Source: an optimization exercise on an open RTL-to-GDS flow (aim: small area, a short achievable clock period and few clock cycles per item). Production flows keep margins and buffers that such runs may drop. RTL that was checked went through simulation tests only; none was proved equivalent to the original. The series may have gaps, and a smaller design here may also do less where the tests do not look. The RTL of runs 2, 3 and 11 to 16 was laid out without a check of its function. Power figures rest on the tool's default switching activity, not on a simulated workload.

<file path="flow/config.mk">
export PLATFORM = sky130hd
export DESIGN_NAME = MyDesign
export DESIGN_NICKNAME = MyDesign
export VERILOG_FILES = /design/flow/design.v
export SDC_FILE = /design/flow/constraint.sdc
export NUM_CORES = 4
export LEC_CHECK = 0
export CAP_MARGIN = 50
export CORE_MARGIN = 2
export CORE_UTILIZATION = 80
export CTS_CLUSTER_DIAMETER = 150
export CTS_CLUSTER_SIZE = 25
export SLEW_MARGIN = 50
export SYNTH_HIERARCHICAL = 1
</file>
<file path="flow/flow/run.sh">
#!/bin/bash
# The standard layout (standard.sh, standard synthesis unchanged), with
# the port buffers inserted by buffer_ports made from buf_2 cells instead of
# the default choice. Each tool's output goes to ORFS's own logs under orfs/;
# this script's output goes to run_flow.log.
set -euo pipefail
export BUFFER_PORTS_ARGS="-buffer_cell sky130_fd_sc_hd__buf_2"
bash standard.sh > run_flow.log 2>&1
</file>
<file path="flow/constraint.sdc">
create_clock -name core_clock -period 12.0 [get_ports {clk}]
set_input_delay 2.4000 -clock core_clock [delete_from_list [all_inputs] [get_ports {clk}]]
set_output_delay 2.4000 -clock core_clock [all_outputs]
set_load 0.01 [all_outputs]
</file>
<file path="flow/design.v">
module mac_s1 (
  input  wire [7:0] x0, x1, x2,
  input  wire [7:0] g0, g1, g2,
  output wire [41:0] o
);
  wire t0 = ~(x0[0] & g0[0]);
  wire t1 = ~(x0[0] & g0[1]);
  wire t2 = ~(x0[0] & g0[2]);
  wire t3 = ~(x0[0] & g0[3]);
  wire t4 = ~(x0[0] & g0[4]);
  wire t5 = ~(x0[0] & g0[5]);
  wire t6 = ~(x0[0] & g0[6]);
  wire t7 = (x0[0] & g0[7]);
  wire t8 = ~(x0[1] & g0[0]);
  wire t9 = ~(x0[1] & g0[1]);
  wire t10 = ~(x0[1] & g0[2]);
  wire t11 = ~(x0[1] & g0[3]);
  wire t12 = ~(x0[1] & g0[4]);
  wire t13 = ~(x0[1] & g0[5]);
  wire t14 = ~(x0[1] & g0[6]);
  wire t15 = (x0[1] & g0[7]);
  wire t16 = ~(x0[2] & g0[0]);
  wire t17 = ~(x0[2] & g0[1]);
  wire t18 = ~(x0[2] & g0[2]);
  wire t19 = ~(x0[2] & g0[3]);
  wire t20 = ~(x0[2] & g0[4]);
  wire t21 = ~(x0[2] & g0[5]);
  wire t22 = ~(x0[2] & g0[6]);
  wire t23 = (x0[2] & g0[7]);
  wire t24 = ~(x0[3] & g0[0]);
  wire t25 = ~(x0[3] & g0[1]);
  wire t26 = ~(x0[3] & g0[2]);
  wire t27 = ~(x0[3] & g0[3]);
  wire t28 = ~(x0[3] & g0[4]);
  wire t29 = ~(x0[3] & g0[5]);
  wire t30 = ~(x0[3] & g0[6]);
  wire t31 = (x0[3] & g0[7]);
  wire t32 = ~(x0[4] & g0[0]);
  wire t33 = ~(x0[4] & g0[1]);
  wire t34 = ~(x0[4] & g0[2]);
  wire t35 = ~(x0[4] & g0[3]);
  wire t36 = ~(x0[4] & g0[4]);
  wire t37 = ~(x0[4] & g0[5]);
  wire t38 = ~(x0[4] & g0[6]);
  wire t39 = (x0[4] & g0[7]);
  wire t40 = ~(x0[5] & g0[0]);
  wire t41 = ~(x0[5] & g0[1]);
  wire t42 = ~(x0[5] & g0[2]);
  wire t43 = ~(x0[5] & g0[3]);
  wire t44 = ~(x0[5] & g0[4]);
  wire t45 = ~(x0[5] & g0[5]);
  wire t46 = ~(x0[5] & g0[6]);
  wire t47 = (x0[5] & g0[7]);
  wire t48 = ~(x0[6] & g0[0]);
  wire t49 = ~(x0[6] & g0[1]);
  wire t50 = ~(x0[6] & g0[2]);
  wire t51 = ~(x0[6] & g0[3]);
  wire t52 = ~(x0[6] & g0[4]);
  wire t53 = ~(x0[6] & g0[5]);
  wire t54 = ~(x0[6] & g0[6]);
  wire t55 = (x0[6] & g0[7]);
  wire t56 = (x0[7] & g0[0]);
  wire t57 = (x0[7] & g0[1]);
  wire t58 = (x0[7] & g0[2]);
  wire t59 = (x0[7] & g0[3]);
  wire t60 = (x0[7] & g0[4]);
  wire t61 = (x0[7] & g0[5]);
  wire t62 = (x0[7] & g0[6]);
  wire t63 = ~(x0[7] & g0[7]);
  wire t64 = ~(x1[0] & g1[0]);
  wire t65 = ~(x1[0] & g1[1]);
  wire t66 = ~(x1[0] & g1[2]);
  wire t67 = ~(x1[0] & g1[3]);
  wire t68 = ~(x1[0] & g1[4]);
  wire t69 = ~(x1[0] & g1[5]);
  wire t70 = ~(x1[0] & g1[6]);
  wire t71 = (x1[0] & g1[7]);
  wire t72 = ~(x1[1] & g1[0]);
  wire t73 = ~(x1[1] & g1[1]);
  wire t74 = ~(x1[1] & g1[2]);
  wire t75 = ~(x1[1] & g1[3]);
  wire t76 = ~(x1[1] & g1[4]);
  wire t77 = ~(x1[1] & g1[5]);
  wire t78 = ~(x1[1] & g1[6]);
  wire t79 = (x1[1] & g1[7]);
  wire t80 = ~(x1[2] & g1[0]);
  wire t81 = ~(x1[2] & g1[1]);
  wire t82 = ~(x1[2] & g1[2]);
  wire t83 = ~(x1[2] & g1[3]);
  wire t84 = ~(x1[2] & g1[4]);
  wire t85 = ~(x1[2] & g1[5]);
  wire t86 = ~(x1[2] & g1[6]);
  wire t87 = (x1[2] & g1[7]);
  wire t88 = ~(x1[3] & g1[0]);
  wire t89 = ~(x1[3] & g1[1]);
  wire t90 = ~(x1[3] & g1[2]);
  wire t91 = ~(x1[3] & g1[3]);
  wire t92 = ~(x1[3] & g1[4]);
  wire t93 = ~(x1[3] & g1[5]);
  wire t94 = ~(x1[3] & g1[6]);
  wire t95 = (x1[3] & g1[7]);
  wire t96 = ~(x1[4] & g1[0]);
  wire t97 = ~(x1[4] & g1[1]);
  wire t98 = ~(x1[4] & g1[2]);
  wire t99 = ~(x1[4] & g1[3]);
  wire t100 = ~(x1[4] & g1[4]);
  wire t101 = ~(x1[4] & g1[5]);
  wire t102 = ~(x1[4] & g1[6]);
  wire t103 = (x1[4] & g1[7]);
  wire t104 = ~(x1[5] & g1[0]);
  wire t105 = ~(x1[5] & g1[1]);
  wire t106 = ~(x1[5] & g1[2]);
  wire t107 = ~(x1[5] & g1[3]);
  wire t108 = ~(x1[5] & g1[4]);
  wire t109 = ~(x1[5] & g1[5]);
  wire t110 = ~(x1[5] & g1[6]);
  wire t111 = (x1[5] & g1[7]);
  wire t112 = ~(x1[6] & g1[0]);
  wire t113 = ~(x1[6] & g1[1]);
  wire t114 = ~(x1[6] & g1[2]);
  wire t115 = ~(x1[6] & g1[3]);
  wire t116 = ~(x1[6] & g1[4]);
  wire t117 = ~(x1[6] & g1[5]);
  wire t118 = ~(x1[6] & g1[6]);
  wire t119 = (x1[6] & g1[7]);
  wire t120 = (x1[7] & g1[0]);
  wire t121 = (x1[7] & g1[1]);
  wire t122 = (x1[7] & g1[2]);
  wire t123 = (x1[7] & g1[3]);
  wire t124 = (x1[7] & g1[4]);
  wire t125 = (x1[7] & g1[5]);
  wire t126 = (x1[7] & g1[6]);
  wire t127 = ~(x1[7] & g1[7]);
  wire t128 = ~(x2[0] & g2[0]);
  wire t129 = ~(x2[0] & g2[1]);
  wire t130 = ~(x2[0] & g2[2]);
  wire t131 = ~(x2[0] & g2[3]);
  wire t132 = ~(x2[0] & g2[4]);
  wire t133 = ~(x2[0] & g2[5]);
  wire t134 = ~(x2[0] & g2[6]);
  wire t135 = (x2[0] & g2[7]);
  wire t136 = ~(x2[1] & g2[0]);
  wire t137 = ~(x2[1] & g2[1]);
  wire t138 = ~(x2[1] & g2[2]);
  wire t139 = ~(x2[1] & g2[3]);
  wire t140 = ~(x2[1] & g2[4]);
  wire t141 = ~(x2[1] & g2[5]);
  wire t142 = ~(x2[1] & g2[6]);
  wire t143 = (x2[1] & g2[7]);
  wire t144 = ~(x2[2] & g2[0]);
  wire t145 = ~(x2[2] & g2[1]);
  wire t146 = ~(x2[2] & g2[2]);
  wire t147 = ~(x2[2] & g2[3]);
  wire t148 = ~(x2[2] & g2[4]);
  wire t149 = ~(x2[2] & g2[5]);
  wire t150 = ~(x2[2] & g2[6]);
  wire t151 = (x2[2] & g2[7]);
  wire t152 = ~(x2[3] & g2[0]);
  wire t153 = ~(x2[3] & g2[1]);
  wire t154 = ~(x2[3] & g2[2]);
  wire t155 = ~(x2[3] & g2[3]);
  wire t156 = ~(x2[3] & g2[4]);
  wire t157 = ~(x2[3] & g2[5]);
  wire t158 = ~(x2[3] & g2[6]);
  wire t159 = (x2[3] & g2[7]);
  wire t160 = ~(x2[4] & g2[0]);
  wire t161 = ~(x2[4] & g2[1]);
  wire t162 = ~(x2[4] & g2[2]);
  wire t163 = ~(x2[4] & g2[3]);
  wire t164 = ~(x2[4] & g2[4]);
  wire t165 = ~(x2[4] & g2[5]);
  wire t166 = ~(x2[4] & g2[6]);
  wire t167 = (x2[4] & g2[7]);
  wire t168 = ~(x2[5] & g2[0]);
  wire t169 = ~(x2[5] & g2[1]);
  wire t170 = ~(x2[5] & g2[2]);
  wire t171 = ~(x2[5] & g2[3]);
  wire t172 = ~(x2[5] & g2[4]);
  wire t173 = ~(x2[5] & g2[5]);
  wire t174 = ~(x2[5] & g2[6]);
  wire t175 = (x2[5] & g2[7]);
  wire t176 = ~(x2[6] & g2[0]);
  wire t177 = ~(x2[6] & g2[1]);
  wire t178 = ~(x2[6] & g2[2]);
  wire t179 = ~(x2[6] & g2[3]);
  wire t180 = ~(x2[6] & g2[4]);
  wire t181 = ~(x2[6] & g2[5]);
  wire t182 = ~(x2[6] & g2[6]);
  wire t183 = (x2[6] & g2[7]);
  wire t184 = (x2[7] & g2[0]);
  wire t185 = (x2[7] & g2[1]);
  wire t186 = (x2[7] & g2[2]);
  wire t187 = (x2[7] & g2[3]);
  wire t188 = (x2[7] & g2[4]);
  wire t189 = (x2[7] & g2[5]);
  wire t190 = (x2[7] & g2[6]);
  wire t191 = ~(x2[7] & g2[7]);
  wire t192 = ~(t0 ^ t64);
  wire t193 = t0 | t64;
  wire t194, t195;
  ha_bit u196 (.a(t128), .b(t192), .s(t194), .co(t195));
  wire t196, t197;
  fa_bit u198 (.a(t1), .b(t8), .c(t65), .s(t196), .co(t197));
  wire t198, t199;
  fa_bit u200 (.a(t72), .b(t129), .c(t136), .s(t198), .co(t199));
  wire t200, t201;
  fa_bit u202 (.a(t193), .b(t195), .c(t196), .s(t200), .co(t201));
  wire t202, t203;
  ha_bit u204 (.a(t198), .b(t200), .s(t202), .co(t203));
  wire t204 = ~(t2 ^ t9);
  wire t205 = t2 | t9;
  wire t206, t207;
  fa_bit u208 (.a(t16), .b(t66), .c(t73), .s(t206), .co(t207));
  wire t208, t209;
  fa_bit u210 (.a(t80), .b(t130), .c(t137), .s(t208), .co(t209));
  wire t210, t211;
  fa_bit u212 (.a(t144), .b(t204), .c(t197), .s(t210), .co(t211));
  wire t212, t213;
  fa_bit u214 (.a(t199), .b(t206), .c(t208), .s(t212), .co(t213));
  wire t214, t215;
  fa_bit u216 (.a(t210), .b(t201), .c(t212), .s(t214), .co(t215));
  wire t216, t217;
  ha_bit u218 (.a(t203), .b(t214), .s(t216), .co(t217));
  wire t218, t219;
  fa_bit u220 (.a(t3), .b(t10), .c(t17), .s(t218), .co(t219));
  wire t220, t221;
  fa_bit u222 (.a(t24), .b(t67), .c(t74), .s(t220), .co(t221));
  wire t222, t223;
  fa_bit u224 (.a(t81), .b(t88), .c(t131), .s(t222), .co(t223));
  wire t224, t225;
  fa_bit u226 (.a(t138), .b(t145), .c(t152), .s(t224), .co(t225));
  wire t226, t227;
  fa_bit u228 (.a(t205), .b(t207), .c(t209), .s(t226), .co(t227));
  wire t228, t229;
  fa_bit u230 (.a(t218), .b(t220), .c(t222), .s(t228), .co(t229));
  wire t230, t231;
  fa_bit u232 (.a(t224), .b(t211), .c(t226), .s(t230), .co(t231));
  wire t232, t233;
  fa_bit u234 (.a(t213), .b(t228), .c(t230), .s(t232), .co(t233));
  wire t234, t235;
  fa_bit u236 (.a(t215), .b(t217), .c(t232), .s(t234), .co(t235));
  wire t236 = ~(t4 ^ t11);
  wire t237 = t4 | t11;
  wire t238, t239;
  fa_bit u240 (.a(t18), .b(t25), .c(t32), .s(t238), .co(t239));
  wire t240, t241;
  fa_bit u242 (.a(t68), .b(t75), .c(t82), .s(t240), .co(t241));
  wire t242, t243;
  fa_bit u244 (.a(t89), .b(t96), .c(t132), .s(t242), .co(t243));
  wire t244, t245;
  fa_bit u246 (.a(t139), .b(t146), .c(t153), .s(t244), .co(t245));
  wire t246, t247;
  fa_bit u248 (.a(t160), .b(t236), .c(t219), .s(t246), .co(t247));
  wire t248, t249;
  fa_bit u250 (.a(t221), .b(t223), .c(t225), .s(t248), .co(t249));
  wire t250, t251;
  fa_bit u252 (.a(t238), .b(t240), .c(t242), .s(t250), .co(t251));
  wire t252, t253;
  fa_bit u254 (.a(t244), .b(t227), .c(t246), .s(t252), .co(t253));
  wire t254, t255;
  fa_bit u256 (.a(t248), .b(t229), .c(t250), .s(t254), .co(t255));
  wire t256, t257;
  fa_bit u258 (.a(t231), .b(t252), .c(t254), .s(t256), .co(t257));
  wire t258, t259;
  ha_bit u260 (.a(t233), .b(t256), .s(t258), .co(t259));
  wire t260 = ~(t5 ^ t12);
  wire t261 = t5 | t12;
  wire t262, t263;
  fa_bit u264 (.a(t19), .b(t26), .c(t33), .s(t262), .co(t263));
  wire t264, t265;
  fa_bit u266 (.a(t40), .b(t69), .c(t76), .s(t264), .co(t265));
  wire t266, t267;
  fa_bit u268 (.a(t83), .b(t90), .c(t97), .s(t266), .co(t267));
  wire t268, t269;
  fa_bit u270 (.a(t104), .b(t133), .c(t140), .s(t268), .co(t269));
  wire t270, t271;
  fa_bit u272 (.a(t147), .b(t154), .c(t161), .s(t270), .co(t271));
  wire t272, t273;
  fa_bit u274 (.a(t168), .b(t237), .c(t260), .s(t272), .co(t273));
  wire t274, t275;
  fa_bit u276 (.a(t239), .b(t241), .c(t243), .s(t274), .co(t275));
  wire t276, t277;
  fa_bit u278 (.a(t245), .b(t262), .c(t264), .s(t276), .co(t277));
  wire t278, t279;
  fa_bit u280 (.a(t266), .b(t268), .c(t270), .s(t278), .co(t279));
  wire t280, t281;
  fa_bit u282 (.a(t272), .b(t247), .c(t249), .s(t280), .co(t281));
  wire t282, t283;
  fa_bit u284 (.a(t274), .b(t251), .c(t276), .s(t282), .co(t283));
  wire t284, t285;
  fa_bit u286 (.a(t278), .b(t253), .c(t280), .s(t284), .co(t285));
  wire t286, t287;
  fa_bit u288 (.a(t255), .b(t282), .c(t284), .s(t286), .co(t287));
  wire t288 = ~(t6 ^ t13);
  wire t289 = t6 | t13;
  wire t290, t291;
  fa_bit u292 (.a(t20), .b(t27), .c(t34), .s(t290), .co(t291));
  wire t292, t293;
  fa_bit u294 (.a(t41), .b(t48), .c(t70), .s(t292), .co(t293));
  wire t294, t295;
  fa_bit u296 (.a(t77), .b(t84), .c(t91), .s(t294), .co(t295));
  wire t296, t297;
  fa_bit u298 (.a(t98), .b(t105), .c(t112), .s(t296), .co(t297));
  wire t298, t299;
  fa_bit u300 (.a(t134), .b(t141), .c(t148), .s(t298), .co(t299));
  wire t300, t301;
  fa_bit u302 (.a(t155), .b(t162), .c(t169), .s(t300), .co(t301));
  wire t302, t303;
  fa_bit u304 (.a(t176), .b(t261), .c(t288), .s(t302), .co(t303));
  wire t304, t305;
  fa_bit u306 (.a(t263), .b(t265), .c(t267), .s(t304), .co(t305));
  wire t306, t307;
  fa_bit u308 (.a(t269), .b(t271), .c(t290), .s(t306), .co(t307));
  wire t308, t309;
  fa_bit u310 (.a(t292), .b(t294), .c(t296), .s(t308), .co(t309));
  wire t310, t311;
  fa_bit u312 (.a(t298), .b(t300), .c(t273), .s(t310), .co(t311));
  wire t312, t313;
  fa_bit u314 (.a(t302), .b(t275), .c(t304), .s(t312), .co(t313));
  wire t314, t315;
  fa_bit u316 (.a(t277), .b(t279), .c(t306), .s(t314), .co(t315));
  wire t316, t317;
  fa_bit u318 (.a(t308), .b(t310), .c(t281), .s(t316), .co(t317));
  wire t318, t319;
  fa_bit u320 (.a(t283), .b(t312), .c(t314), .s(t318), .co(t319));
  wire t320, t321;
  fa_bit u322 (.a(t316), .b(t285), .c(t318), .s(t320), .co(t321));
  wire t322 = ~(t7 ^ t14);
  wire t323 = t7 | t14;
  wire t324, t325;
  fa_bit u326 (.a(t21), .b(t28), .c(t35), .s(t324), .co(t325));
  wire t326, t327;
  fa_bit u328 (.a(t42), .b(t49), .c(t56), .s(t326), .co(t327));
  wire t328, t329;
  fa_bit u330 (.a(t71), .b(t78), .c(t85), .s(t328), .co(t329));
  wire t330, t331;
  fa_bit u332 (.a(t92), .b(t99), .c(t106), .s(t330), .co(t331));
  wire t332, t333;
  fa_bit u334 (.a(t113), .b(t120), .c(t135), .s(t332), .co(t333));
  wire t334, t335;
  fa_bit u336 (.a(t142), .b(t149), .c(t156), .s(t334), .co(t335));
  wire t336, t337;
  fa_bit u338 (.a(t163), .b(t170), .c(t177), .s(t336), .co(t337));
  wire t338, t339;
  fa_bit u340 (.a(t184), .b(t289), .c(t322), .s(t338), .co(t339));
  wire t340, t341;
  fa_bit u342 (.a(t291), .b(t293), .c(t295), .s(t340), .co(t341));
  wire t342, t343;
  fa_bit u344 (.a(t297), .b(t299), .c(t301), .s(t342), .co(t343));
  wire t344, t345;
  fa_bit u346 (.a(t324), .b(t326), .c(t328), .s(t344), .co(t345));
  wire t346, t347;
  fa_bit u348 (.a(t330), .b(t332), .c(t334), .s(t346), .co(t347));
  wire t348, t349;
  fa_bit u350 (.a(t336), .b(t303), .c(t338), .s(t348), .co(t349));
  wire t350, t351;
  fa_bit u352 (.a(t305), .b(t307), .c(t340), .s(t350), .co(t351));
  wire t352, t353;
  fa_bit u354 (.a(t342), .b(t309), .c(t311), .s(t352), .co(t353));
  wire t354, t355;
  fa_bit u356 (.a(t344), .b(t346), .c(t348), .s(t354), .co(t355));
  wire t356, t357;
  fa_bit u358 (.a(t313), .b(t315), .c(t350), .s(t356), .co(t357));
  wire t358, t359;
  fa_bit u360 (.a(t352), .b(t317), .c(t354), .s(t358), .co(t359));
  wire t360, t361;
  ha_bit u362 (.a(t319), .b(t356), .s(t360), .co(t361));
  wire t362, t363;
  fa_bit u364 (.a(t15), .b(t22), .c(t29), .s(t362), .co(t363));
  wire t364, t365;
  fa_bit u366 (.a(t36), .b(t43), .c(t50), .s(t364), .co(t365));
  wire t366, t367;
  fa_bit u368 (.a(t57), .b(t79), .c(t86), .s(t366), .co(t367));
  wire t368, t369;
  fa_bit u370 (.a(t93), .b(t100), .c(t107), .s(t368), .co(t369));
  wire t370, t371;
  fa_bit u372 (.a(t114), .b(t121), .c(t143), .s(t370), .co(t371));
  wire t372, t373;
  fa_bit u374 (.a(t150), .b(t157), .c(t164), .s(t372), .co(t373));
  wire t374, t375;
  fa_bit u376 (.a(t171), .b(t178), .c(t185), .s(t374), .co(t375));
  wire t376, t377;
  fa_bit u378 (.a(t323), .b(t325), .c(t327), .s(t376), .co(t377));
  wire t378, t379;
  fa_bit u380 (.a(t329), .b(t331), .c(t333), .s(t378), .co(t379));
  wire t380, t381;
  fa_bit u382 (.a(t335), .b(t337), .c(t362), .s(t380), .co(t381));
  wire t382, t383;
  fa_bit u384 (.a(t364), .b(t366), .c(t368), .s(t382), .co(t383));
  wire t384, t385;
  fa_bit u386 (.a(t370), .b(t372), .c(t374), .s(t384), .co(t385));
  wire t386, t387;
  fa_bit u388 (.a(t339), .b(t341), .c(t343), .s(t386), .co(t387));
  wire t388, t389;
  fa_bit u390 (.a(t376), .b(t378), .c(t345), .s(t388), .co(t389));
  wire t390, t391;
  fa_bit u392 (.a(t347), .b(t380), .c(t382), .s(t390), .co(t391));
  wire t392, t393;
  fa_bit u394 (.a(t384), .b(t349), .c(t351), .s(t392), .co(t393));
  wire t394, t395;
  fa_bit u396 (.a(t353), .b(t386), .c(t388), .s(t394), .co(t395));
  wire t396, t397;
  fa_bit u398 (.a(t390), .b(t355), .c(t392), .s(t396), .co(t397));
  wire t398, t399;
  ha_bit u400 (.a(t357), .b(t394), .s(t398), .co(t399));
  wire t400, t401;
  fa_bit u402 (.a(t23), .b(t30), .c(t37), .s(t400), .co(t401));
  wire t402, t403;
  fa_bit u404 (.a(t44), .b(t51), .c(t58), .s(t402), .co(t403));
  wire t404, t405;
  fa_bit u406 (.a(t87), .b(t94), .c(t101), .s(t404), .co(t405));
  wire t406, t407;
  fa_bit u408 (.a(t108), .b(t115), .c(t122), .s(t406), .co(t407));
  wire t408, t409;
  fa_bit u410 (.a(t151), .b(t158), .c(t165), .s(t408), .co(t409));
  wire t410, t411;
  fa_bit u412 (.a(t172), .b(t179), .c(t186), .s(t410), .co(t411));
  wire t412, t413;
  fa_bit u414 (.a(t363), .b(t365), .c(t367), .s(t412), .co(t413));
  wire t414, t415;
  fa_bit u416 (.a(t369), .b(t371), .c(t373), .s(t414), .co(t415));
  wire t416, t417;
  fa_bit u418 (.a(t375), .b(t400), .c(t402), .s(t416), .co(t417));
  wire t418, t419;
  fa_bit u420 (.a(t404), .b(t406), .c(t408), .s(t418), .co(t419));
  wire t420, t421;
  fa_bit u422 (.a(t410), .b(t377), .c(t379), .s(t420), .co(t421));
  wire t422, t423;
  fa_bit u424 (.a(t381), .b(t412), .c(t414), .s(t422), .co(t423));
  wire t424, t425;
  fa_bit u426 (.a(t383), .b(t385), .c(t416), .s(t424), .co(t425));
  wire t426, t427;
  fa_bit u428 (.a(t418), .b(t387), .c(t389), .s(t426), .co(t427));
  wire t428, t429;
  fa_bit u430 (.a(t391), .b(t420), .c(t422), .s(t428), .co(t429));
  wire t430, t431;
  fa_bit u432 (.a(t424), .b(t393), .c(t426), .s(t430), .co(t431));
  wire t432, t433;
  ha_bit u434 (.a(t395), .b(t428), .s(t432), .co(t433));
  wire t434, t435;
  fa_bit u436 (.a(t31), .b(t38), .c(t45), .s(t434), .co(t435));
  wire t436, t437;
  fa_bit u438 (.a(t52), .b(t59), .c(t95), .s(t436), .co(t437));
  wire t438, t439;
  fa_bit u440 (.a(t102), .b(t109), .c(t116), .s(t438), .co(t439));
  wire t440, t441;
  fa_bit u442 (.a(t123), .b(t159), .c(t166), .s(t440), .co(t441));
  wire t442, t443;
  fa_bit u444 (.a(t173), .b(t180), .c(t187), .s(t442), .co(t443));
  wire t444, t445;
  fa_bit u446 (.a(t401), .b(t403), .c(t405), .s(t444), .co(t445));
  wire t446, t447;
  fa_bit u448 (.a(t407), .b(t409), .c(t411), .s(t446), .co(t447));
  wire t448, t449;
  fa_bit u450 (.a(t434), .b(t436), .c(t438), .s(t448), .co(t449));
  wire t450, t451;
  fa_bit u452 (.a(t440), .b(t442), .c(t413), .s(t450), .co(t451));
  wire t452, t453;
  fa_bit u454 (.a(t415), .b(t444), .c(t446), .s(t452), .co(t453));
  wire t454, t455;
  fa_bit u456 (.a(t417), .b(t419), .c(t448), .s(t454), .co(t455));
  wire t456, t457;
  fa_bit u458 (.a(t421), .b(t450), .c(t423), .s(t456), .co(t457));
  wire t458, t459;
  fa_bit u460 (.a(t425), .b(t452), .c(t454), .s(t458), .co(t459));
  wire t460, t461;
  fa_bit u462 (.a(t427), .b(t456), .c(t429), .s(t460), .co(t461));
  wire t462 = ~(t39 ^ t46);
  wire t463 = t39 | t46;
  wire t464, t465;
  fa_bit u466 (.a(t53), .b(t60), .c(t103), .s(t464), .co(t465));
  wire t466, t467;
  fa_bit u468 (.a(t110), .b(t117), .c(t124), .s(t466), .co(t467));
  wire t468, t469;
  fa_bit u470 (.a(t167), .b(t174), .c(t181), .s(t468), .co(t469));
  wire t470, t471;
  fa_bit u472 (.a(t188), .b(t462), .c(t435), .s(t470), .co(t471));
  wire t472, t473;
  fa_bit u474 (.a(t437), .b(t439), .c(t441), .s(t472), .co(t473));
  wire t474, t475;
  fa_bit u476 (.a(t443), .b(t464), .c(t466), .s(t474), .co(t475));
  wire t476, t477;
  fa_bit u478 (.a(t468), .b(t445), .c(t447), .s(t476), .co(t477));
  wire t478, t479;
  fa_bit u480 (.a(t470), .b(t472), .c(t449), .s(t478), .co(t479));
  wire t480, t481;
  fa_bit u482 (.a(t474), .b(t451), .c(t453), .s(t480), .co(t481));
  wire t482, t483;
  fa_bit u484 (.a(t455), .b(t476), .c(t478), .s(t482), .co(t483));
  wire t484, t485;
  fa_bit u486 (.a(t457), .b(t480), .c(t459), .s(t484), .co(t485));
  wire t486, t487;
  fa_bit u488 (.a(t47), .b(t54), .c(t61), .s(t486), .co(t487));
  wire t488, t489;
  fa_bit u490 (.a(t111), .b(t118), .c(t125), .s(t488), .co(t489));
  wire t490, t491;
  fa_bit u492 (.a(t175), .b(t182), .c(t189), .s(t490), .co(t491));
  wire t492, t493;
  fa_bit u494 (.a(t463), .b(t465), .c(t467), .s(t492), .co(t493));
  wire t494, t495;
  fa_bit u496 (.a(t469), .b(t486), .c(t488), .s(t494), .co(t495));
  wire t496, t497;
  fa_bit u498 (.a(t490), .b(t471), .c(t473), .s(t496), .co(t497));
  wire t498, t499;
  fa_bit u500 (.a(t492), .b(t475), .c(t494), .s(t498), .co(t499));
  wire t500, t501;
  fa_bit u502 (.a(t477), .b(t496), .c(t479), .s(t500), .co(t501));
  wire t502, t503;
  fa_bit u504 (.a(t498), .b(t481), .c(t500), .s(t502), .co(t503));
  wire t504, t505;
  fa_bit u506 (.a(t55), .b(t62), .c(t119), .s(t504), .co(t505));
  wire t506, t507;
  fa_bit u508 (.a(t126), .b(t183), .c(t190), .s(t506), .co(t507));
  wire t508, t509;
  fa_bit u510 (.a(t487), .b(t489), .c(t491), .s(t508), .co(t509));
  wire t510, t511;
  fa_bit u512 (.a(t504), .b(t506), .c(t493), .s(t510), .co(t511));
  wire t512, t513;
  fa_bit u514 (.a(t508), .b(t495), .c(t497), .s(t512), .co(t513));
  wire t514, t515;
  fa_bit u516 (.a(t510), .b(t499), .c(t512), .s(t514), .co(t515));
  wire t516, t517;
  fa_bit u518 (.a(t63), .b(t127), .c(t191), .s(t516), .co(t517));
  wire t518, t519;
  fa_bit u520 (.a(t505), .b(t507), .c(t516), .s(t518), .co(t519));
  wire t520, t521;
  fa_bit u522 (.a(t509), .b(t518), .c(t511), .s(t520), .co(t521));
  wire t522, t523;
  ha_bit u524 (.a(t513), .b(t520), .s(t522), .co(t523));
  wire t524 = ~(t517 ^ t519);
  wire t525 = t517 | t519;
  wire t526, t527;
  ha_bit u528 (.a(t524), .b(t521), .s(t526), .co(t527));
  wire t528 = ~t525;
  assign o = {t525, t527, t528, t523, t526, t515, t522, t503, t514, t501, t502, t485, t483, t484, t461, t482, t460, t431, t433, t458, t430, t432, t399, t397, t398, t396, t361, t359, t321, t360, t358, t320, t287, t286, t259, t257, t258, t235, t234, t216, t202, t194};
endmodule
module mac_s2 (
  input  wire [7:0] x0, x1, x2,
  input  wire [7:0] g0, g1, g2,
  input  wire [41:0] i,
  output wire [48:0] o
);
  wire t0 = ~(x0[0] & g0[0]);
  wire t1 = ~(x0[0] & g0[1]);
  wire t2 = ~(x0[0] & g0[2]);
  wire t3 = ~(x0[0] & g0[3]);
  wire t4 = ~(x0[0] & g0[4]);
  wire t5 = ~(x0[0] & g0[5]);
  wire t6 = ~(x0[0] & g0[6]);
  wire t7 = (x0[0] & g0[7]);
  wire t8 = ~(x0[1] & g0[0]);
  wire t9 = ~(x0[1] & g0[1]);
  wire t10 = ~(x0[1] & g0[2]);
  wire t11 = ~(x0[1] & g0[3]);
  wire t12 = ~(x0[1] & g0[4]);
  wire t13 = ~(x0[1] & g0[5]);
  wire t14 = ~(x0[1] & g0[6]);
  wire t15 = (x0[1] & g0[7]);
  wire t16 = ~(x0[2] & g0[0]);
  wire t17 = ~(x0[2] & g0[1]);
  wire t18 = ~(x0[2] & g0[2]);
  wire t19 = ~(x0[2] & g0[3]);
  wire t20 = ~(x0[2] & g0[4]);
  wire t21 = ~(x0[2] & g0[5]);
  wire t22 = ~(x0[2] & g0[6]);
  wire t23 = (x0[2] & g0[7]);
  wire t24 = ~(x0[3] & g0[0]);
  wire t25 = ~(x0[3] & g0[1]);
  wire t26 = ~(x0[3] & g0[2]);
  wire t27 = ~(x0[3] & g0[3]);
  wire t28 = ~(x0[3] & g0[4]);
  wire t29 = ~(x0[3] & g0[5]);
  wire t30 = ~(x0[3] & g0[6]);
  wire t31 = (x0[3] & g0[7]);
  wire t32 = ~(x0[4] & g0[0]);
  wire t33 = ~(x0[4] & g0[1]);
  wire t34 = ~(x0[4] & g0[2]);
  wire t35 = ~(x0[4] & g0[3]);
  wire t36 = ~(x0[4] & g0[4]);
  wire t37 = ~(x0[4] & g0[5]);
  wire t38 = ~(x0[4] & g0[6]);
  wire t39 = (x0[4] & g0[7]);
  wire t40 = ~(x0[5] & g0[0]);
  wire t41 = ~(x0[5] & g0[1]);
  wire t42 = ~(x0[5] & g0[2]);
  wire t43 = ~(x0[5] & g0[3]);
  wire t44 = ~(x0[5] & g0[4]);
  wire t45 = ~(x0[5] & g0[5]);
  wire t46 = ~(x0[5] & g0[6]);
  wire t47 = (x0[5] & g0[7]);
  wire t48 = ~(x0[6] & g0[0]);
  wire t49 = ~(x0[6] & g0[1]);
  wire t50 = ~(x0[6] & g0[2]);
  wire t51 = ~(x0[6] & g0[3]);
  wire t52 = ~(x0[6] & g0[4]);
  wire t53 = ~(x0[6] & g0[5]);
  wire t54 = ~(x0[6] & g0[6]);
  wire t55 = (x0[6] & g0[7]);
  wire t56 = (x0[7] & g0[0]);
  wire t57 = (x0[7] & g0[1]);
  wire t58 = (x0[7] & g0[2]);
  wire t59 = (x0[7] & g0[3]);
  wire t60 = (x0[7] & g0[4]);
  wire t61 = (x0[7] & g0[5]);
  wire t62 = (x0[7] & g0[6]);
  wire t63 = ~(x0[7] & g0[7]);
  wire t64 = ~(x1[0] & g1[0]);
  wire t65 = ~(x1[0] & g1[1]);
  wire t66 = ~(x1[0] & g1[2]);
  wire t67 = ~(x1[0] & g1[3]);
  wire t68 = ~(x1[0] & g1[4]);
  wire t69 = ~(x1[0] & g1[5]);
  wire t70 = ~(x1[0] & g1[6]);
  wire t71 = (x1[0] & g1[7]);
  wire t72 = ~(x1[1] & g1[0]);
  wire t73 = ~(x1[1] & g1[1]);
  wire t74 = ~(x1[1] & g1[2]);
  wire t75 = ~(x1[1] & g1[3]);
  wire t76 = ~(x1[1] & g1[4]);
  wire t77 = ~(x1[1] & g1[5]);
  wire t78 = ~(x1[1] & g1[6]);
  wire t79 = (x1[1] & g1[7]);
  wire t80 = ~(x1[2] & g1[0]);
  wire t81 = ~(x1[2] & g1[1]);
  wire t82 = ~(x1[2] & g1[2]);
  wire t83 = ~(x1[2] & g1[3]);
  wire t84 = ~(x1[2] & g1[4]);
  wire t85 = ~(x1[2] & g1[5]);
  wire t86 = ~(x1[2] & g1[6]);
  wire t87 = (x1[2] & g1[7]);
  wire t88 = ~(x1[3] & g1[0]);
  wire t89 = ~(x1[3] & g1[1]);
  wire t90 = ~(x1[3] & g1[2]);
  wire t91 = ~(x1[3] & g1[3]);
  wire t92 = ~(x1[3] & g1[4]);
  wire t93 = ~(x1[3] & g1[5]);
  wire t94 = ~(x1[3] & g1[6]);
  wire t95 = (x1[3] & g1[7]);
  wire t96 = ~(x1[4] & g1[0]);
  wire t97 = ~(x1[4] & g1[1]);
  wire t98 = ~(x1[4] & g1[2]);
  wire t99 = ~(x1[4] & g1[3]);
  wire t100 = ~(x1[4] & g1[4]);
  wire t101 = ~(x1[4] & g1[5]);
  wire t102 = ~(x1[4] & g1[6]);
  wire t103 = (x1[4] & g1[7]);
  wire t104 = ~(x1[5] & g1[0]);
  wire t105 = ~(x1[5] & g1[1]);
  wire t106 = ~(x1[5] & g1[2]);
  wire t107 = ~(x1[5] & g1[3]);
  wire t108 = ~(x1[5] & g1[4]);
  wire t109 = ~(x1[5] & g1[5]);
  wire t110 = ~(x1[5] & g1[6]);
  wire t111 = (x1[5] & g1[7]);
  wire t112 = ~(x1[6] & g1[0]);
  wire t113 = ~(x1[6] & g1[1]);
  wire t114 = ~(x1[6] & g1[2]);
  wire t115 = ~(x1[6] & g1[3]);
  wire t116 = ~(x1[6] & g1[4]);
  wire t117 = ~(x1[6] & g1[5]);
  wire t118 = ~(x1[6] & g1[6]);
  wire t119 = (x1[6] & g1[7]);
  wire t120 = (x1[7] & g1[0]);
  wire t121 = (x1[7] & g1[1]);
  wire t122 = (x1[7] & g1[2]);
  wire t123 = (x1[7] & g1[3]);
  wire t124 = (x1[7] & g1[4]);
  wire t125 = (x1[7] & g1[5]);
  wire t126 = (x1[7] & g1[6]);
  wire t127 = ~(x1[7] & g1[7]);
  wire t128 = ~(x2[0] & g2[0]);
  wire t129 = ~(x2[0] & g2[1]);
  wire t130 = ~(x2[0] & g2[2]);
  wire t131 = ~(x2[0] & g2[3]);
  wire t132 = ~(x2[0] & g2[4]);
  wire t133 = ~(x2[0] & g2[5]);
  wire t134 = ~(x2[0] & g2[6]);
  wire t135 = (x2[0] & g2[7]);
  wire t136 = ~(x2[1] & g2[0]);
  wire t137 = ~(x2[1] & g2[1]);
  wire t138 = ~(x2[1] & g2[2]);
  wire t139 = ~(x2[1] & g2[3]);
  wire t140 = ~(x2[1] & g2[4]);
  wire t141 = ~(x2[1] & g2[5]);
  wire t142 = ~(x2[1] & g2[6]);
  wire t143 = (x2[1] & g2[7]);
  wire t144 = ~(x2[2] & g2[0]);
  wire t145 = ~(x2[2] & g2[1]);
  wire t146 = ~(x2[2] & g2[2]);
  wire t147 = ~(x2[2] & g2[3]);
  wire t148 = ~(x2[2] & g2[4]);
  wire t149 = ~(x2[2] & g2[5]);
  wire t150 = ~(x2[2] & g2[6]);
  wire t151 = (x2[2] & g2[7]);
  wire t152 = ~(x2[3] & g2[0]);
  wire t153 = ~(x2[3] & g2[1]);
  wire t154 = ~(x2[3] & g2[2]);
  wire t155 = ~(x2[3] & g2[3]);
  wire t156 = ~(x2[3] & g2[4]);
  wire t157 = ~(x2[3] & g2[5]);
  wire t158 = ~(x2[3] & g2[6]);
  wire t159 = (x2[3] & g2[7]);
  wire t160 = ~(x2[4] & g2[0]);
  wire t161 = ~(x2[4] & g2[1]);
  wire t162 = ~(x2[4] & g2[2]);
  wire t163 = ~(x2[4] & g2[3]);
  wire t164 = ~(x2[4] & g2[4]);
  wire t165 = ~(x2[4] & g2[5]);
  wire t166 = ~(x2[4] & g2[6]);
  wire t167 = (x2[4] & g2[7]);
  wire t168 = ~(x2[5] & g2[0]);
  wire t169 = ~(x2[5] & g2[1]);
  wire t170 = ~(x2[5] & g2[2]);
  wire t171 = ~(x2[5] & g2[3]);
  wire t172 = ~(x2[5] & g2[4]);
  wire t173 = ~(x2[5] & g2[5]);
  wire t174 = ~(x2[5] & g2[6]);
  wire t175 = (x2[5] & g2[7]);
  wire t176 = ~(x2[6] & g2[0]);
  wire t177 = ~(x2[6] & g2[1]);
  wire t178 = ~(x2[6] & g2[2]);
  wire t179 = ~(x2[6] & g2[3]);
  wire t180 = ~(x2[6] & g2[4]);
  wire t181 = ~(x2[6] & g2[5]);
  wire t182 = ~(x2[6] & g2[6]);
  wire t183 = (x2[6] & g2[7]);
  wire t184 = (x2[7] & g2[0]);
  wire t185 = (x2[7] & g2[1]);
  wire t186 = (x2[7] & g2[2]);
  wire t187 = (x2[7] & g2[3]);
  wire t188 = (x2[7] & g2[4]);
  wire t189 = (x2[7] & g2[5]);
  wire t190 = (x2[7] & g2[6]);
  wire t191 = ~(x2[7] & g2[7]);
  wire t192, t193;
  fa_bit u194 (.a(i[0]), .b(t0), .c(t64), .s(t192), .co(t193));
  wire t194, t195;
  ha_bit u196 (.a(t128), .b(t192), .s(t194), .co(t195));
  wire t196, t197;
  fa_bit u198 (.a(i[1]), .b(t1), .c(t8), .s(t196), .co(t197));
  wire t198, t199;
  fa_bit u200 (.a(t65), .b(t72), .c(t129), .s(t198), .co(t199));
  wire t200, t201;
  fa_bit u202 (.a(t136), .b(t193), .c(t196), .s(t200), .co(t201));
  wire t202, t203;
  fa_bit u204 (.a(t198), .b(t195), .c(t200), .s(t202), .co(t203));
  wire t204, t205;
  fa_bit u206 (.a(i[2]), .b(t2), .c(t9), .s(t204), .co(t205));
  wire t206, t207;
  fa_bit u208 (.a(t16), .b(t66), .c(t73), .s(t206), .co(t207));
  wire t208, t209;
  fa_bit u210 (.a(t80), .b(t130), .c(t137), .s(t208), .co(t209));
  wire t210, t211;
  fa_bit u212 (.a(t144), .b(t197), .c(t199), .s(t210), .co(t211));
  wire t212, t213;
  fa_bit u214 (.a(t204), .b(t206), .c(t208), .s(t212), .co(t213));
  wire t214, t215;
  fa_bit u216 (.a(t201), .b(t210), .c(t212), .s(t214), .co(t215));
  wire t216, t217;
  ha_bit u218 (.a(t203), .b(t214), .s(t216), .co(t217));
  wire t218, t219;
  fa_bit u220 (.a(i[3]), .b(t3), .c(t10), .s(t218), .co(t219));
  wire t220, t221;
  fa_bit u222 (.a(t17), .b(t24), .c(t67), .s(t220), .co(t221));
  wire t222, t223;
  fa_bit u224 (.a(t74), .b(t81), .c(t88), .s(t222), .co(t223));
  wire t224, t225;
  fa_bit u226 (.a(t131), .b(t138), .c(t145), .s(t224), .co(t225));
  wire t226, t227;
  fa_bit u228 (.a(t152), .b(t205), .c(t207), .s(t226), .co(t227));
  wire t228, t229;
  fa_bit u230 (.a(t209), .b(t218), .c(t220), .s(t228), .co(t229));
  wire t230, t231;
  fa_bit u232 (.a(t222), .b(t224), .c(t211), .s(t230), .co(t231));
  wire t232, t233;
  fa_bit u234 (.a(t226), .b(t213), .c(t228), .s(t232), .co(t233));
  wire t234, t235;
  fa_bit u236 (.a(t230), .b(t215), .c(t232), .s(t234), .co(t235));
  wire t236, t237;
  ha_bit u238 (.a(t217), .b(t234), .s(t236), .co(t237));
  wire t238, t239;
  fa_bit u240 (.a(i[4]), .b(i[5]), .c(t4), .s(t238), .co(t239));
  wire t240, t241;
  fa_bit u242 (.a(t11), .b(t18), .c(t25), .s(t240), .co(t241));
  wire t242, t243;
  fa_bit u244 (.a(t32), .b(t68), .c(t75), .s(t242), .co(t243));
  wire t244, t245;
  fa_bit u246 (.a(t82), .b(t89), .c(t96), .s(t244), .co(t245));
  wire t246, t247;
  fa_bit u248 (.a(t132), .b(t139), .c(t146), .s(t246), .co(t247));
  wire t248, t249;
  fa_bit u250 (.a(t153), .b(t160), .c(t219), .s(t248), .co(t249));
  wire t250, t251;
  fa_bit u252 (.a(t221), .b(t223), .c(t225), .s(t250), .co(t251));
  wire t252, t253;
  fa_bit u254 (.a(t238), .b(t240), .c(t242), .s(t252), .co(t253));
  wire t254, t255;
  fa_bit u256 (.a(t244), .b(t246), .c(t227), .s(t254), .co(t255));
  wire t256, t257;
  fa_bit u258 (.a(t248), .b(t250), .c(t229), .s(t256), .co(t257));
  wire t258, t259;
  fa_bit u260 (.a(t252), .b(t231), .c(t254), .s(t258), .co(t259));
  wire t260, t261;
  fa_bit u262 (.a(t233), .b(t256), .c(t258), .s(t260), .co(t261));
  wire t262, t263;
  fa_bit u264 (.a(i[6]), .b(i[7]), .c(i[8]), .s(t262), .co(t263));
  wire t264, t265;
  fa_bit u266 (.a(t262), .b(t5), .c(t12), .s(t264), .co(t265));
  wire t266, t267;
  fa_bit u268 (.a(t19), .b(t26), .c(t33), .s(t266), .co(t267));
  wire t268, t269;
  fa_bit u270 (.a(t40), .b(t69), .c(t76), .s(t268), .co(t269));
  wire t270, t271;
  fa_bit u272 (.a(t83), .b(t90), .c(t97), .s(t270), .co(t271));
  wire t272, t273;
  fa_bit u274 (.a(t104), .b(t133), .c(t140), .s(t272), .co(t273));
  wire t274, t275;
  fa_bit u276 (.a(t147), .b(t154), .c(t161), .s(t274), .co(t275));
  wire t276, t277;
  fa_bit u278 (.a(t168), .b(t239), .c(t241), .s(t276), .co(t277));
  wire t278, t279;
  fa_bit u280 (.a(t243), .b(t245), .c(t247), .s(t278), .co(t279));
  wire t280, t281;
  fa_bit u282 (.a(t264), .b(t266), .c(t268), .s(t280), .co(t281));
  wire t282, t283;
  fa_bit u284 (.a(t270), .b(t272), .c(t274), .s(t282), .co(t283));
  wire t284, t285;
  fa_bit u286 (.a(t249), .b(t251), .c(t276), .s(t284), .co(t285));
  wire t286, t287;
  fa_bit u288 (.a(t278), .b(t253), .c(t280), .s(t286), .co(t287));
  wire t288, t289;
  fa_bit u290 (.a(t282), .b(t255), .c(t257), .s(t288), .co(t289));
  wire t290, t291;
  fa_bit u292 (.a(t284), .b(t286), .c(t259), .s(t290), .co(t291));
  wire t292, t293;
  fa_bit u294 (.a(i[9]), .b(i[10]), .c(t263), .s(t292), .co(t293));
  wire t294, t295;
  fa_bit u296 (.a(t6), .b(t13), .c(t20), .s(t294), .co(t295));
  wire t296, t297;
  fa_bit u298 (.a(t27), .b(t34), .c(t41), .s(t296), .co(t297));
  wire t298, t299;
  fa_bit u300 (.a(t48), .b(t70), .c(t77), .s(t298), .co(t299));
  wire t300, t301;
  fa_bit u302 (.a(t84), .b(t91), .c(t98), .s(t300), .co(t301));
  wire t302, t303;
  fa_bit u304 (.a(t105), .b(t112), .c(t134), .s(t302), .co(t303));
  wire t304, t305;
  fa_bit u306 (.a(t141), .b(t148), .c(t155), .s(t304), .co(t305));
  wire t306, t307;
  fa_bit u308 (.a(t162), .b(t169), .c(t176), .s(t306), .co(t307));
  wire t308, t309;
  fa_bit u310 (.a(t292), .b(t265), .c(t267), .s(t308), .co(t309));
  wire t310, t311;
  fa_bit u312 (.a(t269), .b(t271), .c(t273), .s(t310), .co(t311));
  wire t312, t313;
  fa_bit u314 (.a(t275), .b(t294), .c(t296), .s(t312), .co(t313));
  wire t314, t315;
  fa_bit u316 (.a(t298), .b(t300), .c(t302), .s(t314), .co(t315));
  wire t316, t317;
  fa_bit u318 (.a(t304), .b(t306), .c(t277), .s(t316), .co(t317));
  wire t318, t319;
  fa_bit u320 (.a(t279), .b(t308), .c(t310), .s(t318), .co(t319));
  wire t320, t321;
  fa_bit u322 (.a(t281), .b(t283), .c(t312), .s(t320), .co(t321));
  wire t322, t323;
  fa_bit u324 (.a(t314), .b(t316), .c(t285), .s(t322), .co(t323));
  wire t324, t325;
  fa_bit u326 (.a(t287), .b(t318), .c(t320), .s(t324), .co(t325));
  wire t326, t327;
  ha_bit u328 (.a(t289), .b(t322), .s(t326), .co(t327));
  wire t328, t329;
  fa_bit u330 (.a(i[11]), .b(i[12]), .c(i[13]), .s(t328), .co(t329));
  wire t330, t331;
  fa_bit u332 (.a(t328), .b(t7), .c(t14), .s(t330), .co(t331));
  wire t332, t333;
  fa_bit u334 (.a(t21), .b(t28), .c(t35), .s(t332), .co(t333));
  wire t334, t335;
  fa_bit u336 (.a(t42), .b(t49), .c(t56), .s(t334), .co(t335));
  wire t336, t337;
  fa_bit u338 (.a(t71), .b(t78), .c(t85), .s(t336), .co(t337));
  wire t338, t339;
  fa_bit u340 (.a(t92), .b(t99), .c(t106), .s(t338), .co(t339));
  wire t340, t341;
  fa_bit u342 (.a(t113), .b(t120), .c(t135), .s(t340), .co(t341));
  wire t342, t343;
  fa_bit u344 (.a(t142), .b(t149), .c(t156), .s(t342), .co(t343));
  wire t344, t345;
  fa_bit u346 (.a(t163), .b(t170), .c(t177), .s(t344), .co(t345));
  wire t346, t347;
  fa_bit u348 (.a(t184), .b(t293), .c(t295), .s(t346), .co(t347));
  wire t348, t349;
  fa_bit u350 (.a(t297), .b(t299), .c(t301), .s(t348), .co(t349));
  wire t350, t351;
  fa_bit u352 (.a(t303), .b(t305), .c(t307), .s(t350), .co(t351));
  wire t352, t353;
  fa_bit u354 (.a(t330), .b(t332), .c(t334), .s(t352), .co(t353));
  wire t354, t355;
  fa_bit u356 (.a(t336), .b(t338), .c(t340), .s(t354), .co(t355));
  wire t356, t357;
  fa_bit u358 (.a(t342), .b(t344), .c(t309), .s(t356), .co(t357));
  wire t358, t359;
  fa_bit u360 (.a(t311), .b(t346), .c(t348), .s(t358), .co(t359));
  wire t360, t361;
  fa_bit u362 (.a(t350), .b(t313), .c(t315), .s(t360), .co(t361));
  wire t362, t363;
  fa_bit u364 (.a(t352), .b(t354), .c(t317), .s(t362), .co(t363));
  wire t364, t365;
  fa_bit u366 (.a(t356), .b(t319), .c(t321), .s(t364), .co(t365));
  wire t366, t367;
  fa_bit u368 (.a(t358), .b(t360), .c(t362), .s(t366), .co(t367));
  wire t368, t369;
  ha_bit u370 (.a(t323), .b(t325), .s(t368), .co(t369));
  wire t370, t371;
  fa_bit u372 (.a(i[14]), .b(i[15]), .c(i[16]), .s(t370), .co(t371));
  wire t372, t373;
  fa_bit u374 (.a(i[17]), .b(t329), .c(t370), .s(t372), .co(t373));
  wire t374, t375;
  fa_bit u376 (.a(t15), .b(t22), .c(t29), .s(t374), .co(t375));
  wire t376, t377;
  fa_bit u378 (.a(t36), .b(t43), .c(t50), .s(t376), .co(t377));
  wire t378, t379;
  fa_bit u380 (.a(t57), .b(t79), .c(t86), .s(t378), .co(t379));
  wire t380, t381;
  fa_bit u382 (.a(t93), .b(t100), .c(t107), .s(t380), .co(t381));
  wire t382, t383;
  fa_bit u384 (.a(t114), .b(t121), .c(t143), .s(t382), .co(t383));
  wire t384, t385;
  fa_bit u386 (.a(t150), .b(t157), .c(t164), .s(t384), .co(t385));
  wire t386, t387;
  fa_bit u388 (.a(t171), .b(t178), .c(t185), .s(t386), .co(t387));
  wire t388, t389;
  fa_bit u390 (.a(t372), .b(t331), .c(t333), .s(t388), .co(t389));
  wire t390, t391;
  fa_bit u392 (.a(t335), .b(t337), .c(t339), .s(t390), .co(t391));
  wire t392, t393;
  fa_bit u394 (.a(t341), .b(t343), .c(t345), .s(t392), .co(t393));
  wire t394, t395;
  fa_bit u396 (.a(t374), .b(t376), .c(t378), .s(t394), .co(t395));
  wire t396, t397;
  fa_bit u398 (.a(t380), .b(t382), .c(t384), .s(t396), .co(t397));
  wire t398, t399;
  fa_bit u400 (.a(t386), .b(t347), .c(t349), .s(t398), .co(t399));
  wire t400, t401;
  fa_bit u402 (.a(t351), .b(t388), .c(t390), .s(t400), .co(t401));
  wire t402, t403;
  fa_bit u404 (.a(t392), .b(t353), .c(t355), .s(t402), .co(t403));
  wire t404, t405;
  fa_bit u406 (.a(t394), .b(t396), .c(t357), .s(t404), .co(t405));
  wire t406, t407;
  fa_bit u408 (.a(t359), .b(t398), .c(t361), .s(t406), .co(t407));
  wire t408, t409;
  fa_bit u410 (.a(t400), .b(t402), .c(t363), .s(t408), .co(t409));
  wire t410, t411;
  fa_bit u412 (.a(t404), .b(t365), .c(t406), .s(t410), .co(t411));
  wire t412, t413;
  ha_bit u414 (.a(t367), .b(t408), .s(t412), .co(t413));
  wire t414, t415;
  fa_bit u416 (.a(i[18]), .b(i[19]), .c(i[20]), .s(t414), .co(t415));
  wire t416, t417;
  fa_bit u418 (.a(i[21]), .b(t371), .c(t414), .s(t416), .co(t417));
  wire t418, t419;
  fa_bit u420 (.a(t23), .b(t30), .c(t37), .s(t418), .co(t419));
  wire t420, t421;
  fa_bit u422 (.a(t44), .b(t51), .c(t58), .s(t420), .co(t421));
  wire t422, t423;
  fa_bit u424 (.a(t87), .b(t94), .c(t101), .s(t422), .co(t423));
  wire t424, t425;
  fa_bit u426 (.a(t108), .b(t115), .c(t122), .s(t424), .co(t425));
  wire t426, t427;
  fa_bit u428 (.a(t151), .b(t158), .c(t165), .s(t426), .co(t427));
  wire t428, t429;
  fa_bit u430 (.a(t172), .b(t179), .c(t186), .s(t428), .co(t429));
  wire t430, t431;
  fa_bit u432 (.a(t373), .b(t416), .c(t375), .s(t430), .co(t431));
  wire t432, t433;
  fa_bit u434 (.a(t377), .b(t379), .c(t381), .s(t432), .co(t433));
  wire t434, t435;
  fa_bit u436 (.a(t383), .b(t385), .c(t387), .s(t434), .co(t435));
  wire t436, t437;
  fa_bit u438 (.a(t418), .b(t420), .c(t422), .s(t436), .co(t437));
  wire t438, t439;
  fa_bit u440 (.a(t424), .b(t426), .c(t428), .s(t438), .co(t439));
  wire t440, t441;
  fa_bit u442 (.a(t389), .b(t391), .c(t393), .s(t440), .co(t441));
  wire t442, t443;
  fa_bit u444 (.a(t430), .b(t432), .c(t434), .s(t442), .co(t443));
  wire t444, t445;
  fa_bit u446 (.a(t395), .b(t397), .c(t436), .s(t444), .co(t445));
  wire t446, t447;
  fa_bit u448 (.a(t438), .b(t399), .c(t401), .s(t446), .co(t447));
  wire t448, t449;
  fa_bit u450 (.a(t403), .b(t440), .c(t442), .s(t448), .co(t449));
  wire t450, t451;
  fa_bit u452 (.a(t444), .b(t405), .c(t407), .s(t450), .co(t451));
  wire t452, t453;
  ha_bit u454 (.a(t446), .b(t448), .s(t452), .co(t453));
  wire t454, t455;
  fa_bit u456 (.a(i[22]), .b(i[23]), .c(i[24]), .s(t454), .co(t455));
  wire t456, t457;
  fa_bit u458 (.a(i[25]), .b(t415), .c(t454), .s(t456), .co(t457));
  wire t458, t459;
  fa_bit u460 (.a(t31), .b(t38), .c(t45), .s(t458), .co(t459));
  wire t460, t461;
  fa_bit u462 (.a(t52), .b(t59), .c(t95), .s(t460), .co(t461));
  wire t462, t463;
  fa_bit u464 (.a(t102), .b(t109), .c(t116), .s(t462), .co(t463));
  wire t464, t465;
  fa_bit u466 (.a(t123), .b(t159), .c(t166), .s(t464), .co(t465));
  wire t466, t467;
  fa_bit u468 (.a(t173), .b(t180), .c(t187), .s(t466), .co(t467));
  wire t468, t469;
  fa_bit u470 (.a(t417), .b(t456), .c(t419), .s(t468), .co(t469));
  wire t470, t471;
  fa_bit u472 (.a(t421), .b(t423), .c(t425), .s(t470), .co(t471));
  wire t472, t473;
  fa_bit u474 (.a(t427), .b(t429), .c(t458), .s(t472), .co(t473));
  wire t474, t475;
  fa_bit u476 (.a(t460), .b(t462), .c(t464), .s(t474), .co(t475));
  wire t476, t477;
  fa_bit u478 (.a(t466), .b(t431), .c(t433), .s(t476), .co(t477));
  wire t478, t479;
  fa_bit u480 (.a(t435), .b(t468), .c(t470), .s(t478), .co(t479));
  wire t480, t481;
  fa_bit u482 (.a(t437), .b(t439), .c(t472), .s(t480), .co(t481));
  wire t482, t483;
  fa_bit u484 (.a(t474), .b(t441), .c(t476), .s(t482), .co(t483));
  wire t484, t485;
  fa_bit u486 (.a(t443), .b(t445), .c(t478), .s(t484), .co(t485));
  wire t486, t487;
  fa_bit u488 (.a(t480), .b(t447), .c(t482), .s(t486), .co(t487));
  wire t488, t489;
  ha_bit u490 (.a(t449), .b(t484), .s(t488), .co(t489));
  wire t490, t491;
  fa_bit u492 (.a(i[26]), .b(i[27]), .c(i[28]), .s(t490), .co(t491));
  wire t492, t493;
  fa_bit u494 (.a(t455), .b(t490), .c(t39), .s(t492), .co(t493));
  wire t494, t495;
  fa_bit u496 (.a(t46), .b(t53), .c(t60), .s(t494), .co(t495));
  wire t496, t497;
  fa_bit u498 (.a(t103), .b(t110), .c(t117), .s(t496), .co(t497));
  wire t498, t499;
  fa_bit u500 (.a(t124), .b(t167), .c(t174), .s(t498), .co(t499));
  wire t500, t501;
  fa_bit u502 (.a(t181), .b(t188), .c(t457), .s(t500), .co(t501));
  wire t502, t503;
  fa_bit u504 (.a(t459), .b(t461), .c(t463), .s(t502), .co(t503));
  wire t504, t505;
  fa_bit u506 (.a(t465), .b(t467), .c(t492), .s(t504), .co(t505));
  wire t506, t507;
  fa_bit u508 (.a(t494), .b(t496), .c(t498), .s(t506), .co(t507));
  wire t508, t509;
  fa_bit u510 (.a(t500), .b(t469), .c(t471), .s(t508), .co(t509));
  wire t510, t511;
  fa_bit u512 (.a(t473), .b(t502), .c(t504), .s(t510), .co(t511));
  wire t512, t513;
  fa_bit u514 (.a(t475), .b(t506), .c(t477), .s(t512), .co(t513));
  wire t514, t515;
  fa_bit u516 (.a(t479), .b(t508), .c(t481), .s(t514), .co(t515));
  wire t516, t517;
  fa_bit u518 (.a(t510), .b(t512), .c(t483), .s(t516), .co(t517));
  wire t518, t519;
  ha_bit u520 (.a(t485), .b(t514), .s(t518), .co(t519));
  wire t520, t521;
  fa_bit u522 (.a(i[29]), .b(i[30]), .c(i[31]), .s(t520), .co(t521));
  wire t522, t523;
  fa_bit u524 (.a(t491), .b(t520), .c(t47), .s(t522), .co(t523));
  wire t524, t525;
  fa_bit u526 (.a(t54), .b(t61), .c(t111), .s(t524), .co(t525));
  wire t526, t527;
  fa_bit u528 (.a(t118), .b(t125), .c(t175), .s(t526), .co(t527));
  wire t528, t529;
  fa_bit u530 (.a(t182), .b(t189), .c(t493), .s(t528), .co(t529));
  wire t530, t531;
  fa_bit u532 (.a(t495), .b(t497), .c(t499), .s(t530), .co(t531));
  wire t532, t533;
  fa_bit u534 (.a(t522), .b(t501), .c(t524), .s(t532), .co(t533));
  wire t534, t535;
  fa_bit u536 (.a(t526), .b(t528), .c(t503), .s(t534), .co(t535));
  wire t536, t537;
  fa_bit u538 (.a(t505), .b(t530), .c(t507), .s(t536), .co(t537));
  wire t538, t539;
  fa_bit u540 (.a(t532), .b(t509), .c(t534), .s(t538), .co(t539));
  wire t540, t541;
  fa_bit u542 (.a(t511), .b(t536), .c(t513), .s(t540), .co(t541));
  wire t542, t543;
  ha_bit u544 (.a(t515), .b(t538), .s(t542), .co(t543));
  wire t544, t545;
  fa_bit u546 (.a(i[32]), .b(i[33]), .c(i[34]), .s(t544), .co(t545));
  wire t546, t547;
  fa_bit u548 (.a(t521), .b(t544), .c(t55), .s(t546), .co(t547));
  wire t548, t549;
  fa_bit u550 (.a(t62), .b(t119), .c(t126), .s(t548), .co(t549));
  wire t550, t551;
  fa_bit u552 (.a(t183), .b(t190), .c(t523), .s(t550), .co(t551));
  wire t552, t553;
  fa_bit u554 (.a(t525), .b(t527), .c(t546), .s(t552), .co(t553));
  wire t554, t555;
  fa_bit u556 (.a(t548), .b(t529), .c(t550), .s(t554), .co(t555));
  wire t556, t557;
  fa_bit u558 (.a(t531), .b(t533), .c(t552), .s(t556), .co(t557));
  wire t558, t559;
  fa_bit u560 (.a(t535), .b(t554), .c(t537), .s(t558), .co(t559));
  wire t560, t561;
  fa_bit u562 (.a(t556), .b(t539), .c(t558), .s(t560), .co(t561));
  wire t562, t563;
  ha_bit u564 (.a(t541), .b(t543), .s(t562), .co(t563));
  wire t564, t565;
  fa_bit u566 (.a(i[35]), .b(i[36]), .c(t545), .s(t564), .co(t565));
  wire t566, t567;
  fa_bit u568 (.a(t63), .b(t127), .c(t191), .s(t566), .co(t567));
  wire t568, t569;
  fa_bit u570 (.a(t564), .b(t547), .c(t549), .s(t568), .co(t569));
  wire t570, t571;
  fa_bit u572 (.a(t566), .b(t551), .c(t553), .s(t570), .co(t571));
  wire t572, t573;
  fa_bit u574 (.a(t568), .b(t555), .c(t570), .s(t572), .co(t573));
  wire t574, t575;
  fa_bit u576 (.a(t557), .b(t559), .c(t572), .s(t574), .co(t575));
  wire t576, t577;
  fa_bit u578 (.a(i[37]), .b(i[38]), .c(t565), .s(t576), .co(t577));
  wire t578, t579;
  fa_bit u580 (.a(t567), .b(t576), .c(t569), .s(t578), .co(t579));
  wire t580, t581;
  fa_bit u582 (.a(t571), .b(t578), .c(t573), .s(t580), .co(t581));
  wire t582, t583;
  fa_bit u584 (.a(i[39]), .b(i[40]), .c(t577), .s(t582), .co(t583));
  wire t584, t585;
  ha_bit u586 (.a(t582), .b(t579), .s(t584), .co(t585));
  wire t586 = ~(i[41] ^ t583);
  wire t587 = i[41] | t583;
  assign o = {t587, t585, t586, t581, t584, t575, t580, t574, t563, t561, t562, t560, t517, t519, t542, t540, t516, t487, t489, t518, t486, t488, t453, t451, t411, t413, t452, t450, t409, t410, t412, t369, t368, t366, t327, t364, t326, t291, t324, t261, t290, t288, t260, t237, t235, t236, t216, t202, t194};
endmodule
module mac_s3 (
  input  wire [7:0] x0, x1, x2,
  input  wire [7:0] g0, g1, g2,
  input  wire [48:0] i,
  output wire [47:0] o
);
  wire t0 = ~(x0[0] & g0[0]);
  wire t1 = ~(x0[0] & g0[1]);
  wire t2 = ~(x0[0] & g0[2]);
  wire t3 = ~(x0[0] & g0[3]);
  wire t4 = ~(x0[0] & g0[4]);
  wire t5 = ~(x0[0] & g0[5]);
  wire t6 = ~(x0[0] & g0[6]);
  wire t7 = (x0[0] & g0[7]);
  wire t8 = ~(x0[1] & g0[0]);
  wire t9 = ~(x0[1] & g0[1]);
  wire t10 = ~(x0[1] & g0[2]);
  wire t11 = ~(x0[1] & g0[3]);
  wire t12 = ~(x0[1] & g0[4]);
  wire t13 = ~(x0[1] & g0[5]);
  wire t14 = ~(x0[1] & g0[6]);
  wire t15 = (x0[1] & g0[7]);
  wire t16 = ~(x0[2] & g0[0]);
  wire t17 = ~(x0[2] & g0[1]);
  wire t18 = ~(x0[2] & g0[2]);
  wire t19 = ~(x0[2] & g0[3]);
  wire t20 = ~(x0[2] & g0[4]);
  wire t21 = ~(x0[2] & g0[5]);
  wire t22 = ~(x0[2] & g0[6]);
  wire t23 = (x0[2] & g0[7]);
  wire t24 = ~(x0[3] & g0[0]);
  wire t25 = ~(x0[3] & g0[1]);
  wire t26 = ~(x0[3] & g0[2]);
  wire t27 = ~(x0[3] & g0[3]);
  wire t28 = ~(x0[3] & g0[4]);
  wire t29 = ~(x0[3] & g0[5]);
  wire t30 = ~(x0[3] & g0[6]);
  wire t31 = (x0[3] & g0[7]);
  wire t32 = ~(x0[4] & g0[0]);
  wire t33 = ~(x0[4] & g0[1]);
  wire t34 = ~(x0[4] & g0[2]);
  wire t35 = ~(x0[4] & g0[3]);
  wire t36 = ~(x0[4] & g0[4]);
  wire t37 = ~(x0[4] & g0[5]);
  wire t38 = ~(x0[4] & g0[6]);
  wire t39 = (x0[4] & g0[7]);
  wire t40 = ~(x0[5] & g0[0]);
  wire t41 = ~(x0[5] & g0[1]);
  wire t42 = ~(x0[5] & g0[2]);
  wire t43 = ~(x0[5] & g0[3]);
  wire t44 = ~(x0[5] & g0[4]);
  wire t45 = ~(x0[5] & g0[5]);
  wire t46 = ~(x0[5] & g0[6]);
  wire t47 = (x0[5] & g0[7]);
  wire t48 = ~(x0[6] & g0[0]);
  wire t49 = ~(x0[6] & g0[1]);
  wire t50 = ~(x0[6] & g0[2]);
  wire t51 = ~(x0[6] & g0[3]);
  wire t52 = ~(x0[6] & g0[4]);
  wire t53 = ~(x0[6] & g0[5]);
  wire t54 = ~(x0[6] & g0[6]);
  wire t55 = (x0[6] & g0[7]);
  wire t56 = (x0[7] & g0[0]);
  wire t57 = (x0[7] & g0[1]);
  wire t58 = (x0[7] & g0[2]);
  wire t59 = (x0[7] & g0[3]);
  wire t60 = (x0[7] & g0[4]);
  wire t61 = (x0[7] & g0[5]);
  wire t62 = (x0[7] & g0[6]);
  wire t63 = ~(x0[7] & g0[7]);
  wire t64 = ~(x1[0] & g1[0]);
  wire t65 = ~(x1[0] & g1[1]);
  wire t66 = ~(x1[0] & g1[2]);
  wire t67 = ~(x1[0] & g1[3]);
  wire t68 = ~(x1[0] & g1[4]);
  wire t69 = ~(x1[0] & g1[5]);
  wire t70 = ~(x1[0] & g1[6]);
  wire t71 = (x1[0] & g1[7]);
  wire t72 = ~(x1[1] & g1[0]);
  wire t73 = ~(x1[1] & g1[1]);
  wire t74 = ~(x1[1] & g1[2]);
  wire t75 = ~(x1[1] & g1[3]);
  wire t76 = ~(x1[1] & g1[4]);
  wire t77 = ~(x1[1] & g1[5]);
  wire t78 = ~(x1[1] & g1[6]);
  wire t79 = (x1[1] & g1[7]);
  wire t80 = ~(x1[2] & g1[0]);
  wire t81 = ~(x1[2] & g1[1]);
  wire t82 = ~(x1[2] & g1[2]);
  wire t83 = ~(x1[2] & g1[3]);
  wire t84 = ~(x1[2] & g1[4]);
  wire t85 = ~(x1[2] & g1[5]);
  wire t86 = ~(x1[2] & g1[6]);
  wire t87 = (x1[2] & g1[7]);
  wire t88 = ~(x1[3] & g1[0]);
  wire t89 = ~(x1[3] & g1[1]);
  wire t90 = ~(x1[3] & g1[2]);
  wire t91 = ~(x1[3] & g1[3]);
  wire t92 = ~(x1[3] & g1[4]);
  wire t93 = ~(x1[3] & g1[5]);
  wire t94 = ~(x1[3] & g1[6]);
  wire t95 = (x1[3] & g1[7]);
  wire t96 = ~(x1[4] & g1[0]);
  wire t97 = ~(x1[4] & g1[1]);
  wire t98 = ~(x1[4] & g1[2]);
  wire t99 = ~(x1[4] & g1[3]);
  wire t100 = ~(x1[4] & g1[4]);
  wire t101 = ~(x1[4] & g1[5]);
  wire t102 = ~(x1[4] & g1[6]);
  wire t103 = (x1[4] & g1[7]);
  wire t104 = ~(x1[5] & g1[0]);
  wire t105 = ~(x1[5] & g1[1]);
  wire t106 = ~(x1[5] & g1[2]);
  wire t107 = ~(x1[5] & g1[3]);
  wire t108 = ~(x1[5] & g1[4]);
  wire t109 = ~(x1[5] & g1[5]);
  wire t110 = ~(x1[5] & g1[6]);
  wire t111 = (x1[5] & g1[7]);
  wire t112 = ~(x1[6] & g1[0]);
  wire t113 = ~(x1[6] & g1[1]);
  wire t114 = ~(x1[6] & g1[2]);
  wire t115 = ~(x1[6] & g1[3]);
  wire t116 = ~(x1[6] & g1[4]);
  wire t117 = ~(x1[6] & g1[5]);
  wire t118 = ~(x1[6] & g1[6]);
  wire t119 = (x1[6] & g1[7]);
  wire t120 = (x1[7] & g1[0]);
  wire t121 = (x1[7] & g1[1]);
  wire t122 = (x1[7] & g1[2]);
  wire t123 = (x1[7] & g1[3]);
  wire t124 = (x1[7] & g1[4]);
  wire t125 = (x1[7] & g1[5]);
  wire t126 = (x1[7] & g1[6]);
  wire t127 = ~(x1[7] & g1[7]);
  wire t128 = ~(x2[0] & g2[0]);
  wire t129 = ~(x2[0] & g2[1]);
  wire t130 = ~(x2[0] & g2[2]);
  wire t131 = ~(x2[0] & g2[3]);
  wire t132 = ~(x2[0] & g2[4]);
  wire t133 = ~(x2[0] & g2[5]);
  wire t134 = ~(x2[0] & g2[6]);
  wire t135 = (x2[0] & g2[7]);
  wire t136 = ~(x2[1] & g2[0]);
  wire t137 = ~(x2[1] & g2[1]);
  wire t138 = ~(x2[1] & g2[2]);
  wire t139 = ~(x2[1] & g2[3]);
  wire t140 = ~(x2[1] & g2[4]);
  wire t141 = ~(x2[1] & g2[5]);
  wire t142 = ~(x2[1] & g2[6]);
  wire t143 = (x2[1] & g2[7]);
  wire t144 = ~(x2[2] & g2[0]);
  wire t145 = ~(x2[2] & g2[1]);
  wire t146 = ~(x2[2] & g2[2]);
  wire t147 = ~(x2[2] & g2[3]);
  wire t148 = ~(x2[2] & g2[4]);
  wire t149 = ~(x2[2] & g2[5]);
  wire t150 = ~(x2[2] & g2[6]);
  wire t151 = (x2[2] & g2[7]);
  wire t152 = ~(x2[3] & g2[0]);
  wire t153 = ~(x2[3] & g2[1]);
  wire t154 = ~(x2[3] & g2[2]);
  wire t155 = ~(x2[3] & g2[3]);
  wire t156 = ~(x2[3] & g2[4]);
  wire t157 = ~(x2[3] & g2[5]);
  wire t158 = ~(x2[3] & g2[6]);
  wire t159 = (x2[3] & g2[7]);
  wire t160 = ~(x2[4] & g2[0]);
  wire t161 = ~(x2[4] & g2[1]);
  wire t162 = ~(x2[4] & g2[2]);
  wire t163 = ~(x2[4] & g2[3]);
  wire t164 = ~(x2[4] & g2[4]);
  wire t165 = ~(x2[4] & g2[5]);
  wire t166 = ~(x2[4] & g2[6]);
  wire t167 = (x2[4] & g2[7]);
  wire t168 = ~(x2[5] & g2[0]);
  wire t169 = ~(x2[5] & g2[1]);
  wire t170 = ~(x2[5] & g2[2]);
  wire t171 = ~(x2[5] & g2[3]);
  wire t172 = ~(x2[5] & g2[4]);
  wire t173 = ~(x2[5] & g2[5]);
  wire t174 = ~(x2[5] & g2[6]);
  wire t175 = (x2[5] & g2[7]);
  wire t176 = ~(x2[6] & g2[0]);
  wire t177 = ~(x2[6] & g2[1]);
  wire t178 = ~(x2[6] & g2[2]);
  wire t179 = ~(x2[6] & g2[3]);
  wire t180 = ~(x2[6] & g2[4]);
  wire t181 = ~(x2[6] & g2[5]);
  wire t182 = ~(x2[6] & g2[6]);
  wire t183 = (x2[6] & g2[7]);
  wire t184 = (x2[7] & g2[0]);
  wire t185 = (x2[7] & g2[1]);
  wire t186 = (x2[7] & g2[2]);
  wire t187 = (x2[7] & g2[3]);
  wire t188 = (x2[7] & g2[4]);
  wire t189 = (x2[7] & g2[5]);
  wire t190 = (x2[7] & g2[6]);
  wire t191 = ~(x2[7] & g2[7]);
  wire t192, t193;
  fa_bit u194 (.a(i[0]), .b(t0), .c(t64), .s(t192), .co(t193));
  wire t194, t195;
  ha_bit u196 (.a(t128), .b(t192), .s(t194), .co(t195));
  wire t196, t197;
  fa_bit u198 (.a(i[1]), .b(t1), .c(t8), .s(t196), .co(t197));
  wire t198, t199;
  fa_bit u200 (.a(t65), .b(t72), .c(t129), .s(t198), .co(t199));
  wire t200, t201;
  fa_bit u202 (.a(t136), .b(t193), .c(t196), .s(t200), .co(t201));
  wire t202, t203;
  fa_bit u204 (.a(t198), .b(t195), .c(t200), .s(t202), .co(t203));
  wire t204, t205;
  fa_bit u206 (.a(i[2]), .b(t2), .c(t9), .s(t204), .co(t205));
  wire t206, t207;
  fa_bit u208 (.a(t16), .b(t66), .c(t73), .s(t206), .co(t207));
  wire t208, t209;
  fa_bit u210 (.a(t80), .b(t130), .c(t137), .s(t208), .co(t209));
  wire t210, t211;
  fa_bit u212 (.a(t144), .b(t197), .c(t199), .s(t210), .co(t211));
  wire t212, t213;
  fa_bit u214 (.a(t204), .b(t206), .c(t208), .s(t212), .co(t213));
  wire t214, t215;
  fa_bit u216 (.a(t201), .b(t210), .c(t212), .s(t214), .co(t215));
  wire t216, t217;
  ha_bit u218 (.a(t203), .b(t214), .s(t216), .co(t217));
  wire t218, t219;
  fa_bit u220 (.a(i[3]), .b(t3), .c(t10), .s(t218), .co(t219));
  wire t220, t221;
  fa_bit u222 (.a(t17), .b(t24), .c(t67), .s(t220), .co(t221));
  wire t222, t223;
  fa_bit u224 (.a(t74), .b(t81), .c(t88), .s(t222), .co(t223));
  wire t224, t225;
  fa_bit u226 (.a(t131), .b(t138), .c(t145), .s(t224), .co(t225));
  wire t226, t227;
  fa_bit u228 (.a(t152), .b(t205), .c(t207), .s(t226), .co(t227));
  wire t228, t229;
  fa_bit u230 (.a(t209), .b(t218), .c(t220), .s(t228), .co(t229));
  wire t230, t231;
  fa_bit u232 (.a(t222), .b(t224), .c(t211), .s(t230), .co(t231));
  wire t232, t233;
  fa_bit u234 (.a(t226), .b(t213), .c(t228), .s(t232), .co(t233));
  wire t234, t235;
  fa_bit u236 (.a(t230), .b(t215), .c(t232), .s(t234), .co(t235));
  wire t236, t237;
  ha_bit u238 (.a(t217), .b(t234), .s(t236), .co(t237));
  wire t238, t239;
  fa_bit u240 (.a(i[4]), .b(i[5]), .c(i[6]), .s(t238), .co(t239));
  wire t240, t241;
  fa_bit u242 (.a(t238), .b(t4), .c(t11), .s(t240), .co(t241));
  wire t242, t243;
  fa_bit u244 (.a(t18), .b(t25), .c(t32), .s(t242), .co(t243));
  wire t244, t245;
  fa_bit u246 (.a(t68), .b(t75), .c(t82), .s(t244), .co(t245));
  wire t246, t247;
  fa_bit u248 (.a(t89), .b(t96), .c(t132), .s(t246), .co(t247));
  wire t248, t249;
  fa_bit u250 (.a(t139), .b(t146), .c(t153), .s(t248), .co(t249));
  wire t250, t251;
  fa_bit u252 (.a(t160), .b(t219), .c(t221), .s(t250), .co(t251));
  wire t252, t253;
  fa_bit u254 (.a(t223), .b(t225), .c(t240), .s(t252), .co(t253));
  wire t254, t255;
  fa_bit u256 (.a(t242), .b(t244), .c(t246), .s(t254), .co(t255));
  wire t256, t257;
  fa_bit u258 (.a(t248), .b(t227), .c(t250), .s(t256), .co(t257));
  wire t258, t259;
  fa_bit u260 (.a(t229), .b(t252), .c(t254), .s(t258), .co(t259));
  wire t260, t261;
  fa_bit u262 (.a(t231), .b(t233), .c(t256), .s(t260), .co(t261));
  wire t262, t263;
  fa_bit u264 (.a(t258), .b(t235), .c(t260), .s(t262), .co(t263));
  wire t264, t265;
  fa_bit u266 (.a(i[7]), .b(i[8]), .c(i[9]), .s(t264), .co(t265));
  wire t266, t267;
  fa_bit u268 (.a(t239), .b(t264), .c(t5), .s(t266), .co(t267));
  wire t268, t269;
  fa_bit u270 (.a(t12), .b(t19), .c(t26), .s(t268), .co(t269));
  wire t270, t271;
  fa_bit u272 (.a(t33), .b(t40), .c(t69), .s(t270), .co(t271));
  wire t272, t273;
  fa_bit u274 (.a(t76), .b(t83), .c(t90), .s(t272), .co(t273));
  wire t274, t275;
  fa_bit u276 (.a(t97), .b(t104), .c(t133), .s(t274), .co(t275));
  wire t276, t277;
  fa_bit u278 (.a(t140), .b(t147), .c(t154), .s(t276), .co(t277));
  wire t278, t279;
  fa_bit u280 (.a(t161), .b(t168), .c(t241), .s(t278), .co(t279));
  wire t280, t281;
  fa_bit u282 (.a(t243), .b(t245), .c(t247), .s(t280), .co(t281));
  wire t282, t283;
  fa_bit u284 (.a(t249), .b(t266), .c(t268), .s(t282), .co(t283));
  wire t284, t285;
  fa_bit u286 (.a(t270), .b(t272), .c(t274), .s(t284), .co(t285));
  wire t286, t287;
  fa_bit u288 (.a(t276), .b(t251), .c(t278), .s(t286), .co(t287));
  wire t288, t289;
  fa_bit u290 (.a(t253), .b(t280), .c(t255), .s(t288), .co(t289));
  wire t290, t291;
  fa_bit u292 (.a(t282), .b(t284), .c(t257), .s(t290), .co(t291));
  wire t292, t293;
  fa_bit u294 (.a(t259), .b(t286), .c(t288), .s(t292), .co(t293));
  wire t294, t295;
  fa_bit u296 (.a(t290), .b(t261), .c(t292), .s(t294), .co(t295));
  wire t296, t297;
  fa_bit u298 (.a(i[10]), .b(i[11]), .c(i[12]), .s(t296), .co(t297));
  wire t298, t299;
  fa_bit u300 (.a(t265), .b(t296), .c(t6), .s(t298), .co(t299));
  wire t300, t301;
  fa_bit u302 (.a(t13), .b(t20), .c(t27), .s(t300), .co(t301));
  wire t302, t303;
  fa_bit u304 (.a(t34), .b(t41), .c(t48), .s(t302), .co(t303));
  wire t304, t305;
  fa_bit u306 (.a(t70), .b(t77), .c(t84), .s(t304), .co(t305));
  wire t306, t307;
  fa_bit u308 (.a(t91), .b(t98), .c(t105), .s(t306), .co(t307));
  wire t308, t309;
  fa_bit u310 (.a(t112), .b(t134), .c(t141), .s(t308), .co(t309));
  wire t310, t311;
  fa_bit u312 (.a(t148), .b(t155), .c(t162), .s(t310), .co(t311));
  wire t312, t313;
  fa_bit u314 (.a(t169), .b(t176), .c(t267), .s(t312), .co(t313));
  wire t314, t315;
  fa_bit u316 (.a(t269), .b(t271), .c(t273), .s(t314), .co(t315));
  wire t316, t317;
  fa_bit u318 (.a(t275), .b(t277), .c(t298), .s(t316), .co(t317));
  wire t318, t319;
  fa_bit u320 (.a(t300), .b(t302), .c(t304), .s(t318), .co(t319));
  wire t320, t321;
  fa_bit u322 (.a(t306), .b(t308), .c(t310), .s(t320), .co(t321));
  wire t322, t323;
  fa_bit u324 (.a(t279), .b(t312), .c(t281), .s(t322), .co(t323));
  wire t324, t325;
  fa_bit u326 (.a(t283), .b(t314), .c(t316), .s(t324), .co(t325));
  wire t326, t327;
  fa_bit u328 (.a(t285), .b(t318), .c(t320), .s(t326), .co(t327));
  wire t328, t329;
  fa_bit u330 (.a(t287), .b(t322), .c(t289), .s(t328), .co(t329));
  wire t330, t331;
  fa_bit u332 (.a(t324), .b(t326), .c(t291), .s(t330), .co(t331));
  wire t332, t333;
  ha_bit u334 (.a(t328), .b(t293), .s(t332), .co(t333));
  wire t334, t335;
  fa_bit u336 (.a(i[13]), .b(i[14]), .c(i[15]), .s(t334), .co(t335));
  wire t336, t337;
  fa_bit u338 (.a(i[16]), .b(t297), .c(t334), .s(t336), .co(t337));
  wire t338, t339;
  fa_bit u340 (.a(t7), .b(t14), .c(t21), .s(t338), .co(t339));
  wire t340, t341;
  fa_bit u342 (.a(t28), .b(t35), .c(t42), .s(t340), .co(t341));
  wire t342, t343;
  fa_bit u344 (.a(t49), .b(t56), .c(t71), .s(t342), .co(t343));
  wire t344, t345;
  fa_bit u346 (.a(t78), .b(t85), .c(t92), .s(t344), .co(t345));
  wire t346, t347;
  fa_bit u348 (.a(t99), .b(t106), .c(t113), .s(t346), .co(t347));
  wire t348, t349;
  fa_bit u350 (.a(t120), .b(t135), .c(t142), .s(t348), .co(t349));
  wire t350, t351;
  fa_bit u352 (.a(t149), .b(t156), .c(t163), .s(t350), .co(t351));
  wire t352, t353;
  fa_bit u354 (.a(t170), .b(t177), .c(t184), .s(t352), .co(t353));
  wire t354, t355;
  fa_bit u356 (.a(t336), .b(t299), .c(t301), .s(t354), .co(t355));
  wire t356, t357;
  fa_bit u358 (.a(t303), .b(t305), .c(t307), .s(t356), .co(t357));
  wire t358, t359;
  fa_bit u360 (.a(t309), .b(t311), .c(t338), .s(t358), .co(t359));
  wire t360, t361;
  fa_bit u362 (.a(t340), .b(t342), .c(t344), .s(t360), .co(t361));
  wire t362, t363;
  fa_bit u364 (.a(t346), .b(t348), .c(t350), .s(t362), .co(t363));
  wire t364, t365;
  fa_bit u366 (.a(t352), .b(t313), .c(t315), .s(t364), .co(t365));
  wire t366, t367;
  fa_bit u368 (.a(t317), .b(t354), .c(t356), .s(t366), .co(t367));
  wire t368, t369;
  fa_bit u370 (.a(t319), .b(t321), .c(t358), .s(t368), .co(t369));
  wire t370, t371;
  fa_bit u372 (.a(t360), .b(t362), .c(t323), .s(t370), .co(t371));
  wire t372, t373;
  fa_bit u374 (.a(t364), .b(t325), .c(t366), .s(t372), .co(t373));
  wire t374, t375;
  fa_bit u376 (.a(t327), .b(t368), .c(t370), .s(t374), .co(t375));
  wire t376, t377;
  ha_bit u378 (.a(t329), .b(t372), .s(t376), .co(t377));
  wire t378, t379;
  fa_bit u380 (.a(i[17]), .b(i[18]), .c(i[19]), .s(t378), .co(t379));
  wire t380, t381;
  fa_bit u382 (.a(t335), .b(t378), .c(t15), .s(t380), .co(t381));
  wire t382, t383;
  fa_bit u384 (.a(t22), .b(t29), .c(t36), .s(t382), .co(t383));
  wire t384, t385;
  fa_bit u386 (.a(t43), .b(t50), .c(t57), .s(t384), .co(t385));
  wire t386, t387;
  fa_bit u388 (.a(t79), .b(t86), .c(t93), .s(t386), .co(t387));
  wire t388, t389;
  fa_bit u390 (.a(t100), .b(t107), .c(t114), .s(t388), .co(t389));
  wire t390, t391;
  fa_bit u392 (.a(t121), .b(t143), .c(t150), .s(t390), .co(t391));
  wire t392, t393;
  fa_bit u394 (.a(t157), .b(t164), .c(t171), .s(t392), .co(t393));
  wire t394, t395;
  fa_bit u396 (.a(t178), .b(t185), .c(t337), .s(t394), .co(t395));
  wire t396, t397;
  fa_bit u398 (.a(t339), .b(t341), .c(t343), .s(t396), .co(t397));
  wire t398, t399;
  fa_bit u400 (.a(t345), .b(t347), .c(t349), .s(t398), .co(t399));
  wire t400, t401;
  fa_bit u402 (.a(t351), .b(t353), .c(t380), .s(t400), .co(t401));
  wire t402, t403;
  fa_bit u404 (.a(t382), .b(t384), .c(t386), .s(t402), .co(t403));
  wire t404, t405;
  fa_bit u406 (.a(t388), .b(t390), .c(t392), .s(t404), .co(t405));
  wire t406, t407;
  fa_bit u408 (.a(t394), .b(t355), .c(t357), .s(t406), .co(t407));
  wire t408, t409;
  fa_bit u410 (.a(t359), .b(t396), .c(t398), .s(t408), .co(t409));
  wire t410, t411;
  fa_bit u412 (.a(t400), .b(t361), .c(t363), .s(t410), .co(t411));
  wire t412, t413;
  fa_bit u414 (.a(t402), .b(t404), .c(t365), .s(t412), .co(t413));
  wire t414, t415;
  fa_bit u416 (.a(t406), .b(t367), .c(t369), .s(t414), .co(t415));
  wire t416, t417;
  fa_bit u418 (.a(t408), .b(t410), .c(t371), .s(t416), .co(t417));
  wire t418, t419;
  fa_bit u420 (.a(t412), .b(t373), .c(t414), .s(t418), .co(t419));
  wire t420, t421;
  ha_bit u422 (.a(t375), .b(t416), .s(t420), .co(t421));
  wire t422, t423;
  fa_bit u424 (.a(i[20]), .b(i[21]), .c(i[22]), .s(t422), .co(t423));
  wire t424, t425;
  fa_bit u426 (.a(i[23]), .b(i[24]), .c(t379), .s(t424), .co(t425));
  wire t426, t427;
  fa_bit u428 (.a(t422), .b(t23), .c(t30), .s(t426), .co(t427));
  wire t428, t429;
  fa_bit u430 (.a(t37), .b(t44), .c(t51), .s(t428), .co(t429));
  wire t430, t431;
  fa_bit u432 (.a(t58), .b(t87), .c(t94), .s(t430), .co(t431));
  wire t432, t433;
  fa_bit u434 (.a(t101), .b(t108), .c(t115), .s(t432), .co(t433));
  wire t434, t435;
  fa_bit u436 (.a(t122), .b(t151), .c(t158), .s(t434), .co(t435));
  wire t436, t437;
  fa_bit u438 (.a(t165), .b(t172), .c(t179), .s(t436), .co(t437));
  wire t438, t439;
  fa_bit u440 (.a(t186), .b(t424), .c(t381), .s(t438), .co(t439));
  wire t440, t441;
  fa_bit u442 (.a(t383), .b(t385), .c(t387), .s(t440), .co(t441));
  wire t442, t443;
  fa_bit u444 (.a(t389), .b(t391), .c(t393), .s(t442), .co(t443));
  wire t444, t445;
  fa_bit u446 (.a(t395), .b(t426), .c(t428), .s(t444), .co(t445));
  wire t446, t447;
  fa_bit u448 (.a(t430), .b(t432), .c(t434), .s(t446), .co(t447));
  wire t448, t449;
  fa_bit u450 (.a(t436), .b(t438), .c(t397), .s(t448), .co(t449));
  wire t450, t451;
  fa_bit u452 (.a(t399), .b(t401), .c(t440), .s(t450), .co(t451));
  wire t452, t453;
  fa_bit u454 (.a(t442), .b(t403), .c(t405), .s(t452), .co(t453));
  wire t454, t455;
  fa_bit u456 (.a(t444), .b(t446), .c(t407), .s(t454), .co(t455));
  wire t456, t457;
  fa_bit u458 (.a(t448), .b(t409), .c(t411), .s(t456), .co(t457));
  wire t458, t459;
  fa_bit u460 (.a(t450), .b(t452), .c(t413), .s(t458), .co(t459));
  wire t460, t461;
  fa_bit u462 (.a(t454), .b(t415), .c(t456), .s(t460), .co(t461));
  wire t462, t463;
  ha_bit u464 (.a(t417), .b(t458), .s(t462), .co(t463));
  wire t464, t465;
  fa_bit u466 (.a(i[25]), .b(i[26]), .c(i[27]), .s(t464), .co(t465));
  wire t466, t467;
  fa_bit u468 (.a(i[28]), .b(t423), .c(t464), .s(t466), .co(t467));
  wire t468, t469;
  fa_bit u470 (.a(t31), .b(t38), .c(t45), .s(t468), .co(t469));
  wire t470, t471;
  fa_bit u472 (.a(t52), .b(t59), .c(t95), .s(t470), .co(t471));
  wire t472, t473;
  fa_bit u474 (.a(t102), .b(t109), .c(t116), .s(t472), .co(t473));
  wire t474, t475;
  fa_bit u476 (.a(t123), .b(t159), .c(t166), .s(t474), .co(t475));
  wire t476, t477;
  fa_bit u478 (.a(t173), .b(t180), .c(t187), .s(t476), .co(t477));
  wire t478, t479;
  fa_bit u480 (.a(t425), .b(t466), .c(t427), .s(t478), .co(t479));
  wire t480, t481;
  fa_bit u482 (.a(t429), .b(t431), .c(t433), .s(t480), .co(t481));
  wire t482, t483;
  fa_bit u484 (.a(t435), .b(t437), .c(t468), .s(t482), .co(t483));
  wire t484, t485;
  fa_bit u486 (.a(t470), .b(t472), .c(t474), .s(t484), .co(t485));
  wire t486, t487;
  fa_bit u488 (.a(t476), .b(t439), .c(t441), .s(t486), .co(t487));
  wire t488, t489;
  fa_bit u490 (.a(t443), .b(t478), .c(t480), .s(t488), .co(t489));
  wire t490, t491;
  fa_bit u492 (.a(t445), .b(t447), .c(t482), .s(t490), .co(t491));
  wire t492, t493;
  fa_bit u494 (.a(t484), .b(t449), .c(t451), .s(t492), .co(t493));
  wire t494, t495;
  fa_bit u496 (.a(t486), .b(t453), .c(t488), .s(t494), .co(t495));
  wire t496, t497;
  fa_bit u498 (.a(t490), .b(t455), .c(t492), .s(t496), .co(t497));
  wire t498, t499;
  ha_bit u500 (.a(t457), .b(t494), .s(t498), .co(t499));
  wire t500, t501;
  fa_bit u502 (.a(i[29]), .b(i[30]), .c(i[31]), .s(t500), .co(t501));
  wire t502, t503;
  fa_bit u504 (.a(i[32]), .b(t465), .c(t500), .s(t502), .co(t503));
  wire t504, t505;
  fa_bit u506 (.a(t39), .b(t46), .c(t53), .s(t504), .co(t505));
  wire t506, t507;
  fa_bit u508 (.a(t60), .b(t103), .c(t110), .s(t506), .co(t507));
  wire t508, t509;
  fa_bit u510 (.a(t117), .b(t124), .c(t167), .s(t508), .co(t509));
  wire t510, t511;
  fa_bit u512 (.a(t174), .b(t181), .c(t188), .s(t510), .co(t511));
  wire t512, t513;
  fa_bit u514 (.a(t467), .b(t502), .c(t469), .s(t512), .co(t513));
  wire t514, t515;
  fa_bit u516 (.a(t471), .b(t473), .c(t475), .s(t514), .co(t515));
  wire t516, t517;
  fa_bit u518 (.a(t477), .b(t504), .c(t506), .s(t516), .co(t517));
  wire t518, t519;
  fa_bit u520 (.a(t508), .b(t510), .c(t479), .s(t518), .co(t519));
  wire t520, t521;
  fa_bit u522 (.a(t481), .b(t512), .c(t483), .s(t520), .co(t521));
  wire t522, t523;
  fa_bit u524 (.a(t514), .b(t485), .c(t516), .s(t522), .co(t523));
  wire t524, t525;
  fa_bit u526 (.a(t487), .b(t518), .c(t489), .s(t524), .co(t525));
  wire t526, t527;
  fa_bit u528 (.a(t491), .b(t520), .c(t522), .s(t526), .co(t527));
  wire t528, t529;
  fa_bit u530 (.a(t493), .b(t524), .c(t495), .s(t528), .co(t529));
  wire t530, t531;
  fa_bit u532 (.a(i[33]), .b(i[34]), .c(i[35]), .s(t530), .co(t531));
  wire t532, t533;
  fa_bit u534 (.a(i[36]), .b(t501), .c(t530), .s(t532), .co(t533));
  wire t534, t535;
  fa_bit u536 (.a(t47), .b(t54), .c(t61), .s(t534), .co(t535));
  wire t536, t537;
  fa_bit u538 (.a(t111), .b(t118), .c(t125), .s(t536), .co(t537));
  wire t538, t539;
  fa_bit u540 (.a(t175), .b(t182), .c(t189), .s(t538), .co(t539));
  wire t540, t541;
  fa_bit u542 (.a(t503), .b(t532), .c(t505), .s(t540), .co(t541));
  wire t542, t543;
  fa_bit u544 (.a(t507), .b(t509), .c(t511), .s(t542), .co(t543));
  wire t544, t545;
  fa_bit u546 (.a(t534), .b(t536), .c(t538), .s(t544), .co(t545));
  wire t546, t547;
  fa_bit u548 (.a(t513), .b(t515), .c(t540), .s(t546), .co(t547));
  wire t548, t549;
  fa_bit u550 (.a(t542), .b(t517), .c(t544), .s(t548), .co(t549));
  wire t550, t551;
  fa_bit u552 (.a(t519), .b(t521), .c(t523), .s(t550), .co(t551));
  wire t552, t553;
  fa_bit u554 (.a(t546), .b(t548), .c(t525), .s(t552), .co(t553));
  wire t554, t555;
  ha_bit u556 (.a(t550), .b(t527), .s(t554), .co(t555));
  wire t556, t557;
  fa_bit u558 (.a(i[37]), .b(i[38]), .c(t531), .s(t556), .co(t557));
  wire t558, t559;
  fa_bit u560 (.a(t55), .b(t62), .c(t119), .s(t558), .co(t559));
  wire t560, t561;
  fa_bit u562 (.a(t126), .b(t183), .c(t190), .s(t560), .co(t561));
  wire t562, t563;
  fa_bit u564 (.a(t533), .b(t556), .c(t535), .s(t562), .co(t563));
  wire t564, t565;
  fa_bit u566 (.a(t537), .b(t539), .c(t558), .s(t564), .co(t565));
  wire t566, t567;
  fa_bit u568 (.a(t560), .b(t541), .c(t543), .s(t566), .co(t567));
  wire t568, t569;
  fa_bit u570 (.a(t562), .b(t545), .c(t564), .s(t568), .co(t569));
  wire t570, t571;
  fa_bit u572 (.a(t547), .b(t566), .c(t549), .s(t570), .co(t571));
  wire t572, t573;
  fa_bit u574 (.a(t568), .b(t551), .c(t570), .s(t572), .co(t573));
  wire t574, t575;
  fa_bit u576 (.a(i[39]), .b(i[40]), .c(i[41]), .s(t574), .co(t575));
  wire t576, t577;
  fa_bit u578 (.a(t574), .b(t63), .c(t127), .s(t576), .co(t577));
  wire t578, t579;
  fa_bit u580 (.a(t191), .b(t557), .c(t559), .s(t578), .co(t579));
  wire t580, t581;
  fa_bit u582 (.a(t561), .b(t576), .c(t563), .s(t580), .co(t581));
  wire t582, t583;
  fa_bit u584 (.a(t578), .b(t565), .c(t567), .s(t582), .co(t583));
  wire t584, t585;
  fa_bit u586 (.a(t580), .b(t569), .c(t582), .s(t584), .co(t585));
  wire t586, t587;
  fa_bit u588 (.a(i[42]), .b(i[43]), .c(t575), .s(t586), .co(t587));
  wire t588, t589;
  fa_bit u590 (.a(t586), .b(t577), .c(t579), .s(t588), .co(t589));
  wire t590, t591;
  fa_bit u592 (.a(t581), .b(t588), .c(t583), .s(t590), .co(t591));
  wire t592, t593;
  fa_bit u594 (.a(i[44]), .b(i[45]), .c(t587), .s(t592), .co(t593));
  wire t594, t595;
  ha_bit u596 (.a(t592), .b(t589), .s(t594), .co(t595));
  wire t596, t597;
  fa_bit u598 (.a(i[46]), .b(i[47]), .c(t593), .s(t596), .co(t597));
  assign o = {t597, i[48], t595, t596, t591, t594, t590, t585, t573, t584, t571, t572, t555, t553, t529, t554, t552, t528, t499, t497, t526, t463, t461, t498, t496, t459, t462, t460, t421, t419, t420, t418, t377, t376, t374, t333, t331, t295, t332, t330, t294, t263, t262, t237, t236, t216, t202, t194};
endmodule
module fin (
  input  wire [47:0] i,
  output wire [8:0] r
);
  wire t0, t1;
  ha_bit u2 (.a(i[8]), .b(i[9]), .s(t0), .co(t1));
  wire t2, t3;
  fa_bit u4 (.a(i[11]), .b(i[12]), .c(i[13]), .s(t2), .co(t3));
  wire t4, t5;
  ha_bit u6 (.a(i[14]), .b(t1), .s(t4), .co(t5));
  wire t6, t7;
  fa_bit u8 (.a(i[15]), .b(i[16]), .c(i[17]), .s(t6), .co(t7));
  wire t8, t9;
  ha_bit u10 (.a(t3), .b(t5), .s(t8), .co(t9));
  wire t10, t11;
  fa_bit u12 (.a(i[18]), .b(i[19]), .c(i[20]), .s(t10), .co(t11));
  wire t12, t13;
  fa_bit u14 (.a(i[21]), .b(t7), .c(t10), .s(t12), .co(t13));
  wire t14, t15;
  fa_bit u16 (.a(i[22]), .b(i[23]), .c(i[24]), .s(t14), .co(t15));
  wire t16, t17;
  fa_bit u18 (.a(i[25]), .b(i[26]), .c(t11), .s(t16), .co(t17));
  wire t18, t19;
  ha_bit u20 (.a(t14), .b(t13), .s(t18), .co(t19));
  wire t20, t21;
  fa_bit u22 (.a(i[27]), .b(i[28]), .c(i[29]), .s(t20), .co(t21));
  wire t22, t23;
  fa_bit u24 (.a(i[30]), .b(t15), .c(t20), .s(t22), .co(t23));
  wire t24, t25;
  ha_bit u26 (.a(t17), .b(t22), .s(t24), .co(t25));
  wire t26, t27;
  fa_bit u28 (.a(i[31]), .b(i[32]), .c(i[33]), .s(t26), .co(t27));
  wire t28, t29;
  fa_bit u30 (.a(t21), .b(t26), .c(t23), .s(t28), .co(t29));
  wire t30, t31;
  fa_bit u32 (.a(i[34]), .b(i[35]), .c(i[36]), .s(t30), .co(t31));
  wire t32, t33;
  ha_bit u34 (.a(t27), .b(t30), .s(t32), .co(t33));
  wire t34, t35;
  fa_bit u36 (.a(i[37]), .b(i[38]), .c(i[39]), .s(t34), .co(t35));
  wire t36, t37;
  ha_bit u38 (.a(t31), .b(t34), .s(t36), .co(t37));
  wire t38, t39;
  fa_bit u40 (.a(i[40]), .b(i[41]), .c(t35), .s(t38), .co(t39));
  wire t40, t41;
  ha_bit u42 (.a(i[42]), .b(i[43]), .s(t40), .co(t41));
  wire t42, t43;
  ha_bit u44 (.a(i[44]), .b(i[45]), .s(t42), .co(t43));
  wire t44, t45;
  ha_bit u46 (.a(i[46]), .b(i[47]), .s(t44), .co(t45));
  wire [18:0] qa = {t43, t41, t40, t37, t33, t32, t25, t19, t16, t9, t6, t2, i[10], i[6], i[4], i[3], i[2], i[1], i[0]};
  wire [18:0] qb = {t44, t42, t39, t38, t36, t29, t28, t24, t18, t12, t8, t4, t0, i[7], i[5], 1'b0, 1'b0, 1'b0, 1'b0};
  wire [18:0] s = ~qa + ~qb;
  assign r = {s[18], |s[17:7], s[6:0]};
endmodule
module fa_bit (input wire a, b, c, output wire s, co);
  assign s  = a ^ b ^ c;
  assign co = (a & b) | (a & c) | (b & c);
endmodule
module ha_bit (input wire a, b, output wire s, co);
  assign s  = a ^ b;
  assign co = a & b;
endmodule
module MyDesign (
  input   wire dut_run,
  output  wire dut_busy,
  input   wire reset_b,
  input   wire clk,
  output wire        input_sram_write_enable,
  output wire [11:0] input_sram_write_addresss,
  output wire [15:0] input_sram_write_data,
  output reg  [11:0] input_sram_read_address,
  input  wire [15:0] input_sram_read_data,
  output wire        output_sram_write_enable,
  output reg  [11:0] output_sram_write_addresss,
  output wire [15:0] output_sram_write_data,
  output wire [11:0] output_sram_read_address,
  input  wire [15:0] output_sram_read_data,
  output wire        scratchpad_sram_write_enable,
  output wire [11:0] scratchpad_sram_write_addresss,
  output wire [15:0] scratchpad_sram_write_data,
  output wire [11:0] scratchpad_sram_read_address,
  input  wire [15:0] scratchpad_sram_read_data,
  output wire        weights_sram_write_enable,
  output wire [11:0] weights_sram_write_addresss,
  output wire [15:0] weights_sram_write_data,
  output wire [11:0] weights_sram_read_address,
  input  wire [15:0] weights_sram_read_data
);
  assign input_sram_write_enable   = 1'b0;
  assign input_sram_write_addresss = 12'd0;
  assign input_sram_write_data     = 16'd0;
  reg        busy;                
  reg        run;                 
  reg        av;                  
  reg  [2:0] wcnt;                
  reg  [3:0] endsr;               
  wire       start = dut_run & ~busy;
  reg        pv, ph;
  reg  [5:0] pr;
  reg  [4:0] pj;
  reg  [6:0] nreg;
  wire [4:0] cmask = {nreg[6], |nreg[6:5], |nreg[6:4], |nreg[6:3], |nreg[6:2]};
  wire [5:0] rmask = {nreg[6], |nreg[6:5], |nreg[6:4], |nreg[6:3], |nreg[6:2], |nreg[6:1]};
  wire       lastcol = (pj == cmask);
  wire       lastrow = (pr == rmask);
  reg  [15:0] XR, XRp, XA, XAp, XB, XBp;
  reg  [15:0] XRo, XAo;           
  reg         weo;                
  reg  [4:0]  spwa;               
  reg         xv, xh, xlast, xn4;
  reg  [5:0]  xr;
  reg  [4:0]  xj;
  wire        endd = run & xh & (&XR);
  reg  [11:0] ira;                
  reg  [4:0]  spra;               
  reg  [6:0]  wra;                
  reg  [4:0]  jA, jB, jC, jD;     
  always @(posedge clk) begin
    if (!reset_b) begin
      busy  <= 1'b0;
      run   <= 1'b0;
      weo   <= 1'b0;
      av    <= 1'b0;
      pv    <= 1'b0;
      endsr <= 4'd0;
    end else begin
      endsr <= {endsr[2:0], endd};
      if (start) begin
        busy  <= 1'b1;
        run   <= 1'b1;
        weo   <= 1'b1;
        av   <= 1'b1;
        pv   <= 1'b0;
      end else begin
        if (endsr[2]) run  <= 1'b0;
        if (endsr[3]) busy <= 1'b0;
        if (endsr[0]) weo <= 1'b0;
        if (endd) begin
          av <= 1'b0;
          pv <= 1'b0;
        end else
          pv <= av;
      end
    end
  end
  always @(posedge clk) begin
    if (av) ira <= ira + 12'd1;
    else    ira <= 12'd0;
    if (!run)               wcnt <= 3'd0;
    else if (wcnt != 3'd6)  wcnt <= wcnt + 3'd1;
    if (!run)               wra <= 7'd0;
    else if (wcnt < 3'd4)   wra <= {4'd0, wcnt + 3'd1};
    else                    wra <= {2'b10, pj};
    if (!pv)
      ph <= 1'b1;
    else if (ph) begin
      ph   <= 1'b0;
      pr   <= 6'd0;
      pj   <= 5'd0;
      nreg <= input_sram_read_data[6:0];
    end else if (lastcol) begin
      pj <= 5'd0;
      if (lastrow) ph <= 1'b1;
      else         pr <= pr + 6'd1;
    end else
      pj <= pj + 5'd1;
  end
  always @(posedge clk) begin
    if (!reset_b) begin
      input_sram_read_address <= 12'd0;
      spra <= 5'd0;
      spwa <= 5'd0;
    end else begin
      spwa <= pj;
      if (av) input_sram_read_address <= ira + 12'd1;
      else    input_sram_read_address <= 12'd0;
      if (pv) begin
        if (ph | lastcol) spra <= 5'd0;
        else              spra <= pj + 5'd1;
      end
    end
  end
  always @(posedge clk) begin
    XR  <= input_sram_read_data;
    XRp <= XR;
    XA  <= scratchpad_sram_read_data;
    XAp <= XA;
    XB  <= weights_sram_read_data;
    XBp <= XB;
    xh    <= pv & ph;
    xv    <= pv & ~ph;
    xr    <= pr;
    xj    <= pj;
    xlast <= lastcol & lastrow;
    xn4   <= ~|cmask[4:1];
    jA <= xj;
    jB <= jA;
    jC <= jB;
    jD <= jC;
  end
  always @(posedge clk) begin
    if (!reset_b) begin
      XRo <= 16'd0;
      XAo <= 16'd0;
    end else begin
      XRo <= input_sram_read_data;
      XAo <= scratchpad_sram_read_data;
    end
  end
  assign scratchpad_sram_read_address   = {7'd0, spra};
  assign scratchpad_sram_write_enable   = weo;
  assign scratchpad_sram_write_addresss = {7'd0, spwa};
  assign scratchpad_sram_write_data     = XRo;
  assign weights_sram_read_address      = {5'd0, wra};
  assign weights_sram_write_enable      = weo;
  assign weights_sram_write_addresss    = {7'b0000010, jA};
  assign weights_sram_write_data        = XAo;
  assign output_sram_read_address       = {7'b1000000, jB};
  reg [7:0] k00, k01, k02, k10, k11, k12, k20, k21, k22;
  always @(posedge clk) begin
    case (wcnt)
      3'd1: begin k00 <= weights_sram_read_data[15:8]; k01 <= weights_sram_read_data[7:0]; end
      3'd2: begin k02 <= weights_sram_read_data[15:8]; k10 <= weights_sram_read_data[7:0]; end
      3'd3: begin k11 <= weights_sram_read_data[15:8]; k12 <= weights_sram_read_data[7:0]; end
      3'd4: begin k20 <= weights_sram_read_data[15:8]; k21 <= weights_sram_read_data[7:0]; end
      3'd5: begin k22 <= weights_sram_read_data[15:8]; end
      default: ;
    endcase
  end
  wire [41:0] s1a, s1b;
  wire [48:0] s2a, s2b;
  wire [47:0] s3a, s3b;
  reg  [41:0] P1a, P1b;
  reg  [48:0] P2a, P2b;
  reg  [47:0] P3a, P3b;
  mac_s1 m1a (.x0(XRp[15:8]), .x1(XRp[7:0]), .x2(XR[15:8]), .g0(k20), .g1(k21), .g2(k22), .o(s1a));
  mac_s1 m1b (.x0(XRp[7:0]), .x1(XR[15:8]), .x2(XR[7:0]),  .g0(k20), .g1(k21), .g2(k22), .o(s1b));
  mac_s2 m2a (.x0(XAp[15:8]), .x1(XAp[7:0]), .x2(XA[15:8]), .g0(k10), .g1(k11), .g2(k12), .i(P1a), .o(s2a));
  mac_s2 m2b (.x0(XAp[7:0]), .x1(XA[15:8]), .x2(XA[7:0]),  .g0(k10), .g1(k11), .g2(k12), .i(P1b), .o(s2b));
  mac_s3 m3a (.x0(XBp[15:8]), .x1(XBp[7:0]), .x2(XB[15:8]), .g0(k00), .g1(k01), .g2(k02), .i(P2a), .o(s3a));
  mac_s3 m3b (.x0(XBp[7:0]), .x1(XB[15:8]), .x2(XB[7:0]),  .g0(k00), .g1(k01), .g2(k02), .i(P2b), .o(s3b));
  always @(posedge clk) begin
    P1a <= s1a; P1b <= s1b;
    P2a <= s2a; P2b <= s2b;
    P3a <= s3a; P3b <= s3b;
  end
  wire [8:0] r0, r1;
  fin f0 (.i(P3a), .r(r0));
  fin f1 (.i(P3b), .r(r1));
  reg  [8:0]  R0, R1;
  always @(posedge clk) begin
    R0 <= r0;
    R1 <= r1;
  end
  reg [4:0] T1, T2, T3, T4;
  wire [4:0] T0 = {run & xv & (|xr[5:1]) & (|xj), ~xr[0], xr[1] ^ xj[0], xlast, xn4};
  always @(posedge clk) begin
    if (!reset_b) begin
      T1 <= 5'd0; T2 <= 5'd0; T3 <= 5'd0; T4 <= 5'd0;
    end else begin
      T1 <= T0; T2 <= T1; T3 <= T2; T4 <= T3;
    end
  end
  wire t_ov = T4[4], t_even = T4[3], t_par = T4[2], t_last = T4[1];
  reg  [6:0]  Creg, Hhold, pend;
  reg  [11:0] oaddr;
  reg         owe;
  reg  [6:0]  owh, owl;
  wire [6:0]  c0 = R0[8] ? 7'd0 : (R0[7] ? 7'd127 : R0[6:0]);
  wire [6:0]  c1 = R1[8] ? 7'd0 : (R1[7] ? 7'd127 : R1[6:0]);
  wire        g01 = c0 > c1;
  wire        g0c = c0 > Creg;
  wire        g1c = c1 > Creg;
  wire [6:0]  H    = g01 ? c0 : c1;
  wire [6:0]  item = (g01 & g0c) ? c0 : ((~g01 & g1c) ? c1 : Creg);
  always @(posedge clk) Creg <= T3[0] ? Hhold : output_sram_read_data[14:8];
  always @(posedge clk) begin
    if (!reset_b) begin
      owe <= 1'b0;
    end else begin
      owe <= t_ov & (t_even | t_par | t_last);
    end
  end
  always @(posedge clk) begin
    if (!run) oaddr <= 12'd0;
    if (t_ov) begin
      if (t_even) begin
        Hhold <= H;
        owh   <= H;
        output_sram_write_addresss <= {7'b1000000, jD};
      end else begin
        output_sram_write_addresss <= oaddr;
        if (t_par) begin
          owh <= pend;
          owl <= item;
          oaddr <= oaddr + 12'd1;
        end else begin
          pend <= item;
          owh  <= item;
          owl  <= 7'd0;
          if (t_last) oaddr <= oaddr + 12'd1;
        end
      end
    end
  end
  assign output_sram_write_enable = owe;
  assign output_sram_write_data   = {1'b0, owh, 1'b0, owl};
  assign dut_busy = busy;
endmodule
</file>
<file path="flow/standard.sh">
#!/bin/bash
# synth_recipe.tcl (not shown) runs the flow's synth.tcl, then flattens the netlist and writes it again
# the make line also repeats each setting of config.mk as NAME=value (left out here)
make -C /OpenROAD-flow-scripts/flow DESIGN_CONFIG=/design/flow/config.mk WORK_HOME=/design/flow/orfs CLKGATE_MAP_FILE= SYNTH_SCRIPT=/design/flow/synth_recipe.tcl "${@:-finish}"
</file>
Fig. 1: run 1, I/O nets highlighted
Bar = 100 µm.
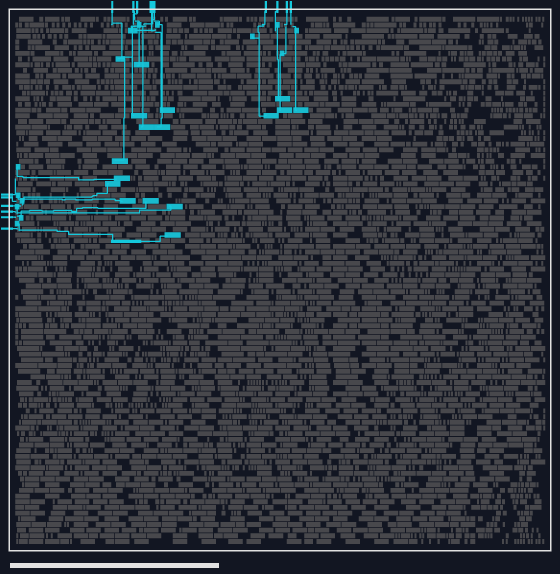
`scratchpad_sram_read_data`: drawn in cyan, bits 16, direction input, end cells 32, buffers 16, wire 1000 µm.

Fig. 2: run 1, M1 wires
Supply wires on this layer in grey.
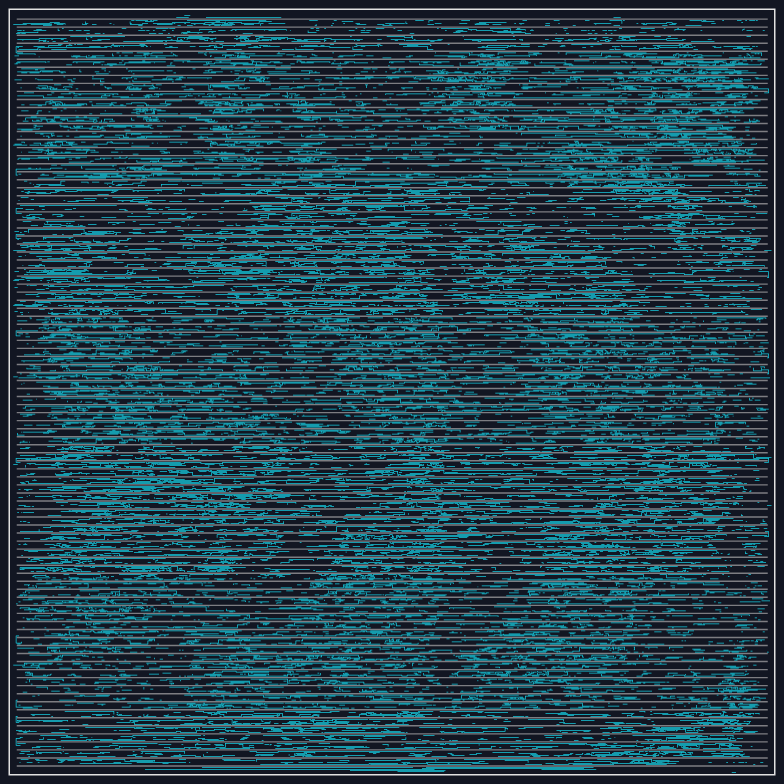
The layer carries 42.6 mm of wire. The layer holds 35% of the routed length. The wires run mostly horizontal. 4929 nets have wire on it. The longest straight run is 98.0 µm.

==> summary.txt, run 1 <==
STA
  – Worst-case clock skew: roughly 0.026 ns
  – Pins Over Slew Limit: 0
  – Period utilization: between 30% and 40%
  – Final hold violation count: 0
  – F_max: roughly 270 MHz
  – RSZ-0062 raised after global routing: false
  – Min Tclk post-route: approximately 3.7 ns
  – WHS: between 0.3 and 0.4 ns
  – Worst setup margin: 8.26 ns
  – Slew @ Worst Pin: 0.768 ns

Clocking
  – CTS tree: yes
  – Hold buffers post-CTS: 0
  – Post_cts resized: 0
  – Post-CTS Setup Bufs: 0
  – CTS clk-pin slew, worst paths: approximately 0.10 ns
  – Clock latency reported for the late side of the worst-skew pair: approximately 0.66 ns
  – Root buf cell: clkbuf_16
  – Total CTS buffers: 31
  – H-tree levels: 1
  – Max clock buf depth: 3

Layout
  – Sequential cell count: 680
  – NonClk Buf Share: 2.59%
  – Reg area: roughly 15000 µm²
  – Biggest regs: P2a (49), P2b (49)
  – Synth-to-Final Area Change: 0.0168%
  – # nets final: about 5500
  – Fillers: 3845
  – Layout clock area frac: under 10%
  – Post-Layout Cell Count: slightly above 5000
  – Seq/total area: about 29%
  – Top cell category: multi-input gates
  – Final instance area: about 52000 µm²
  – # clk buffers: 48
  – Commonest non-fill, non-tap cell in the layout: fa_1
  – Multi-input combinational area share: a little under two thirds
  – Buffers excl. clock: roughly 210

Global route
  – Total track usage: a little under two fifths
  – First-pass GRT wire length: around 190000 µm
  – Final global-route overflow total: 0
  – Vias in the first global route: about 35000
  – GR Util met2: between 60% and 70%
  – GRT busiest layer: met2
  – Largest net degree at the start of global routing: 75

Floorplanning
  – Tap cells: approximately 860
  – I/O pin count: 232
  – Core area: around 64000 µm²
  – Die Width: about 260 µm
  – Die Area: roughly 67000 µm²
  – Placement Rows: 93

Worst setup path
  – Reg2reg end: P3a[17]
  – Crit path max-delay family: adder cells
  – Crit end category: flip-flop
  – Most used cell, CP: fa_1
  – Buf/Inv on CP: 0
  – Stages on the worst setup path: 7
  – Critical path launch point: k00[2]
  – Crit path cell chain: nand2_1 -> fa_1 -> fa_1 -> fa_1 -> fa_1 -> fa_1 -> ha_1
  – Worst path slowest cell: edfxtp_1
  – R2R Path Start: k00[2]
  – Worst Setup EP: P3a[17]
  – R2R Setup Slk: 8.26 ns
  – Worst-path fanout max: 16
  – Req. time, crit path: between 10 and 15 ns

Power and ir drop
  – Maximum vdd ir drop: roughly 330 µV
  – Psw: ~7.2 mW
  – Switching share of power: 45.2%
  – Logic power comb: 11.2 mW
  – Internal power: roughly 8.8 mW
  – Register share of total power: between 20% and 30%
  – Tot Pwr: between 15 and 20 mW
  – Sequential Power: between 3 and 4 mW
  – Logic pwr share: 70.1%
  – Max power group: combinational cells
  – Pwr dens: between 300 and 400 nW/µm²
  – Clock net power: roughly 1.2 mW

Logic synthesis
  – Largest family of logic cells by synthesized area: adder cells
  – Most frequent cell after synthesis: fa_1
  – Syn_area_per_cell: between 10 and 15 µm²
  – Synthesis Warnings: 7
  – #FFs+latches synth: between 600 and 700
  – XOR/XNOR Fraction of Synth Area: less than 1%
  – Post-synth ARST share: 0%
  – Synth Area in Adders: 45.7%
  – Share of the synthesized area in the top cell type: a little over two fifths
  – Area leader, netlist: fa_1
  – Most used DFF post-synth: dfxtp_1
  – Most frequent cells after synthesis: fa_1, nand2_1, dfxtp_1
  – Syn Inst Count: 4365
  – Largest cells by area after synthesis: fa_1, dfxtp_1, edfxtp_1
  – Multiplexer share of the synthesized area: less than 1%

Routing
  – Routed metal-1 wirelength: around 43000 µm
  – Met3 Wirelength: between 10000 and 15000 µm
  – Vias per Instance: a little over 6
  – Routed Antenna Nets: 0
  – DRC violations left: 0
  – Highest routed layer: met5
  – Vias: about 31000
  – First-pass DRT Iterations: 8

Placement
  – Gp weighted congestion: about 0.9
  – Post-DP HPWL: 92600 µm
  – Place WS: between 8 and 9 ns
  – Post-Place Cells: roughly 5000
  – Placed cell area: a little over 50000 µm²

Job
  – Max cap viols: 0

Hold path
  – Hold path cells: 0
  – Hold WC Path Type: flip-flop to flip-flop

Outcome
  – Status: finished clean
Testbench counts for the RTL of run 1, summed over its fixed seeds: cycles 36,652, items 15,932.
Fig. 3: run 1, routing congestion
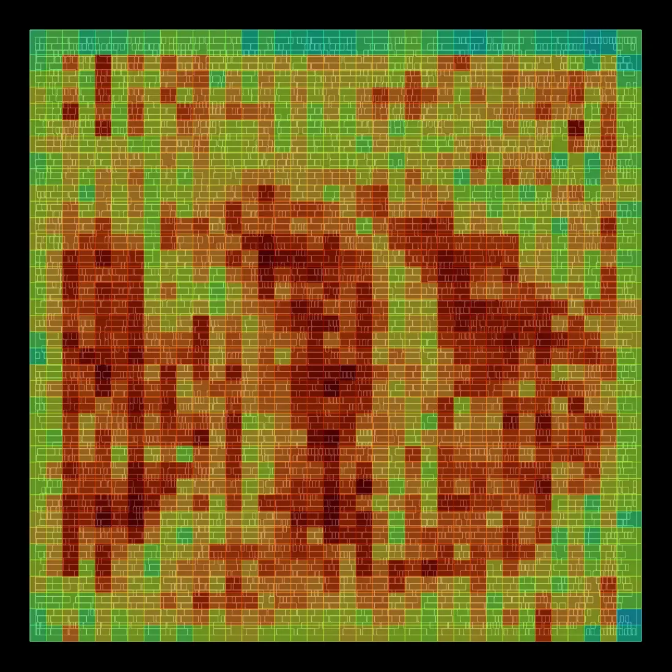
grt met3 use: 9.11%
GR Layer Usage met1: 47.9%
WL per Instance: 24.1 µm

Fig. 4: run 1, clock distribution
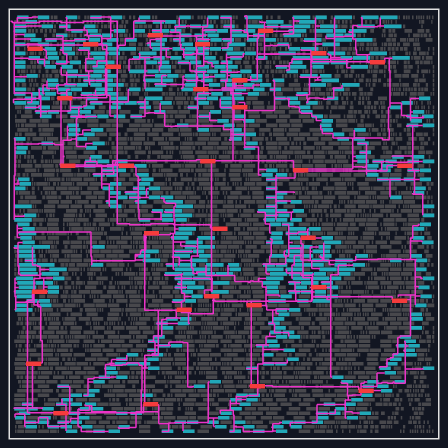
flip-flops: drawn in cyan, count 680. clock wires: drawn in magenta, length 7050 µm. cells driving clock nets: drawn in red, count 31.
There are 32 routed clock nets.

==> run 2, diff against run 1 <==
--- a/flow/design.v
+++ b/flow/design.v
@@ -1992,7 +1992,7 @@
     R1 <= r1;
   end
   reg [4:0] T1, T2, T3, T4;
-  wire [4:0] T0 = {run & xv & (|xr[5:1]) & (|xj), ~xr[0], xr[1] ^ xj[0], xlast, xn4};
+  wire [4:0] T0 = {xv & (|xr[5:1]) & (|xj), ~xr[0], xr[1] ^ xj[0], xlast, xn4};
   always @(posedge clk) begin
     if (!reset_b) begin
       T1 <= 5'd0; T2 <= 5'd0; T3 <= 5'd0; T4 <= 5'd0;
==> run 2 against run 1 <==
Compared with the run above:
- still clean
- critical path depth is 5 higher
- synthesized cell count hardly changed
- core utilization is 0.064 points lower
- largest cell class unchanged
==> summary.txt, run 2 <==
Outcome
  – Status: finished clean

Logic synthesis
  – Synthesis Warnings: 7
  – Most frequent cells after synthesis: fa_1, nand2_1, dfxtp_1
  – #FFs+latches synth: just under 700
  – Syn Inst Count: approximately 4400
  – Largest cells by area after synthesis: fa_1, dfxtp_1, edfxtp_1
  – Synth Area in Adders: approximately 46%
  – XOR/XNOR Fraction of Synth Area: less than 1%
  – Area leader, netlist: fa_1
  – Multiplexer share of the synthesized area: less than 1%
  – Share of the synthesized area in the top cell type: 41.8%
  – Most used DFF post-synth: dfxtp_1
  – Post-synth ARST share: 0%
  – Most frequent cell after synthesis: fa_1

STA
  – Period utilization: 30.8%
  – Pins Over Slew Limit: 0
  – Final hold violation count: 0
  – Worst setup margin: between 8 and 9 ns
  – Min Tclk post-route: ~3.7 ns

Hold path
  – Hold WC Path Type: flip-flop to flip-flop
  – Hold path cells: 0

Routing
  – Routed Antenna Nets: 0
  – Vias: ~31000
  – Highest routed layer: met4
  – Vias per Instance: between 6 and 7
  – First-pass DRT Iterations: 8
  – Routed metal-1 wirelength: 42900 µm
  – DRC violations left: 0

Layout
  – Layout clock area frac: under 10%
  – # nets final: 5489
  – Final instance area: ~52000 µm²
  – NonClk Buf Share: ~2.5%
  – Fillers: around 3800
  – Sequential cell count: 680
  – Synth-to-Final Area Change: -0.0531%
  – Biggest regs: P2a (49), P2b (49)
  – Seq/total area: 28.8%
  – Post-Layout Cell Count: between 5000 and 6000
  – Buffers excl. clock: 210
  – Top cell category: multi-input gates
  – Reg area: 15000 µm²
  – Multi-input combinational area share: between 60% and 70%

Floorplanning
  – Tap cells: around 860
  – Die Area: between 60000 and 70000 µm²
  – Placement Rows: 93
  – Die Width: ~260 µm

Power and ir drop
  – Pwr dens: slightly above 300 nW/µm²
  – Maximum vdd ir drop: between 300 and 400 µV
  – Psw: slightly above 7 mW
  – Switching share of power: 45.3%
  – Tot Pwr: about 16 mW
  – Logic pwr share: 70.2%
  – Max power group: combinational cells
  – Internal power: roughly 8.8 mW
  – Register share of total power: 22.1%

Global route
  – First-pass GRT wire length: between 150000 and 200000 µm
  – Largest net degree at the start of global routing: 75
  – GR Layer Usage met1: between 40% and 50%
  – GR Util met2: roughly 61%
  – Vias in the first global route: about 35000
  – Total track usage: between 30 and 40%
  – Grt met3 use: under 10%

Placement
  – Post-DP HPWL: 92400 µm
  – Gp weighted congestion: around 0.9
  – Placed cell area: around 51000 µm²

Clocking
  – Max clock buf depth: 3
  – H-tree levels: 1
  – Clock latency reported for the late side of the worst-skew pair: 0.69 ns
  – Total CTS buffers: 31
  – CTS clk-pin slew, worst paths: 0.11 ns
  – CTS tree: yes
  – Root buf cell: clkbuf_16
  – Hold buffers post-CTS: 0

Worst setup path
  – Buf/Inv on CP: 1
  – R2R Setup Slk: 8.31 ns
  – Req. time, crit path: 12.53 ns
  – Worst Setup EP: R1[7]
  – Worst-path fanout max: 7
  – Crit path cell chain: fa_1 -> fa_1 -> fa_1 -> inv_1 -> ha_1 -> a21oi_2 -> nor3b_2 -> o21ai_1 -> a32oi_1 -> xnor2_1 -> a2111oi_1 -> nand4_1
  – Crit end category: flip-flop
  – Stages on the worst setup path: 12
  – Worst path slowest cell: fa_1
  – Crit path max-delay family: adder cells
  – R2R Path Start: P3b[27]
  – Most used cell, CP: fa_1
  – Critical path launch point: P3b[27]
Fig. 5: run 2, clock distribution
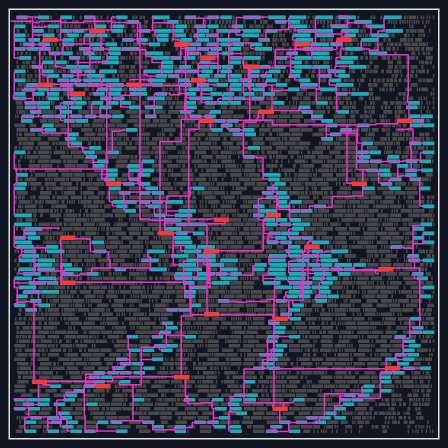
worst-case clock skew: 0.0449 ns
Clock net power: 1.23 mW

Fig. 6: run 2, placed cells, one colour a class
Bar = 100 µm.
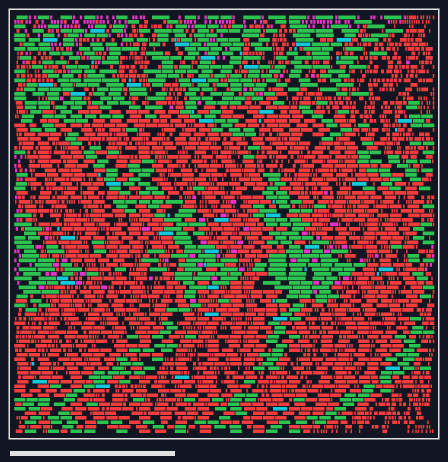
flip-flops: drawn in green, cells 680, share of their area 29%. other buffers and delay cells: drawn in magenta, cells 210, share of their area 2.6%. clock drivers and dummy loads: drawn in cyan, cells 51, share of their area 1.7%. all other logic: drawn in red, cells 3253, share of their area 66%.

Fig. 7: run 2, I/O nets highlighted
Bar = 100 µm.
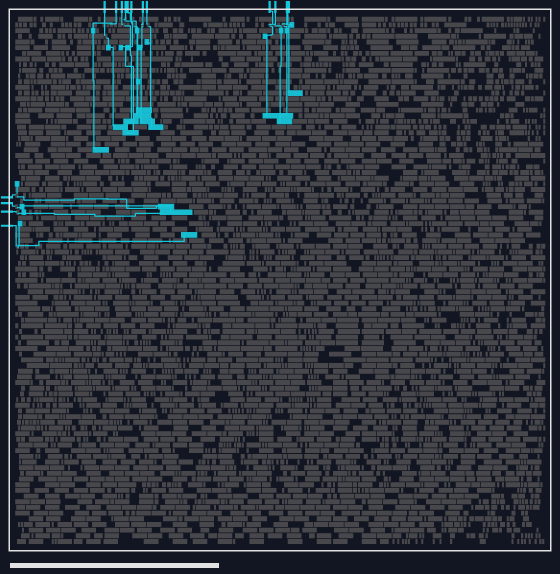
PortBufs: 157
I/O pin count: 232

==> run 3, diff against run 2 <==
==> flow/config.mk (replaced) <==
export PLATFORM = sky130hd
export DESIGN_NAME = MyDesign
export DESIGN_NICKNAME = MyDesign
export VERILOG_FILES = /design/flow/design.v
export SDC_FILE = /design/flow/constraint.sdc
export NUM_CORES = 4
export LEC_CHECK = 0
export CAP_MARGIN = 70
export CORE_MARGIN = 2
export CORE_UTILIZATION = 70
export CTS_CLUSTER_DIAMETER = 150
export CTS_CLUSTER_SIZE = 25
export SLEW_MARGIN = 70
export SYNTH_HIERARCHICAL = 1
Fig. 8: run 3, M1 wires
Supply wires on this layer in grey.
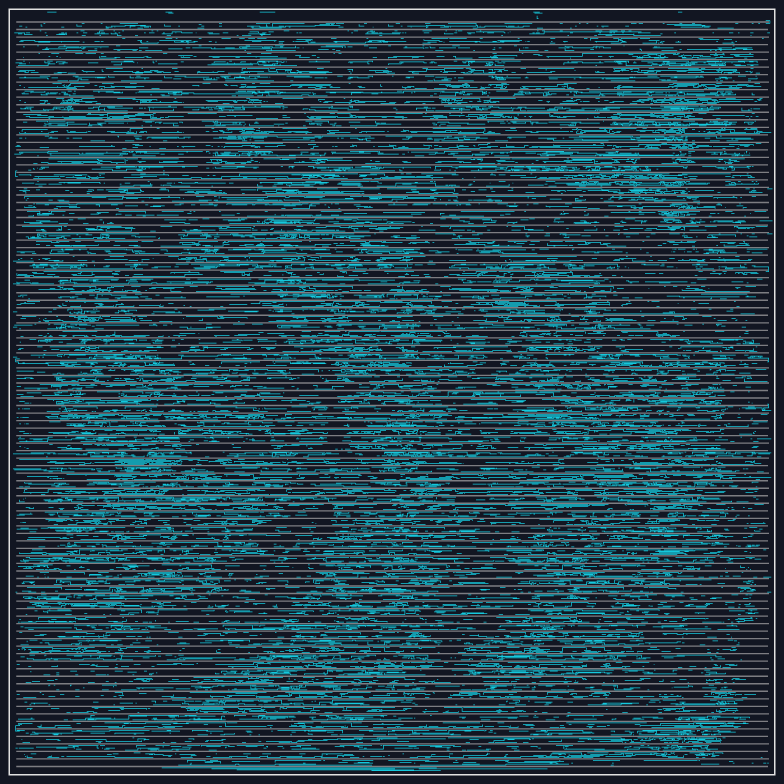
The wires run mostly horizontal. The layer carries 44.9 mm of wire. 4997 nets have wire on it. The layer holds 37% of the routed length. The longest straight run is 99.4 µm.

Fig. 9: run 3, I/O nets highlighted
Bar = 100 µm.
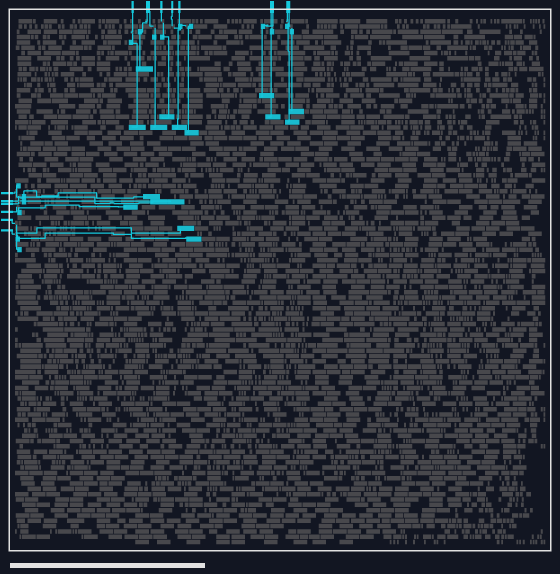
`scratchpad_sram_read_data`: drawn in cyan, bits 16, direction input, end cells 32, buffers 16, wire 1100 µm.

Fig. 10: run 3, routing congestion
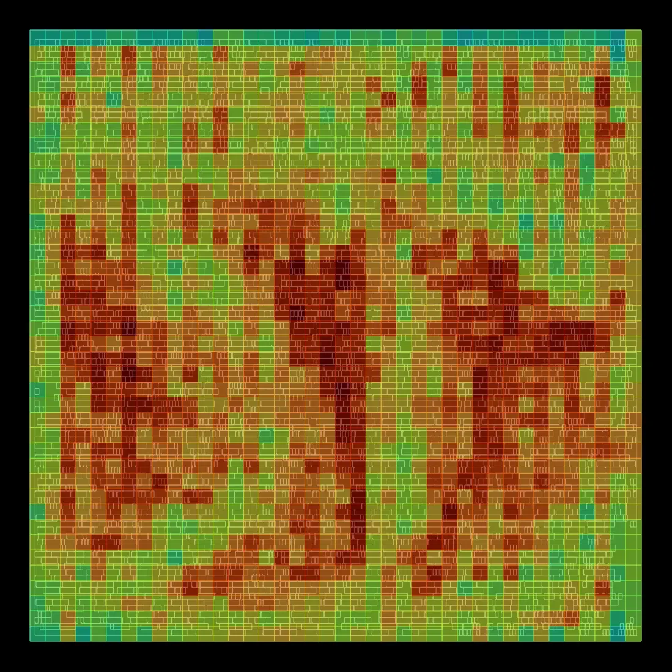
total track usage: 32.9%
grt met3 use: 7.49%

==> run 3 against run 2 <==
Compared with the run above:
- still clean on timing, DRC and antenna
- die area increased by 14%
- sequential cell count unchanged
- hold slack improved by 0.0085 ns
- via count decreased by 0.95%
- core utilization decreased by 8.6 points
- maximum frequency decreased by 0.54%
- register-to-register slack got worse by 0.02 ns
- final cell count increased by 4.4%
- setup slack got worse by 0.020 ns
- design area increased by 1.7%
- largest power group unchanged
==> summary.txt, run 3 <==
Outcome
  – Status: finished clean

Logic synthesis
  – XOR/XNOR Fraction of Synth Area: less than 1%
  – Post-synth ARST share: 0%
  – Largest family of logic cells by synthesized area: adder cells
  – #FFs+latches synth: 680
  – Share of the synthesized area in the top cell type: around two fifths
  – Syn Inst Count: 4361
  – Most used DFF post-synth: dfxtp_1
  – Area leader, netlist: fa_1
  – Largest cells by area after synthesis: fa_1, dfxtp_1, edfxtp_1
  – Synth Area in Adders: a little under half
  – Most frequent cells after synthesis: fa_1, nand2_1, dfxtp_1
  – Multiplexer share of the synthesized area: 0.439%
  – Synthesis Warnings: 7

Clocking
  – Root buf cell: clkbuf_16
  – Max clock buf depth: 3
  – Clock latency reported for the late side of the worst-skew pair: 0.65 ns
  – CTS tree: yes
  – CTS clk-pin slew, worst paths: approximately 0.09 ns
  – Hold buffers post-CTS: 0
  – Post-CTS Setup Bufs: 0
  – H-tree levels: 1
  – Post_cts resized: 0

Worst setup path
  – Crit end category: flip-flop
  – Critical path launch point: k22[3]
  – Reg2reg end: P1b[10]
  – Worst-path fanout max: 5
  – Crit path cell chain: buf_4 -> buf_4 -> buf_2 -> buf_2 -> nand2_1 -> fa_1 -> fa_1 -> fa_1 -> fa_1 -> fa_1
  – Req. time, crit path: roughly 13 ns
  – R2R Setup Slk: 8.29 ns
  – Crit path max-delay family: adder cells
  – Stages on the worst setup path: 10
  – Buf/Inv on CP: 4
  – Worst path slowest cell: fa_1
  – R2R Path Start: k22[3]
  – Most used cell, CP: fa_1

Layout
  – Final instance area: about 53000 µm²
  – Sequential cell count: 680
  – Biggest regs: P2a (49), P2b (49)
  – Fillers: ~5200
  – Top cell category: multi-input gates
  – Layout clock area frac: 1.68%
  – Post-Layout Cell Count: 5274
  – Multi-input combinational area share: a little over three fifths
  – Buffers excl. clock: roughly 330
  – Reg area: 15100 µm²
  – NonClk Buf Share: 3.48%
  – Synth-to-Final Area Change: 1.65%
  – Commonest non-fill, non-tap cell in the layout: fa_1

Job
  – Max cap viols: 0

Routing
  – First-pass DRT Iterations: 5
  – Routed Antenna Nets: 0
  – DRC violations left: 0
  – Vias per Instance: roughly 5.9
  – Met3 Wirelength: between 10000 and 15000 µm

Placement
  – Gp weighted congestion: 0.910
  – PortBufs: ~160
  – Post-DP HPWL: 97300 µm
  – Placed cell area: slightly above 50000 µm²

STA
  – Worst setup margin: 8.29 ns
  – WHS: about 0.34 ns
  – Min Tclk post-route: ~3.7 ns
  – RSZ-0062 raised after global routing: false
  – Pins Over Slew Limit: 0
  – Worst-case clock skew: around 0.020 ns
  – Final hold violation count: 0

Power and ir drop
  – Clock net power: roughly 1.2 mW
  – Maximum vdd ir drop: 311 µV
  – Sequential Power: 3.54 mW
  – Switching share of power: 45.1%
  – Logic pwr share: between 70% and 80%
  – Logic power comb: 11.2 mW
  – Psw: between 7 and 8 mW
  – Pwr dens: 302 nW/µm²
  – Register share of total power: between 20 and 25%
  – Internal power: roughly 8.7 mW
  – Max power group: combinational cells

Floorplanning
  – Die Width: between 200 and 300 µm
  – I/O pin count: about 230
  – Tap cells: around 960

Global route
  – Largest net degree at the start of global routing: 75
  – Vias in the first global route: roughly 34000
  – Final global-route overflow total: 0
  – GR Util met2: a little over half
  – First-pass GRT wire length: 193000 µm
  – GR Layer Usage met1: roughly 42%

Hold path
  – Hold path cells: 0
  – Hold WC Path Type: flip-flop to flip-flop
==> run 4, diff against run 3 <==
--- a/flow/design.v
+++ b/flow/design.v
@@ -1992,7 +1992,7 @@
     R1 <= r1;
   end
   reg [4:0] T1, T2, T3, T4;
-  wire [4:0] T0 = {xv & (|xr[5:1]) & (|xj), ~xr[0], xr[1] ^ xj[0], xlast, xn4};
+  wire [4:0] T0 = {run & xv & (|xr[5:1]) & (|xj), ~xr[0], xr[1] ^ xj[0], xlast, xn4};
   always @(posedge clk) begin
     if (!reset_b) begin
       T1 <= 5'd0; T2 <= 5'd0; T3 <= 5'd0; T4 <= 5'd0;
==> flow/run.sh (new file) <==
#!/bin/bash
# synth_recipe.tcl (not shown) runs the flow's synth.tcl, then flattens the netlist and writes it again
# the make line also repeats each setting of config.mk as NAME=value (left out here)
make -C /OpenROAD-flow-scripts/flow DESIGN_CONFIG=/design/flow/config.mk WORK_HOME=/design/flow/orfs CLKGATE_MAP_FILE= SYNTH_SCRIPT=/design/flow/synth_recipe.tcl finish
==> flow/config.mk (replaced) <==
export PLATFORM = sky130hd
export DESIGN_NAME = MyDesign
export DESIGN_NICKNAME = MyDesign
export VERILOG_FILES = /design/flow/design.v
export SDC_FILE = /design/flow/constraint.sdc
export NUM_CORES = 4
export LEC_CHECK = 0
export CAP_MARGIN = 50
export CORE_MARGIN = 2
export CORE_UTILIZATION = 80
export CTS_CLUSTER_DIAMETER = 150
export CTS_CLUSTER_SIZE = 25
export SLEW_MARGIN = 50
export SYNTH_HIERARCHICAL = 1
removed: flow/flow/run.sh
removed: flow/standard.sh
==> run 4 against run 3 <==
Compared with the run above:
- design area is 0.36% lower
- sequential share of layout area is 0.11 points lower
- maximum frequency down 7.4%
- largest cell class unchanged
- sequential power about the same
- synthesized cell count about the same
- sequential cell count did not move
- via count is 3.0% higher
- hold slack got worse by 0.0059 ns
- combinational power is essentially flat
- critical path type is now flip-flop to output pin
- core utilization rose by 9.6 points
==> summary.txt, run 4 <==
Routing
  – Highest routed layer: met4
  – Routed Antenna Nets: 0
  – Vias: roughly 32000
  – Vias per Instance: between 6 and 7
  – DRC violations left: 0
  – Met3 Wirelength: 13800 µm
  – Routed metal-1 wirelength: 42600 µm
  – First-pass DRT Iterations: 9

Clocking
  – Post-CTS Setup Bufs: 0
  – Post_cts resized: 0
  – Max clock buf depth: 3
  – CTS tree: yes
  – CTS clk-pin slew, worst paths: around 0.1 ns
  – Total CTS buffers: 31
  – Root buf cell: clkbuf_16
  – H-tree levels: 1
  – Hold buffers post-CTS: 0

Power and ir drop
  – Internal power: between 8 and 9 mW
  – Max power group: combinational cells
  – Switching share of power: between 40% and 50%
  – Pwr dens: 306 nW/µm²
  – Clock net power: approximately 1.2 mW
  – Logic power comb: ~11 mW
  – Maximum vdd ir drop: around 360 µV
  – Logic pwr share: 70.2%

Worst setup path
  – Worst Setup EP: dut_busy
  – Worst path slowest cell: clkdlybuf4s50_1
  – Crit path max-delay family: buffers and inverters
  – R2R Setup Slk: 8.28 ns
  – Reg2reg end: R1[7]
  – Crit path cell chain: clkdlybuf4s50_1
  – Worst-path fanout max: 3
  – Req. time, crit path: 9.60 ns
  – Crit end category: output pin

Layout
  – Biggest regs: P2a (49), P2b (49)
  – Sequential cell count: 680
  – # nets final: 5483
  – Top cell category: multi-input gates
  – Commonest non-fill, non-tap cell in the layout: fa_1
  – Buffers excl. clock: 202
  – Post-Layout Cell Count: 5043
  – Multi-input combinational area share: 63.1%
  – Layout clock area frac: under 10%
  – Synth-to-Final Area Change: 1.27%
  – NonClk Buf Share: between 3 and 4%
  – Fillers: approximately 3700
  – Reg area: around 15000 µm²

Logic synthesis
  – Synth Area in Adders: about 46%
  – Most frequent cell after synthesis: fa_1
  – Area leader, netlist: fa_1
  – XOR/XNOR Fraction of Synth Area: 0.759%
  – Multiplexer share of the synthesized area: less than 1%
  – Syn_area_per_cell: roughly 12 µm²
  – Largest family of logic cells by synthesized area: adder cells
  – Share of the synthesized area in the top cell type: a little over two fifths
  – Most frequent cells after synthesis: fa_1, nand2_1, dfxtp_1
  – Syn Inst Count: roughly 4400

Placement
  – Placed cell area: 51600 µm²
  – PortBufs: between 150 and 200
  – Post-DP HPWL: roughly 94000 µm
  – Place WS: slightly above 8 ns

STA
  – Pins Over Slew Limit: 0
  – WHS: 0.330 ns
  – F_max: 249 MHz
  – Final hold violation count: 0
  – RSZ-0062 raised after global routing: false
  – Slew @ Worst Pin: around 0.80 ns
  – Min Tclk post-route: 4.01 ns
  – Period utilization: around a third

Floorplanning
  – Core area: around 64000 µm²
  – Tap cells: 855
  – I/O pin count: 232
  – Placement Rows: 93
  – Die Area: approximately 67000 µm²

Global route
  – GRT busiest layer: met2
  – Largest net degree at the start of global routing: 75
  – GR Layer Usage met1: between 40% and 50%
  – Vias in the first global route: about 35000
  – Total track usage: 38.3%

Hold path
  – Hold WC Path Type: flip-flop to flip-flop
  – Hold path cells: 0

Outcome
  – Status: finished clean
Testbench counts for the RTL of run 4, summed over its fixed seeds: cycles 36,652, items 15,932.
Fig. 11: run 4, clock distribution
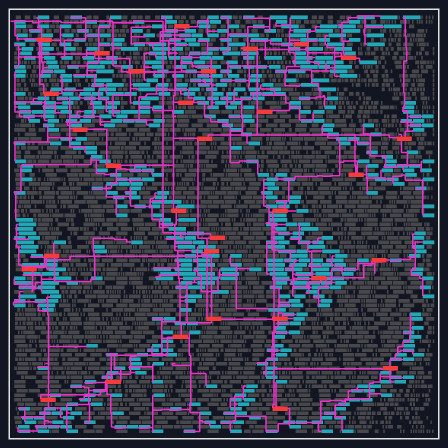
cells driving clock nets: drawn in red, count 31. flip-flops: drawn in cyan, count 680. clock wires: drawn in magenta, length 7100 µm.
There are 32 routed clock nets. Position of the flops: all over the die.

Fig. 12: run 4, routing congestion
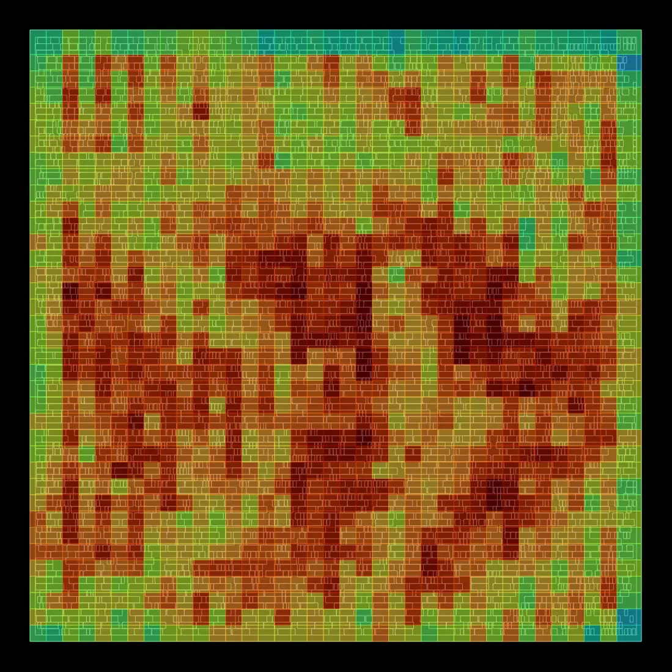
grt met3 use: 8.47%
GR Util met2: 63.3%

Fig. 13: run 4, placed cells, one colour a class
Bar = 100 µm.
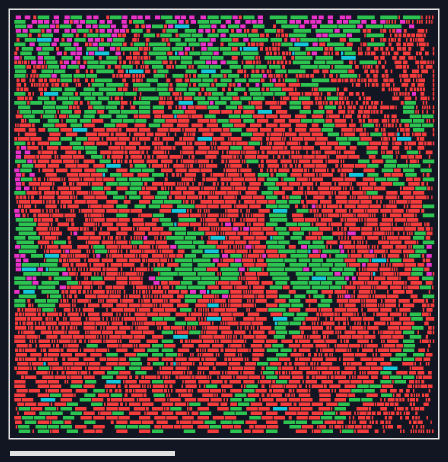
all other logic: drawn in red, cells 3255, share of their area 65%. other buffers and delay cells: drawn in magenta, cells 202, share of their area 3.9%. clock drivers and dummy loads: drawn in cyan, cells 51, share of their area 1.7%. flip-flops: drawn in green, cells 680, share of their area 29%.

==> run 5, diff against run 4 <==
--- a/flow/design.v
+++ b/flow/design.v
@@ -1843,9 +1843,10 @@
   wire       lastcol = (pj == cmask);
   wire       lastrow = (pr == rmask);
   reg  [15:0] XR, XRp, XA, XAp, XB, XBp;
-  reg  [15:0] XRo, XAo;           
+  reg  [15:0] XRo;                
   reg         weo;                
   reg  [4:0]  spwa;               
+  reg         wbank;              
   reg         xv, xh, xlast, xn4;
   reg  [5:0]  xr;
   reg  [4:0]  xj;
@@ -1889,7 +1890,7 @@
     else if (wcnt != 3'd6)  wcnt <= wcnt + 3'd1;
     if (!run)               wra <= 7'd0;
     else if (wcnt < 3'd4)   wra <= {4'd0, wcnt + 3'd1};
-    else                    wra <= {2'b10, pj};
+    else                    wra <= {1'b1, pr[0], pj};
     if (!pv)
       ph <= 1'b1;
     else if (ph) begin
@@ -1909,8 +1910,10 @@
       input_sram_read_address <= 12'd0;
       spra <= 5'd0;
       spwa <= 5'd0;
+      wbank <= 1'b0;
     end else begin
       spwa <= pj;
+      wbank <= pr[0];
       if (av) input_sram_read_address <= ira + 12'd1;
       else    input_sram_read_address <= 12'd0;
       if (pv) begin
@@ -1940,10 +1943,8 @@
   always @(posedge clk) begin
     if (!reset_b) begin
       XRo <= 16'd0;
-      XAo <= 16'd0;
     end else begin
       XRo <= input_sram_read_data;
-      XAo <= scratchpad_sram_read_data;
     end
   end
   assign scratchpad_sram_read_address   = {7'd0, spra};
@@ -1952,8 +1953,8 @@
   assign scratchpad_sram_write_data     = XRo;
   assign weights_sram_read_address      = {5'd0, wra};
   assign weights_sram_write_enable      = weo;
-  assign weights_sram_write_addresss    = {7'b0000010, jA};
-  assign weights_sram_write_data        = XAo;
+  assign weights_sram_write_addresss    = {6'b000001, wbank, spwa};
+  assign weights_sram_write_data        = XRo;
   assign output_sram_read_address       = {7'b1000000, jB};
   reg [7:0] k00, k01, k02, k10, k11, k12, k20, k21, k22;
   always @(posedge clk) begin
==> flow/flow/run.sh (new file) <==
#!/bin/bash
# The standard layout (standard.sh, standard synthesis unchanged), with
# the port buffers inserted by buffer_ports made from buf_2 cells instead of
# the default choice. Each tool's output goes to ORFS's own logs under orfs/;
# this script's output goes to run_flow.log.
set -euo pipefail
export BUFFER_PORTS_ARGS="-buffer_cell sky130_fd_sc_hd__buf_2"
bash standard.sh > run_flow.log 2>&1
==> flow/standard.sh (new file) <==
#!/bin/bash
# synth_recipe.tcl (not shown) runs the flow's synth.tcl, then flattens the netlist and writes it again
# the make line also repeats each setting of config.mk as NAME=value (left out here)
make -C /OpenROAD-flow-scripts/flow DESIGN_CONFIG=/design/flow/config.mk WORK_HOME=/design/flow/orfs CLKGATE_MAP_FILE= SYNTH_SCRIPT=/design/flow/synth_recipe.tcl "${@:-finish}"
removed: flow/run.sh
==> run 5 against run 4 <==
Compared with the run above:
- highest routed layer is now met5
- design area down 2.0%
- clock power down 3%
- still clean on timing, DRC and antenna
- largest cell class unchanged
- clock skew rose by 0.0036 ns
- core utilization is 1.3 points lower
==> summary.txt, run 5 <==
Worst setup path
  – R2R Setup Slk: around 8.1 ns
  – Reg2reg end: owh[6]
  – Crit end category: flip-flop
  – Crit path cell chain: nor2_1 -> nor2_1 -> ha_1 -> a21oi_1 -> o21ai_0 -> o22ai_1 -> buf_4 -> mux2_2 -> a2111oi_1 -> nor3_1
  – Worst-path fanout max: 30
  – Most used cell, CP: nor2_1
  – Worst path slowest cell: a2111oi_1
  – Worst Setup EP: owh[6]
  – Stages on the worst setup path: 10
  – R2R Path Start: R0[7]
  – Buf/Inv on CP: 1
  – Critical path launch point: R0[7]

Power and ir drop
  – Logic pwr share: roughly 71%
  – Maximum vdd ir drop: approximately 310 µV
  – Pwr dens: about 310 nW/µm²
  – Clock net power: 1.19 mW
  – Logic power comb: ~11 mW
  – Max power group: combinational cells
  – Switching share of power: between 40% and 50%
  – Register share of total power: between 20 and 25%
  – Sequential Power: ~3.5 mW
  – Internal power: approximately 8.7 mW

Placement
  – PortBufs: about 160
  – Gp weighted congestion: just over 0.9
  – Post-DP HPWL: about 90000 µm
  – Place WS: about 8.2 ns
  – Post-Place Cells: 4957

Logic synthesis
  – Multiplexer share of the synthesized area: less than 1%
  – Synth Area in Adders: 45.9%
  – Most used DFF post-synth: dfxtp_1
  – XOR/XNOR Fraction of Synth Area: less than 1%
  – Syn Inst Count: around 4400
  – Syn_area_per_cell: roughly 12 µm²
  – #FFs+latches synth: approximately 670
  – Post-synth ARST share: 0%
  – Share of the synthesized area in the top cell type: 42.0%
  – Largest family of logic cells by synthesized area: adder cells
  – Area leader, netlist: fa_1
  – Synthesis Warnings: 7
  – Most frequent cell after synthesis: fa_1

Hold path
  – Hold WC Path Type: flip-flop to flip-flop
  – Hold path cells: 0

Clocking
  – Max clock buf depth: 3
  – Root buf cell: clkbuf_16
  – Post_cts resized: 0
  – Clock latency reported for the late side of the worst-skew pair: between 0.6 and 0.7 ns
  – Post-CTS Setup Bufs: 0
  – H-tree levels: 1

Floorplanning
  – Die Width: between 200 and 300 µm
  – Core area: 64100 µm²
  – Placement Rows: a little over 90
  – Tap cells: about 860
  – I/O pin count: between 200 and 250
  – Die Area: around 67000 µm²

Routing
  – Routed Antenna Nets: 0
  – Met3 Wirelength: between 10000 and 15000 µm
  – WL per Instance: roughly 24 µm
  – Routed metal-1 wirelength: ~42000 µm
  – First-pass DRT Iterations: 9

STA
  – F_max: 259 MHz
  – Pins Over Slew Limit: 0
  – WHS: between 0.3 and 0.4 ns
  – Worst setup margin: 8.14 ns
  – Min Tclk post-route: roughly 3.9 ns
  – Final hold violation count: 0
  – Slew @ Worst Pin: ~0.77 ns

Layout
  – Fillers: 3820
  – Layout clock area frac: around 1.6%
  – Post-Layout Cell Count: 5028
  – Sequential cell count: 666
  – # nets final: roughly 5500
  – Commonest non-fill, non-tap cell in the layout: fa_1
  – Reg area: 14700 µm²
  – Synth-to-Final Area Change: -0.317%
  – # clk buffers: 49
  – Buffers excl. clock: around 220
  – Biggest regs: P2a (49), P2b (49)
  – NonClk Buf Share: 2.63%
  – Multi-input combinational area share: roughly 64%
  – Top cell category: multi-input gates
  – Seq/total area: between 20% and 30%

Global route
  – Largest net degree at the start of global routing: 60
  – Vias in the first global route: between 30000 and 40000
  – GRT busiest layer: met2
  – Final global-route overflow total: 0
  – Grt met3 use: under 10%

Outcome
  – Status: finished clean

Job
  – Max cap viols: 0
Testbench counts for the RTL of run 5, summed over its fixed seeds: cycles 36,652, items 15,932.
Fig. 14: run 5, placed cells, one colour a class
Bar = 100 µm.
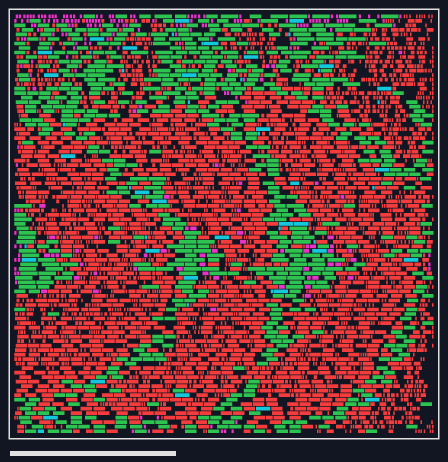
all other logic: drawn in red, cells 3236, share of their area 67%. other buffers and delay cells: drawn in magenta, cells 218, share of their area 2.7%. clock drivers and dummy loads: drawn in cyan, cells 51, share of their area 1.7%. flip-flops: drawn in green, cells 666, share of their area 29%.

Fig. 15: run 5, M1 wires
Supply wires on this layer in grey.
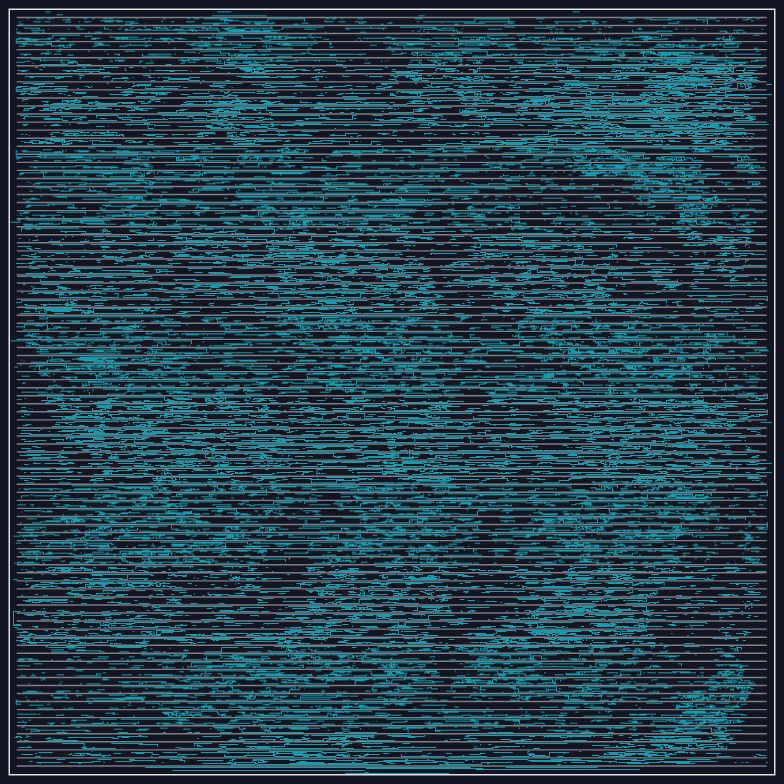
GR Layer Usage met1: 47.9%
detailed-route wire length: 120000 µm
Vias: 30900

Fig. 16: run 5, I/O nets highlighted
Bar = 100 µm.
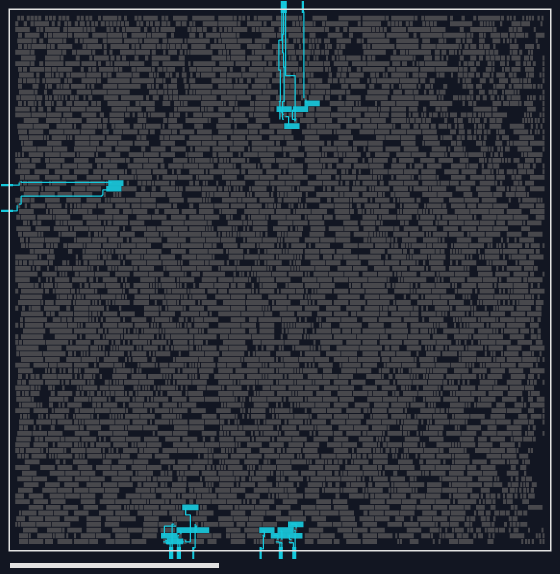
`scratchpad_sram_read_data`: drawn in cyan, bits 16, direction input, end cells 16, buffers 16, wire 469 µm.

==> run 6, diff against run 5 <==
--- a/flow/config.mk
+++ b/flow/config.mk
@@ -5,6 +5,7 @@
 export SDC_FILE = /design/flow/constraint.sdc
 export NUM_CORES = 4
 export LEC_CHECK = 0
+export ABC_CLOCK_PERIOD_IN_PS = 3000
 export CAP_MARGIN = 50
 export CORE_MARGIN = 2
 export CORE_UTILIZATION = 80
==> run 6 against run 5 <==
Compared with the run above:
- clock skew unchanged
- routed wire length unchanged
- register-to-register slack about the same
- critical path depth unchanged
- still clean on timing, DRC and antenna
- die area unchanged
- critical endpoint unchanged
- clock power about the same
- non-clock buffer count unchanged
- largest cell class unchanged
- critical path type unchanged
- sequential share of layout area unchanged
- maximum frequency unchanged
- design area unchanged
==> summary.txt, run 6 <==
Global route
  – Largest net degree at the start of global routing: 60
  – GR Layer Usage met1: between 40% and 50%
  – Final global-route overflow total: 0
  – First-pass GRT wire length: roughly 190000 µm
  – Vias in the first global route: roughly 34000

Layout
  – Synth-to-Final Area Change: -0.317%
  – NonClk Buf Share: around 2.6%
  – Post-Layout Cell Count: ~5000
  – Top cell category: multi-input gates
  – Commonest non-fill, non-tap cell in the layout: fa_1
  – Multi-input combinational gate total: between 3000 and 4000
  – # nets final: 5465
  – Biggest regs: P2a (49), P2b (49)
  – Buffers excl. clock: 218
  – Reg area: between 10000 and 15000 µm²
  – Layout cells sized above 1: approximately 8.5%
  – Final instance area: 51500 µm²
  – Seq/total area: about 28%
  – Multi-input combinational area share: between 60% and 70%
  – Inserted Diodes: 2
  – Sequential cell count: 666
  – Layout clock area frac: under 10%
  – # clk buffers: between 40 and 50
  – Fillers: ~3800

Routing
  – Highest routed layer: met5
  – Routed metal-1 wirelength: ~42000 µm
  – Vias: between 30000 and 40000
  – Vias per Instance: between 6 and 7
  – Met3 Wirelength: 12400 µm
  – WL per Instance: about 24 µm
  – DRC violations left: 0
  – Routed Antenna Nets: 0
  – Detailed-route wire length: between 100000 and 150000 µm
  – First-pass DRT Iterations: 9

Clocking
  – Clock latency reported for the late side of the worst-skew pair: 0.67 ns
  – Hold buffers post-CTS: 0
  – CTS clk-pin slew, worst paths: ~0.1 ns
  – Max clock buf depth: 3
  – Post-CTS Setup Bufs: 0
  – CTS tree: yes
  – H-tree levels: 1
  – Total CTS buffers: 30
  – Post_cts resized: 0
  – Root buf cell: clkbuf_16

Power and ir drop
  – Maximum vdd ir drop: roughly 300 µV
  – Internal power: 8.73 mW
  – Register share of total power: 22.0%
  – Psw: 7.25 mW
  – Tot Pwr: roughly 16 mW
  – Sequential Power: 3.52 mW
  – Pwr dens: a little over 300 nW/µm²
  – Clock net power: 1.19 mW
  – Logic power comb: around 11 mW
  – Switching share of power: 45.3%
  – Logic pwr share: a little over 70%

STA
  – Worst setup margin: around 8.1 ns
  – Pins Over Slew Limit: 0
  – Final hold violation count: 0
  – Fin Setup TNS: 0 ns
  – WHS: between 0.3 and 0.4 ns
  – Slew @ Worst Pin: between 0.7 and 0.8 ns
  – RSZ-0062 raised after global routing: false
  – Period utilization: 32.1%
  – Worst-case clock skew: ~0.035 ns
  – Min Tclk post-route: 3.86 ns
  – F_max: roughly 260 MHz

Hold path
  – Hold WC Path Type: flip-flop to flip-flop
  – Hold path cells: 0

Placement
  – Post-Place Cells: about 5000
  – Post-DP HPWL: between 90000 and 100000 µm
  – Placed cell area: 50500 µm²
  – Gp weighted congestion: approximately 0.92
  – Place WS: between 8 and 9 ns
  – PortBufs: around 160

Worst setup path
  – R2R Setup Slk: between 8 and 9 ns
  – Crit path max-delay family: compound AO/OA/AOI/OAI gates
  – Req. time, crit path: about 12 ns
  – Stages on the worst setup path: 10
  – Crit path cell chain: nor2_1 -> nor2_1 -> ha_1 -> a21oi_1 -> o21ai_0 -> o22ai_1 -> buf_4 -> mux2_2 -> a2111oi_1 -> nor3_1
  – Worst path slowest cell: a2111oi_1
  – Worst-path fanout max: 30
  – Most used cell, CP: nor2_1
  – Reg2reg end: owh[6]
  – R2R Path Start: R0[7]
  – Critical path launch point: R0[7]

Logic synthesis
  – XOR/XNOR Fraction of Synth Area: 0.745%
  – Share of the synthesized area in the top cell type: 42.0%
  – Largest cells by area after synthesis: fa_1, dfxtp_1, edfxtp_1
  – Synthesis Warnings: 7
  – Syn_area_per_cell: approximately 12 µm²
  – Most frequent cell after synthesis: fa_1
  – Most frequent cells after synthesis: fa_1, nand2_1, dfxtp_1
  – Multiplexer share of the synthesized area: less than 1%
  – #FFs+latches synth: about 670
  – Largest family of logic cells by synthesized area: adder cells
  – Post-synth ARST share: 0%
  – Area leader, netlist: fa_1
  – Syn Inst Count: approximately 4400

Floorplanning
  – Placement Rows: just over 90
  – Core area: approximately 64000 µm²
  – Tap cells: between 800 and 900
  – Die Width: roughly 260 µm
  – Die Area: between 60000 and 70000 µm²

Outcome
  – Status: finished clean

Job
  – Max cap viols: 0
Fig. 17: run 6, routing congestion
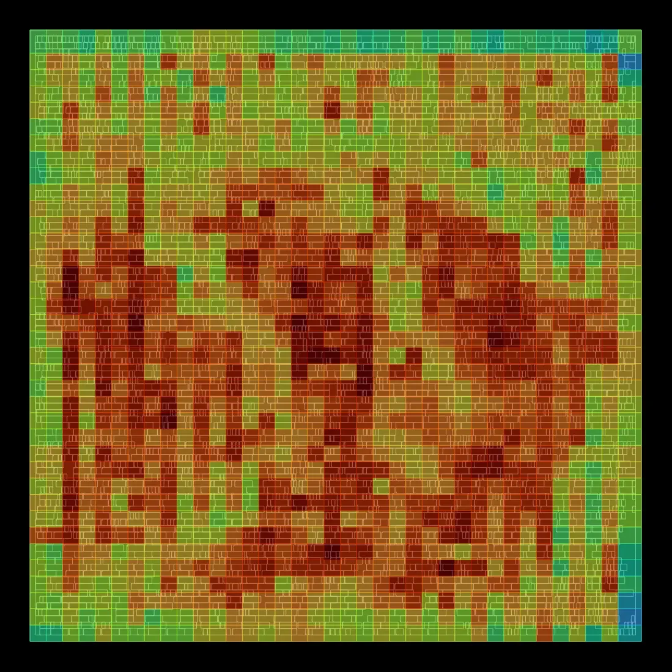
Util after Layout: 80.4%
total track usage: 37.5%
GRT busiest layer: met2
grt met3 use: 7.95%
GR Util met2: 62.0%

Fig. 18: run 6, clock distribution
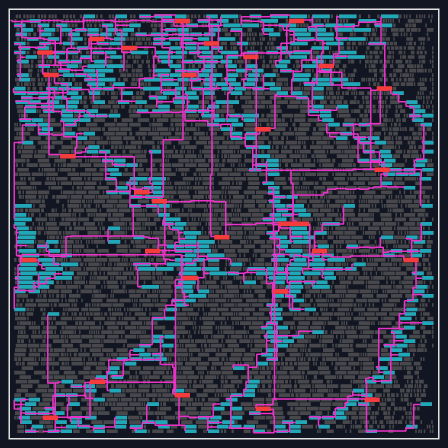
cells driving clock nets: drawn in red, count 30. flip-flops: drawn in cyan, count 666. clock wires: drawn in magenta, length 7070 µm.
There are 31 routed clock nets.

==> run 7, diff against run 6 <==
--- a/flow/config.mk
+++ b/flow/config.mk
@@ -6,10 +6,10 @@
 export NUM_CORES = 4
 export LEC_CHECK = 0
 export ABC_CLOCK_PERIOD_IN_PS = 3000
-export CAP_MARGIN = 50
+export CAP_MARGIN = 40
 export CORE_MARGIN = 2
-export CORE_UTILIZATION = 80
+export CORE_UTILIZATION = 85
 export CTS_CLUSTER_DIAMETER = 150
 export CTS_CLUSTER_SIZE = 25
-export SLEW_MARGIN = 50
+export SLEW_MARGIN = 40
 export SYNTH_HIERARCHICAL = 1
Fig. 19: run 7, I/O nets highlighted
Bar = 100 µm.
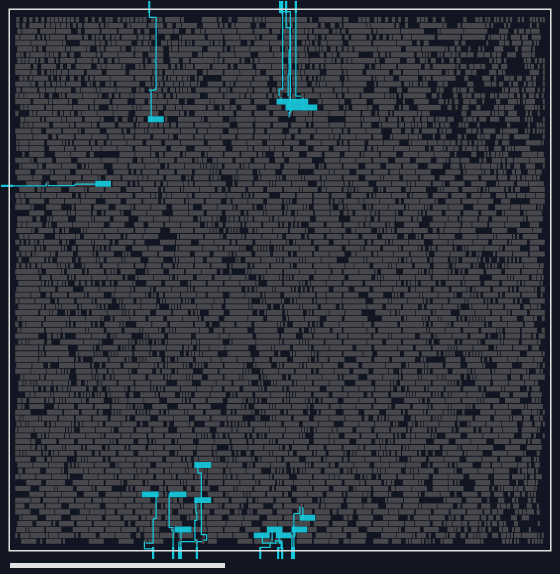
`scratchpad_sram_read_data`: drawn in cyan, bits 16, direction input, end cells 16, buffers 16, wire 534 µm.

Fig. 20: run 7, placed cells, one colour a class
Bar = 100 µm.
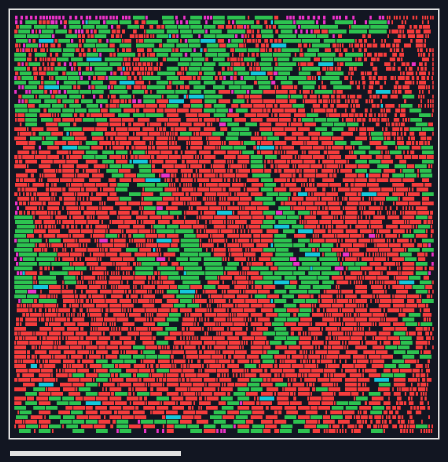
Seq/total area: 28.7%
core area: 60200 µm²

==> run 7 against run 6 <==
Compared with the run above:
- routed wire length up 3.3%
- sequential power about the same
- area after synthesis unchanged
- global-route usage up 3.3 points
- non-clock buffer count down 41
- power up 0.81%
- synthesized cell count unchanged
- clock power about the same
- final cell count down 2.3%
- critical path type unchanged
- critical endpoint unchanged
- largest cell class unchanged
- highest routed layer unchanged
==> summary.txt, run 7 <==
Outcome
  – Status: finished clean

Logic synthesis
  – Multiplexer share of the synthesized area: 0.443%
  – XOR/XNOR Fraction of Synth Area: less than 1%
  – Largest family of logic cells by synthesized area: adder cells
  – Synthesis Warnings: 7
  – Syn Inst Count: between 4000 and 5000
  – Most used DFF post-synth: dfxtp_1
  – Most frequent cells after synthesis: fa_1, nand2_1, dfxtp_1
  – Share of the synthesized area in the top cell type: 42.0%
  – Largest cells by area after synthesis: fa_1, dfxtp_1, edfxtp_1
  – Post-synth ARST share: 0%
  – Syn_area_per_cell: 11.9 µm²
  – Area leader, netlist: fa_1

Power and ir drop
  – Maximum vdd ir drop: 355 µV
  – Internal power: 8.77 mW
  – Pwr dens: approximately 320 nW/µm²
  – Logic power comb: roughly 11 mW
  – Switching share of power: a little under half
  – Sequential Power: around 3.5 mW
  – Psw: approximately 7.3 mW
  – Clock net power: around 1.2 mW
  – Tot Pwr: about 16 mW

Worst setup path
  – Worst Setup EP: owh[6]
  – Req. time, crit path: between 10 and 15 ns
  – Crit path cell chain: nor2_1 -> nor2_1 -> ha_1 -> a21oi_1 -> o21ai_0 -> o22ai_1 -> buf_4 -> mux2_2 -> a2111oi_0 -> nor3_1
  – Worst-path fanout max: 30
  – Worst path slowest cell: a2111oi_0

Layout
  – Layout cells sized above 1: 7.05%
  – Top cell category: multi-input gates
  – Final instance area: ~51000 µm²
  – Post-Layout Cell Count: 4912
  – Buffers excl. clock: between 150 and 200
  – NonClk Buf Share: slightly below 2%
  – Multi-input combinational gate total: 3099
  – # nets final: 5424
  – Reg area: between 10000 and 15000 µm²
  – Multi-input combinational area share: between 60% and 70%
  – Sequential cell count: around 670
  – Biggest regs: P2a (49), P2b (49)
  – Inserted Diodes: 1
  – Fillers: 3110

Clocking
  – H-tree levels: 1
  – Clock latency reported for the late side of the worst-skew pair: between 0.6 and 0.7 ns
  – Root buf cell: clkbuf_16

Routing
  – Vias: 31900
  – Detailed-route wire length: around 120000 µm
  – Met3 Wirelength: 14700 µm
  – DRC violations left: 0

Floorplanning
  – Die Area: 62800 µm²

STA
  – Final hold violation count: 0
  – Worst setup margin: 8.09 ns
  – Worst-case clock skew: 0.0271 ns
  – WHS: ~0.32 ns
  – Pins Over Slew Limit: 0
  – Fin Setup TNS: 0 ns
  – Slew @ Worst Pin: roughly 0.97 ns
  – Min Tclk post-route: about 3.9 ns

Placement
  – Post-DP HPWL: 92300 µm
  – Place WS: around 8 ns
  – Gp weighted congestion: around 0.94

Hold path
  – Hold path cells: 0
  – Hold WC Path Type: flip-flop to flip-flop

Global route
  – Vias in the first global route: around 36000
  – First-pass GRT wire length: between 150000 and 200000 µm
Fig. 21: run 7, routing congestion
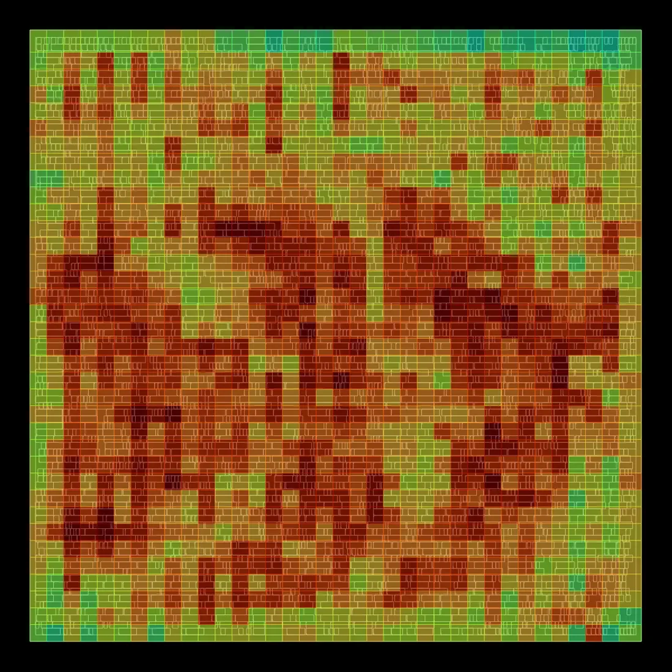
WL per Instance: 25.2 µm
Util after Layout: 84.7%
GR Util met2: 65.3%
GR Layer Usage met1: 51.0%

==> run 8, diff against run 7 <==
--- a/flow/config.mk
+++ b/flow/config.mk
@@ -5,7 +5,6 @@
 export SDC_FILE = /design/flow/constraint.sdc
 export NUM_CORES = 4
 export LEC_CHECK = 0
-export ABC_CLOCK_PERIOD_IN_PS = 3000
 export CAP_MARGIN = 40
 export CORE_MARGIN = 2
 export CORE_UTILIZATION = 85
Fig. 22: run 8, M1 wires
Supply wires on this layer in grey.
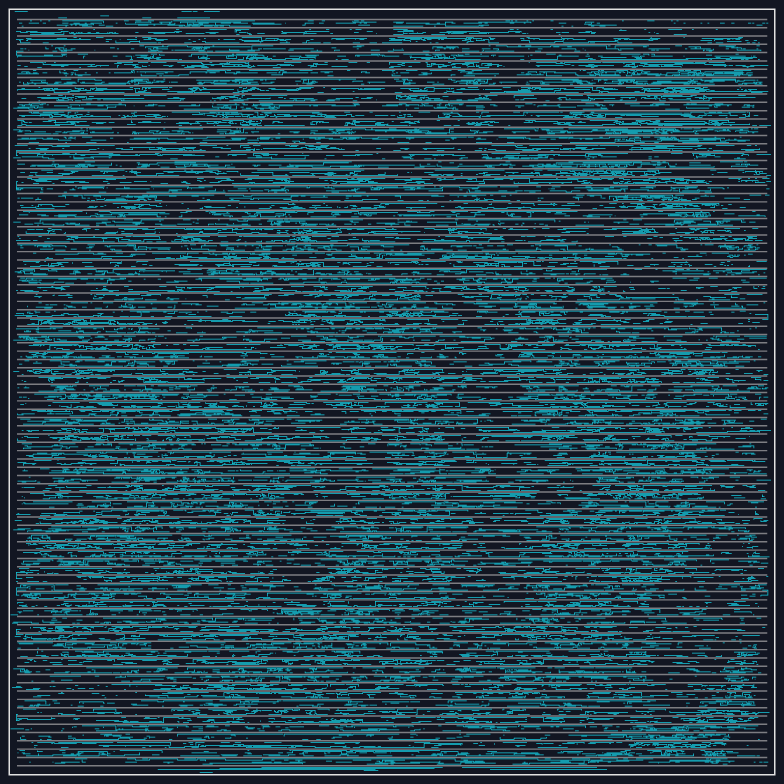
The wires run mostly horizontal. The layer carries 41.6 mm of wire. The layer holds 34% of the routed length.

Fig. 23: run 8, clock distribution
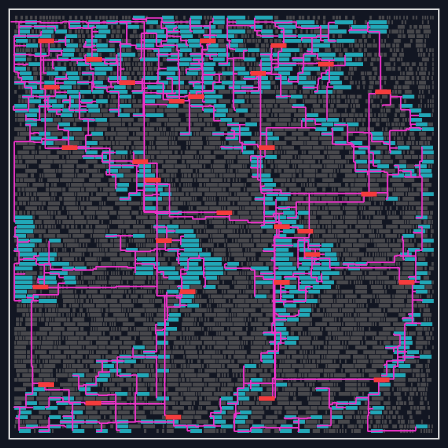
cells driving clock nets: drawn in red, count 30. flip-flops: drawn in cyan, count 666. clock wires: drawn in magenta, length 6680 µm.
Position of the flops: all over the die. There are 31 routed clock nets.

==> run 8 against run 7 <==
Compared with the run above:
- power stayed put
- still clean on timing, DRC and antenna
- area after synthesis stayed put
- critical endpoint unchanged
- critical path depth is the same
- sequential share of layout area unchanged
- design area unchanged
- count of clock-buffer cells in the layout is the same
==> summary.txt, run 8 <==
Clocking
  – CTS tree: yes
  – Max clock buf depth: 3
  – Post-CTS Setup Bufs: 0
  – CTS clk-pin slew, worst paths: roughly 0.10 ns
  – Total CTS buffers: 30
  – Hold buffers post-CTS: 0
  – Post_cts resized: 0
  – Root buf cell: clkbuf_16
  – H-tree levels: 1

Job
  – Max cap viols: 0

Layout
  – Top cell category: multi-input gates
  – Layout cells sized above 1: under 10%
  – Inserted Diodes: 1
  – Fillers: approximately 3100
  – Buffers excl. clock: around 180
  – Biggest regs: P2a (49), P2b (49)
  – Layout clock area frac: under 10%
  – Seq/total area: 28.7%
  – Post-Layout Cell Count: ~4900
  – Multi-input combinational area share: 64.8%
  – Sequential cell count: about 670
  – # nets final: 5424
  – Multi-input combinational gate total: 3099
  – Reg area: between 10000 and 15000 µm²

Logic synthesis
  – Share of the synthesized area in the top cell type: a little over two fifths
  – Most frequent cells after synthesis: fa_1, nand2_1, dfxtp_1
  – Synthesis Warnings: 7
  – Most frequent cell after synthesis: fa_1
  – Post-synth ARST share: 0%
  – Largest family of logic cells by synthesized area: adder cells
  – Syn_area_per_cell: around 12 µm²
  – Area leader, netlist: fa_1
  – Synth Area in Adders: between 40% and 50%

STA
  – Worst-case clock skew: between 0.02 and 0.03 ns
  – Pins Over Slew Limit: 0
  – Final hold violation count: 0
  – WHS: about 0.32 ns
  – Slew @ Worst Pin: just under 1 ns
  – Period utilization: between 30% and 40%
  – F_max: approximately 260 MHz
  – Fin Setup TNS: 0 ns
  – Min Tclk post-route: 3.91 ns

Power and ir drop
  – Logic power comb: 11.4 mW
  – Psw: 7.34 mW
  – Maximum vdd ir drop: approximately 360 µV
  – Switching share of power: between 40% and 50%
  – Pwr dens: 316 nW/µm²
  – Register share of total power: between 20% and 30%
  – Tot Pwr: between 15 and 20 mW
  – Clock net power: roughly 1.2 mW

Worst setup path
  – Crit path max-delay family: compound AO/OA/AOI/OAI gates
  – Worst path slowest cell: a2111oi_0
  – Buf/Inv on CP: 1
  – Worst Setup EP: owh[6]
  – Most used cell, CP: nor2_1
  – Crit path cell chain: nor2_1 -> nor2_1 -> ha_1 -> a21oi_1 -> o21ai_0 -> o22ai_1 -> buf_4 -> mux2_2 -> a2111oi_0 -> nor3_1
  – R2R Path Start: R0[7]
  – Stages on the worst setup path: 10
  – Critical path launch point: R0[7]

Floorplanning
  – I/O pin count: between 200 and 250
  – Die Area: around 63000 µm²
  – Core area: approximately 60000 µm²
  – Die Width: 251 µm
  – Placement Rows: 90

Global route
  – Vias in the first global route: approximately 36000
  – First-pass GRT wire length: between 150000 and 200000 µm
  – Grt met3 use: 10.7%
  – Final global-route overflow total: 0
  – GRT busiest layer: met2
  – GR Layer Usage met1: 51.0%

Placement
  – Post-Place Cells: a little under 5000
  – Place WS: 8.10 ns
  – Post-DP HPWL: 92300 µm

Outcome
  – Status: finished clean

Hold path
  – Hold path cells: 0
  – Hold WC Path Type: flip-flop to flip-flop

Routing
  – Routed metal-1 wirelength: ~42000 µm
  – Routed Antenna Nets: 0
  – Vias per Instance: 6.49
  – First-pass DRT Iterations: 8
  – Vias: 31900
==> run 9, diff against run 8 <==
--- a/flow/design.v
+++ b/flow/design.v
@@ -1832,7 +1832,7 @@
   reg        run;                 
   reg        av;                  
   reg  [2:0] wcnt;                
-  reg  [3:0] endsr;               
+  reg  [4:0] endsr;               
   wire       start = dut_run & ~busy;
   reg        pv, ph;
   reg  [5:0] pr;
@@ -1854,7 +1854,7 @@
   reg  [11:0] ira;                
   reg  [4:0]  spra;               
   reg  [6:0]  wra;                
-  reg  [4:0]  jA, jB, jC, jD;     
+  reg  [4:0]  jA, jB, jC, jD, jE;  
   always @(posedge clk) begin
     if (!reset_b) begin
       busy  <= 1'b0;
@@ -1862,9 +1862,9 @@
       weo   <= 1'b0;
       av    <= 1'b0;
       pv    <= 1'b0;
-      endsr <= 4'd0;
+      endsr <= 5'd0;
     end else begin
-      endsr <= {endsr[2:0], endd};
+      endsr <= {endsr[3:0], endd};
       if (start) begin
         busy  <= 1'b1;
         run   <= 1'b1;
@@ -1872,8 +1872,8 @@
         av   <= 1'b1;
         pv   <= 1'b0;
       end else begin
-        if (endsr[2]) run  <= 1'b0;
-        if (endsr[3]) busy <= 1'b0;
+        if (endsr[3]) run  <= 1'b0;
+        if (endsr[4]) busy <= 1'b0;
         if (endsr[0]) weo <= 1'b0;
         if (endd) begin
           av <= 1'b0;
@@ -1939,6 +1939,7 @@
     jB <= jA;
     jC <= jB;
     jD <= jC;
+    jE <= jD;
   end
   always @(posedge clk) begin
     if (!reset_b) begin
@@ -1955,7 +1956,7 @@
   assign weights_sram_write_enable      = weo;
   assign weights_sram_write_addresss    = {6'b000001, wbank, spwa};
   assign weights_sram_write_data        = XRo;
-  assign output_sram_read_address       = {7'b1000000, jB};
+  assign output_sram_read_address       = {7'b1000000, jC};
   reg [7:0] k00, k01, k02, k10, k11, k12, k20, k21, k22;
   always @(posedge clk) begin
     case (wcnt)
@@ -1992,28 +1993,26 @@
     R0 <= r0;
     R1 <= r1;
   end
-  reg [4:0] T1, T2, T3, T4;
+  reg [4:0] T1, T2, T3, T4, T5;
   wire [4:0] T0 = {run & xv & (|xr[5:1]) & (|xj), ~xr[0], xr[1] ^ xj[0], xlast, xn4};
   always @(posedge clk) begin
     if (!reset_b) begin
-      T1 <= 5'd0; T2 <= 5'd0; T3 <= 5'd0; T4 <= 5'd0;
+      T1 <= 5'd0; T2 <= 5'd0; T3 <= 5'd0; T4 <= 5'd0; T5 <= 5'd0;
     end else begin
-      T1 <= T0; T2 <= T1; T3 <= T2; T4 <= T3;
+      T1 <= T0; T2 <= T1; T3 <= T2; T4 <= T3; T5 <= T4;
     end
   end
-  wire t_ov = T4[4], t_even = T4[3], t_par = T4[2], t_last = T4[1];
+  wire t_ov = T5[4], t_even = T5[3], t_par = T5[2], t_last = T5[1];
+  wire [6:0]  c0 = R0[8] ? 7'd0 : (R0[7] ? 7'd127 : R0[6:0]);
+  wire [6:0]  c1 = R1[8] ? 7'd0 : (R1[7] ? 7'd127 : R1[6:0]);
+  reg  [6:0]  HR;
+  always @(posedge clk) HR <= (c0 > c1) ? c0 : c1;
   reg  [6:0]  Creg, Hhold, pend;
   reg  [11:0] oaddr;
   reg         owe;
   reg  [6:0]  owh, owl;
-  wire [6:0]  c0 = R0[8] ? 7'd0 : (R0[7] ? 7'd127 : R0[6:0]);
-  wire [6:0]  c1 = R1[8] ? 7'd0 : (R1[7] ? 7'd127 : R1[6:0]);
-  wire        g01 = c0 > c1;
-  wire        g0c = c0 > Creg;
-  wire        g1c = c1 > Creg;
-  wire [6:0]  H    = g01 ? c0 : c1;
-  wire [6:0]  item = (g01 & g0c) ? c0 : ((~g01 & g1c) ? c1 : Creg);
-  always @(posedge clk) Creg <= T3[0] ? Hhold : output_sram_read_data[14:8];
+  wire [6:0]  item = (HR > Creg) ? HR : Creg;
+  always @(posedge clk) Creg <= T4[0] ? Hhold : output_sram_read_data[14:8];
   always @(posedge clk) begin
     if (!reset_b) begin
       owe <= 1'b0;
@@ -2025,9 +2024,9 @@
     if (!run) oaddr <= 12'd0;
     if (t_ov) begin
       if (t_even) begin
-        Hhold <= H;
-        owh   <= H;
-        output_sram_write_addresss <= {7'b1000000, jD};
+        Hhold <= HR;
+        owh   <= HR;
+        output_sram_write_addresss <= {7'b1000000, jE};
       end else begin
         output_sram_write_addresss <= oaddr;
         if (t_par) begin
Fig. 24: run 9, routing congestion
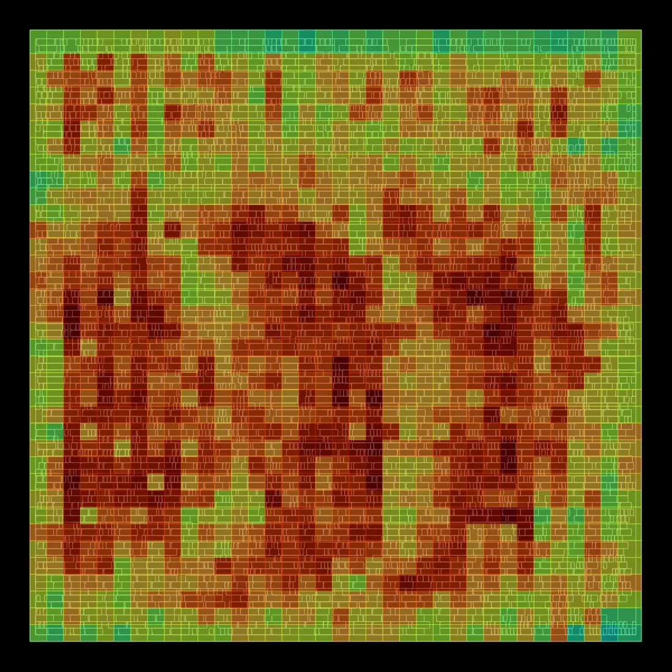
Util after Layout: 84.9%
grt met3 use: 10.0%
WL per Instance: 24.8 µm
GR Layer Usage met1: 50.4%
GR Util met2: 64.8%

Fig. 25: run 9, I/O nets highlighted
Bar = 100 µm.
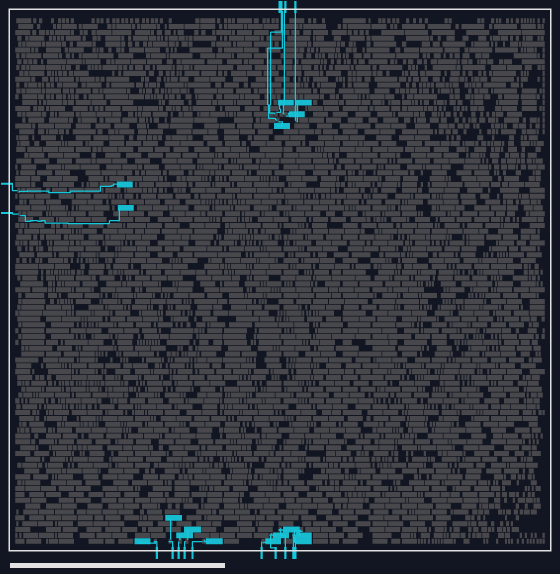
PortBufs: 159

Fig. 26: run 9, clock distribution
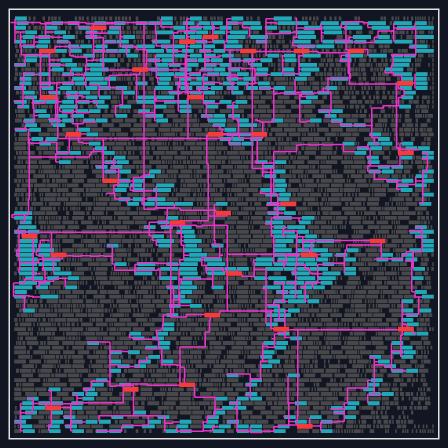
cells driving clock nets: drawn in red, count 31. flip-flops: drawn in cyan, count 684. clock wires: drawn in magenta, length 6840 µm.
Position of the flops: all over the die.

==> run 9 against run 8 <==
Compared with the run above:
- sequential share of layout area increased by 0.58 points
- maximum frequency grew 2.9%
- synthesized cell count shrank 0.21%
- die area is 0.42% higher
- non-clock buffer count fell by 2
- clock skew grew 0.0016 ns
- routed wire length decreased by 1.7%
- final cell count is 0.18% lower
- global-route usage down 0.69 points
- via count about the same
- highest routed layer unchanged
==> summary.txt, run 9 <==
Layout
  – Layout clock area frac: about 1.7%
  – Fillers: 3124
  – Multi-input combinational gate total: just over 3000
  – Commonest non-fill, non-tap cell in the layout: fa_1
  – Inserted Diodes: 2
  – Sequential cell count: between 600 and 700
  – Reg area: about 15000 µm²
  – Synth-to-Final Area Change: -1.30%
  – # clk buffers: about 50
  – Top cell category: multi-input gates
  – Buffers excl. clock: between 150 and 200
  – Post-Layout Cell Count: 4903
  – # nets final: ~5400
  – NonClk Buf Share: ~1.9%

Floorplanning
  – Tap cells: 782
  – Die Area: between 60000 and 70000 µm²

Global route
  – First-pass GRT wire length: 190000 µm
  – Total track usage: between 40% and 50%
  – Final global-route overflow total: 0

Worst setup path
  – Critical path launch point: k21[3]
  – R2R Setup Slk: approximately 8 ns
  – Worst-path fanout max: 16
  – Worst Setup EP: P1b[10]
  – Req. time, crit path: 12.55 ns
  – Reg2reg end: P1b[10]
  – Buf/Inv on CP: 0
  – Crit path max-delay family: adder cells
  – Stages on the worst setup path: 6

Logic synthesis
  – Most used DFF post-synth: dfxtp_1
  – XOR/XNOR Fraction of Synth Area: 0.692%
  – Area leader, netlist: fa_1
  – Share of the synthesized area in the top cell type: 41.8%
  – Largest family of logic cells by synthesized area: adder cells
  – Most frequent cells after synthesis: fa_1, nand2_1, dfxtp_1
  – Syn_area_per_cell: 12.0 µm²
  – Most frequent cell after synthesis: fa_1
  – Synthesis Warnings: 7
  – Syn Inst Count: 4343
  – #FFs+latches synth: approximately 700
  – Largest cells by area after synthesis: fa_1, dfxtp_1, edfxtp_1
  – Post-synth ARST share: 0%
  – Synth Area in Adders: a little under half

Routing
  – Met3 Wirelength: approximately 14000 µm
  – Vias per Instance: between 6 and 7
  – Vias: between 30000 and 40000
  – First-pass DRT Iterations: 9
  – Detailed-route wire length: approximately 120000 µm
  – Routed Antenna Nets: 0

Power and ir drop
  – Internal power: between 8 and 9 mW
  – Psw: a little over 7 mW
  – Register share of total power: 22.6%
  – Switching share of power: a little under half
  – Max power group: combinational cells
  – Logic pwr share: between 60% and 70%

Clocking
  – Root buf cell: clkbuf_16
  – Hold buffers post-CTS: 0
  – H-tree levels: 1
  – Total CTS buffers: 31
  – Max clock buf depth: 3
  – Post-CTS Setup Bufs: 0
  – CTS clk-pin slew, worst paths: approximately 0.10 ns
  – CTS tree: yes

Job
  – Max cap viols: 0

Hold path
  – Hold path cells: 0
  – Hold WC Path Type: flip-flop to flip-flop

Placement
  – Placed cell area: slightly above 50000 µm²
  – Post-Place Cells: around 4800
  – Gp weighted congestion: between 0.9 and 1

STA
  – WHS: 0.329 ns
  – Final hold violation count: 0
  – Fin Setup TNS: 0 ns
  – RSZ-0062 raised after global routing: false
  – Worst-case clock skew: 0.0287 ns
  – Period utilization: 31.7%
  – F_max: roughly 260 MHz

Outcome
  – Status: finished clean
Testbench counts for the RTL of run 9, summed over its fixed seeds: cycles 36,684, items 15,932.
==> run 10, diff against run 9 <==
==> flow/config.mk (replaced) <==
export PLATFORM = sky130hd
export DESIGN_NAME = MyDesign
export DESIGN_NICKNAME = MyDesign
export VERILOG_FILES = /design/flow/design.v
export SDC_FILE = /design/flow/constraint.sdc
export NUM_CORES = 4
export LEC_CHECK = 0
export CAP_MARGIN = 50
export CORE_MARGIN = 2
export CORE_UTILIZATION = 80
export CTS_CLUSTER_DIAMETER = 150
export CTS_CLUSTER_SIZE = 25
export SLEW_MARGIN = 50
export SYNTH_HIERARCHICAL = 1
==> run 10 against run 9 <==
Compared with the run above:
- sequential cell count unchanged
- synthesized cell count did not move
- clock skew up 0.00084 ns
- area after synthesis stayed put
- design area rose by 0.94%
- die area up 6.2%
==> summary.txt, run 10 <==
Worst setup path
  – Worst path slowest cell: edfxtp_1
  – R2R Setup Slk: 8.22 ns
  – Buf/Inv on CP: 0
  – Critical path launch point: k00[2]
  – Crit path cell chain: nand2_1 -> fa_1 -> fa_1 -> fa_1 -> fa_1 -> fa_1 -> ha_1
  – Req. time, crit path: ~13 ns
  – Crit end category: flip-flop
  – R2R Path Start: k00[2]
  – Reg2reg end: P3a[17]

Power and ir drop
  – Tot Pwr: between 15 and 20 mW
  – Maximum vdd ir drop: roughly 330 µV
  – Logic power comb: 11.1 mW
  – Logic pwr share: around 70%
  – Register share of total power: 22.6%
  – Internal power: approximately 9 mW
  – Max power group: combinational cells
  – Switching share of power: a little under half

Floorplanning
  – Die Area: 67000 µm²
  – I/O pin count: ~230
  – Die Width: roughly 260 µm

Layout
  – Buffers excl. clock: about 210
  – Final instance area: between 50000 and 60000 µm²
  – Seq/total area: between 20% and 30%
  – # clk buffers: 49
  – Layout clock area frac: 1.70%
  – Post-Layout Cell Count: ~5000
  – Layout cells sized above 1: under 10%
  – Reg area: ~15000 µm²
  – Biggest regs: P2a (49), P2b (49)
  – Top cell category: multi-input gates
  – Commonest non-fill, non-tap cell in the layout: fa_1
  – Multi-input combinational gate total: 3075
  – NonClk Buf Share: under 10%
  – # nets final: 5443
  – Synth-to-Final Area Change: -0.373%
  – Sequential cell count: 684
  – Fillers: 3857

Routing
  – Vias per Instance: 6.20
  – Routed Antenna Nets: 0
  – Highest routed layer: met4
  – Routed metal-1 wirelength: roughly 42000 µm
  – DRC violations left: 0
  – Met3 Wirelength: roughly 12000 µm

STA
  – F_max: ~260 MHz
  – Worst setup margin: 8.22 ns
  – WHS: ~0.33 ns
  – Period utilization: between 30% and 40%
  – Min Tclk post-route: 3.78 ns
  – Slew @ Worst Pin: 0.783 ns
  – Fin Setup TNS: 0 ns
  – Worst-case clock skew: roughly 0.030 ns

Global route
  – Grt met3 use: about 8.5%
  – Largest net degree at the start of global routing: 61
  – GR Util met2: roughly three fifths
  – Vias in the first global route: ~35000
  – Total track usage: between 30% and 40%

Clocking
  – Root buf cell: clkbuf_16
  – Total CTS buffers: 31
  – CTS clk-pin slew, worst paths: about 0.10 ns
  – H-tree levels: 1
  – CTS tree: yes
  – Post-CTS Setup Bufs: 0
  – Post_cts resized: 0
  – Hold buffers post-CTS: 0

Logic synthesis
  – Area leader, netlist: fa_1
  – XOR/XNOR Fraction of Synth Area: less than 1%
  – Largest family of logic cells by synthesized area: adder cells
  – #FFs+latches synth: 684
  – Largest cells by area after synthesis: fa_1, dfxtp_1, edfxtp_1
  – Most frequent cells after synthesis: fa_1, nand2_1, dfxtp_1
  – Multiplexer share of the synthesized area: less than 1%
  – Syn Inst Count: 4343
  – Most frequent cell after synthesis: fa_1
  – Syn_area_per_cell: between 10 and 15 µm²
  – Most used DFF post-synth: dfxtp_1

Placement
  – Gp weighted congestion: between 0.9 and 1
  – Post-Place Cells: 4945
  – PortBufs: about 160
  – Place WS: 8.32 ns

Job
  – Max cap viols: 0

Outcome
  – Status: finished clean
Fig. 27: run 10, routing congestion
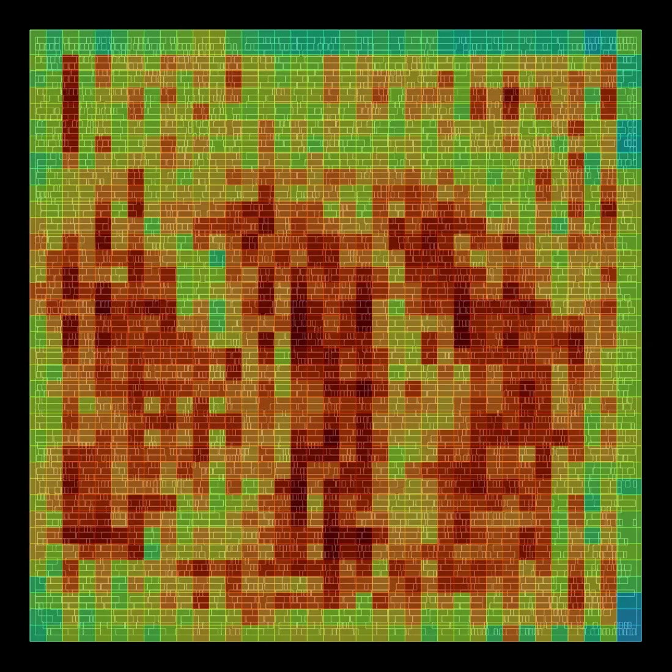
Util after Layout: 80.4%
WL per Instance: 23.8 µm

Fig. 28: run 10, placed cells, one colour a class
Bar = 100 µm.
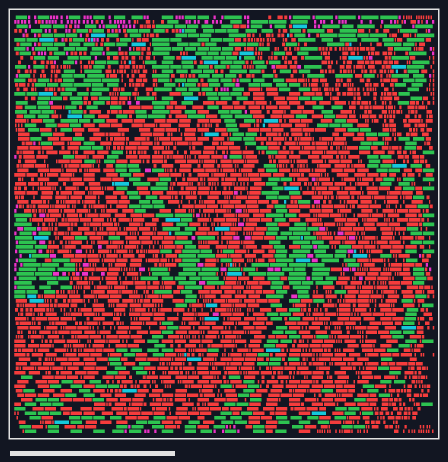
other buffers and delay cells: drawn in magenta, cells 211, share of their area 2.6%. flip-flops: drawn in green, cells 684, share of their area 30%. all other logic: drawn in red, cells 3209, share of their area 66%. clock drivers and dummy loads: drawn in cyan, cells 51, share of their area 1.7%.

Fig. 29: run 10, M1 wires
Supply wires on this layer in grey.
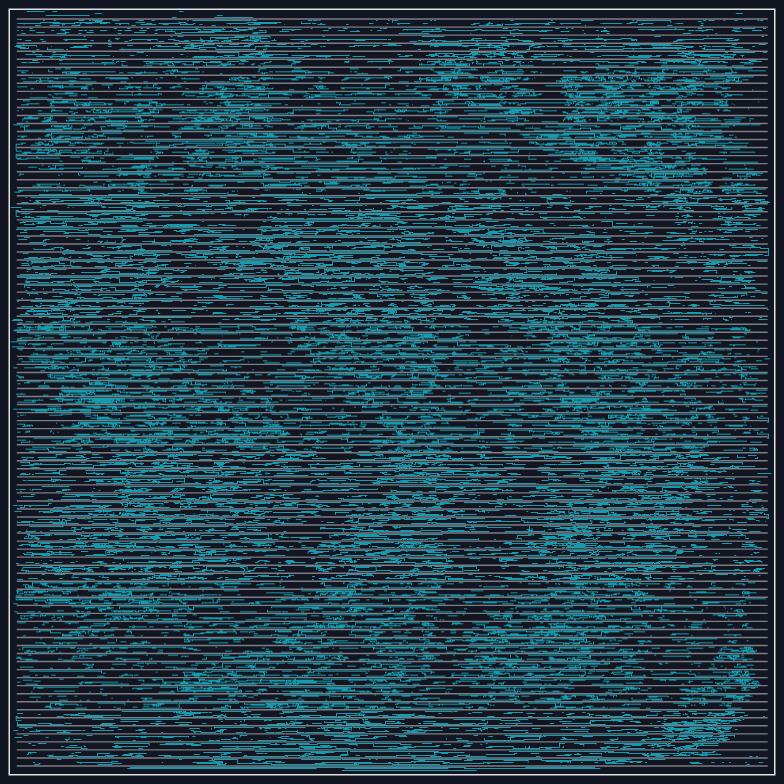
detailed-route wire length: 119000 µm
GR Layer Usage met1: 46.5%
Vias: 31100

Fig. 30: run 10, clock distribution
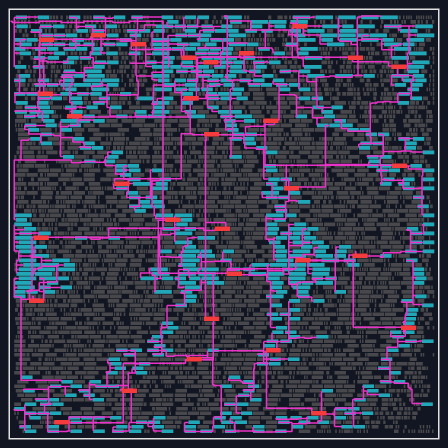

==> run 11: too many edits to list; what changed since run 10 <==
flow/design.v: 2048 -> 2031 lines; modules unchanged: 2
  mac_s1: edited, 536 -> 517 lines
  mac_s2: edited, 596 -> 596 lines
  mac_s3: edited, 606 -> 600 lines
  fin: edited, 55 -> 63 lines
  MyDesign: edited, 247 -> 247 lines
==> module fin as of run 11 <==
module fin (
  input  wire [57:0] i,
  output wire [8:0] r
);
  wire t0, t1;
  fa_bit u2 (.a(i[4]), .b(i[5]), .c(i[6]), .s(t0), .co(t1));
  wire t2, t3;
  fa_bit u4 (.a(i[8]), .b(i[9]), .c(i[10]), .s(t2), .co(t3));
  wire t4, t5;
  ha_bit u6 (.a(i[11]), .b(t1), .s(t4), .co(t5));
  wire t6, t7;
  fa_bit u8 (.a(i[12]), .b(i[13]), .c(i[14]), .s(t6), .co(t7));
  wire t8, t9;
  fa_bit u10 (.a(i[15]), .b(t3), .c(t6), .s(t8), .co(t9));
  wire t10, t11;
  fa_bit u12 (.a(i[16]), .b(i[17]), .c(i[18]), .s(t10), .co(t11));
  wire t12, t13;
  fa_bit u14 (.a(i[19]), .b(t7), .c(t10), .s(t12), .co(t13));
  wire t14, t15;
  fa_bit u16 (.a(i[20]), .b(i[21]), .c(i[22]), .s(t14), .co(t15));
  wire t16, t17;
  fa_bit u18 (.a(i[23]), .b(t11), .c(t14), .s(t16), .co(t17));
  wire t18, t19;
  fa_bit u20 (.a(i[24]), .b(i[25]), .c(i[26]), .s(t18), .co(t19));
  wire t20, t21;
  fa_bit u22 (.a(i[27]), .b(t15), .c(t18), .s(t20), .co(t21));
  wire t22, t23;
  fa_bit u24 (.a(i[28]), .b(i[29]), .c(i[30]), .s(t22), .co(t23));
  wire t24, t25;
  fa_bit u26 (.a(i[31]), .b(t19), .c(t22), .s(t24), .co(t25));
  wire t26, t27;
  fa_bit u28 (.a(i[32]), .b(i[33]), .c(i[34]), .s(t26), .co(t27));
  wire t28, t29;
  fa_bit u30 (.a(i[35]), .b(t23), .c(t26), .s(t28), .co(t29));
  wire t30, t31;
  fa_bit u32 (.a(i[36]), .b(i[37]), .c(i[38]), .s(t30), .co(t31));
  wire t32, t33;
  fa_bit u34 (.a(i[39]), .b(t27), .c(t30), .s(t32), .co(t33));
  wire t34, t35;
  fa_bit u36 (.a(i[40]), .b(i[41]), .c(i[42]), .s(t34), .co(t35));
  wire t36, t37;
  fa_bit u38 (.a(i[43]), .b(t31), .c(t34), .s(t36), .co(t37));
  wire t38, t39;
  fa_bit u40 (.a(i[44]), .b(i[45]), .c(i[46]), .s(t38), .co(t39));
  wire t40, t41;
  fa_bit u42 (.a(i[47]), .b(t35), .c(t38), .s(t40), .co(t41));
  wire t42, t43;
  fa_bit u44 (.a(i[48]), .b(i[49]), .c(i[50]), .s(t42), .co(t43));
  wire t44, t45;
  fa_bit u46 (.a(i[51]), .b(t39), .c(t42), .s(t44), .co(t45));
  wire t46, t47;
  fa_bit u48 (.a(i[52]), .b(i[53]), .c(i[54]), .s(t46), .co(t47));
  wire t48, t49;
  fa_bit u50 (.a(i[55]), .b(t43), .c(t46), .s(t48), .co(t49));
  wire t50 = ~(i[56] ^ i[57]);
  wire t51 = i[56] | i[57];
  wire t52, t53;
  ha_bit u54 (.a(t50), .b(t47), .s(t52), .co(t53));
  wire [18:0] qa = {t51, t52, t45, t41, t37, t33, t29, t25, t21, t17, t13, t9, t5, t2, i[7], i[3], i[2], i[1], i[0]};
  wire [18:0] qb = {t53, t49, t48, t44, t40, t36, t32, t28, t24, t20, t16, t12, t8, t4, t0, 1'b0, 1'b0, 1'b0, 1'b0};
  wire [18:0] s = ~qa + ~qb;
  assign r = {s[18], |s[17:7], s[6:0]};
endmodule
==> module MyDesign as of run 11 <==
module MyDesign (
  input   wire dut_run,
  output  wire dut_busy,
  input   wire reset_b,
  input   wire clk,
  output wire        input_sram_write_enable,
  output wire [11:0] input_sram_write_addresss,
  output wire [15:0] input_sram_write_data,
  output reg  [11:0] input_sram_read_address,
  input  wire [15:0] input_sram_read_data,
  output wire        output_sram_write_enable,
  output reg  [11:0] output_sram_write_addresss,
  output wire [15:0] output_sram_write_data,
  output wire [11:0] output_sram_read_address,
  input  wire [15:0] output_sram_read_data,
  output wire        scratchpad_sram_write_enable,
  output wire [11:0] scratchpad_sram_write_addresss,
  output wire [15:0] scratchpad_sram_write_data,
  output wire [11:0] scratchpad_sram_read_address,
  input  wire [15:0] scratchpad_sram_read_data,
  output wire        weights_sram_write_enable,
  output wire [11:0] weights_sram_write_addresss,
  output wire [15:0] weights_sram_write_data,
  output wire [11:0] weights_sram_read_address,
  input  wire [15:0] weights_sram_read_data
);
  assign input_sram_write_enable   = 1'b0;
  assign input_sram_write_addresss = 12'd0;
  assign input_sram_write_data     = 16'd0;
  reg        busy;                
  reg        run;                 
  reg        av;                  
  reg  [2:0] wcnt;                
  reg  [3:0] endsr;               
  wire       start = dut_run & ~busy;
  reg        pv, ph;
  reg  [5:0] pr;
  reg  [4:0] pj;
  reg  [6:0] nreg;
  wire [4:0] cmask = {nreg[6], |nreg[6:5], |nreg[6:4], |nreg[6:3], |nreg[6:2]};
  wire [5:0] rmask = {nreg[6], |nreg[6:5], |nreg[6:4], |nreg[6:3], |nreg[6:2], |nreg[6:1]};
  wire       lastcol = (pj == cmask);
  wire       lastrow = (pr == rmask);
  reg  [15:0] XR, XRp, XA, XAp, XB, XBp;
  reg  [15:0] XRo, XAo;           
  reg         weo;                
  reg  [4:0]  spwa;               
  reg         xv, xh, xlast, xn4;
  reg  [5:0]  xr;
  reg  [4:0]  xj;
  wire        endd = run & xh & (&XR);
  reg  [11:0] ira;                
  reg  [4:0]  spra;               
  reg  [6:0]  wra;                
  reg  [4:0]  jA, jB, jC, jD;     
  always @(posedge clk) begin
    if (!reset_b) begin
      busy  <= 1'b0;
      run   <= 1'b0;
      weo   <= 1'b0;
      av    <= 1'b0;
      pv    <= 1'b0;
      endsr <= 4'd0;
    end else begin
      endsr <= {endsr[2:0], endd};
      if (start) begin
        busy  <= 1'b1;
        run   <= 1'b1;
        weo   <= 1'b1;
        av   <= 1'b1;
        pv   <= 1'b0;
      end else begin
        if (endsr[2]) run  <= 1'b0;
        if (endsr[3]) busy <= 1'b0;
        if (endsr[0]) weo <= 1'b0;
        if (endd) begin
          av <= 1'b0;
          pv <= 1'b0;
        end else
          pv <= av;
      end
    end
  end
  always @(posedge clk) begin
    if (av) ira <= ira + 12'd1;
    else    ira <= 12'd0;
    if (!run)               wcnt <= 3'd0;
    else if (wcnt != 3'd6)  wcnt <= wcnt + 3'd1;
    if (!run)               wra <= 7'd0;
    else if (wcnt < 3'd4)   wra <= {4'd0, wcnt + 3'd1};
    else                    wra <= {2'b10, pj};
    if (!pv)
      ph <= 1'b1;
    else if (ph) begin
      ph   <= 1'b0;
      pr   <= 6'd0;
      pj   <= 5'd0;
      nreg <= input_sram_read_data[6:0];
    end else if (lastcol) begin
      pj <= 5'd0;
      if (lastrow) ph <= 1'b1;
      else         pr <= pr + 6'd1;
    end else
      pj <= pj + 5'd1;
  end
  always @(posedge clk) begin
    if (!reset_b) begin
      input_sram_read_address <= 12'd0;
      spra <= 5'd0;
      spwa <= 5'd0;
    end else begin
      spwa <= pj;
      if (av) input_sram_read_address <= ira + 12'd1;
      else    input_sram_read_address <= 12'd0;
      if (pv) begin
        if (ph | lastcol) spra <= 5'd0;
        else              spra <= pj + 5'd1;
      end
    end
  end
  always @(posedge clk) begin
    XR  <= input_sram_read_data;
    XRp <= XR;
    XA  <= scratchpad_sram_read_data;
    XAp <= XA;
    XB  <= weights_sram_read_data;
    XBp <= XB;
    xh    <= pv & ph;
    xv    <= pv & ~ph;
    xr    <= pr;
    xj    <= pj;
    xlast <= lastcol & lastrow;
    xn4   <= ~|cmask[4:1];
    jA <= xj;
    jB <= jA;
    jC <= jB;
    jD <= jC;
  end
  always @(posedge clk) begin
    if (!reset_b) begin
      XRo <= 16'd0;
      XAo <= 16'd0;
    end else begin
      XRo <= input_sram_read_data;
      XAo <= scratchpad_sram_read_data;
    end
  end
  assign scratchpad_sram_read_address   = {7'd0, spra};
  assign scratchpad_sram_write_enable   = weo;
  assign scratchpad_sram_write_addresss = {7'd0, spwa};
  assign scratchpad_sram_write_data     = XRo;
  assign weights_sram_read_address      = {5'd0, wra};
  assign weights_sram_write_enable      = weo;
  assign weights_sram_write_addresss    = {7'b0000010, jA};
  assign weights_sram_write_data        = XAo;
  assign output_sram_read_address       = {7'b1000000, jB};
  reg [7:0] k00, k01, k02, k10, k11, k12, k20, k21, k22;
  always @(posedge clk) begin
    case (wcnt)
      3'd1: begin k00 <= weights_sram_read_data[15:8]; k01 <= weights_sram_read_data[7:0]; end
      3'd2: begin k02 <= weights_sram_read_data[15:8]; k10 <= weights_sram_read_data[7:0]; end
      3'd3: begin k11 <= weights_sram_read_data[15:8]; k12 <= weights_sram_read_data[7:0]; end
      3'd4: begin k20 <= weights_sram_read_data[15:8]; k21 <= weights_sram_read_data[7:0]; end
      3'd5: begin k22 <= weights_sram_read_data[15:8]; end
      default: ;
    endcase
  end
  wire [50:0] s1a, s1b;
  wire [54:0] s2a, s2b;
  wire [57:0] s3a, s3b;
  reg  [50:0] P1a, P1b;
  reg  [54:0] P2a, P2b;
  reg  [57:0] P3a, P3b;
  mac_s1 m1a (.x0(XRp[15:8]), .x1(XRp[7:0]), .x2(XR[15:8]), .g0(k20), .g1(k21), .g2(k22), .o(s1a));
  mac_s1 m1b (.x0(XRp[7:0]), .x1(XR[15:8]), .x2(XR[7:0]),  .g0(k20), .g1(k21), .g2(k22), .o(s1b));
  mac_s2 m2a (.x0(XAp[15:8]), .x1(XAp[7:0]), .x2(XA[15:8]), .g0(k10), .g1(k11), .g2(k12), .i(P1a), .o(s2a));
  mac_s2 m2b (.x0(XAp[7:0]), .x1(XA[15:8]), .x2(XA[7:0]),  .g0(k10), .g1(k11), .g2(k12), .i(P1b), .o(s2b));
  mac_s3 m3a (.x0(XBp[15:8]), .x1(XBp[7:0]), .x2(XB[15:8]), .g0(k00), .g1(k01), .g2(k02), .i(P2a), .o(s3a));
  mac_s3 m3b (.x0(XBp[7:0]), .x1(XB[15:8]), .x2(XB[7:0]),  .g0(k00), .g1(k01), .g2(k02), .i(P2b), .o(s3b));
  always @(posedge clk) begin
    P1a <= s1a; P1b <= s1b;
    P2a <= s2a; P2b <= s2b;
    P3a <= s3a; P3b <= s3b;
  end
  wire [8:0] r0, r1;
  fin f0 (.i(P3a), .r(r0));
  fin f1 (.i(P3b), .r(r1));
  reg  [8:0]  R0, R1;
  always @(posedge clk) begin
    R0 <= r0;
    R1 <= r1;
  end
  reg [4:0] T1, T2, T3, T4;
  wire [4:0] T0 = {xv & (|xr[5:1]) & (|xj), ~xr[0], xr[1] ^ xj[0], xlast, xn4};
  always @(posedge clk) begin
    if (!reset_b) begin
      T1 <= 5'd0; T2 <= 5'd0; T3 <= 5'd0; T4 <= 5'd0;
    end else begin
      T1 <= T0; T2 <= T1; T3 <= T2; T4 <= T3;
    end
  end
  wire t_ov = T4[4], t_even = T4[3], t_par = T4[2], t_last = T4[1];
  reg  [6:0]  Creg, Hhold, pend;
  reg  [11:0] oaddr;
  reg         owe;
  reg  [6:0]  owh, owl;
  wire [6:0]  c0 = R0[8] ? 7'd0 : (R0[7] ? 7'd127 : R0[6:0]);
  wire [6:0]  c1 = R1[8] ? 7'd0 : (R1[7] ? 7'd127 : R1[6:0]);
  wire        g01 = c0 > c1;
  wire        g0c = c0 > Creg;
  wire        g1c = c1 > Creg;
  wire [6:0]  H    = g01 ? c0 : c1;
  wire [6:0]  item = (g01 & g0c) ? c0 : ((~g01 & g1c) ? c1 : Creg);
  always @(posedge clk) Creg <= T3[0] ? Hhold : output_sram_read_data[14:8];
  always @(posedge clk) begin
    if (!reset_b) begin
      owe <= 1'b0;
    end else begin
      owe <= t_ov & (t_even | t_par | t_last);
    end
  end
  always @(posedge clk) begin
    if (!run) oaddr <= 12'd0;
    if (t_ov) begin
      if (t_even) begin
        Hhold <= H;
        owh   <= H;
        output_sram_write_addresss <= {7'b1000000, jD};
      end else begin
        output_sram_write_addresss <= oaddr;
        if (t_par) begin
          owh <= pend;
          owl <= item;
          oaddr <= oaddr + 12'd1;
        end else begin
          pend <= item;
          owh  <= item;
          owl  <= 7'd0;
          if (t_last) oaddr <= oaddr + 12'd1;
        end
      end
    end
  end
  assign output_sram_write_enable = owe;
  assign output_sram_write_data   = {1'b0, owh, 1'b0, owl};
  assign dut_busy = busy;
endmodule
--- a/flow/config.mk
+++ b/flow/config.mk
@@ -6,9 +6,9 @@
 export NUM_CORES = 4
 export LEC_CHECK = 0
-export CAP_MARGIN = 50
+export CAP_MARGIN = 70
 export CORE_MARGIN = 2
-export CORE_UTILIZATION = 80
+export CORE_UTILIZATION = 60
 export CTS_CLUSTER_DIAMETER = 150
 export CTS_CLUSTER_SIZE = 25
-export SLEW_MARGIN = 50
+export SLEW_MARGIN = 70
 export SYNTH_HIERARCHICAL = 1
Fig. 31: run 11, clock distribution
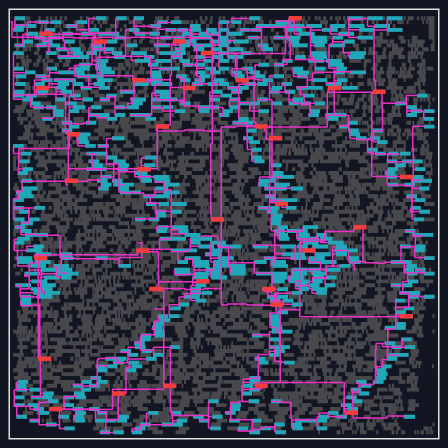
cells driving clock nets: drawn in red, count 35. clock wires: drawn in magenta, length 8270 µm. flip-flops: drawn in cyan, count 730.
Position of the flops: all over the die. There are 36 routed clock nets.

Fig. 32: run 11, M1 wires
Supply wires on this layer in grey.
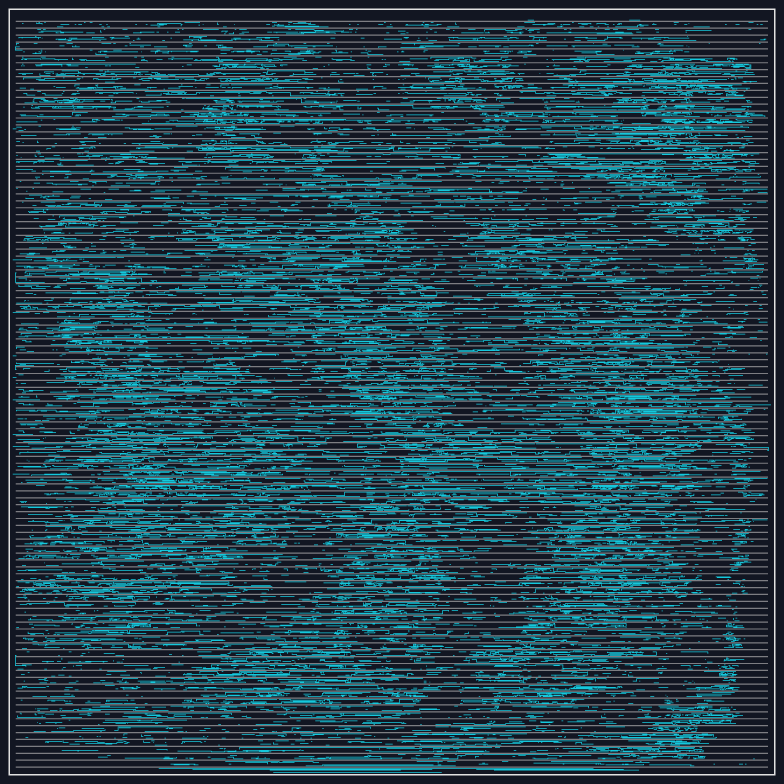
The longest straight run is 171 µm. 4968 nets have wire on it.

Fig. 33: run 11, I/O nets highlighted
Bar = 100 µm.
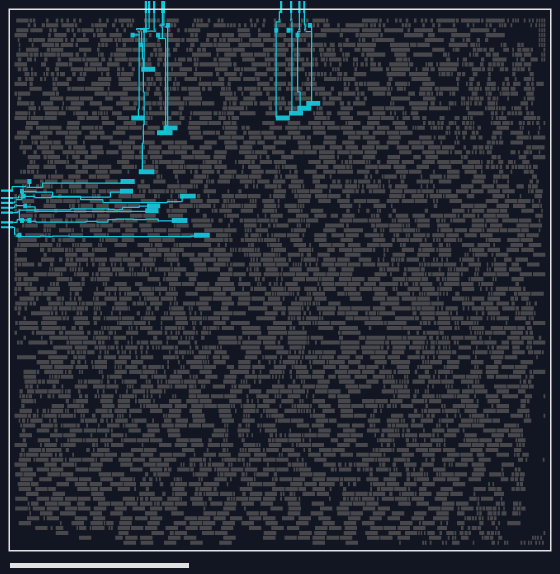
PortBufs: 157

==> run 11 against run 10 <==
Compared with the run above:
- maximum frequency is 0.87% lower
- highest routed layer unchanged
- power up 1.2%
- still clean on timing, DRC and antenna
- final cell count rose by 10%
- non-clock buffer count is 140 higher
- sequential cell count grew 46
- synthesized cell count increased by 2.1%
- largest cell class unchanged
- sequential power grew 4%
- setup slack got worse by 0.033 ns
==> summary.txt, run 11 <==
Hold path
  – Hold WC Path Type: flip-flop to flip-flop
  – Hold path cells: 0

Clocking
  – Post_cts resized: 0
  – CTS clk-pin slew, worst paths: 0.11 ns
  – Max clock buf depth: 3
  – Hold buffers post-CTS: 0
  – CTS tree: yes
  – Root buf cell: clkbuf_16
  – H-tree levels: 2
  – Total CTS buffers: 35
  – Post-CTS Setup Bufs: 0
  – Clock latency reported for the late side of the worst-skew pair: between 0.6 and 0.7 ns

Global route
  – Largest net degree at the start of global routing: between 70 and 80
  – GR Util met2: 46.4%
  – Vias in the first global route: ~33000
  – GR Layer Usage met1: between 30% and 40%
  – First-pass GRT wire length: around 200000 µm
  – Total track usage: 28.6%
  – Grt met3 use: roughly 4.8%
  – GRT busiest layer: met2
  – Final global-route overflow total: 0

Logic synthesis
  – Largest family of logic cells by synthesized area: adder cells
  – Post-Synth Simple-Gate Area: between 10% and 20%
  – XOR/XNOR Fraction of Synth Area: 0.745%
  – Synthesis Warnings: 7
  – Post-synth ARST share: 0%
  – Syn_area_per_cell: between 10 and 15 µm²
  – Most used DFF post-synth: dfxtp_1
  – Most frequent cells after synthesis: fa_1, nand2_1, dfxtp_1
  – Largest cells by area after synthesis: fa_1, dfxtp_1, edfxtp_1
  – Synth Area in Adders: approximately 44%
  – Syn Inst Count: roughly 4400
  – Area leader, netlist: fa_1
  – Share of the synthesized area in the top cell type: between 40% and 50%
  – Most frequent cell after synthesis: fa_1
  – #FFs+latches synth: 730
  – Multiplexer share of the synthesized area: less than 1%

Routing
  – First-pass DRT Iterations: 5
  – Highest routed layer: met4
  – Routed metal-1 wirelength: between 50000 and 60000 µm
  – DRC violations left: 0
  – Detailed-route wire length: approximately 120000 µm
  – Routed Antenna Nets: 0
  – Met3 Wirelength: about 9000 µm
  – Vias: 30600
  – Vias per Instance: 5.54

Worst setup path
  – Crit path max-delay family: adder cells
  – Crit path DAT: between 4 and 5 ns
  – Reg2reg end: P2a[27]
  – R2R Setup Slk: ~8 ns
  – Most used cell, CP: fa_1
  – Buf/Inv on CP: 3
  – Worst path slowest cell: fa_1
  – Crit path cell chain: buf_2 -> buf_4 -> buf_2 -> nand2_1 -> fa_1 -> fa_1 -> fa_1 -> fa_1 -> fa_1
  – R2R Path Start: k12[5]
  – Worst Setup EP: P2a[27]
  – Worst-path fanout max: 6
  – Stages on the worst setup path: 9
  – Req. time, crit path: between 10 and 15 ns
  – Crit end category: flip-flop
  – Critical path launch point: k12[5]

Layout
  – Layout cells sized above 1: a little under an eighth
  – Multi-input combinational area share: between 60% and 70%
  – Post-Layout Cell Count: 5520
  – Biggest regs: P3a (58), P3b (58)
  – Final instance area: about 54000 µm²
  – Util after Layout: between 60% and 70%
  – # clk buffers: 55
  – Signal inverters: between 100 and 150
  – Commonest non-fill, non-tap cell in the layout: fa_1
  – Inserted Diodes: 1
  – Multi-input combinational gate total: just over 3000
  – Reg area: roughly 16000 µm²
  – Layout clock area frac: ~1.9%
  – Sequential cell count: 730
  – Buffers excl. clock: around 350
  – Fillers: between 7000 and 8000
  – # nets final: roughly 5600

STA
  – RSZ-0062 raised after global routing: false
  – Period utilization: 31.8%
  – Fin Setup TNS: 0 ns
  – Pins Over Slew Limit: 0
  – Final hold violation count: 0
  – WHS: 0.331 ns
  – Min Tclk post-route: 3.81 ns
  – Worst setup margin: between 8 and 9 ns

Job
  – Max cap viols: 0

Outcome
  – Status: finished clean

Power and ir drop
  – Register share of total power: 23.2%
  – Maximum vdd ir drop: around 330 µV
  – Logic pwr share: around two thirds
  – Internal power: approximately 8.9 mW
  – Max power group: combinational cells
  – Psw: 7.25 mW
  – Pwr dens: 299 nW/µm²
  – Sequential Power: about 3.7 mW
  – Switching share of power: between 40% and 50%
  – Logic power comb: 11.0 mW

Floorplanning
  – Die Width: roughly 300 µm
  – Tap cells: 1155
  – I/O pin count: about 230
  – Placement Rows: approximately 110

Placement
  – Post-DP HPWL: a little over 100000 µm
  – Post-Place Cells: roughly 5500
  – Place WS: 8.27 ns
  – Gp weighted congestion: 0.870
==> run 12, diff against run 11 <==
--- a/flow/config.mk
+++ b/flow/config.mk
@@ -5,10 +5,10 @@
 export SDC_FILE = /design/flow/constraint.sdc
 export NUM_CORES = 4
 export LEC_CHECK = 0
-export CAP_MARGIN = 70
+export CAP_MARGIN = 50
 export CORE_MARGIN = 2
 export CORE_UTILIZATION = 60
 export CTS_CLUSTER_DIAMETER = 150
 export CTS_CLUSTER_SIZE = 25
-export SLEW_MARGIN = 70
+export SLEW_MARGIN = 50
 export SYNTH_HIERARCHICAL = 1
==> run 12 against run 11 <==
Compared with the run above:
- maximum frequency about the same
- clock skew up 0.014 ns
- largest cell class unchanged
- critical path type unchanged
- clock power about the same
==> summary.txt, run 12 <==
Outcome
  – Status: finished clean

Clocking
  – Hold buffers post-CTS: 0
  – Max clock buf depth: 3
  – Total CTS buffers: 35
  – CTS tree: yes
  – H-tree levels: 2
  – CTS clk-pin slew, worst paths: 0.10 ns

Worst setup path
  – R2R Setup Slk: about 8.2 ns
  – Req. time, crit path: about 12 ns
  – Stages on the worst setup path: 10
  – Worst path slowest cell: a2111oi_0
  – Buf/Inv on CP: 1
  – R2R Path Start: R0[7]
  – Crit path DAT: approximately 4.1 ns
  – Critical path class: flip-flop to flip-flop
  – Worst Setup EP: owh[0]
  – Crit end category: flip-flop
  – Worst-path fanout max: 30
  – Crit path max-delay family: compound AO/OA/AOI/OAI gates
  – Most used cell, CP: nor2_1
  – Crit path cell chain: nor2_1 -> nor2_1 -> ha_1 -> a21oi_1 -> o21ai_0 -> o22ai_1 -> buf_4 -> mux2_2 -> a2111oi_0 -> nor2_1
  – Critical path launch point: R0[7]

Logic synthesis
  – Syn Inst Count: about 4400
  – Area leader, netlist: fa_1
  – Synthesis Warnings: 7
  – #FFs+latches synth: 730
  – Most used DFF post-synth: dfxtp_1
  – Largest cells by area after synthesis: fa_1, dfxtp_1, edfxtp_1
  – Syn_area_per_cell: approximately 12 µm²
  – Most frequent cell after synthesis: fa_1
  – Most frequent cells after synthesis: fa_1, nand2_1, dfxtp_1
  – Post-synth ARST share: 0%
  – Largest family of logic cells by synthesized area: adder cells
  – Multiplexer share of the synthesized area: less than 1%
  – XOR/XNOR Fraction of Synth Area: 0.745%

Floorplanning
  – I/O pin count: between 200 and 250
  – Placement Rows: ~110
  – Core area: approximately 87000 µm²
  – Tap cells: roughly 1200
  – Die Area: approximately 90000 µm²

Layout
  – NonClk Buf Share: under 10%
  – Seq/total area: roughly 30%
  – # nets final: 5524
  – Sequential cell count: 730
  – Layout cells sized above 1: a little over 8%
  – Layout clock area frac: under 10%
  – Top cell category: multi-input gates
  – Post-Layout Cell Count: roughly 5400
  – Inserted Diodes: 0
  – Buffers excl. clock: about 240
  – Commonest non-fill, non-tap cell in the layout: fa_1
  – # clk buffers: between 50 and 60
  – Util after Layout: between 60% and 70%
  – Signal inverters: 144
  – Biggest regs: P3a (58), P3b (58)
  – Multi-input combinational gate total: 3081
  – Final instance area: 53300 µm²

Hold path
  – Hold path cells: 0
  – Hold WC Path Type: flip-flop to flip-flop

Power and ir drop
  – Clock net power: ~1.4 mW
  – Max power group: combinational cells
  – Pwr dens: 302 nW/µm²
  – Internal power: 8.81 mW
  – Switching share of power: between 40% and 50%
  – Tot Pwr: about 16 mW
  – Sequential Power: between 3 and 4 mW
  – Logic power comb: about 11 mW
  – Register share of total power: between 20% and 30%
  – Psw: around 7.2 mW
  – Maximum vdd ir drop: roughly 420 µV

Global route
  – Final global-route overflow total: 0
  – Vias in the first global route: 33400
  – GR Util met2: a little under half
  – Total track usage: about 29%
  – Largest net degree at the start of global routing: 75
  – First-pass GRT wire length: 196000 µm
  – GR Layer Usage met1: 40.0%
  – GRT busiest layer: met2

STA
  – Slew @ Worst Pin: just over 0.7 ns
  – RSZ-0062 raised after global routing: false
  – Pins Over Slew Limit: 0
  – F_max: ~260 MHz
  – Min Tclk post-route: between 3 and 4 ns
  – WHS: between 0.3 and 0.4 ns
  – Period utilization: around a third
  – Worst setup margin: around 8 ns

Routing
  – First-pass DRT Iterations: 5
  – Met3 Wirelength: 9050 µm
  – Vias: 30300
  – Routed Antenna Nets: 0
  – WL per Instance: approximately 23 µm
  – Highest routed layer: met4
  – Routed metal-1 wirelength: just over 50000 µm
  – Vias per Instance: approximately 5.6
  – DRC violations left: 0
  – Detailed-route wire length: between 100000 and 150000 µm

Placement
  – Post-Place Cells: around 5300
  – Gp weighted congestion: about 0.87
  – Placed cell area: ~52000 µm²
  – PortBufs: 157
  – Place WS: ~8.2 ns
  – Post-DP HPWL: 98400 µm

Job
  – Max cap viols: 0
Fig. 34: run 12, clock distribution
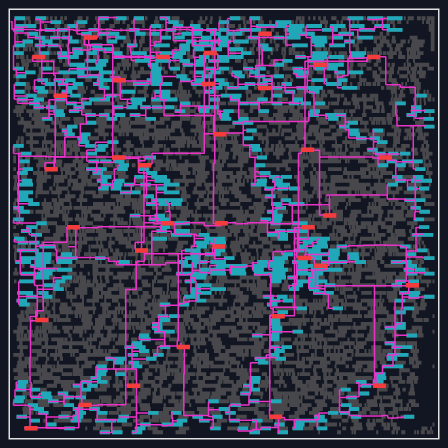
cells driving clock nets: drawn in red, count 35. flip-flops: drawn in cyan, count 730. clock wires: drawn in magenta, length 8400 µm.
Position of the flops: all over the die. There are 36 routed clock nets.

Fig. 35: run 12, I/O nets highlighted
Bar = 100 µm.
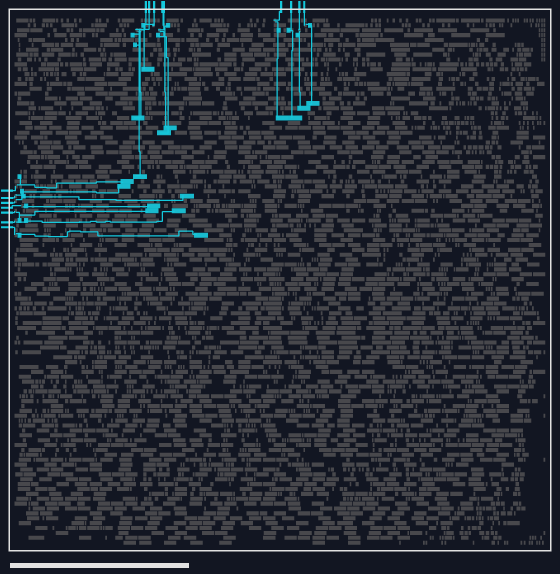

Fig. 36: run 12, M1 wires
Supply wires on this layer in grey.
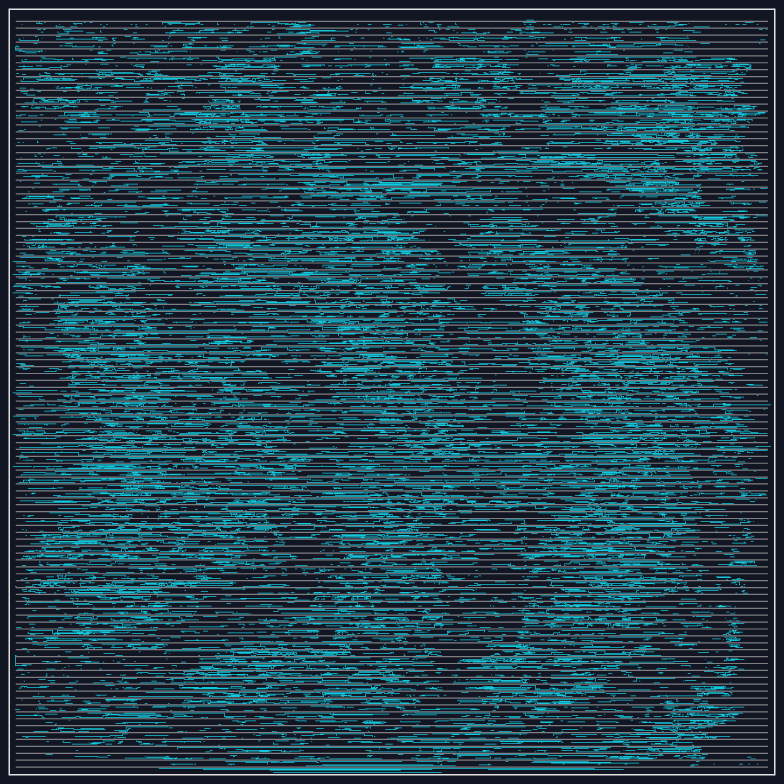
The layer holds 41% of the routed length. The wires run mostly horizontal.

==> run 13, diff against run 12 <==
==> flow/config.mk (replaced) <==
export PLATFORM = sky130hd
export DESIGN_NAME = MyDesign
export DESIGN_NICKNAME = MyDesign
export VERILOG_FILES = /design/flow/design.v
export SDC_FILE = /design/flow/constraint.sdc
export NUM_CORES = 4
export LEC_CHECK = 0
export CAP_MARGIN = 70
export CORE_MARGIN = 2
export CORE_UTILIZATION = 70
export CTS_CLUSTER_DIAMETER = 150
export CTS_CLUSTER_SIZE = 25
export SLEW_MARGIN = 70
export SYNTH_HIERARCHICAL = 1
==> run 13 against run 12 <==
Compared with the run above:
- via count up 2.3%
- maximum frequency grew 3.5%
- non-clock buffer count increased by 97
- still clean
==> summary.txt, run 13 <==
Global route
  – Final global-route overflow total: 0
  – GRT busiest layer: met2
  – Grt met3 use: 6.43%
  – Total track usage: roughly a third
  – First-pass GRT wire length: between 150000 and 200000 µm
  – Vias in the first global route: 34000
  – Largest net degree at the start of global routing: 75
  – GR Layer Usage met1: 43.9%

Layout
  – # clk buffers: 55
  – # nets final: ~5600
  – Final instance area: 53600 µm²
  – Sequential cell count: 730
  – Multi-input logic area: approximately 33000 µm²
  – Fillers: approximately 5400
  – Synth-to-Final Area Change: 1.26%
  – Multi-input combinational gate total: between 3000 and 4000
  – Commonest non-fill, non-tap cell in the layout: fa_1
  – Util after Layout: a little under three quarters
  – Reg area: about 16000 µm²
  – Layout cells sized above 1: a little under an eighth
  – Seq/total area: between 20 and 30%
  – Post-Layout Cell Count: between 5000 and 6000
  – Inserted Diodes: 3
  – Biggest regs: P3a (58), P3b (58)
  – Multi-input combinational area share: 61.4%
  – NonClk Buf Share: roughly 3.5%

STA
  – RSZ-0062 raised after global routing: false
  – Min Tclk post-route: about 3.7 ns
  – Worst setup margin: between 8 and 9 ns
  – Worst-case clock skew: 0.0321 ns
  – WHS: approximately 0.33 ns
  – Fin Setup TNS: 0 ns
  – Pins Over Slew Limit: 0
  – F_max: 271 MHz
  – Final hold violation count: 0

Power and ir drop
  – Maximum vdd ir drop: 384 µV
  – Logic pwr share: between 60% and 70%
  – Sequential Power: 3.74 mW
  – Pwr dens: around 300 nW/µm²
  – Switching share of power: between 40 and 50%
  – Clock net power: between 1 and 1.5 mW
  – Max power group: combinational cells
  – Logic power comb: about 11 mW
  – Tot Pwr: around 16 mW
  – Psw: 7.23 mW
  – Register share of total power: 23.3%
  – Internal power: about 8.8 mW

Routing
  – Routed metal-1 wirelength: between 40000 and 50000 µm
  – DRC violations left: 0
  – Highest routed layer: met4
  – Routed Antenna Nets: 0
  – Vias: about 31000
  – Initial DRC count: 2850
  – Vias per Instance: 5.82
  – Detailed-route wire length: about 120000 µm
  – First-pass DRT Iterations: 6
  – WL per Instance: around 23 µm
  – Met3 Wirelength: approximately 10000 µm

Logic synthesis
  – Syn Inst Count: roughly 4400
  – Largest cells by area after synthesis: fa_1, dfxtp_1, edfxtp_1
  – Synth Area in Adders: around 44%
  – Post-Synth Simple-Gate Area: 13.7%
  – Most frequent cell after synthesis: fa_1
  – Largest family of logic cells by synthesized area: adder cells
  – XOR/XNOR Fraction of Synth Area: 0.745%
  – Most used DFF post-synth: dfxtp_1
  – Multiplexer share of the synthesized area: less than 1%
  – Most frequent cells after synthesis: fa_1, nand2_1, dfxtp_1
  – Synthesis Warnings: 7
  – Post-synth ARST share: 0%
  – Area leader, netlist: fa_1
  – Share of the synthesized area in the top cell type: roughly 41%

Worst setup path
  – Crit path DAT: 4.17 ns
  – Critical path class: flip-flop to flip-flop
  – Most used cell, CP: fa_1
  – Req. time, crit path: approximately 12 ns
  – Crit path cell chain: fa_1 -> fa_1 -> inv_1 -> ha_1 -> nand2b_1 -> a21oi_1 -> a2111oi_0 -> o2111ai_1 -> or4_1 -> nor3_1 -> nand4_1
  – Crit path max-delay family: adder cells
  – R2R Path Start: P3b[52]
  – Stages on the worst setup path: 11
  – Crit end category: flip-flop
  – Critical path launch point: P3b[52]
  – Buf/Inv on CP: 1
  – Worst-path fanout max: 4
  – Worst path slowest cell: fa_1
  – Reg2reg end: R1[7]

Hold path
  – Min-delay src: jC[2]
  – Hold WC Path Type: flip-flop to flip-flop
  – Hold path cells: 0

Placement
  – Gp weighted congestion: about 0.9
  – Placed cell area: around 52000 µm²
  – PortBufs: between 150 and 200
  – Post-Place Cells: approximately 5300
  – Post-DP HPWL: roughly 100000 µm
  – Place WS: 8.38 ns

Floorplanning
  – Die Area: between 70000 and 80000 µm²
  – Die Width: about 280 µm
  – Tap cells: roughly 970
  – I/O pin count: 232
  – Core area: roughly 75000 µm²

Clocking
  – Clock latency reported for the late side of the worst-skew pair: a little over 0.6 ns
  – Total CTS buffers: 35
  – Hold buffers post-CTS: 0
  – CTS clk-pin slew, worst paths: 0.11 ns
  – CTS tree: yes
  – Root buf cell: clkbuf_16
  – Post_cts resized: 0
  – H-tree levels: 2

Job
  – Max cap viols: 0

Outcome
  – Status: finished clean
Fig. 37: run 13, placed cells, one colour a class
Bar = 100 µm.
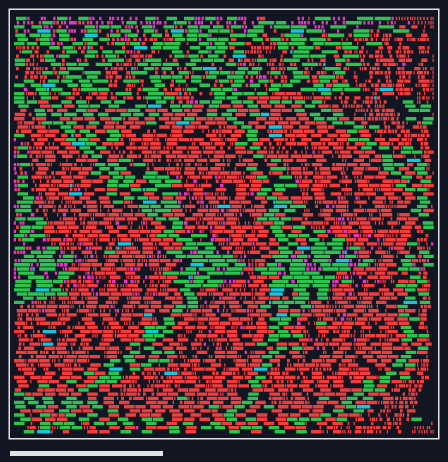
clock drivers and dummy loads: drawn in cyan, cells 59, share of their area 2.0%. all other logic: drawn in red, cells 3225, share of their area 64%. other buffers and delay cells: drawn in magenta, cells 334, share of their area 3.5%. flip-flops: drawn in green, cells 730, share of their area 31%.

Fig. 38: run 13, clock distribution
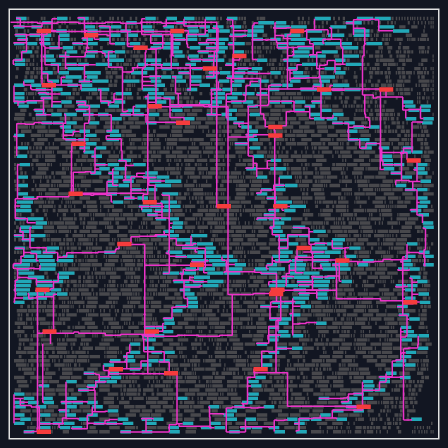
flip-flops: drawn in cyan, count 730. clock wires: drawn in magenta, length 7790 µm. cells driving clock nets: drawn in red, count 35.
There are 36 routed clock nets. Position of the flops: all over the die.

Fig. 39: run 13, M1 wires
Supply wires on this layer in grey.
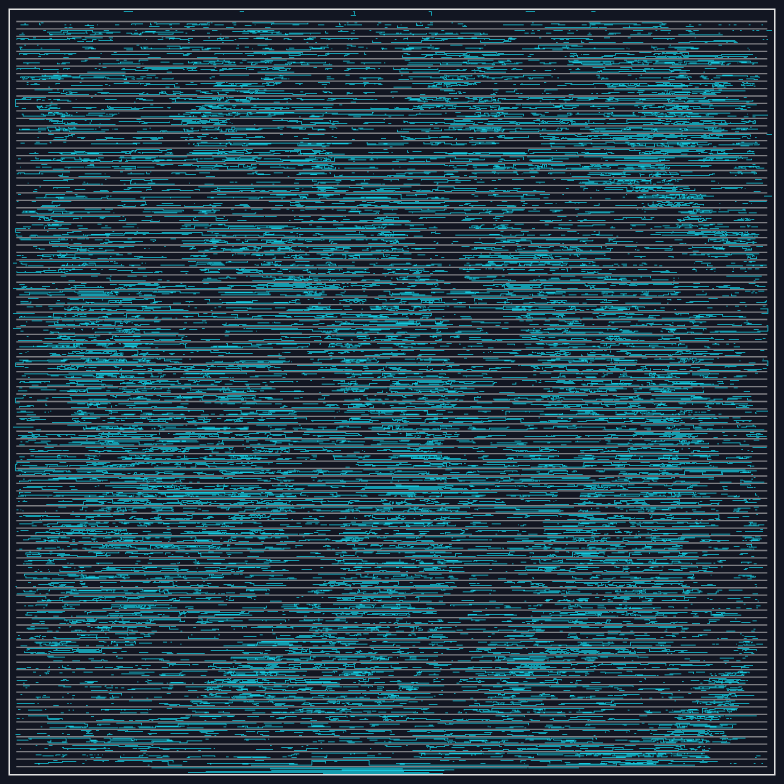
The layer carries 47.2 mm of wire. The longest straight run is 137 µm.

==> run 14, diff against run 13 <==
--- a/flow/design.v
+++ b/flow/design.v
@@ -1811,8 +1811,7 @@
   assign input_sram_write_enable   = 1'b0;
   assign input_sram_write_addresss = 12'd0;
   assign input_sram_write_data     = 16'd0;
-  reg        busy;                
-  reg        run;                 
+  reg        busy;
   reg        av;                  
   reg  [2:0] wcnt;                
   reg  [3:0] endsr;               
@@ -1828,11 +1827,10 @@
   reg  [15:0] XR, XRp, XA, XAp, XB, XBp;
   reg  [15:0] XRo, XAo;           
   reg         weo;                
-  reg  [4:0]  spwa;               
   reg         xv, xh, xlast, xn4;
   reg  [5:0]  xr;
   reg  [4:0]  xj;
-  wire        endd = run & xh & (&XR);
+  wire        endd = busy & xh & (&XR);
   reg  [11:0] ira;                
   reg  [4:0]  spra;               
   reg  [6:0]  wra;                
@@ -1840,7 +1838,6 @@
   always @(posedge clk) begin
     if (!reset_b) begin
       busy  <= 1'b0;
-      run   <= 1'b0;
       weo   <= 1'b0;
       av    <= 1'b0;
       pv    <= 1'b0;
@@ -1849,12 +1846,10 @@
       endsr <= {endsr[2:0], endd};
       if (start) begin
         busy  <= 1'b1;
-        run   <= 1'b1;
         weo   <= 1'b1;
         av   <= 1'b1;
         pv   <= 1'b0;
       end else begin
-        if (endsr[2]) run  <= 1'b0;
         if (endsr[3]) busy <= 1'b0;
         if (endsr[0]) weo <= 1'b0;
         if (endd) begin
@@ -1868,9 +1863,9 @@
   always @(posedge clk) begin
     if (av) ira <= ira + 12'd1;
     else    ira <= 12'd0;
-    if (!run)               wcnt <= 3'd0;
+    if (!busy)              wcnt <= 3'd0;
     else if (wcnt != 3'd6)  wcnt <= wcnt + 3'd1;
-    if (!run)               wra <= 7'd0;
+    if (!busy)              wra <= 7'd0;
     else if (wcnt < 3'd4)   wra <= {4'd0, wcnt + 3'd1};
     else                    wra <= {2'b10, pj};
     if (!pv)
@@ -1891,9 +1886,7 @@
     if (!reset_b) begin
       input_sram_read_address <= 12'd0;
       spra <= 5'd0;
-      spwa <= 5'd0;
     end else begin
-      spwa <= pj;
       if (av) input_sram_read_address <= ira + 12'd1;
       else    input_sram_read_address <= 12'd0;
       if (pv) begin
@@ -1931,7 +1924,7 @@
   end
   assign scratchpad_sram_read_address   = {7'd0, spra};
   assign scratchpad_sram_write_enable   = weo;
-  assign scratchpad_sram_write_addresss = {7'd0, spwa};
+  assign scratchpad_sram_write_addresss = {7'd0, xj};
   assign scratchpad_sram_write_data     = XRo;
   assign weights_sram_read_address      = {5'd0, wra};
   assign weights_sram_write_enable      = weo;
@@ -2004,7 +1997,7 @@
     end
   end
   always @(posedge clk) begin
-    if (!run) oaddr <= 12'd0;
+    if (!busy) oaddr <= 12'd0;
     if (t_ov) begin
       if (t_even) begin
         Hhold <= H;
==> flow/run.sh (new file) <==
#!/bin/bash
# synth_recipe.tcl (not shown) runs the flow's synth.tcl, then flattens the netlist and writes it again
# the make line also repeats each setting of config.mk as NAME=value (left out here)
make -C /OpenROAD-flow-scripts/flow DESIGN_CONFIG=/design/flow/config.mk WORK_HOME=/design/flow/orfs CLKGATE_MAP_FILE= SYNTH_SCRIPT=/design/flow/synth_recipe.tcl finish
--- a/flow/config.mk
+++ b/flow/config.mk
@@ -7,8 +7,7 @@
 export LEC_CHECK = 0
 export CAP_MARGIN = 70
 export CORE_MARGIN = 2
-export CORE_UTILIZATION = 70
-export CTS_CLUSTER_DIAMETER = 150
-export CTS_CLUSTER_SIZE = 25
+export CORE_UTILIZATION = 60
+export CTS_CLUSTER_SIZE = 30
 export SLEW_MARGIN = 70
 export SYNTH_HIERARCHICAL = 1
removed: flow/flow/run.sh
removed: flow/standard.sh
Fig. 40: run 14, placed cells, one colour a class
Bar = 100 µm.
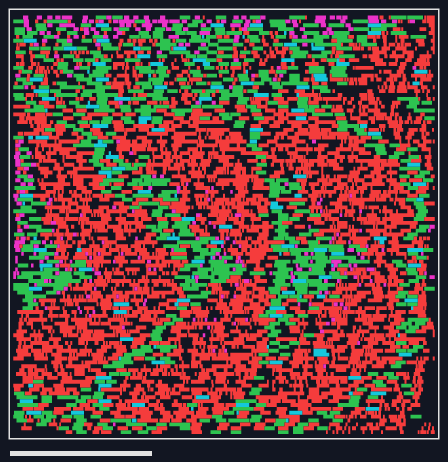
flip-flops: drawn in green, cells 724, share of their area 29%. all other logic: drawn in red, cells 3218, share of their area 61%. other buffers and delay cells: drawn in magenta, cells 339, share of their area 4.7%. clock drivers and dummy loads: drawn in cyan, cells 147, share of their area 5.0%.

Fig. 41: run 14, M1 wires
Supply wires on this layer in grey.
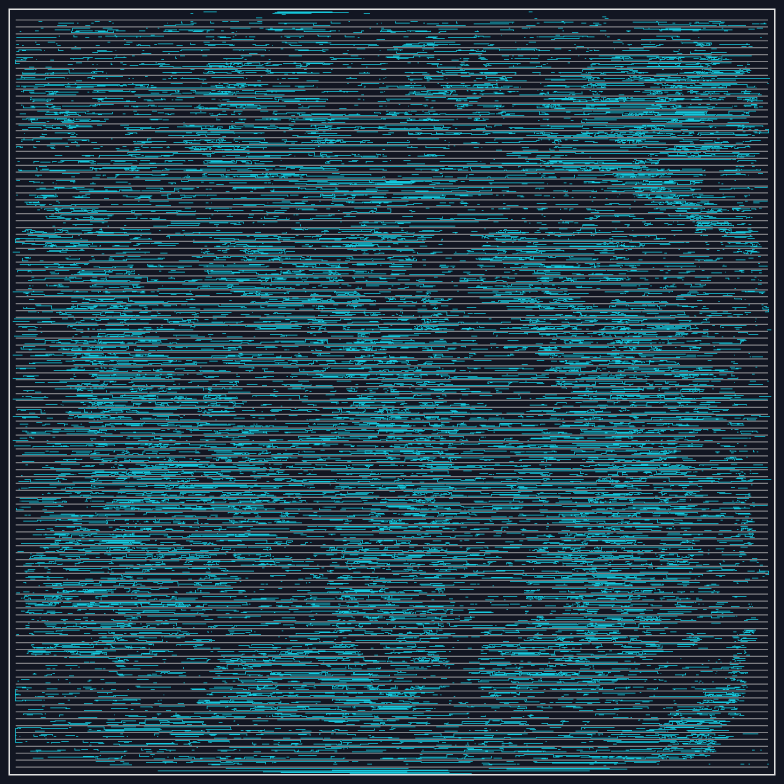
The layer holds 41% of the routed length. The longest straight run is 170 µm. The wires run mostly horizontal. 5016 nets have wire on it. The layer carries 52.6 mm of wire.

==> run 14 against run 13 <==
Compared with the run above:
- non-clock buffer count increased by 5
- still clean
- combinational power about the same
- register-to-register slack improved by 0.04 ns
- first-iteration DRC count decreased by 21%
- critical path depth shrank 10
- sequential share of layout area is 1.5 points lower
- maximum frequency is 13% lower
- largest power group unchanged
- area after synthesis down 0.35%
- clock power increased by 85%
- sequential power barely moved
==> summary.txt, run 14 <==
Layout
  – # nets final: 5658
  – Sequential cell count: around 720
  – # clk buffers: 110
  – Multi-input combinational gate total: 3074
  – Inserted Diodes: 1
  – Buffers excl. clock: between 300 and 400
  – Util after Layout: ~65%
  – Biggest regs: P3a (58), P3b (58)
  – Layout clock area frac: 4.87%
  – NonClk Buf Share: ~4.6%
  – Final instance area: roughly 56000 µm²
  – Multi-input combinational area share: between 50% and 60%

Floorplanning
  – Placement Rows: 108
  – Tap cells: 1155
  – I/O pin count: around 230

STA
  – Worst-case clock skew: about 0.029 ns
  – RSZ-0062 raised after global routing: false
  – Worst setup margin: roughly 7.8 ns
  – Fin Setup TNS: 0 ns
  – Period utilization: a little over a third

Placement
  – Post-Place Cells: 5436
  – Gp weighted congestion: between 0.8 and 0.9
  – Place WS: 8.38 ns
  – PortBufs: 157

Worst setup path
  – Stages on the worst setup path: 1
  – Crit path max-delay family: buffers and inverters
  – Crit end category: output pin
  – Critical path class: flip-flop to output pin
  – Crit path cell chain: clkdlybuf4s50_1
  – Crit path DAT: between 1.5 and 2 ns
  – Reg2reg end: R0[7]
  – Worst path slowest cell: clkdlybuf4s50_1

Global route
  – Final global-route overflow total: 0
  – Total track usage: a little under 30%
  – Vias in the first global route: ~34000
  – GR Util met2: between 40% and 50%

Logic synthesis
  – Most frequent cell after synthesis: fa_1
  – XOR/XNOR Fraction of Synth Area: less than 1%
  – Largest family of logic cells by synthesized area: adder cells
  – Syn_area_per_cell: about 12 µm²
  – Multiplexer share of the synthesized area: less than 1%
  – Post-synth ARST share: 0%

Hold path
  – Hold WC Path Type: flip-flop to flip-flop
  – Min-delay src: jC[2]

Clocking
  – Total CTS buffers: 80
  – Clock latency reported for the late side of the worst-skew pair: around 0.67 ns
  – Root buf cell: clkbuf_16
  – H-tree levels: 3
  – Post_cts resized: 0

Routing
  – Routed metal-1 wirelength: 52600 µm
  – WL per Instance: around 23 µm
  – Highest routed layer: met4
  – Routed Antenna Nets: 0
  – Met3 Wirelength: 9210 µm
  – Initial DRC count: 2255

Power and ir drop
  – Internal power: a little under 10 mW
  – Clock net power: between 2 and 3 mW
  – Pwr dens: between 300 and 400 nW/µm²
  – Tot Pwr: between 15 and 20 mW
  – Logic pwr share: between 60% and 70%
  – Switching share of power: between 40% and 50%

Outcome
  – Status: finished clean

Job
  – Max cap viols: 0
Fig. 42: run 14, I/O nets highlighted
Bar = 100 µm.
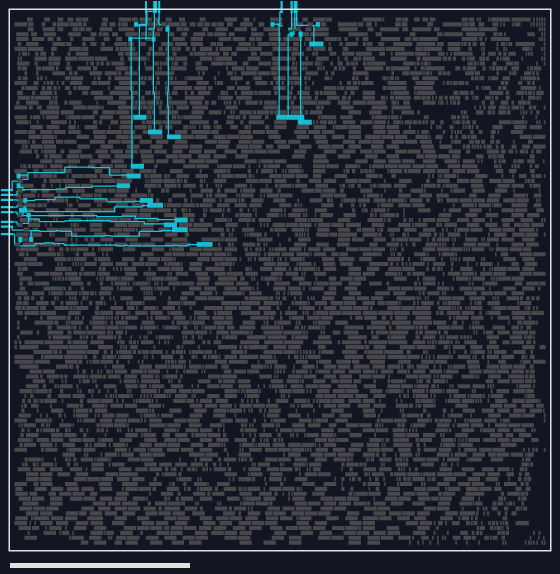
`scratchpad_sram_read_data`: drawn in cyan, bits 16, direction input, end cells 32, buffers 16, wire 1270 µm.

Fig. 43: run 14, clock distribution
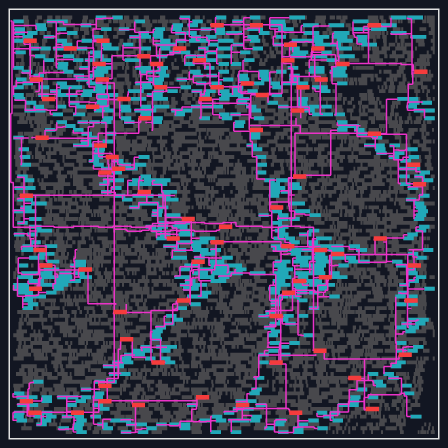

==> run 15, diff against run 14 <==
--- a/flow/design.v
+++ b/flow/design.v
@@ -1713,7 +1713,7 @@
 endmodule
 module fin (
   input  wire [57:0] i,
-  output wire [8:0] r
+  output wire [6:0] r
 );
   wire t0, t1;
   fa_bit u2 (.a(i[4]), .b(i[5]), .c(i[6]), .s(t0), .co(t1));
@@ -1772,7 +1772,7 @@
   wire [18:0] qa = {t51, t52, t45, t41, t37, t33, t29, t25, t21, t17, t13, t9, t5, t2, i[7], i[3], i[2], i[1], i[0]};
   wire [18:0] qb = {t53, t49, t48, t44, t40, t36, t32, t28, t24, t20, t16, t12, t8, t4, t0, 1'b0, 1'b0, 1'b0, 1'b0};
   wire [18:0] s = ~qa + ~qb;
-  assign r = {s[18], |s[17:7], s[6:0]};
+  assign r = s[18] ? 7'd0 : (|s[17:7] ? 7'd127 : s[6:0]);
 endmodule
 module fa_bit (input wire a, b, c, output wire s, co);
   assign s  = a ^ b ^ c;
@@ -1831,8 +1831,6 @@
   reg  [5:0]  xr;
   reg  [4:0]  xj;
   wire        endd = busy & xh & (&XR);
-  reg  [11:0] ira;                
-  reg  [4:0]  spra;               
   reg  [6:0]  wra;                
   reg  [4:0]  jA, jB, jC, jD;     
   always @(posedge clk) begin
@@ -1861,8 +1859,8 @@
     end
   end
   always @(posedge clk) begin
-    if (av) ira <= ira + 12'd1;
-    else    ira <= 12'd0;
+    if (av) input_sram_read_address <= input_sram_read_address + 12'd1;
+    else    input_sram_read_address <= 12'd0;
     if (!busy)              wcnt <= 3'd0;
     else if (wcnt != 3'd6)  wcnt <= wcnt + 3'd1;
     if (!busy)              wra <= 7'd0;
@@ -1883,19 +1881,6 @@
       pj <= pj + 5'd1;
   end
   always @(posedge clk) begin
-    if (!reset_b) begin
-      input_sram_read_address <= 12'd0;
-      spra <= 5'd0;
-    end else begin
-      if (av) input_sram_read_address <= ira + 12'd1;
-      else    input_sram_read_address <= 12'd0;
-      if (pv) begin
-        if (ph | lastcol) spra <= 5'd0;
-        else              spra <= pj + 5'd1;
-      end
-    end
-  end
-  always @(posedge clk) begin
     XR  <= input_sram_read_data;
     XRp <= XR;
     XA  <= scratchpad_sram_read_data;
@@ -1922,7 +1907,7 @@
       XAo <= scratchpad_sram_read_data;
     end
   end
-  assign scratchpad_sram_read_address   = {7'd0, spra};
+  assign scratchpad_sram_read_address   = {7'd0, pj};
   assign scratchpad_sram_write_enable   = weo;
   assign scratchpad_sram_write_addresss = {7'd0, xj};
   assign scratchpad_sram_write_data     = XRo;
@@ -1959,14 +1944,15 @@
     P2a <= s2a; P2b <= s2b;
     P3a <= s3a; P3b <= s3b;
   end
-  wire [8:0] r0, r1;
+  wire [6:0] r0, r1;
   fin f0 (.i(P3a), .r(r0));
   fin f1 (.i(P3b), .r(r1));
-  reg  [8:0]  R0, R1;
+  reg  [6:0]  R0, R1;
   always @(posedge clk) begin
     R0 <= r0;
     R1 <= r1;
   end
+  wire [6:0]  H = (R1 > R0) ? R1 : R0;
   reg [4:0] T1, T2, T3, T4;
   wire [4:0] T0 = {xv & (|xr[5:1]) & (|xj), ~xr[0], xr[1] ^ xj[0], xlast, xn4};
   always @(posedge clk) begin
@@ -1976,19 +1962,14 @@
       T1 <= T0; T2 <= T1; T3 <= T2; T4 <= T3;
     end
   end
-  wire t_ov = T4[4], t_even = T4[3], t_par = T4[2], t_last = T4[1];
+  wire t_ov = T4[4], t_even = T4[3], t_par = T4[2], t_last = T4[1], t_n4 = T4[0];
   reg  [6:0]  Creg, Hhold, pend;
   reg  [11:0] oaddr;
   reg         owe;
   reg  [6:0]  owh, owl;
-  wire [6:0]  c0 = R0[8] ? 7'd0 : (R0[7] ? 7'd127 : R0[6:0]);
-  wire [6:0]  c1 = R1[8] ? 7'd0 : (R1[7] ? 7'd127 : R1[6:0]);
-  wire        g01 = c0 > c1;
-  wire        g0c = c0 > Creg;
-  wire        g1c = c1 > Creg;
-  wire [6:0]  H    = g01 ? c0 : c1;
-  wire [6:0]  item = (g01 & g0c) ? c0 : ((~g01 & g1c) ? c1 : Creg);
-  always @(posedge clk) Creg <= T3[0] ? Hhold : output_sram_read_data[14:8];
+  wire [6:0]  cv   = t_n4 ? Hhold : Creg;
+  wire [6:0]  item = (H > cv) ? H : cv;
+  always @(posedge clk) Creg <= output_sram_read_data[14:8];
   always @(posedge clk) begin
     if (!reset_b) begin
       owe <= 1'b0;
Fig. 44: run 15, clock distribution
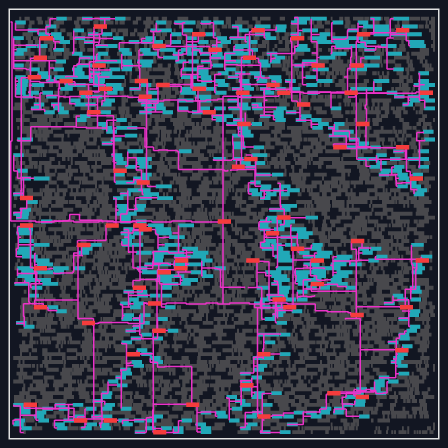
clock wires: drawn in magenta, length 8920 µm. flip-flops: drawn in cyan, count 704. cells driving clock nets: drawn in red, count 79.
Position of the flops: all over the die.

Fig. 45: run 15, M1 wires
Supply wires on this layer in grey.
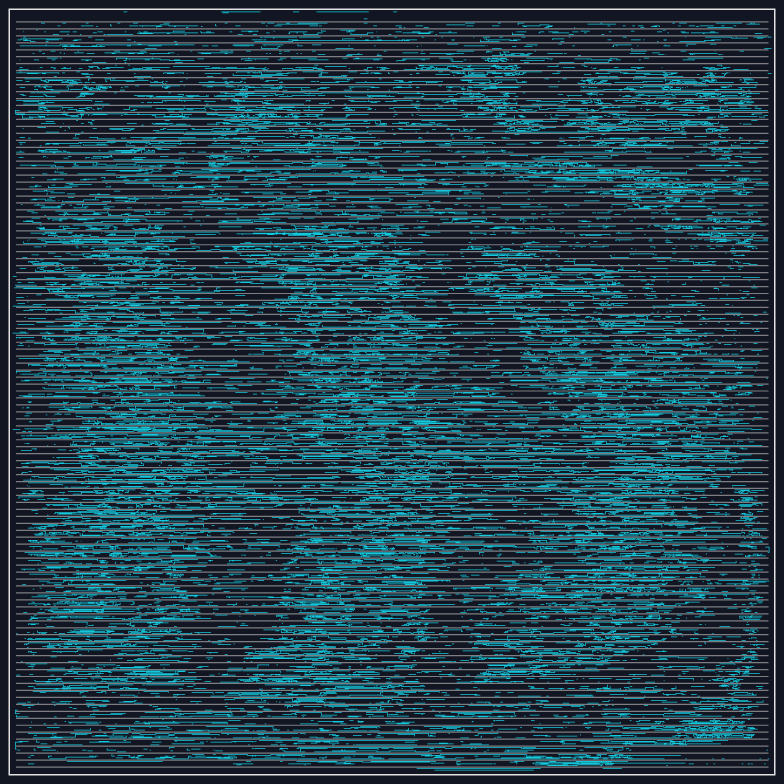
The layer carries 50.6 mm of wire. The longest straight run is 79.1 µm. The wires run mostly horizontal. The layer holds 41% of the routed length.

Fig. 46: run 15, placed cells, one colour a class
Bar = 100 µm.
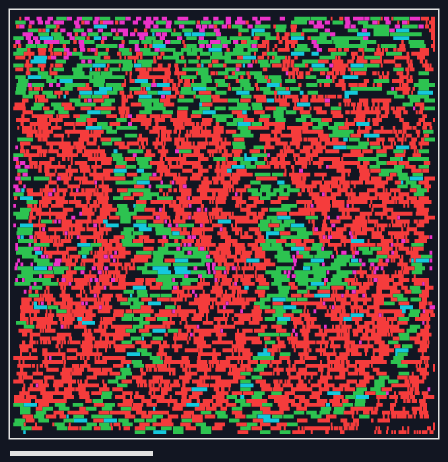
other buffers and delay cells: drawn in magenta, cells 341, share of their area 4.8%. flip-flops: drawn in green, cells 704, share of their area 29%. clock drivers and dummy loads: drawn in cyan, cells 146, share of their area 5.2%. all other logic: drawn in red, cells 3156, share of their area 61%.

==> run 15 against run 14 <==
Compared with the run above:
- critical endpoint is now scratchpad_sram_read_address[2]
- largest cell class unchanged
- largest power group unchanged
- area after synthesis fell by 1.3%
- routed wire length fell by 2.1%
- power increased by 6.7%
- still clean on timing, DRC and antenna
- sequential share of layout area shrank 0.44 points
==> summary.txt, run 15 <==
Worst setup path
  – Buf/Inv on CP: 1
  – Worst-path fanout max: 9
  – Reg2reg end: R0[0]
  – Critical path class: flip-flop to output pin
  – Worst Setup EP: scratchpad_sram_read_address[2]
  – Req. time, crit path: 9.60 ns
  – Crit path cell chain: clkdlybuf4s50_1
  – R2R Path Start: P3a[24]
  – Critical path launch point: pj[2]
  – R2R Setup Slk: just under 8 ns
  – Crit path DAT: ~1.8 ns
  – Crit path max-delay family: buffers and inverters
  – Worst path slowest cell: clkdlybuf4s50_1
  – Stages on the worst setup path: 1

STA
  – Min Tclk post-route: ~4.2 ns
  – Fin Setup TNS: 0 ns
  – Period utilization: between 30 and 40%
  – Pins Over Slew Limit: 0
  – WHS: 0.326 ns
  – Worst-case clock skew: ~0.027 ns
  – Final hold violation count: 0

Routing
  – DRC violations left: 0
  – Detailed-route wire length: about 120000 µm
  – Routed Antenna Nets: 0
  – Highest routed layer: met4
  – Vias per Instance: around 5.5
  – Met3 Wirelength: between 9000 and 10000 µm
  – Initial DRC count: between 2000 and 2500
  – Routed metal-1 wirelength: 50600 µm
  – First-pass DRT Iterations: 5
  – WL per Instance: between 20 and 25 µm

Layout
  – Multi-input combinational area share: between 50% and 60%
  – Commonest non-fill, non-tap cell in the layout: fa_1
  – Biggest regs: P3a (58), P3b (58)
  – Signal inverters: about 140
  – Util after Layout: between 60% and 70%
  – # nets final: between 5000 and 6000
  – Multi-input logic area: around 33000 µm²
  – Seq/total area: ~28%
  – Layout cells sized above 1: 10.6%
  – Sequential cell count: 704
  – Reg area: 15500 µm²
  – NonClk Buf Share: 4.67%
  – Fillers: approximately 6600
  – Buffers excl. clock: approximately 340
  – Synth-to-Final Area Change: 6.68%
  – Layout clock area frac: approximately 5.1%

Placement
  – Gp weighted congestion: approximately 0.89
  – Post-DP HPWL: 101000 µm
  – Post-Place Cells: around 5300
  – PortBufs: 157
  – Place WS: 7.90 ns
  – Placed cell area: ~53000 µm²

Power and ir drop
  – Maximum vdd ir drop: roughly 600 µV
  – Clock net power: between 2 and 3 mW
  – Switching share of power: between 40% and 50%
  – Pwr dens: approximately 330 nW/µm²
  – Logic power comb: 12.2 mW
  – Register share of total power: between 10% and 20%
  – Tot Pwr: roughly 18 mW
  – Logic pwr share: approximately 66%
  – Sequential Power: between 3 and 4 mW
  – Internal power: 10.2 mW

Clocking
  – Max clock buf depth: 3
  – CTS tree: yes
  – CTS clk-pin slew, worst paths: 0.06 ns
  – Clock latency reported for the late side of the worst-skew pair: 0.64 ns
  – Hold buffers post-CTS: 0
  – Post-CTS Setup Bufs: 0
  – Root buf cell: clkbuf_16
  – Post_cts resized: 0
  – Total CTS buffers: roughly 80
  – H-tree levels: 3

Logic synthesis
  – Largest cells by area after synthesis: fa_1, dfxtp_1, edfxtp_1
  – Syn Inst Count: roughly 4300
  – Most frequent cells after synthesis: fa_1, nand2_1, dfxtp_1
  – Syn_area_per_cell: between 10 and 15 µm²
  – Synth Area in Adders: a little under half
  – Multiplexer share of the synthesized area: less than 1%
  – Most frequent cell after synthesis: fa_1
  – Post-Synth Simple-Gate Area: a little over an eighth
  – Most used DFF post-synth: dfxtp_1
  – Share of the synthesized area in the top cell type: between 40% and 50%
  – Largest family of logic cells by synthesized area: adder cells

Global route
  – Vias in the first global route: 33400
  – GR Layer Usage met1: between 30% and 40%
  – Final global-route overflow total: 0
  – GRT busiest layer: met2
  – Grt met3 use: under 10%
  – Largest net degree at the start of global routing: 57
  – GR Util met2: 47.1%
  – Total track usage: 29.0%

Floorplanning
  – Core area: about 86000 µm²
  – Placement Rows: 107
  – Die Area: approximately 89000 µm²
  – I/O pin count: about 230
  – Tap cells: around 1100
  – Die Width: 298 µm

Job
  – Max cap viols: 0

Outcome
  – Status: finished clean

Hold path
  – Hold WC Path Type: flip-flop to flip-flop
  – Hold path cells: 0
  – Min-delay src: jC[1]
Fig. 47: run 15, I/O nets highlighted
Bar = 100 µm.
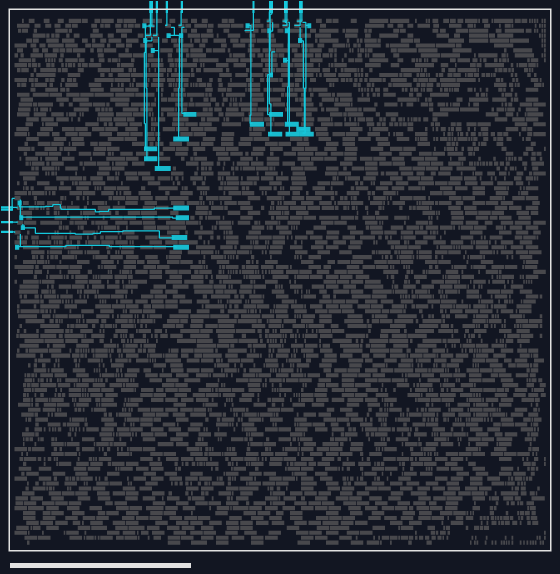

==> run 16: too many edits to list; what changed since run 15 <==
flow/design.v: 2005 -> 1402 lines; modules unchanged: 0
  mac3_const: new, 565 lines
  mac3_cs: new, 615 lines
  fa_bit: edited, 4 -> 4 lines
  ha_bit: edited, 4 -> 4 lines
  MyDesign: edited, 221 -> 214 lines
  removed: mac_s1, mac_s2, mac_s3, fin
==> module ha_bit as of run 16 <==
module ha_bit (input wire a, b, output wire s, co);
  assign s = a ^ b;
  assign co = a & b;
endmodule
==> module fa_bit as of run 16 <==
module fa_bit (input wire a, b, c, output wire s, co);
  assign s = a ^ b ^ c;
  assign co = (a & b) | (a & c) | (b & c);
endmodule
--- a/flow/config.mk
+++ b/flow/config.mk
@@ -8,6 +8,5 @@
 export CAP_MARGIN = 70
 export CORE_MARGIN = 2
-export CORE_UTILIZATION = 60
-export CTS_CLUSTER_SIZE = 30
+export CORE_UTILIZATION = 40
 export SLEW_MARGIN = 70
 export SYNTH_HIERARCHICAL = 1
Fig. 48: run 16, I/O nets highlighted
Bar = 100 µm.
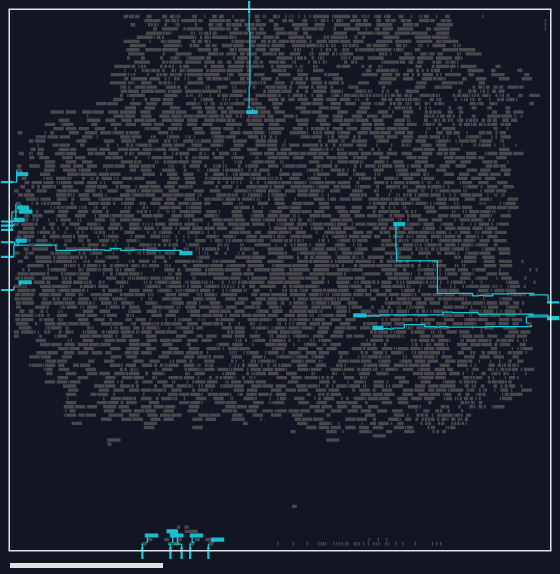
`scratchpad_sram_read_data`: drawn in cyan, bits 16, direction input, end cells 16, buffers 16, wire 745 µm.

Fig. 49: run 16, clock distribution
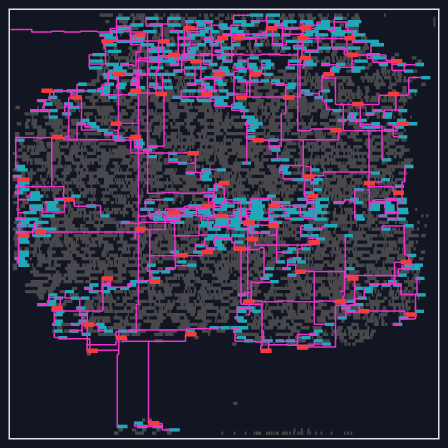
clock latency reported for the late side of the worst-skew pair: 0.70 ns
worst-case clock skew: 0.0540 ns

==> run 16 against run 15 <==
Compared with the run above:
- still clean on timing, DRC and antenna
- via count down 0.96%
- first-iteration DRC count fell by 1.3%
- clock power decreased by 9.4%
- critical path type is now flip-flop to flip-flop
- largest power group unchanged
==> summary.txt, run 16 <==
Outcome
  – Status: finished clean

Routing
  – Vias: 30000
  – Routed Antenna Nets: 0
  – Met3 Wirelength: about 12000 µm
  – Highest routed layer: met4
  – Vias per Instance: a little over 5
  – DRC violations left: 0
  – Routed metal-1 wirelength: roughly 52000 µm
  – Detailed-route wire length: between 100000 and 150000 µm
  – Initial DRC count: roughly 2500

Power and ir drop
  – Logic pwr share: between 60% and 70%
  – Pwr dens: 294 nW/µm²
  – Tot Pwr: 15.8 mW
  – Internal power: roughly 9 mW

Global route
  – Largest net degree at the start of global routing: 34

Logic synthesis
  – Syn Inst Count: slightly above 4000
  – Syn_area_per_cell: roughly 12 µm²
  – XOR/XNOR Fraction of Synth Area: 0.680%
  – Post-Synth Simple-Gate Area: between 10% and 20%
  – Synth Area in Adders: around 49%
  – Largest family of logic cells by synthesized area: adder cells

Worst setup path
  – Reg2reg end: P2ca[11]
  – Crit path cell chain: buf_2 -> buf_4 -> buf_2 -> and2_1 -> fa_1 -> fa_1 -> fa_1 -> fa_1 -> fa_1 -> fa_1 -> fa_1
  – R2R Setup Slk: approximately 7.3 ns
  – Critical path launch point: k10[0]
  – Crit end category: flip-flop
  – Req. time, crit path: 12.53 ns
  – R2R Path Start: k10[0]
  – Crit path DAT: between 5 and 6 ns

Placement
  – Placed cell area: 51100 µm²
  – Post-DP HPWL: slightly above 100000 µm
  – Place WS: just over 7 ns
  – Post-Place Cells: about 5700

Clocking
  – CTS tree: yes
  – Post_cts resized: 0
  – Total CTS buffers: 73
  – Post-CTS Setup Bufs: 0
  – H-tree levels: 3
  – Root buf cell: clkbuf_16

Layout
  – Signal inverters: about 140
  – Synth-to-Final Area Change: 9.73%
  – Post-Layout Cell Count: about 5900
  – Commonest non-fill, non-tap cell in the layout: fa_1
  – Multi-input logic area: between 30000 and 40000 µm²
  – Sequential cell count: about 560
  – Layout cells sized above 1: approximately 11%

Floorplanning
  – Die Area: between 100000 and 150000 µm²
  – Core area: 122000 µm²

STA
  – WHS: about 0.33 ns
  – Pins Over Slew Limit: 0
  – RSZ-0062 raised after global routing: false
  – Fin Setup TNS: 0 ns

Hold path
  – Hold path cells: 0
Fig. 50: run 16, routing congestion
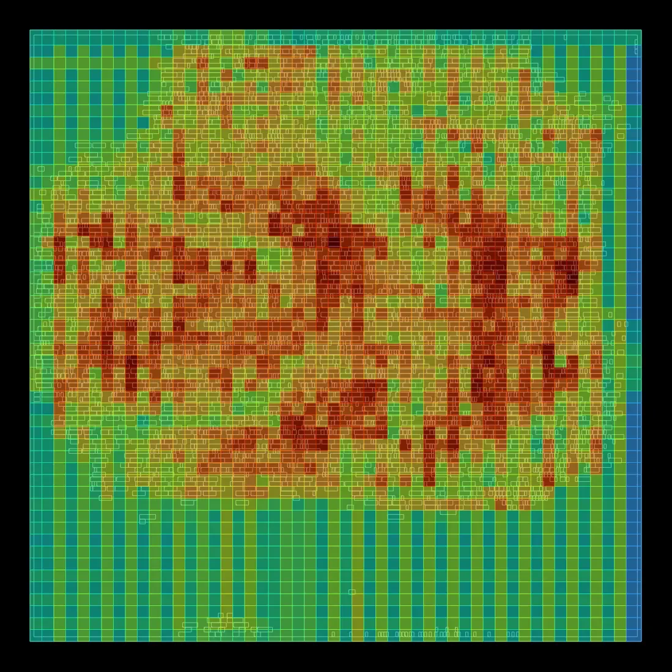
grt met3 use: 5.42%
WL per Instance: 21.8 µm
total track usage: 21.0%


==> gallery <==
Placed cells, one colour a class.
Bar = 100 µm.
image #1
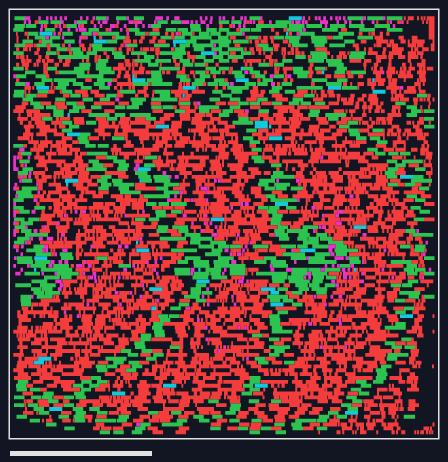
image #2
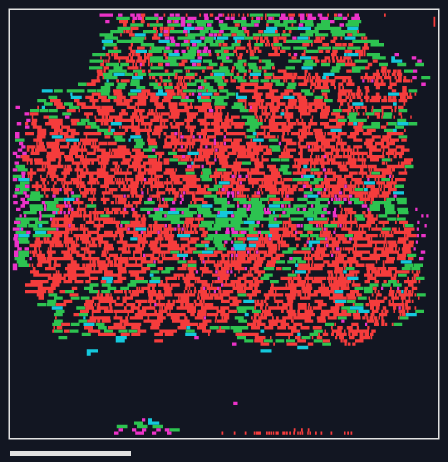
The one with the most sequential cells is image #1.
image #1: run 11
image #2: run 16

Key to image #2:
other buffers and delay cells: drawn in magenta, cells 357, share of their area 5.1%. flip-flops: drawn in green, cells 564, share of their area 25%. all other logic: drawn in red, cells 3193, share of their area 65%. clock drivers and dummy loads: drawn in cyan, cells 134, share of their area 4.9%.


==> screenshots <==
M1 wires.
Supply wires on this layer in grey.
Plate I
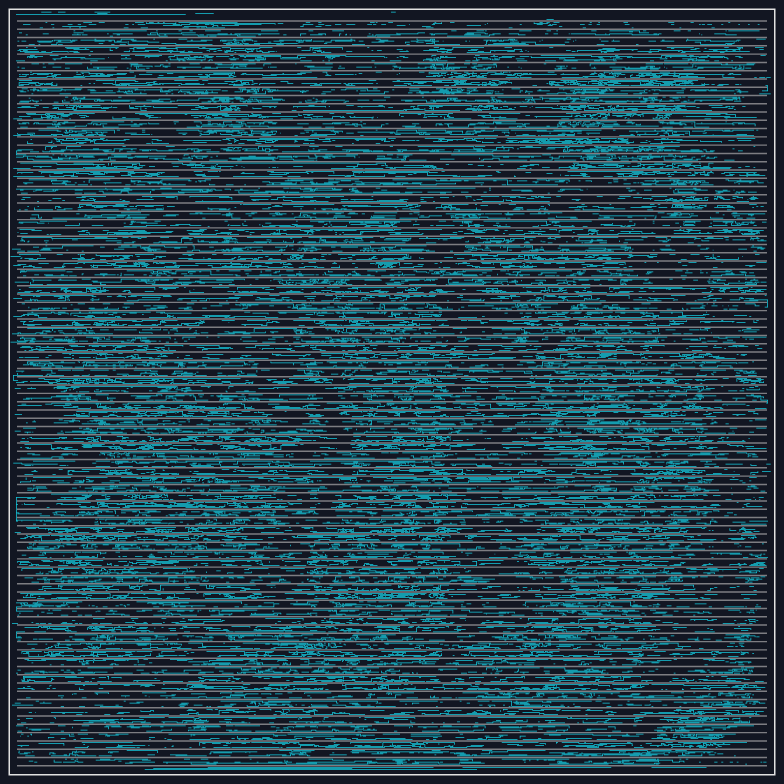
Plate II
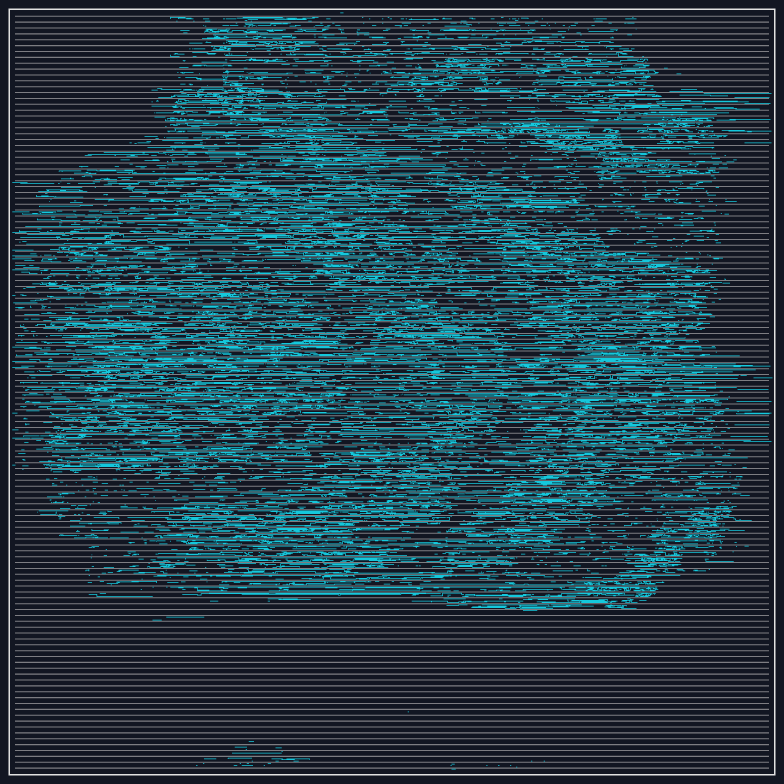
Plate I: run 9
Plate II: run 16

## static timing again, ports no longer ideal
How much do the figures lean on ideal ports? The routed layouts below were timed once more, with nothing changed but the port constraints. Step 1: set_driving_cell puts a clkbuf_16 on clk and a buf_2 on each other input, an assumption about the parent block. Step 2 times the ports against the registers' clock, not the clock port: input delays grow and output delays shrink by t, the midpoint of the rising clock arrivals with the driver on. a / b / c = ideal ports / drivers / drivers and shift; a / b = the first two.
run	shift t [ns]	setup WS [ns]	slew at the worst register clock pin (ns)
run 1	0.712	8.265 / 8.265 / 8.265	0.11 / 0.11
run 2	0.734	8.305 / 8.305 / 8.305	0.12 / 0.12
run 3	0.712	8.285 / 8.285 / 8.285	0.11 / 0.11
run 4	0.718	7.987 / 7.921 / 8.279	0.11 / 0.11
run 5	0.718	8.143 / 8.143 / 8.143	0.11 / 0.11
run 6	0.718	8.143 / 8.143 / 8.143	0.11 / 0.11
run 7	0.706	8.089 / 8.089 / 8.089	0.11 / 0.11
run 8	0.706	8.089 / 8.089 / 8.089	0.11 / 0.11
run 9	0.733	8.199 / 8.199 / 8.199	0.11 / 0.11
run 10	0.728	8.219 / 8.219 / 8.219	0.11 / 0.11
run 11	0.665	8.186 / 8.186 / 8.186	0.11 / 0.11
run 12	0.674	8.186 / 8.186 / 8.186	0.11 / 0.11
run 13	0.665	8.316 / 8.316 / 8.316	0.11 / 0.11
run 14	0.723	7.753 / 7.684 / 8.362	0.06 / 0.06
run 15	0.695	7.842 / 7.775 / 7.876	0.07 / 0.07
run 16	0.748	7.336 / 7.336 / 7.336	0.07 / 0.07
After both steps setup and hold are still met in every run listed.
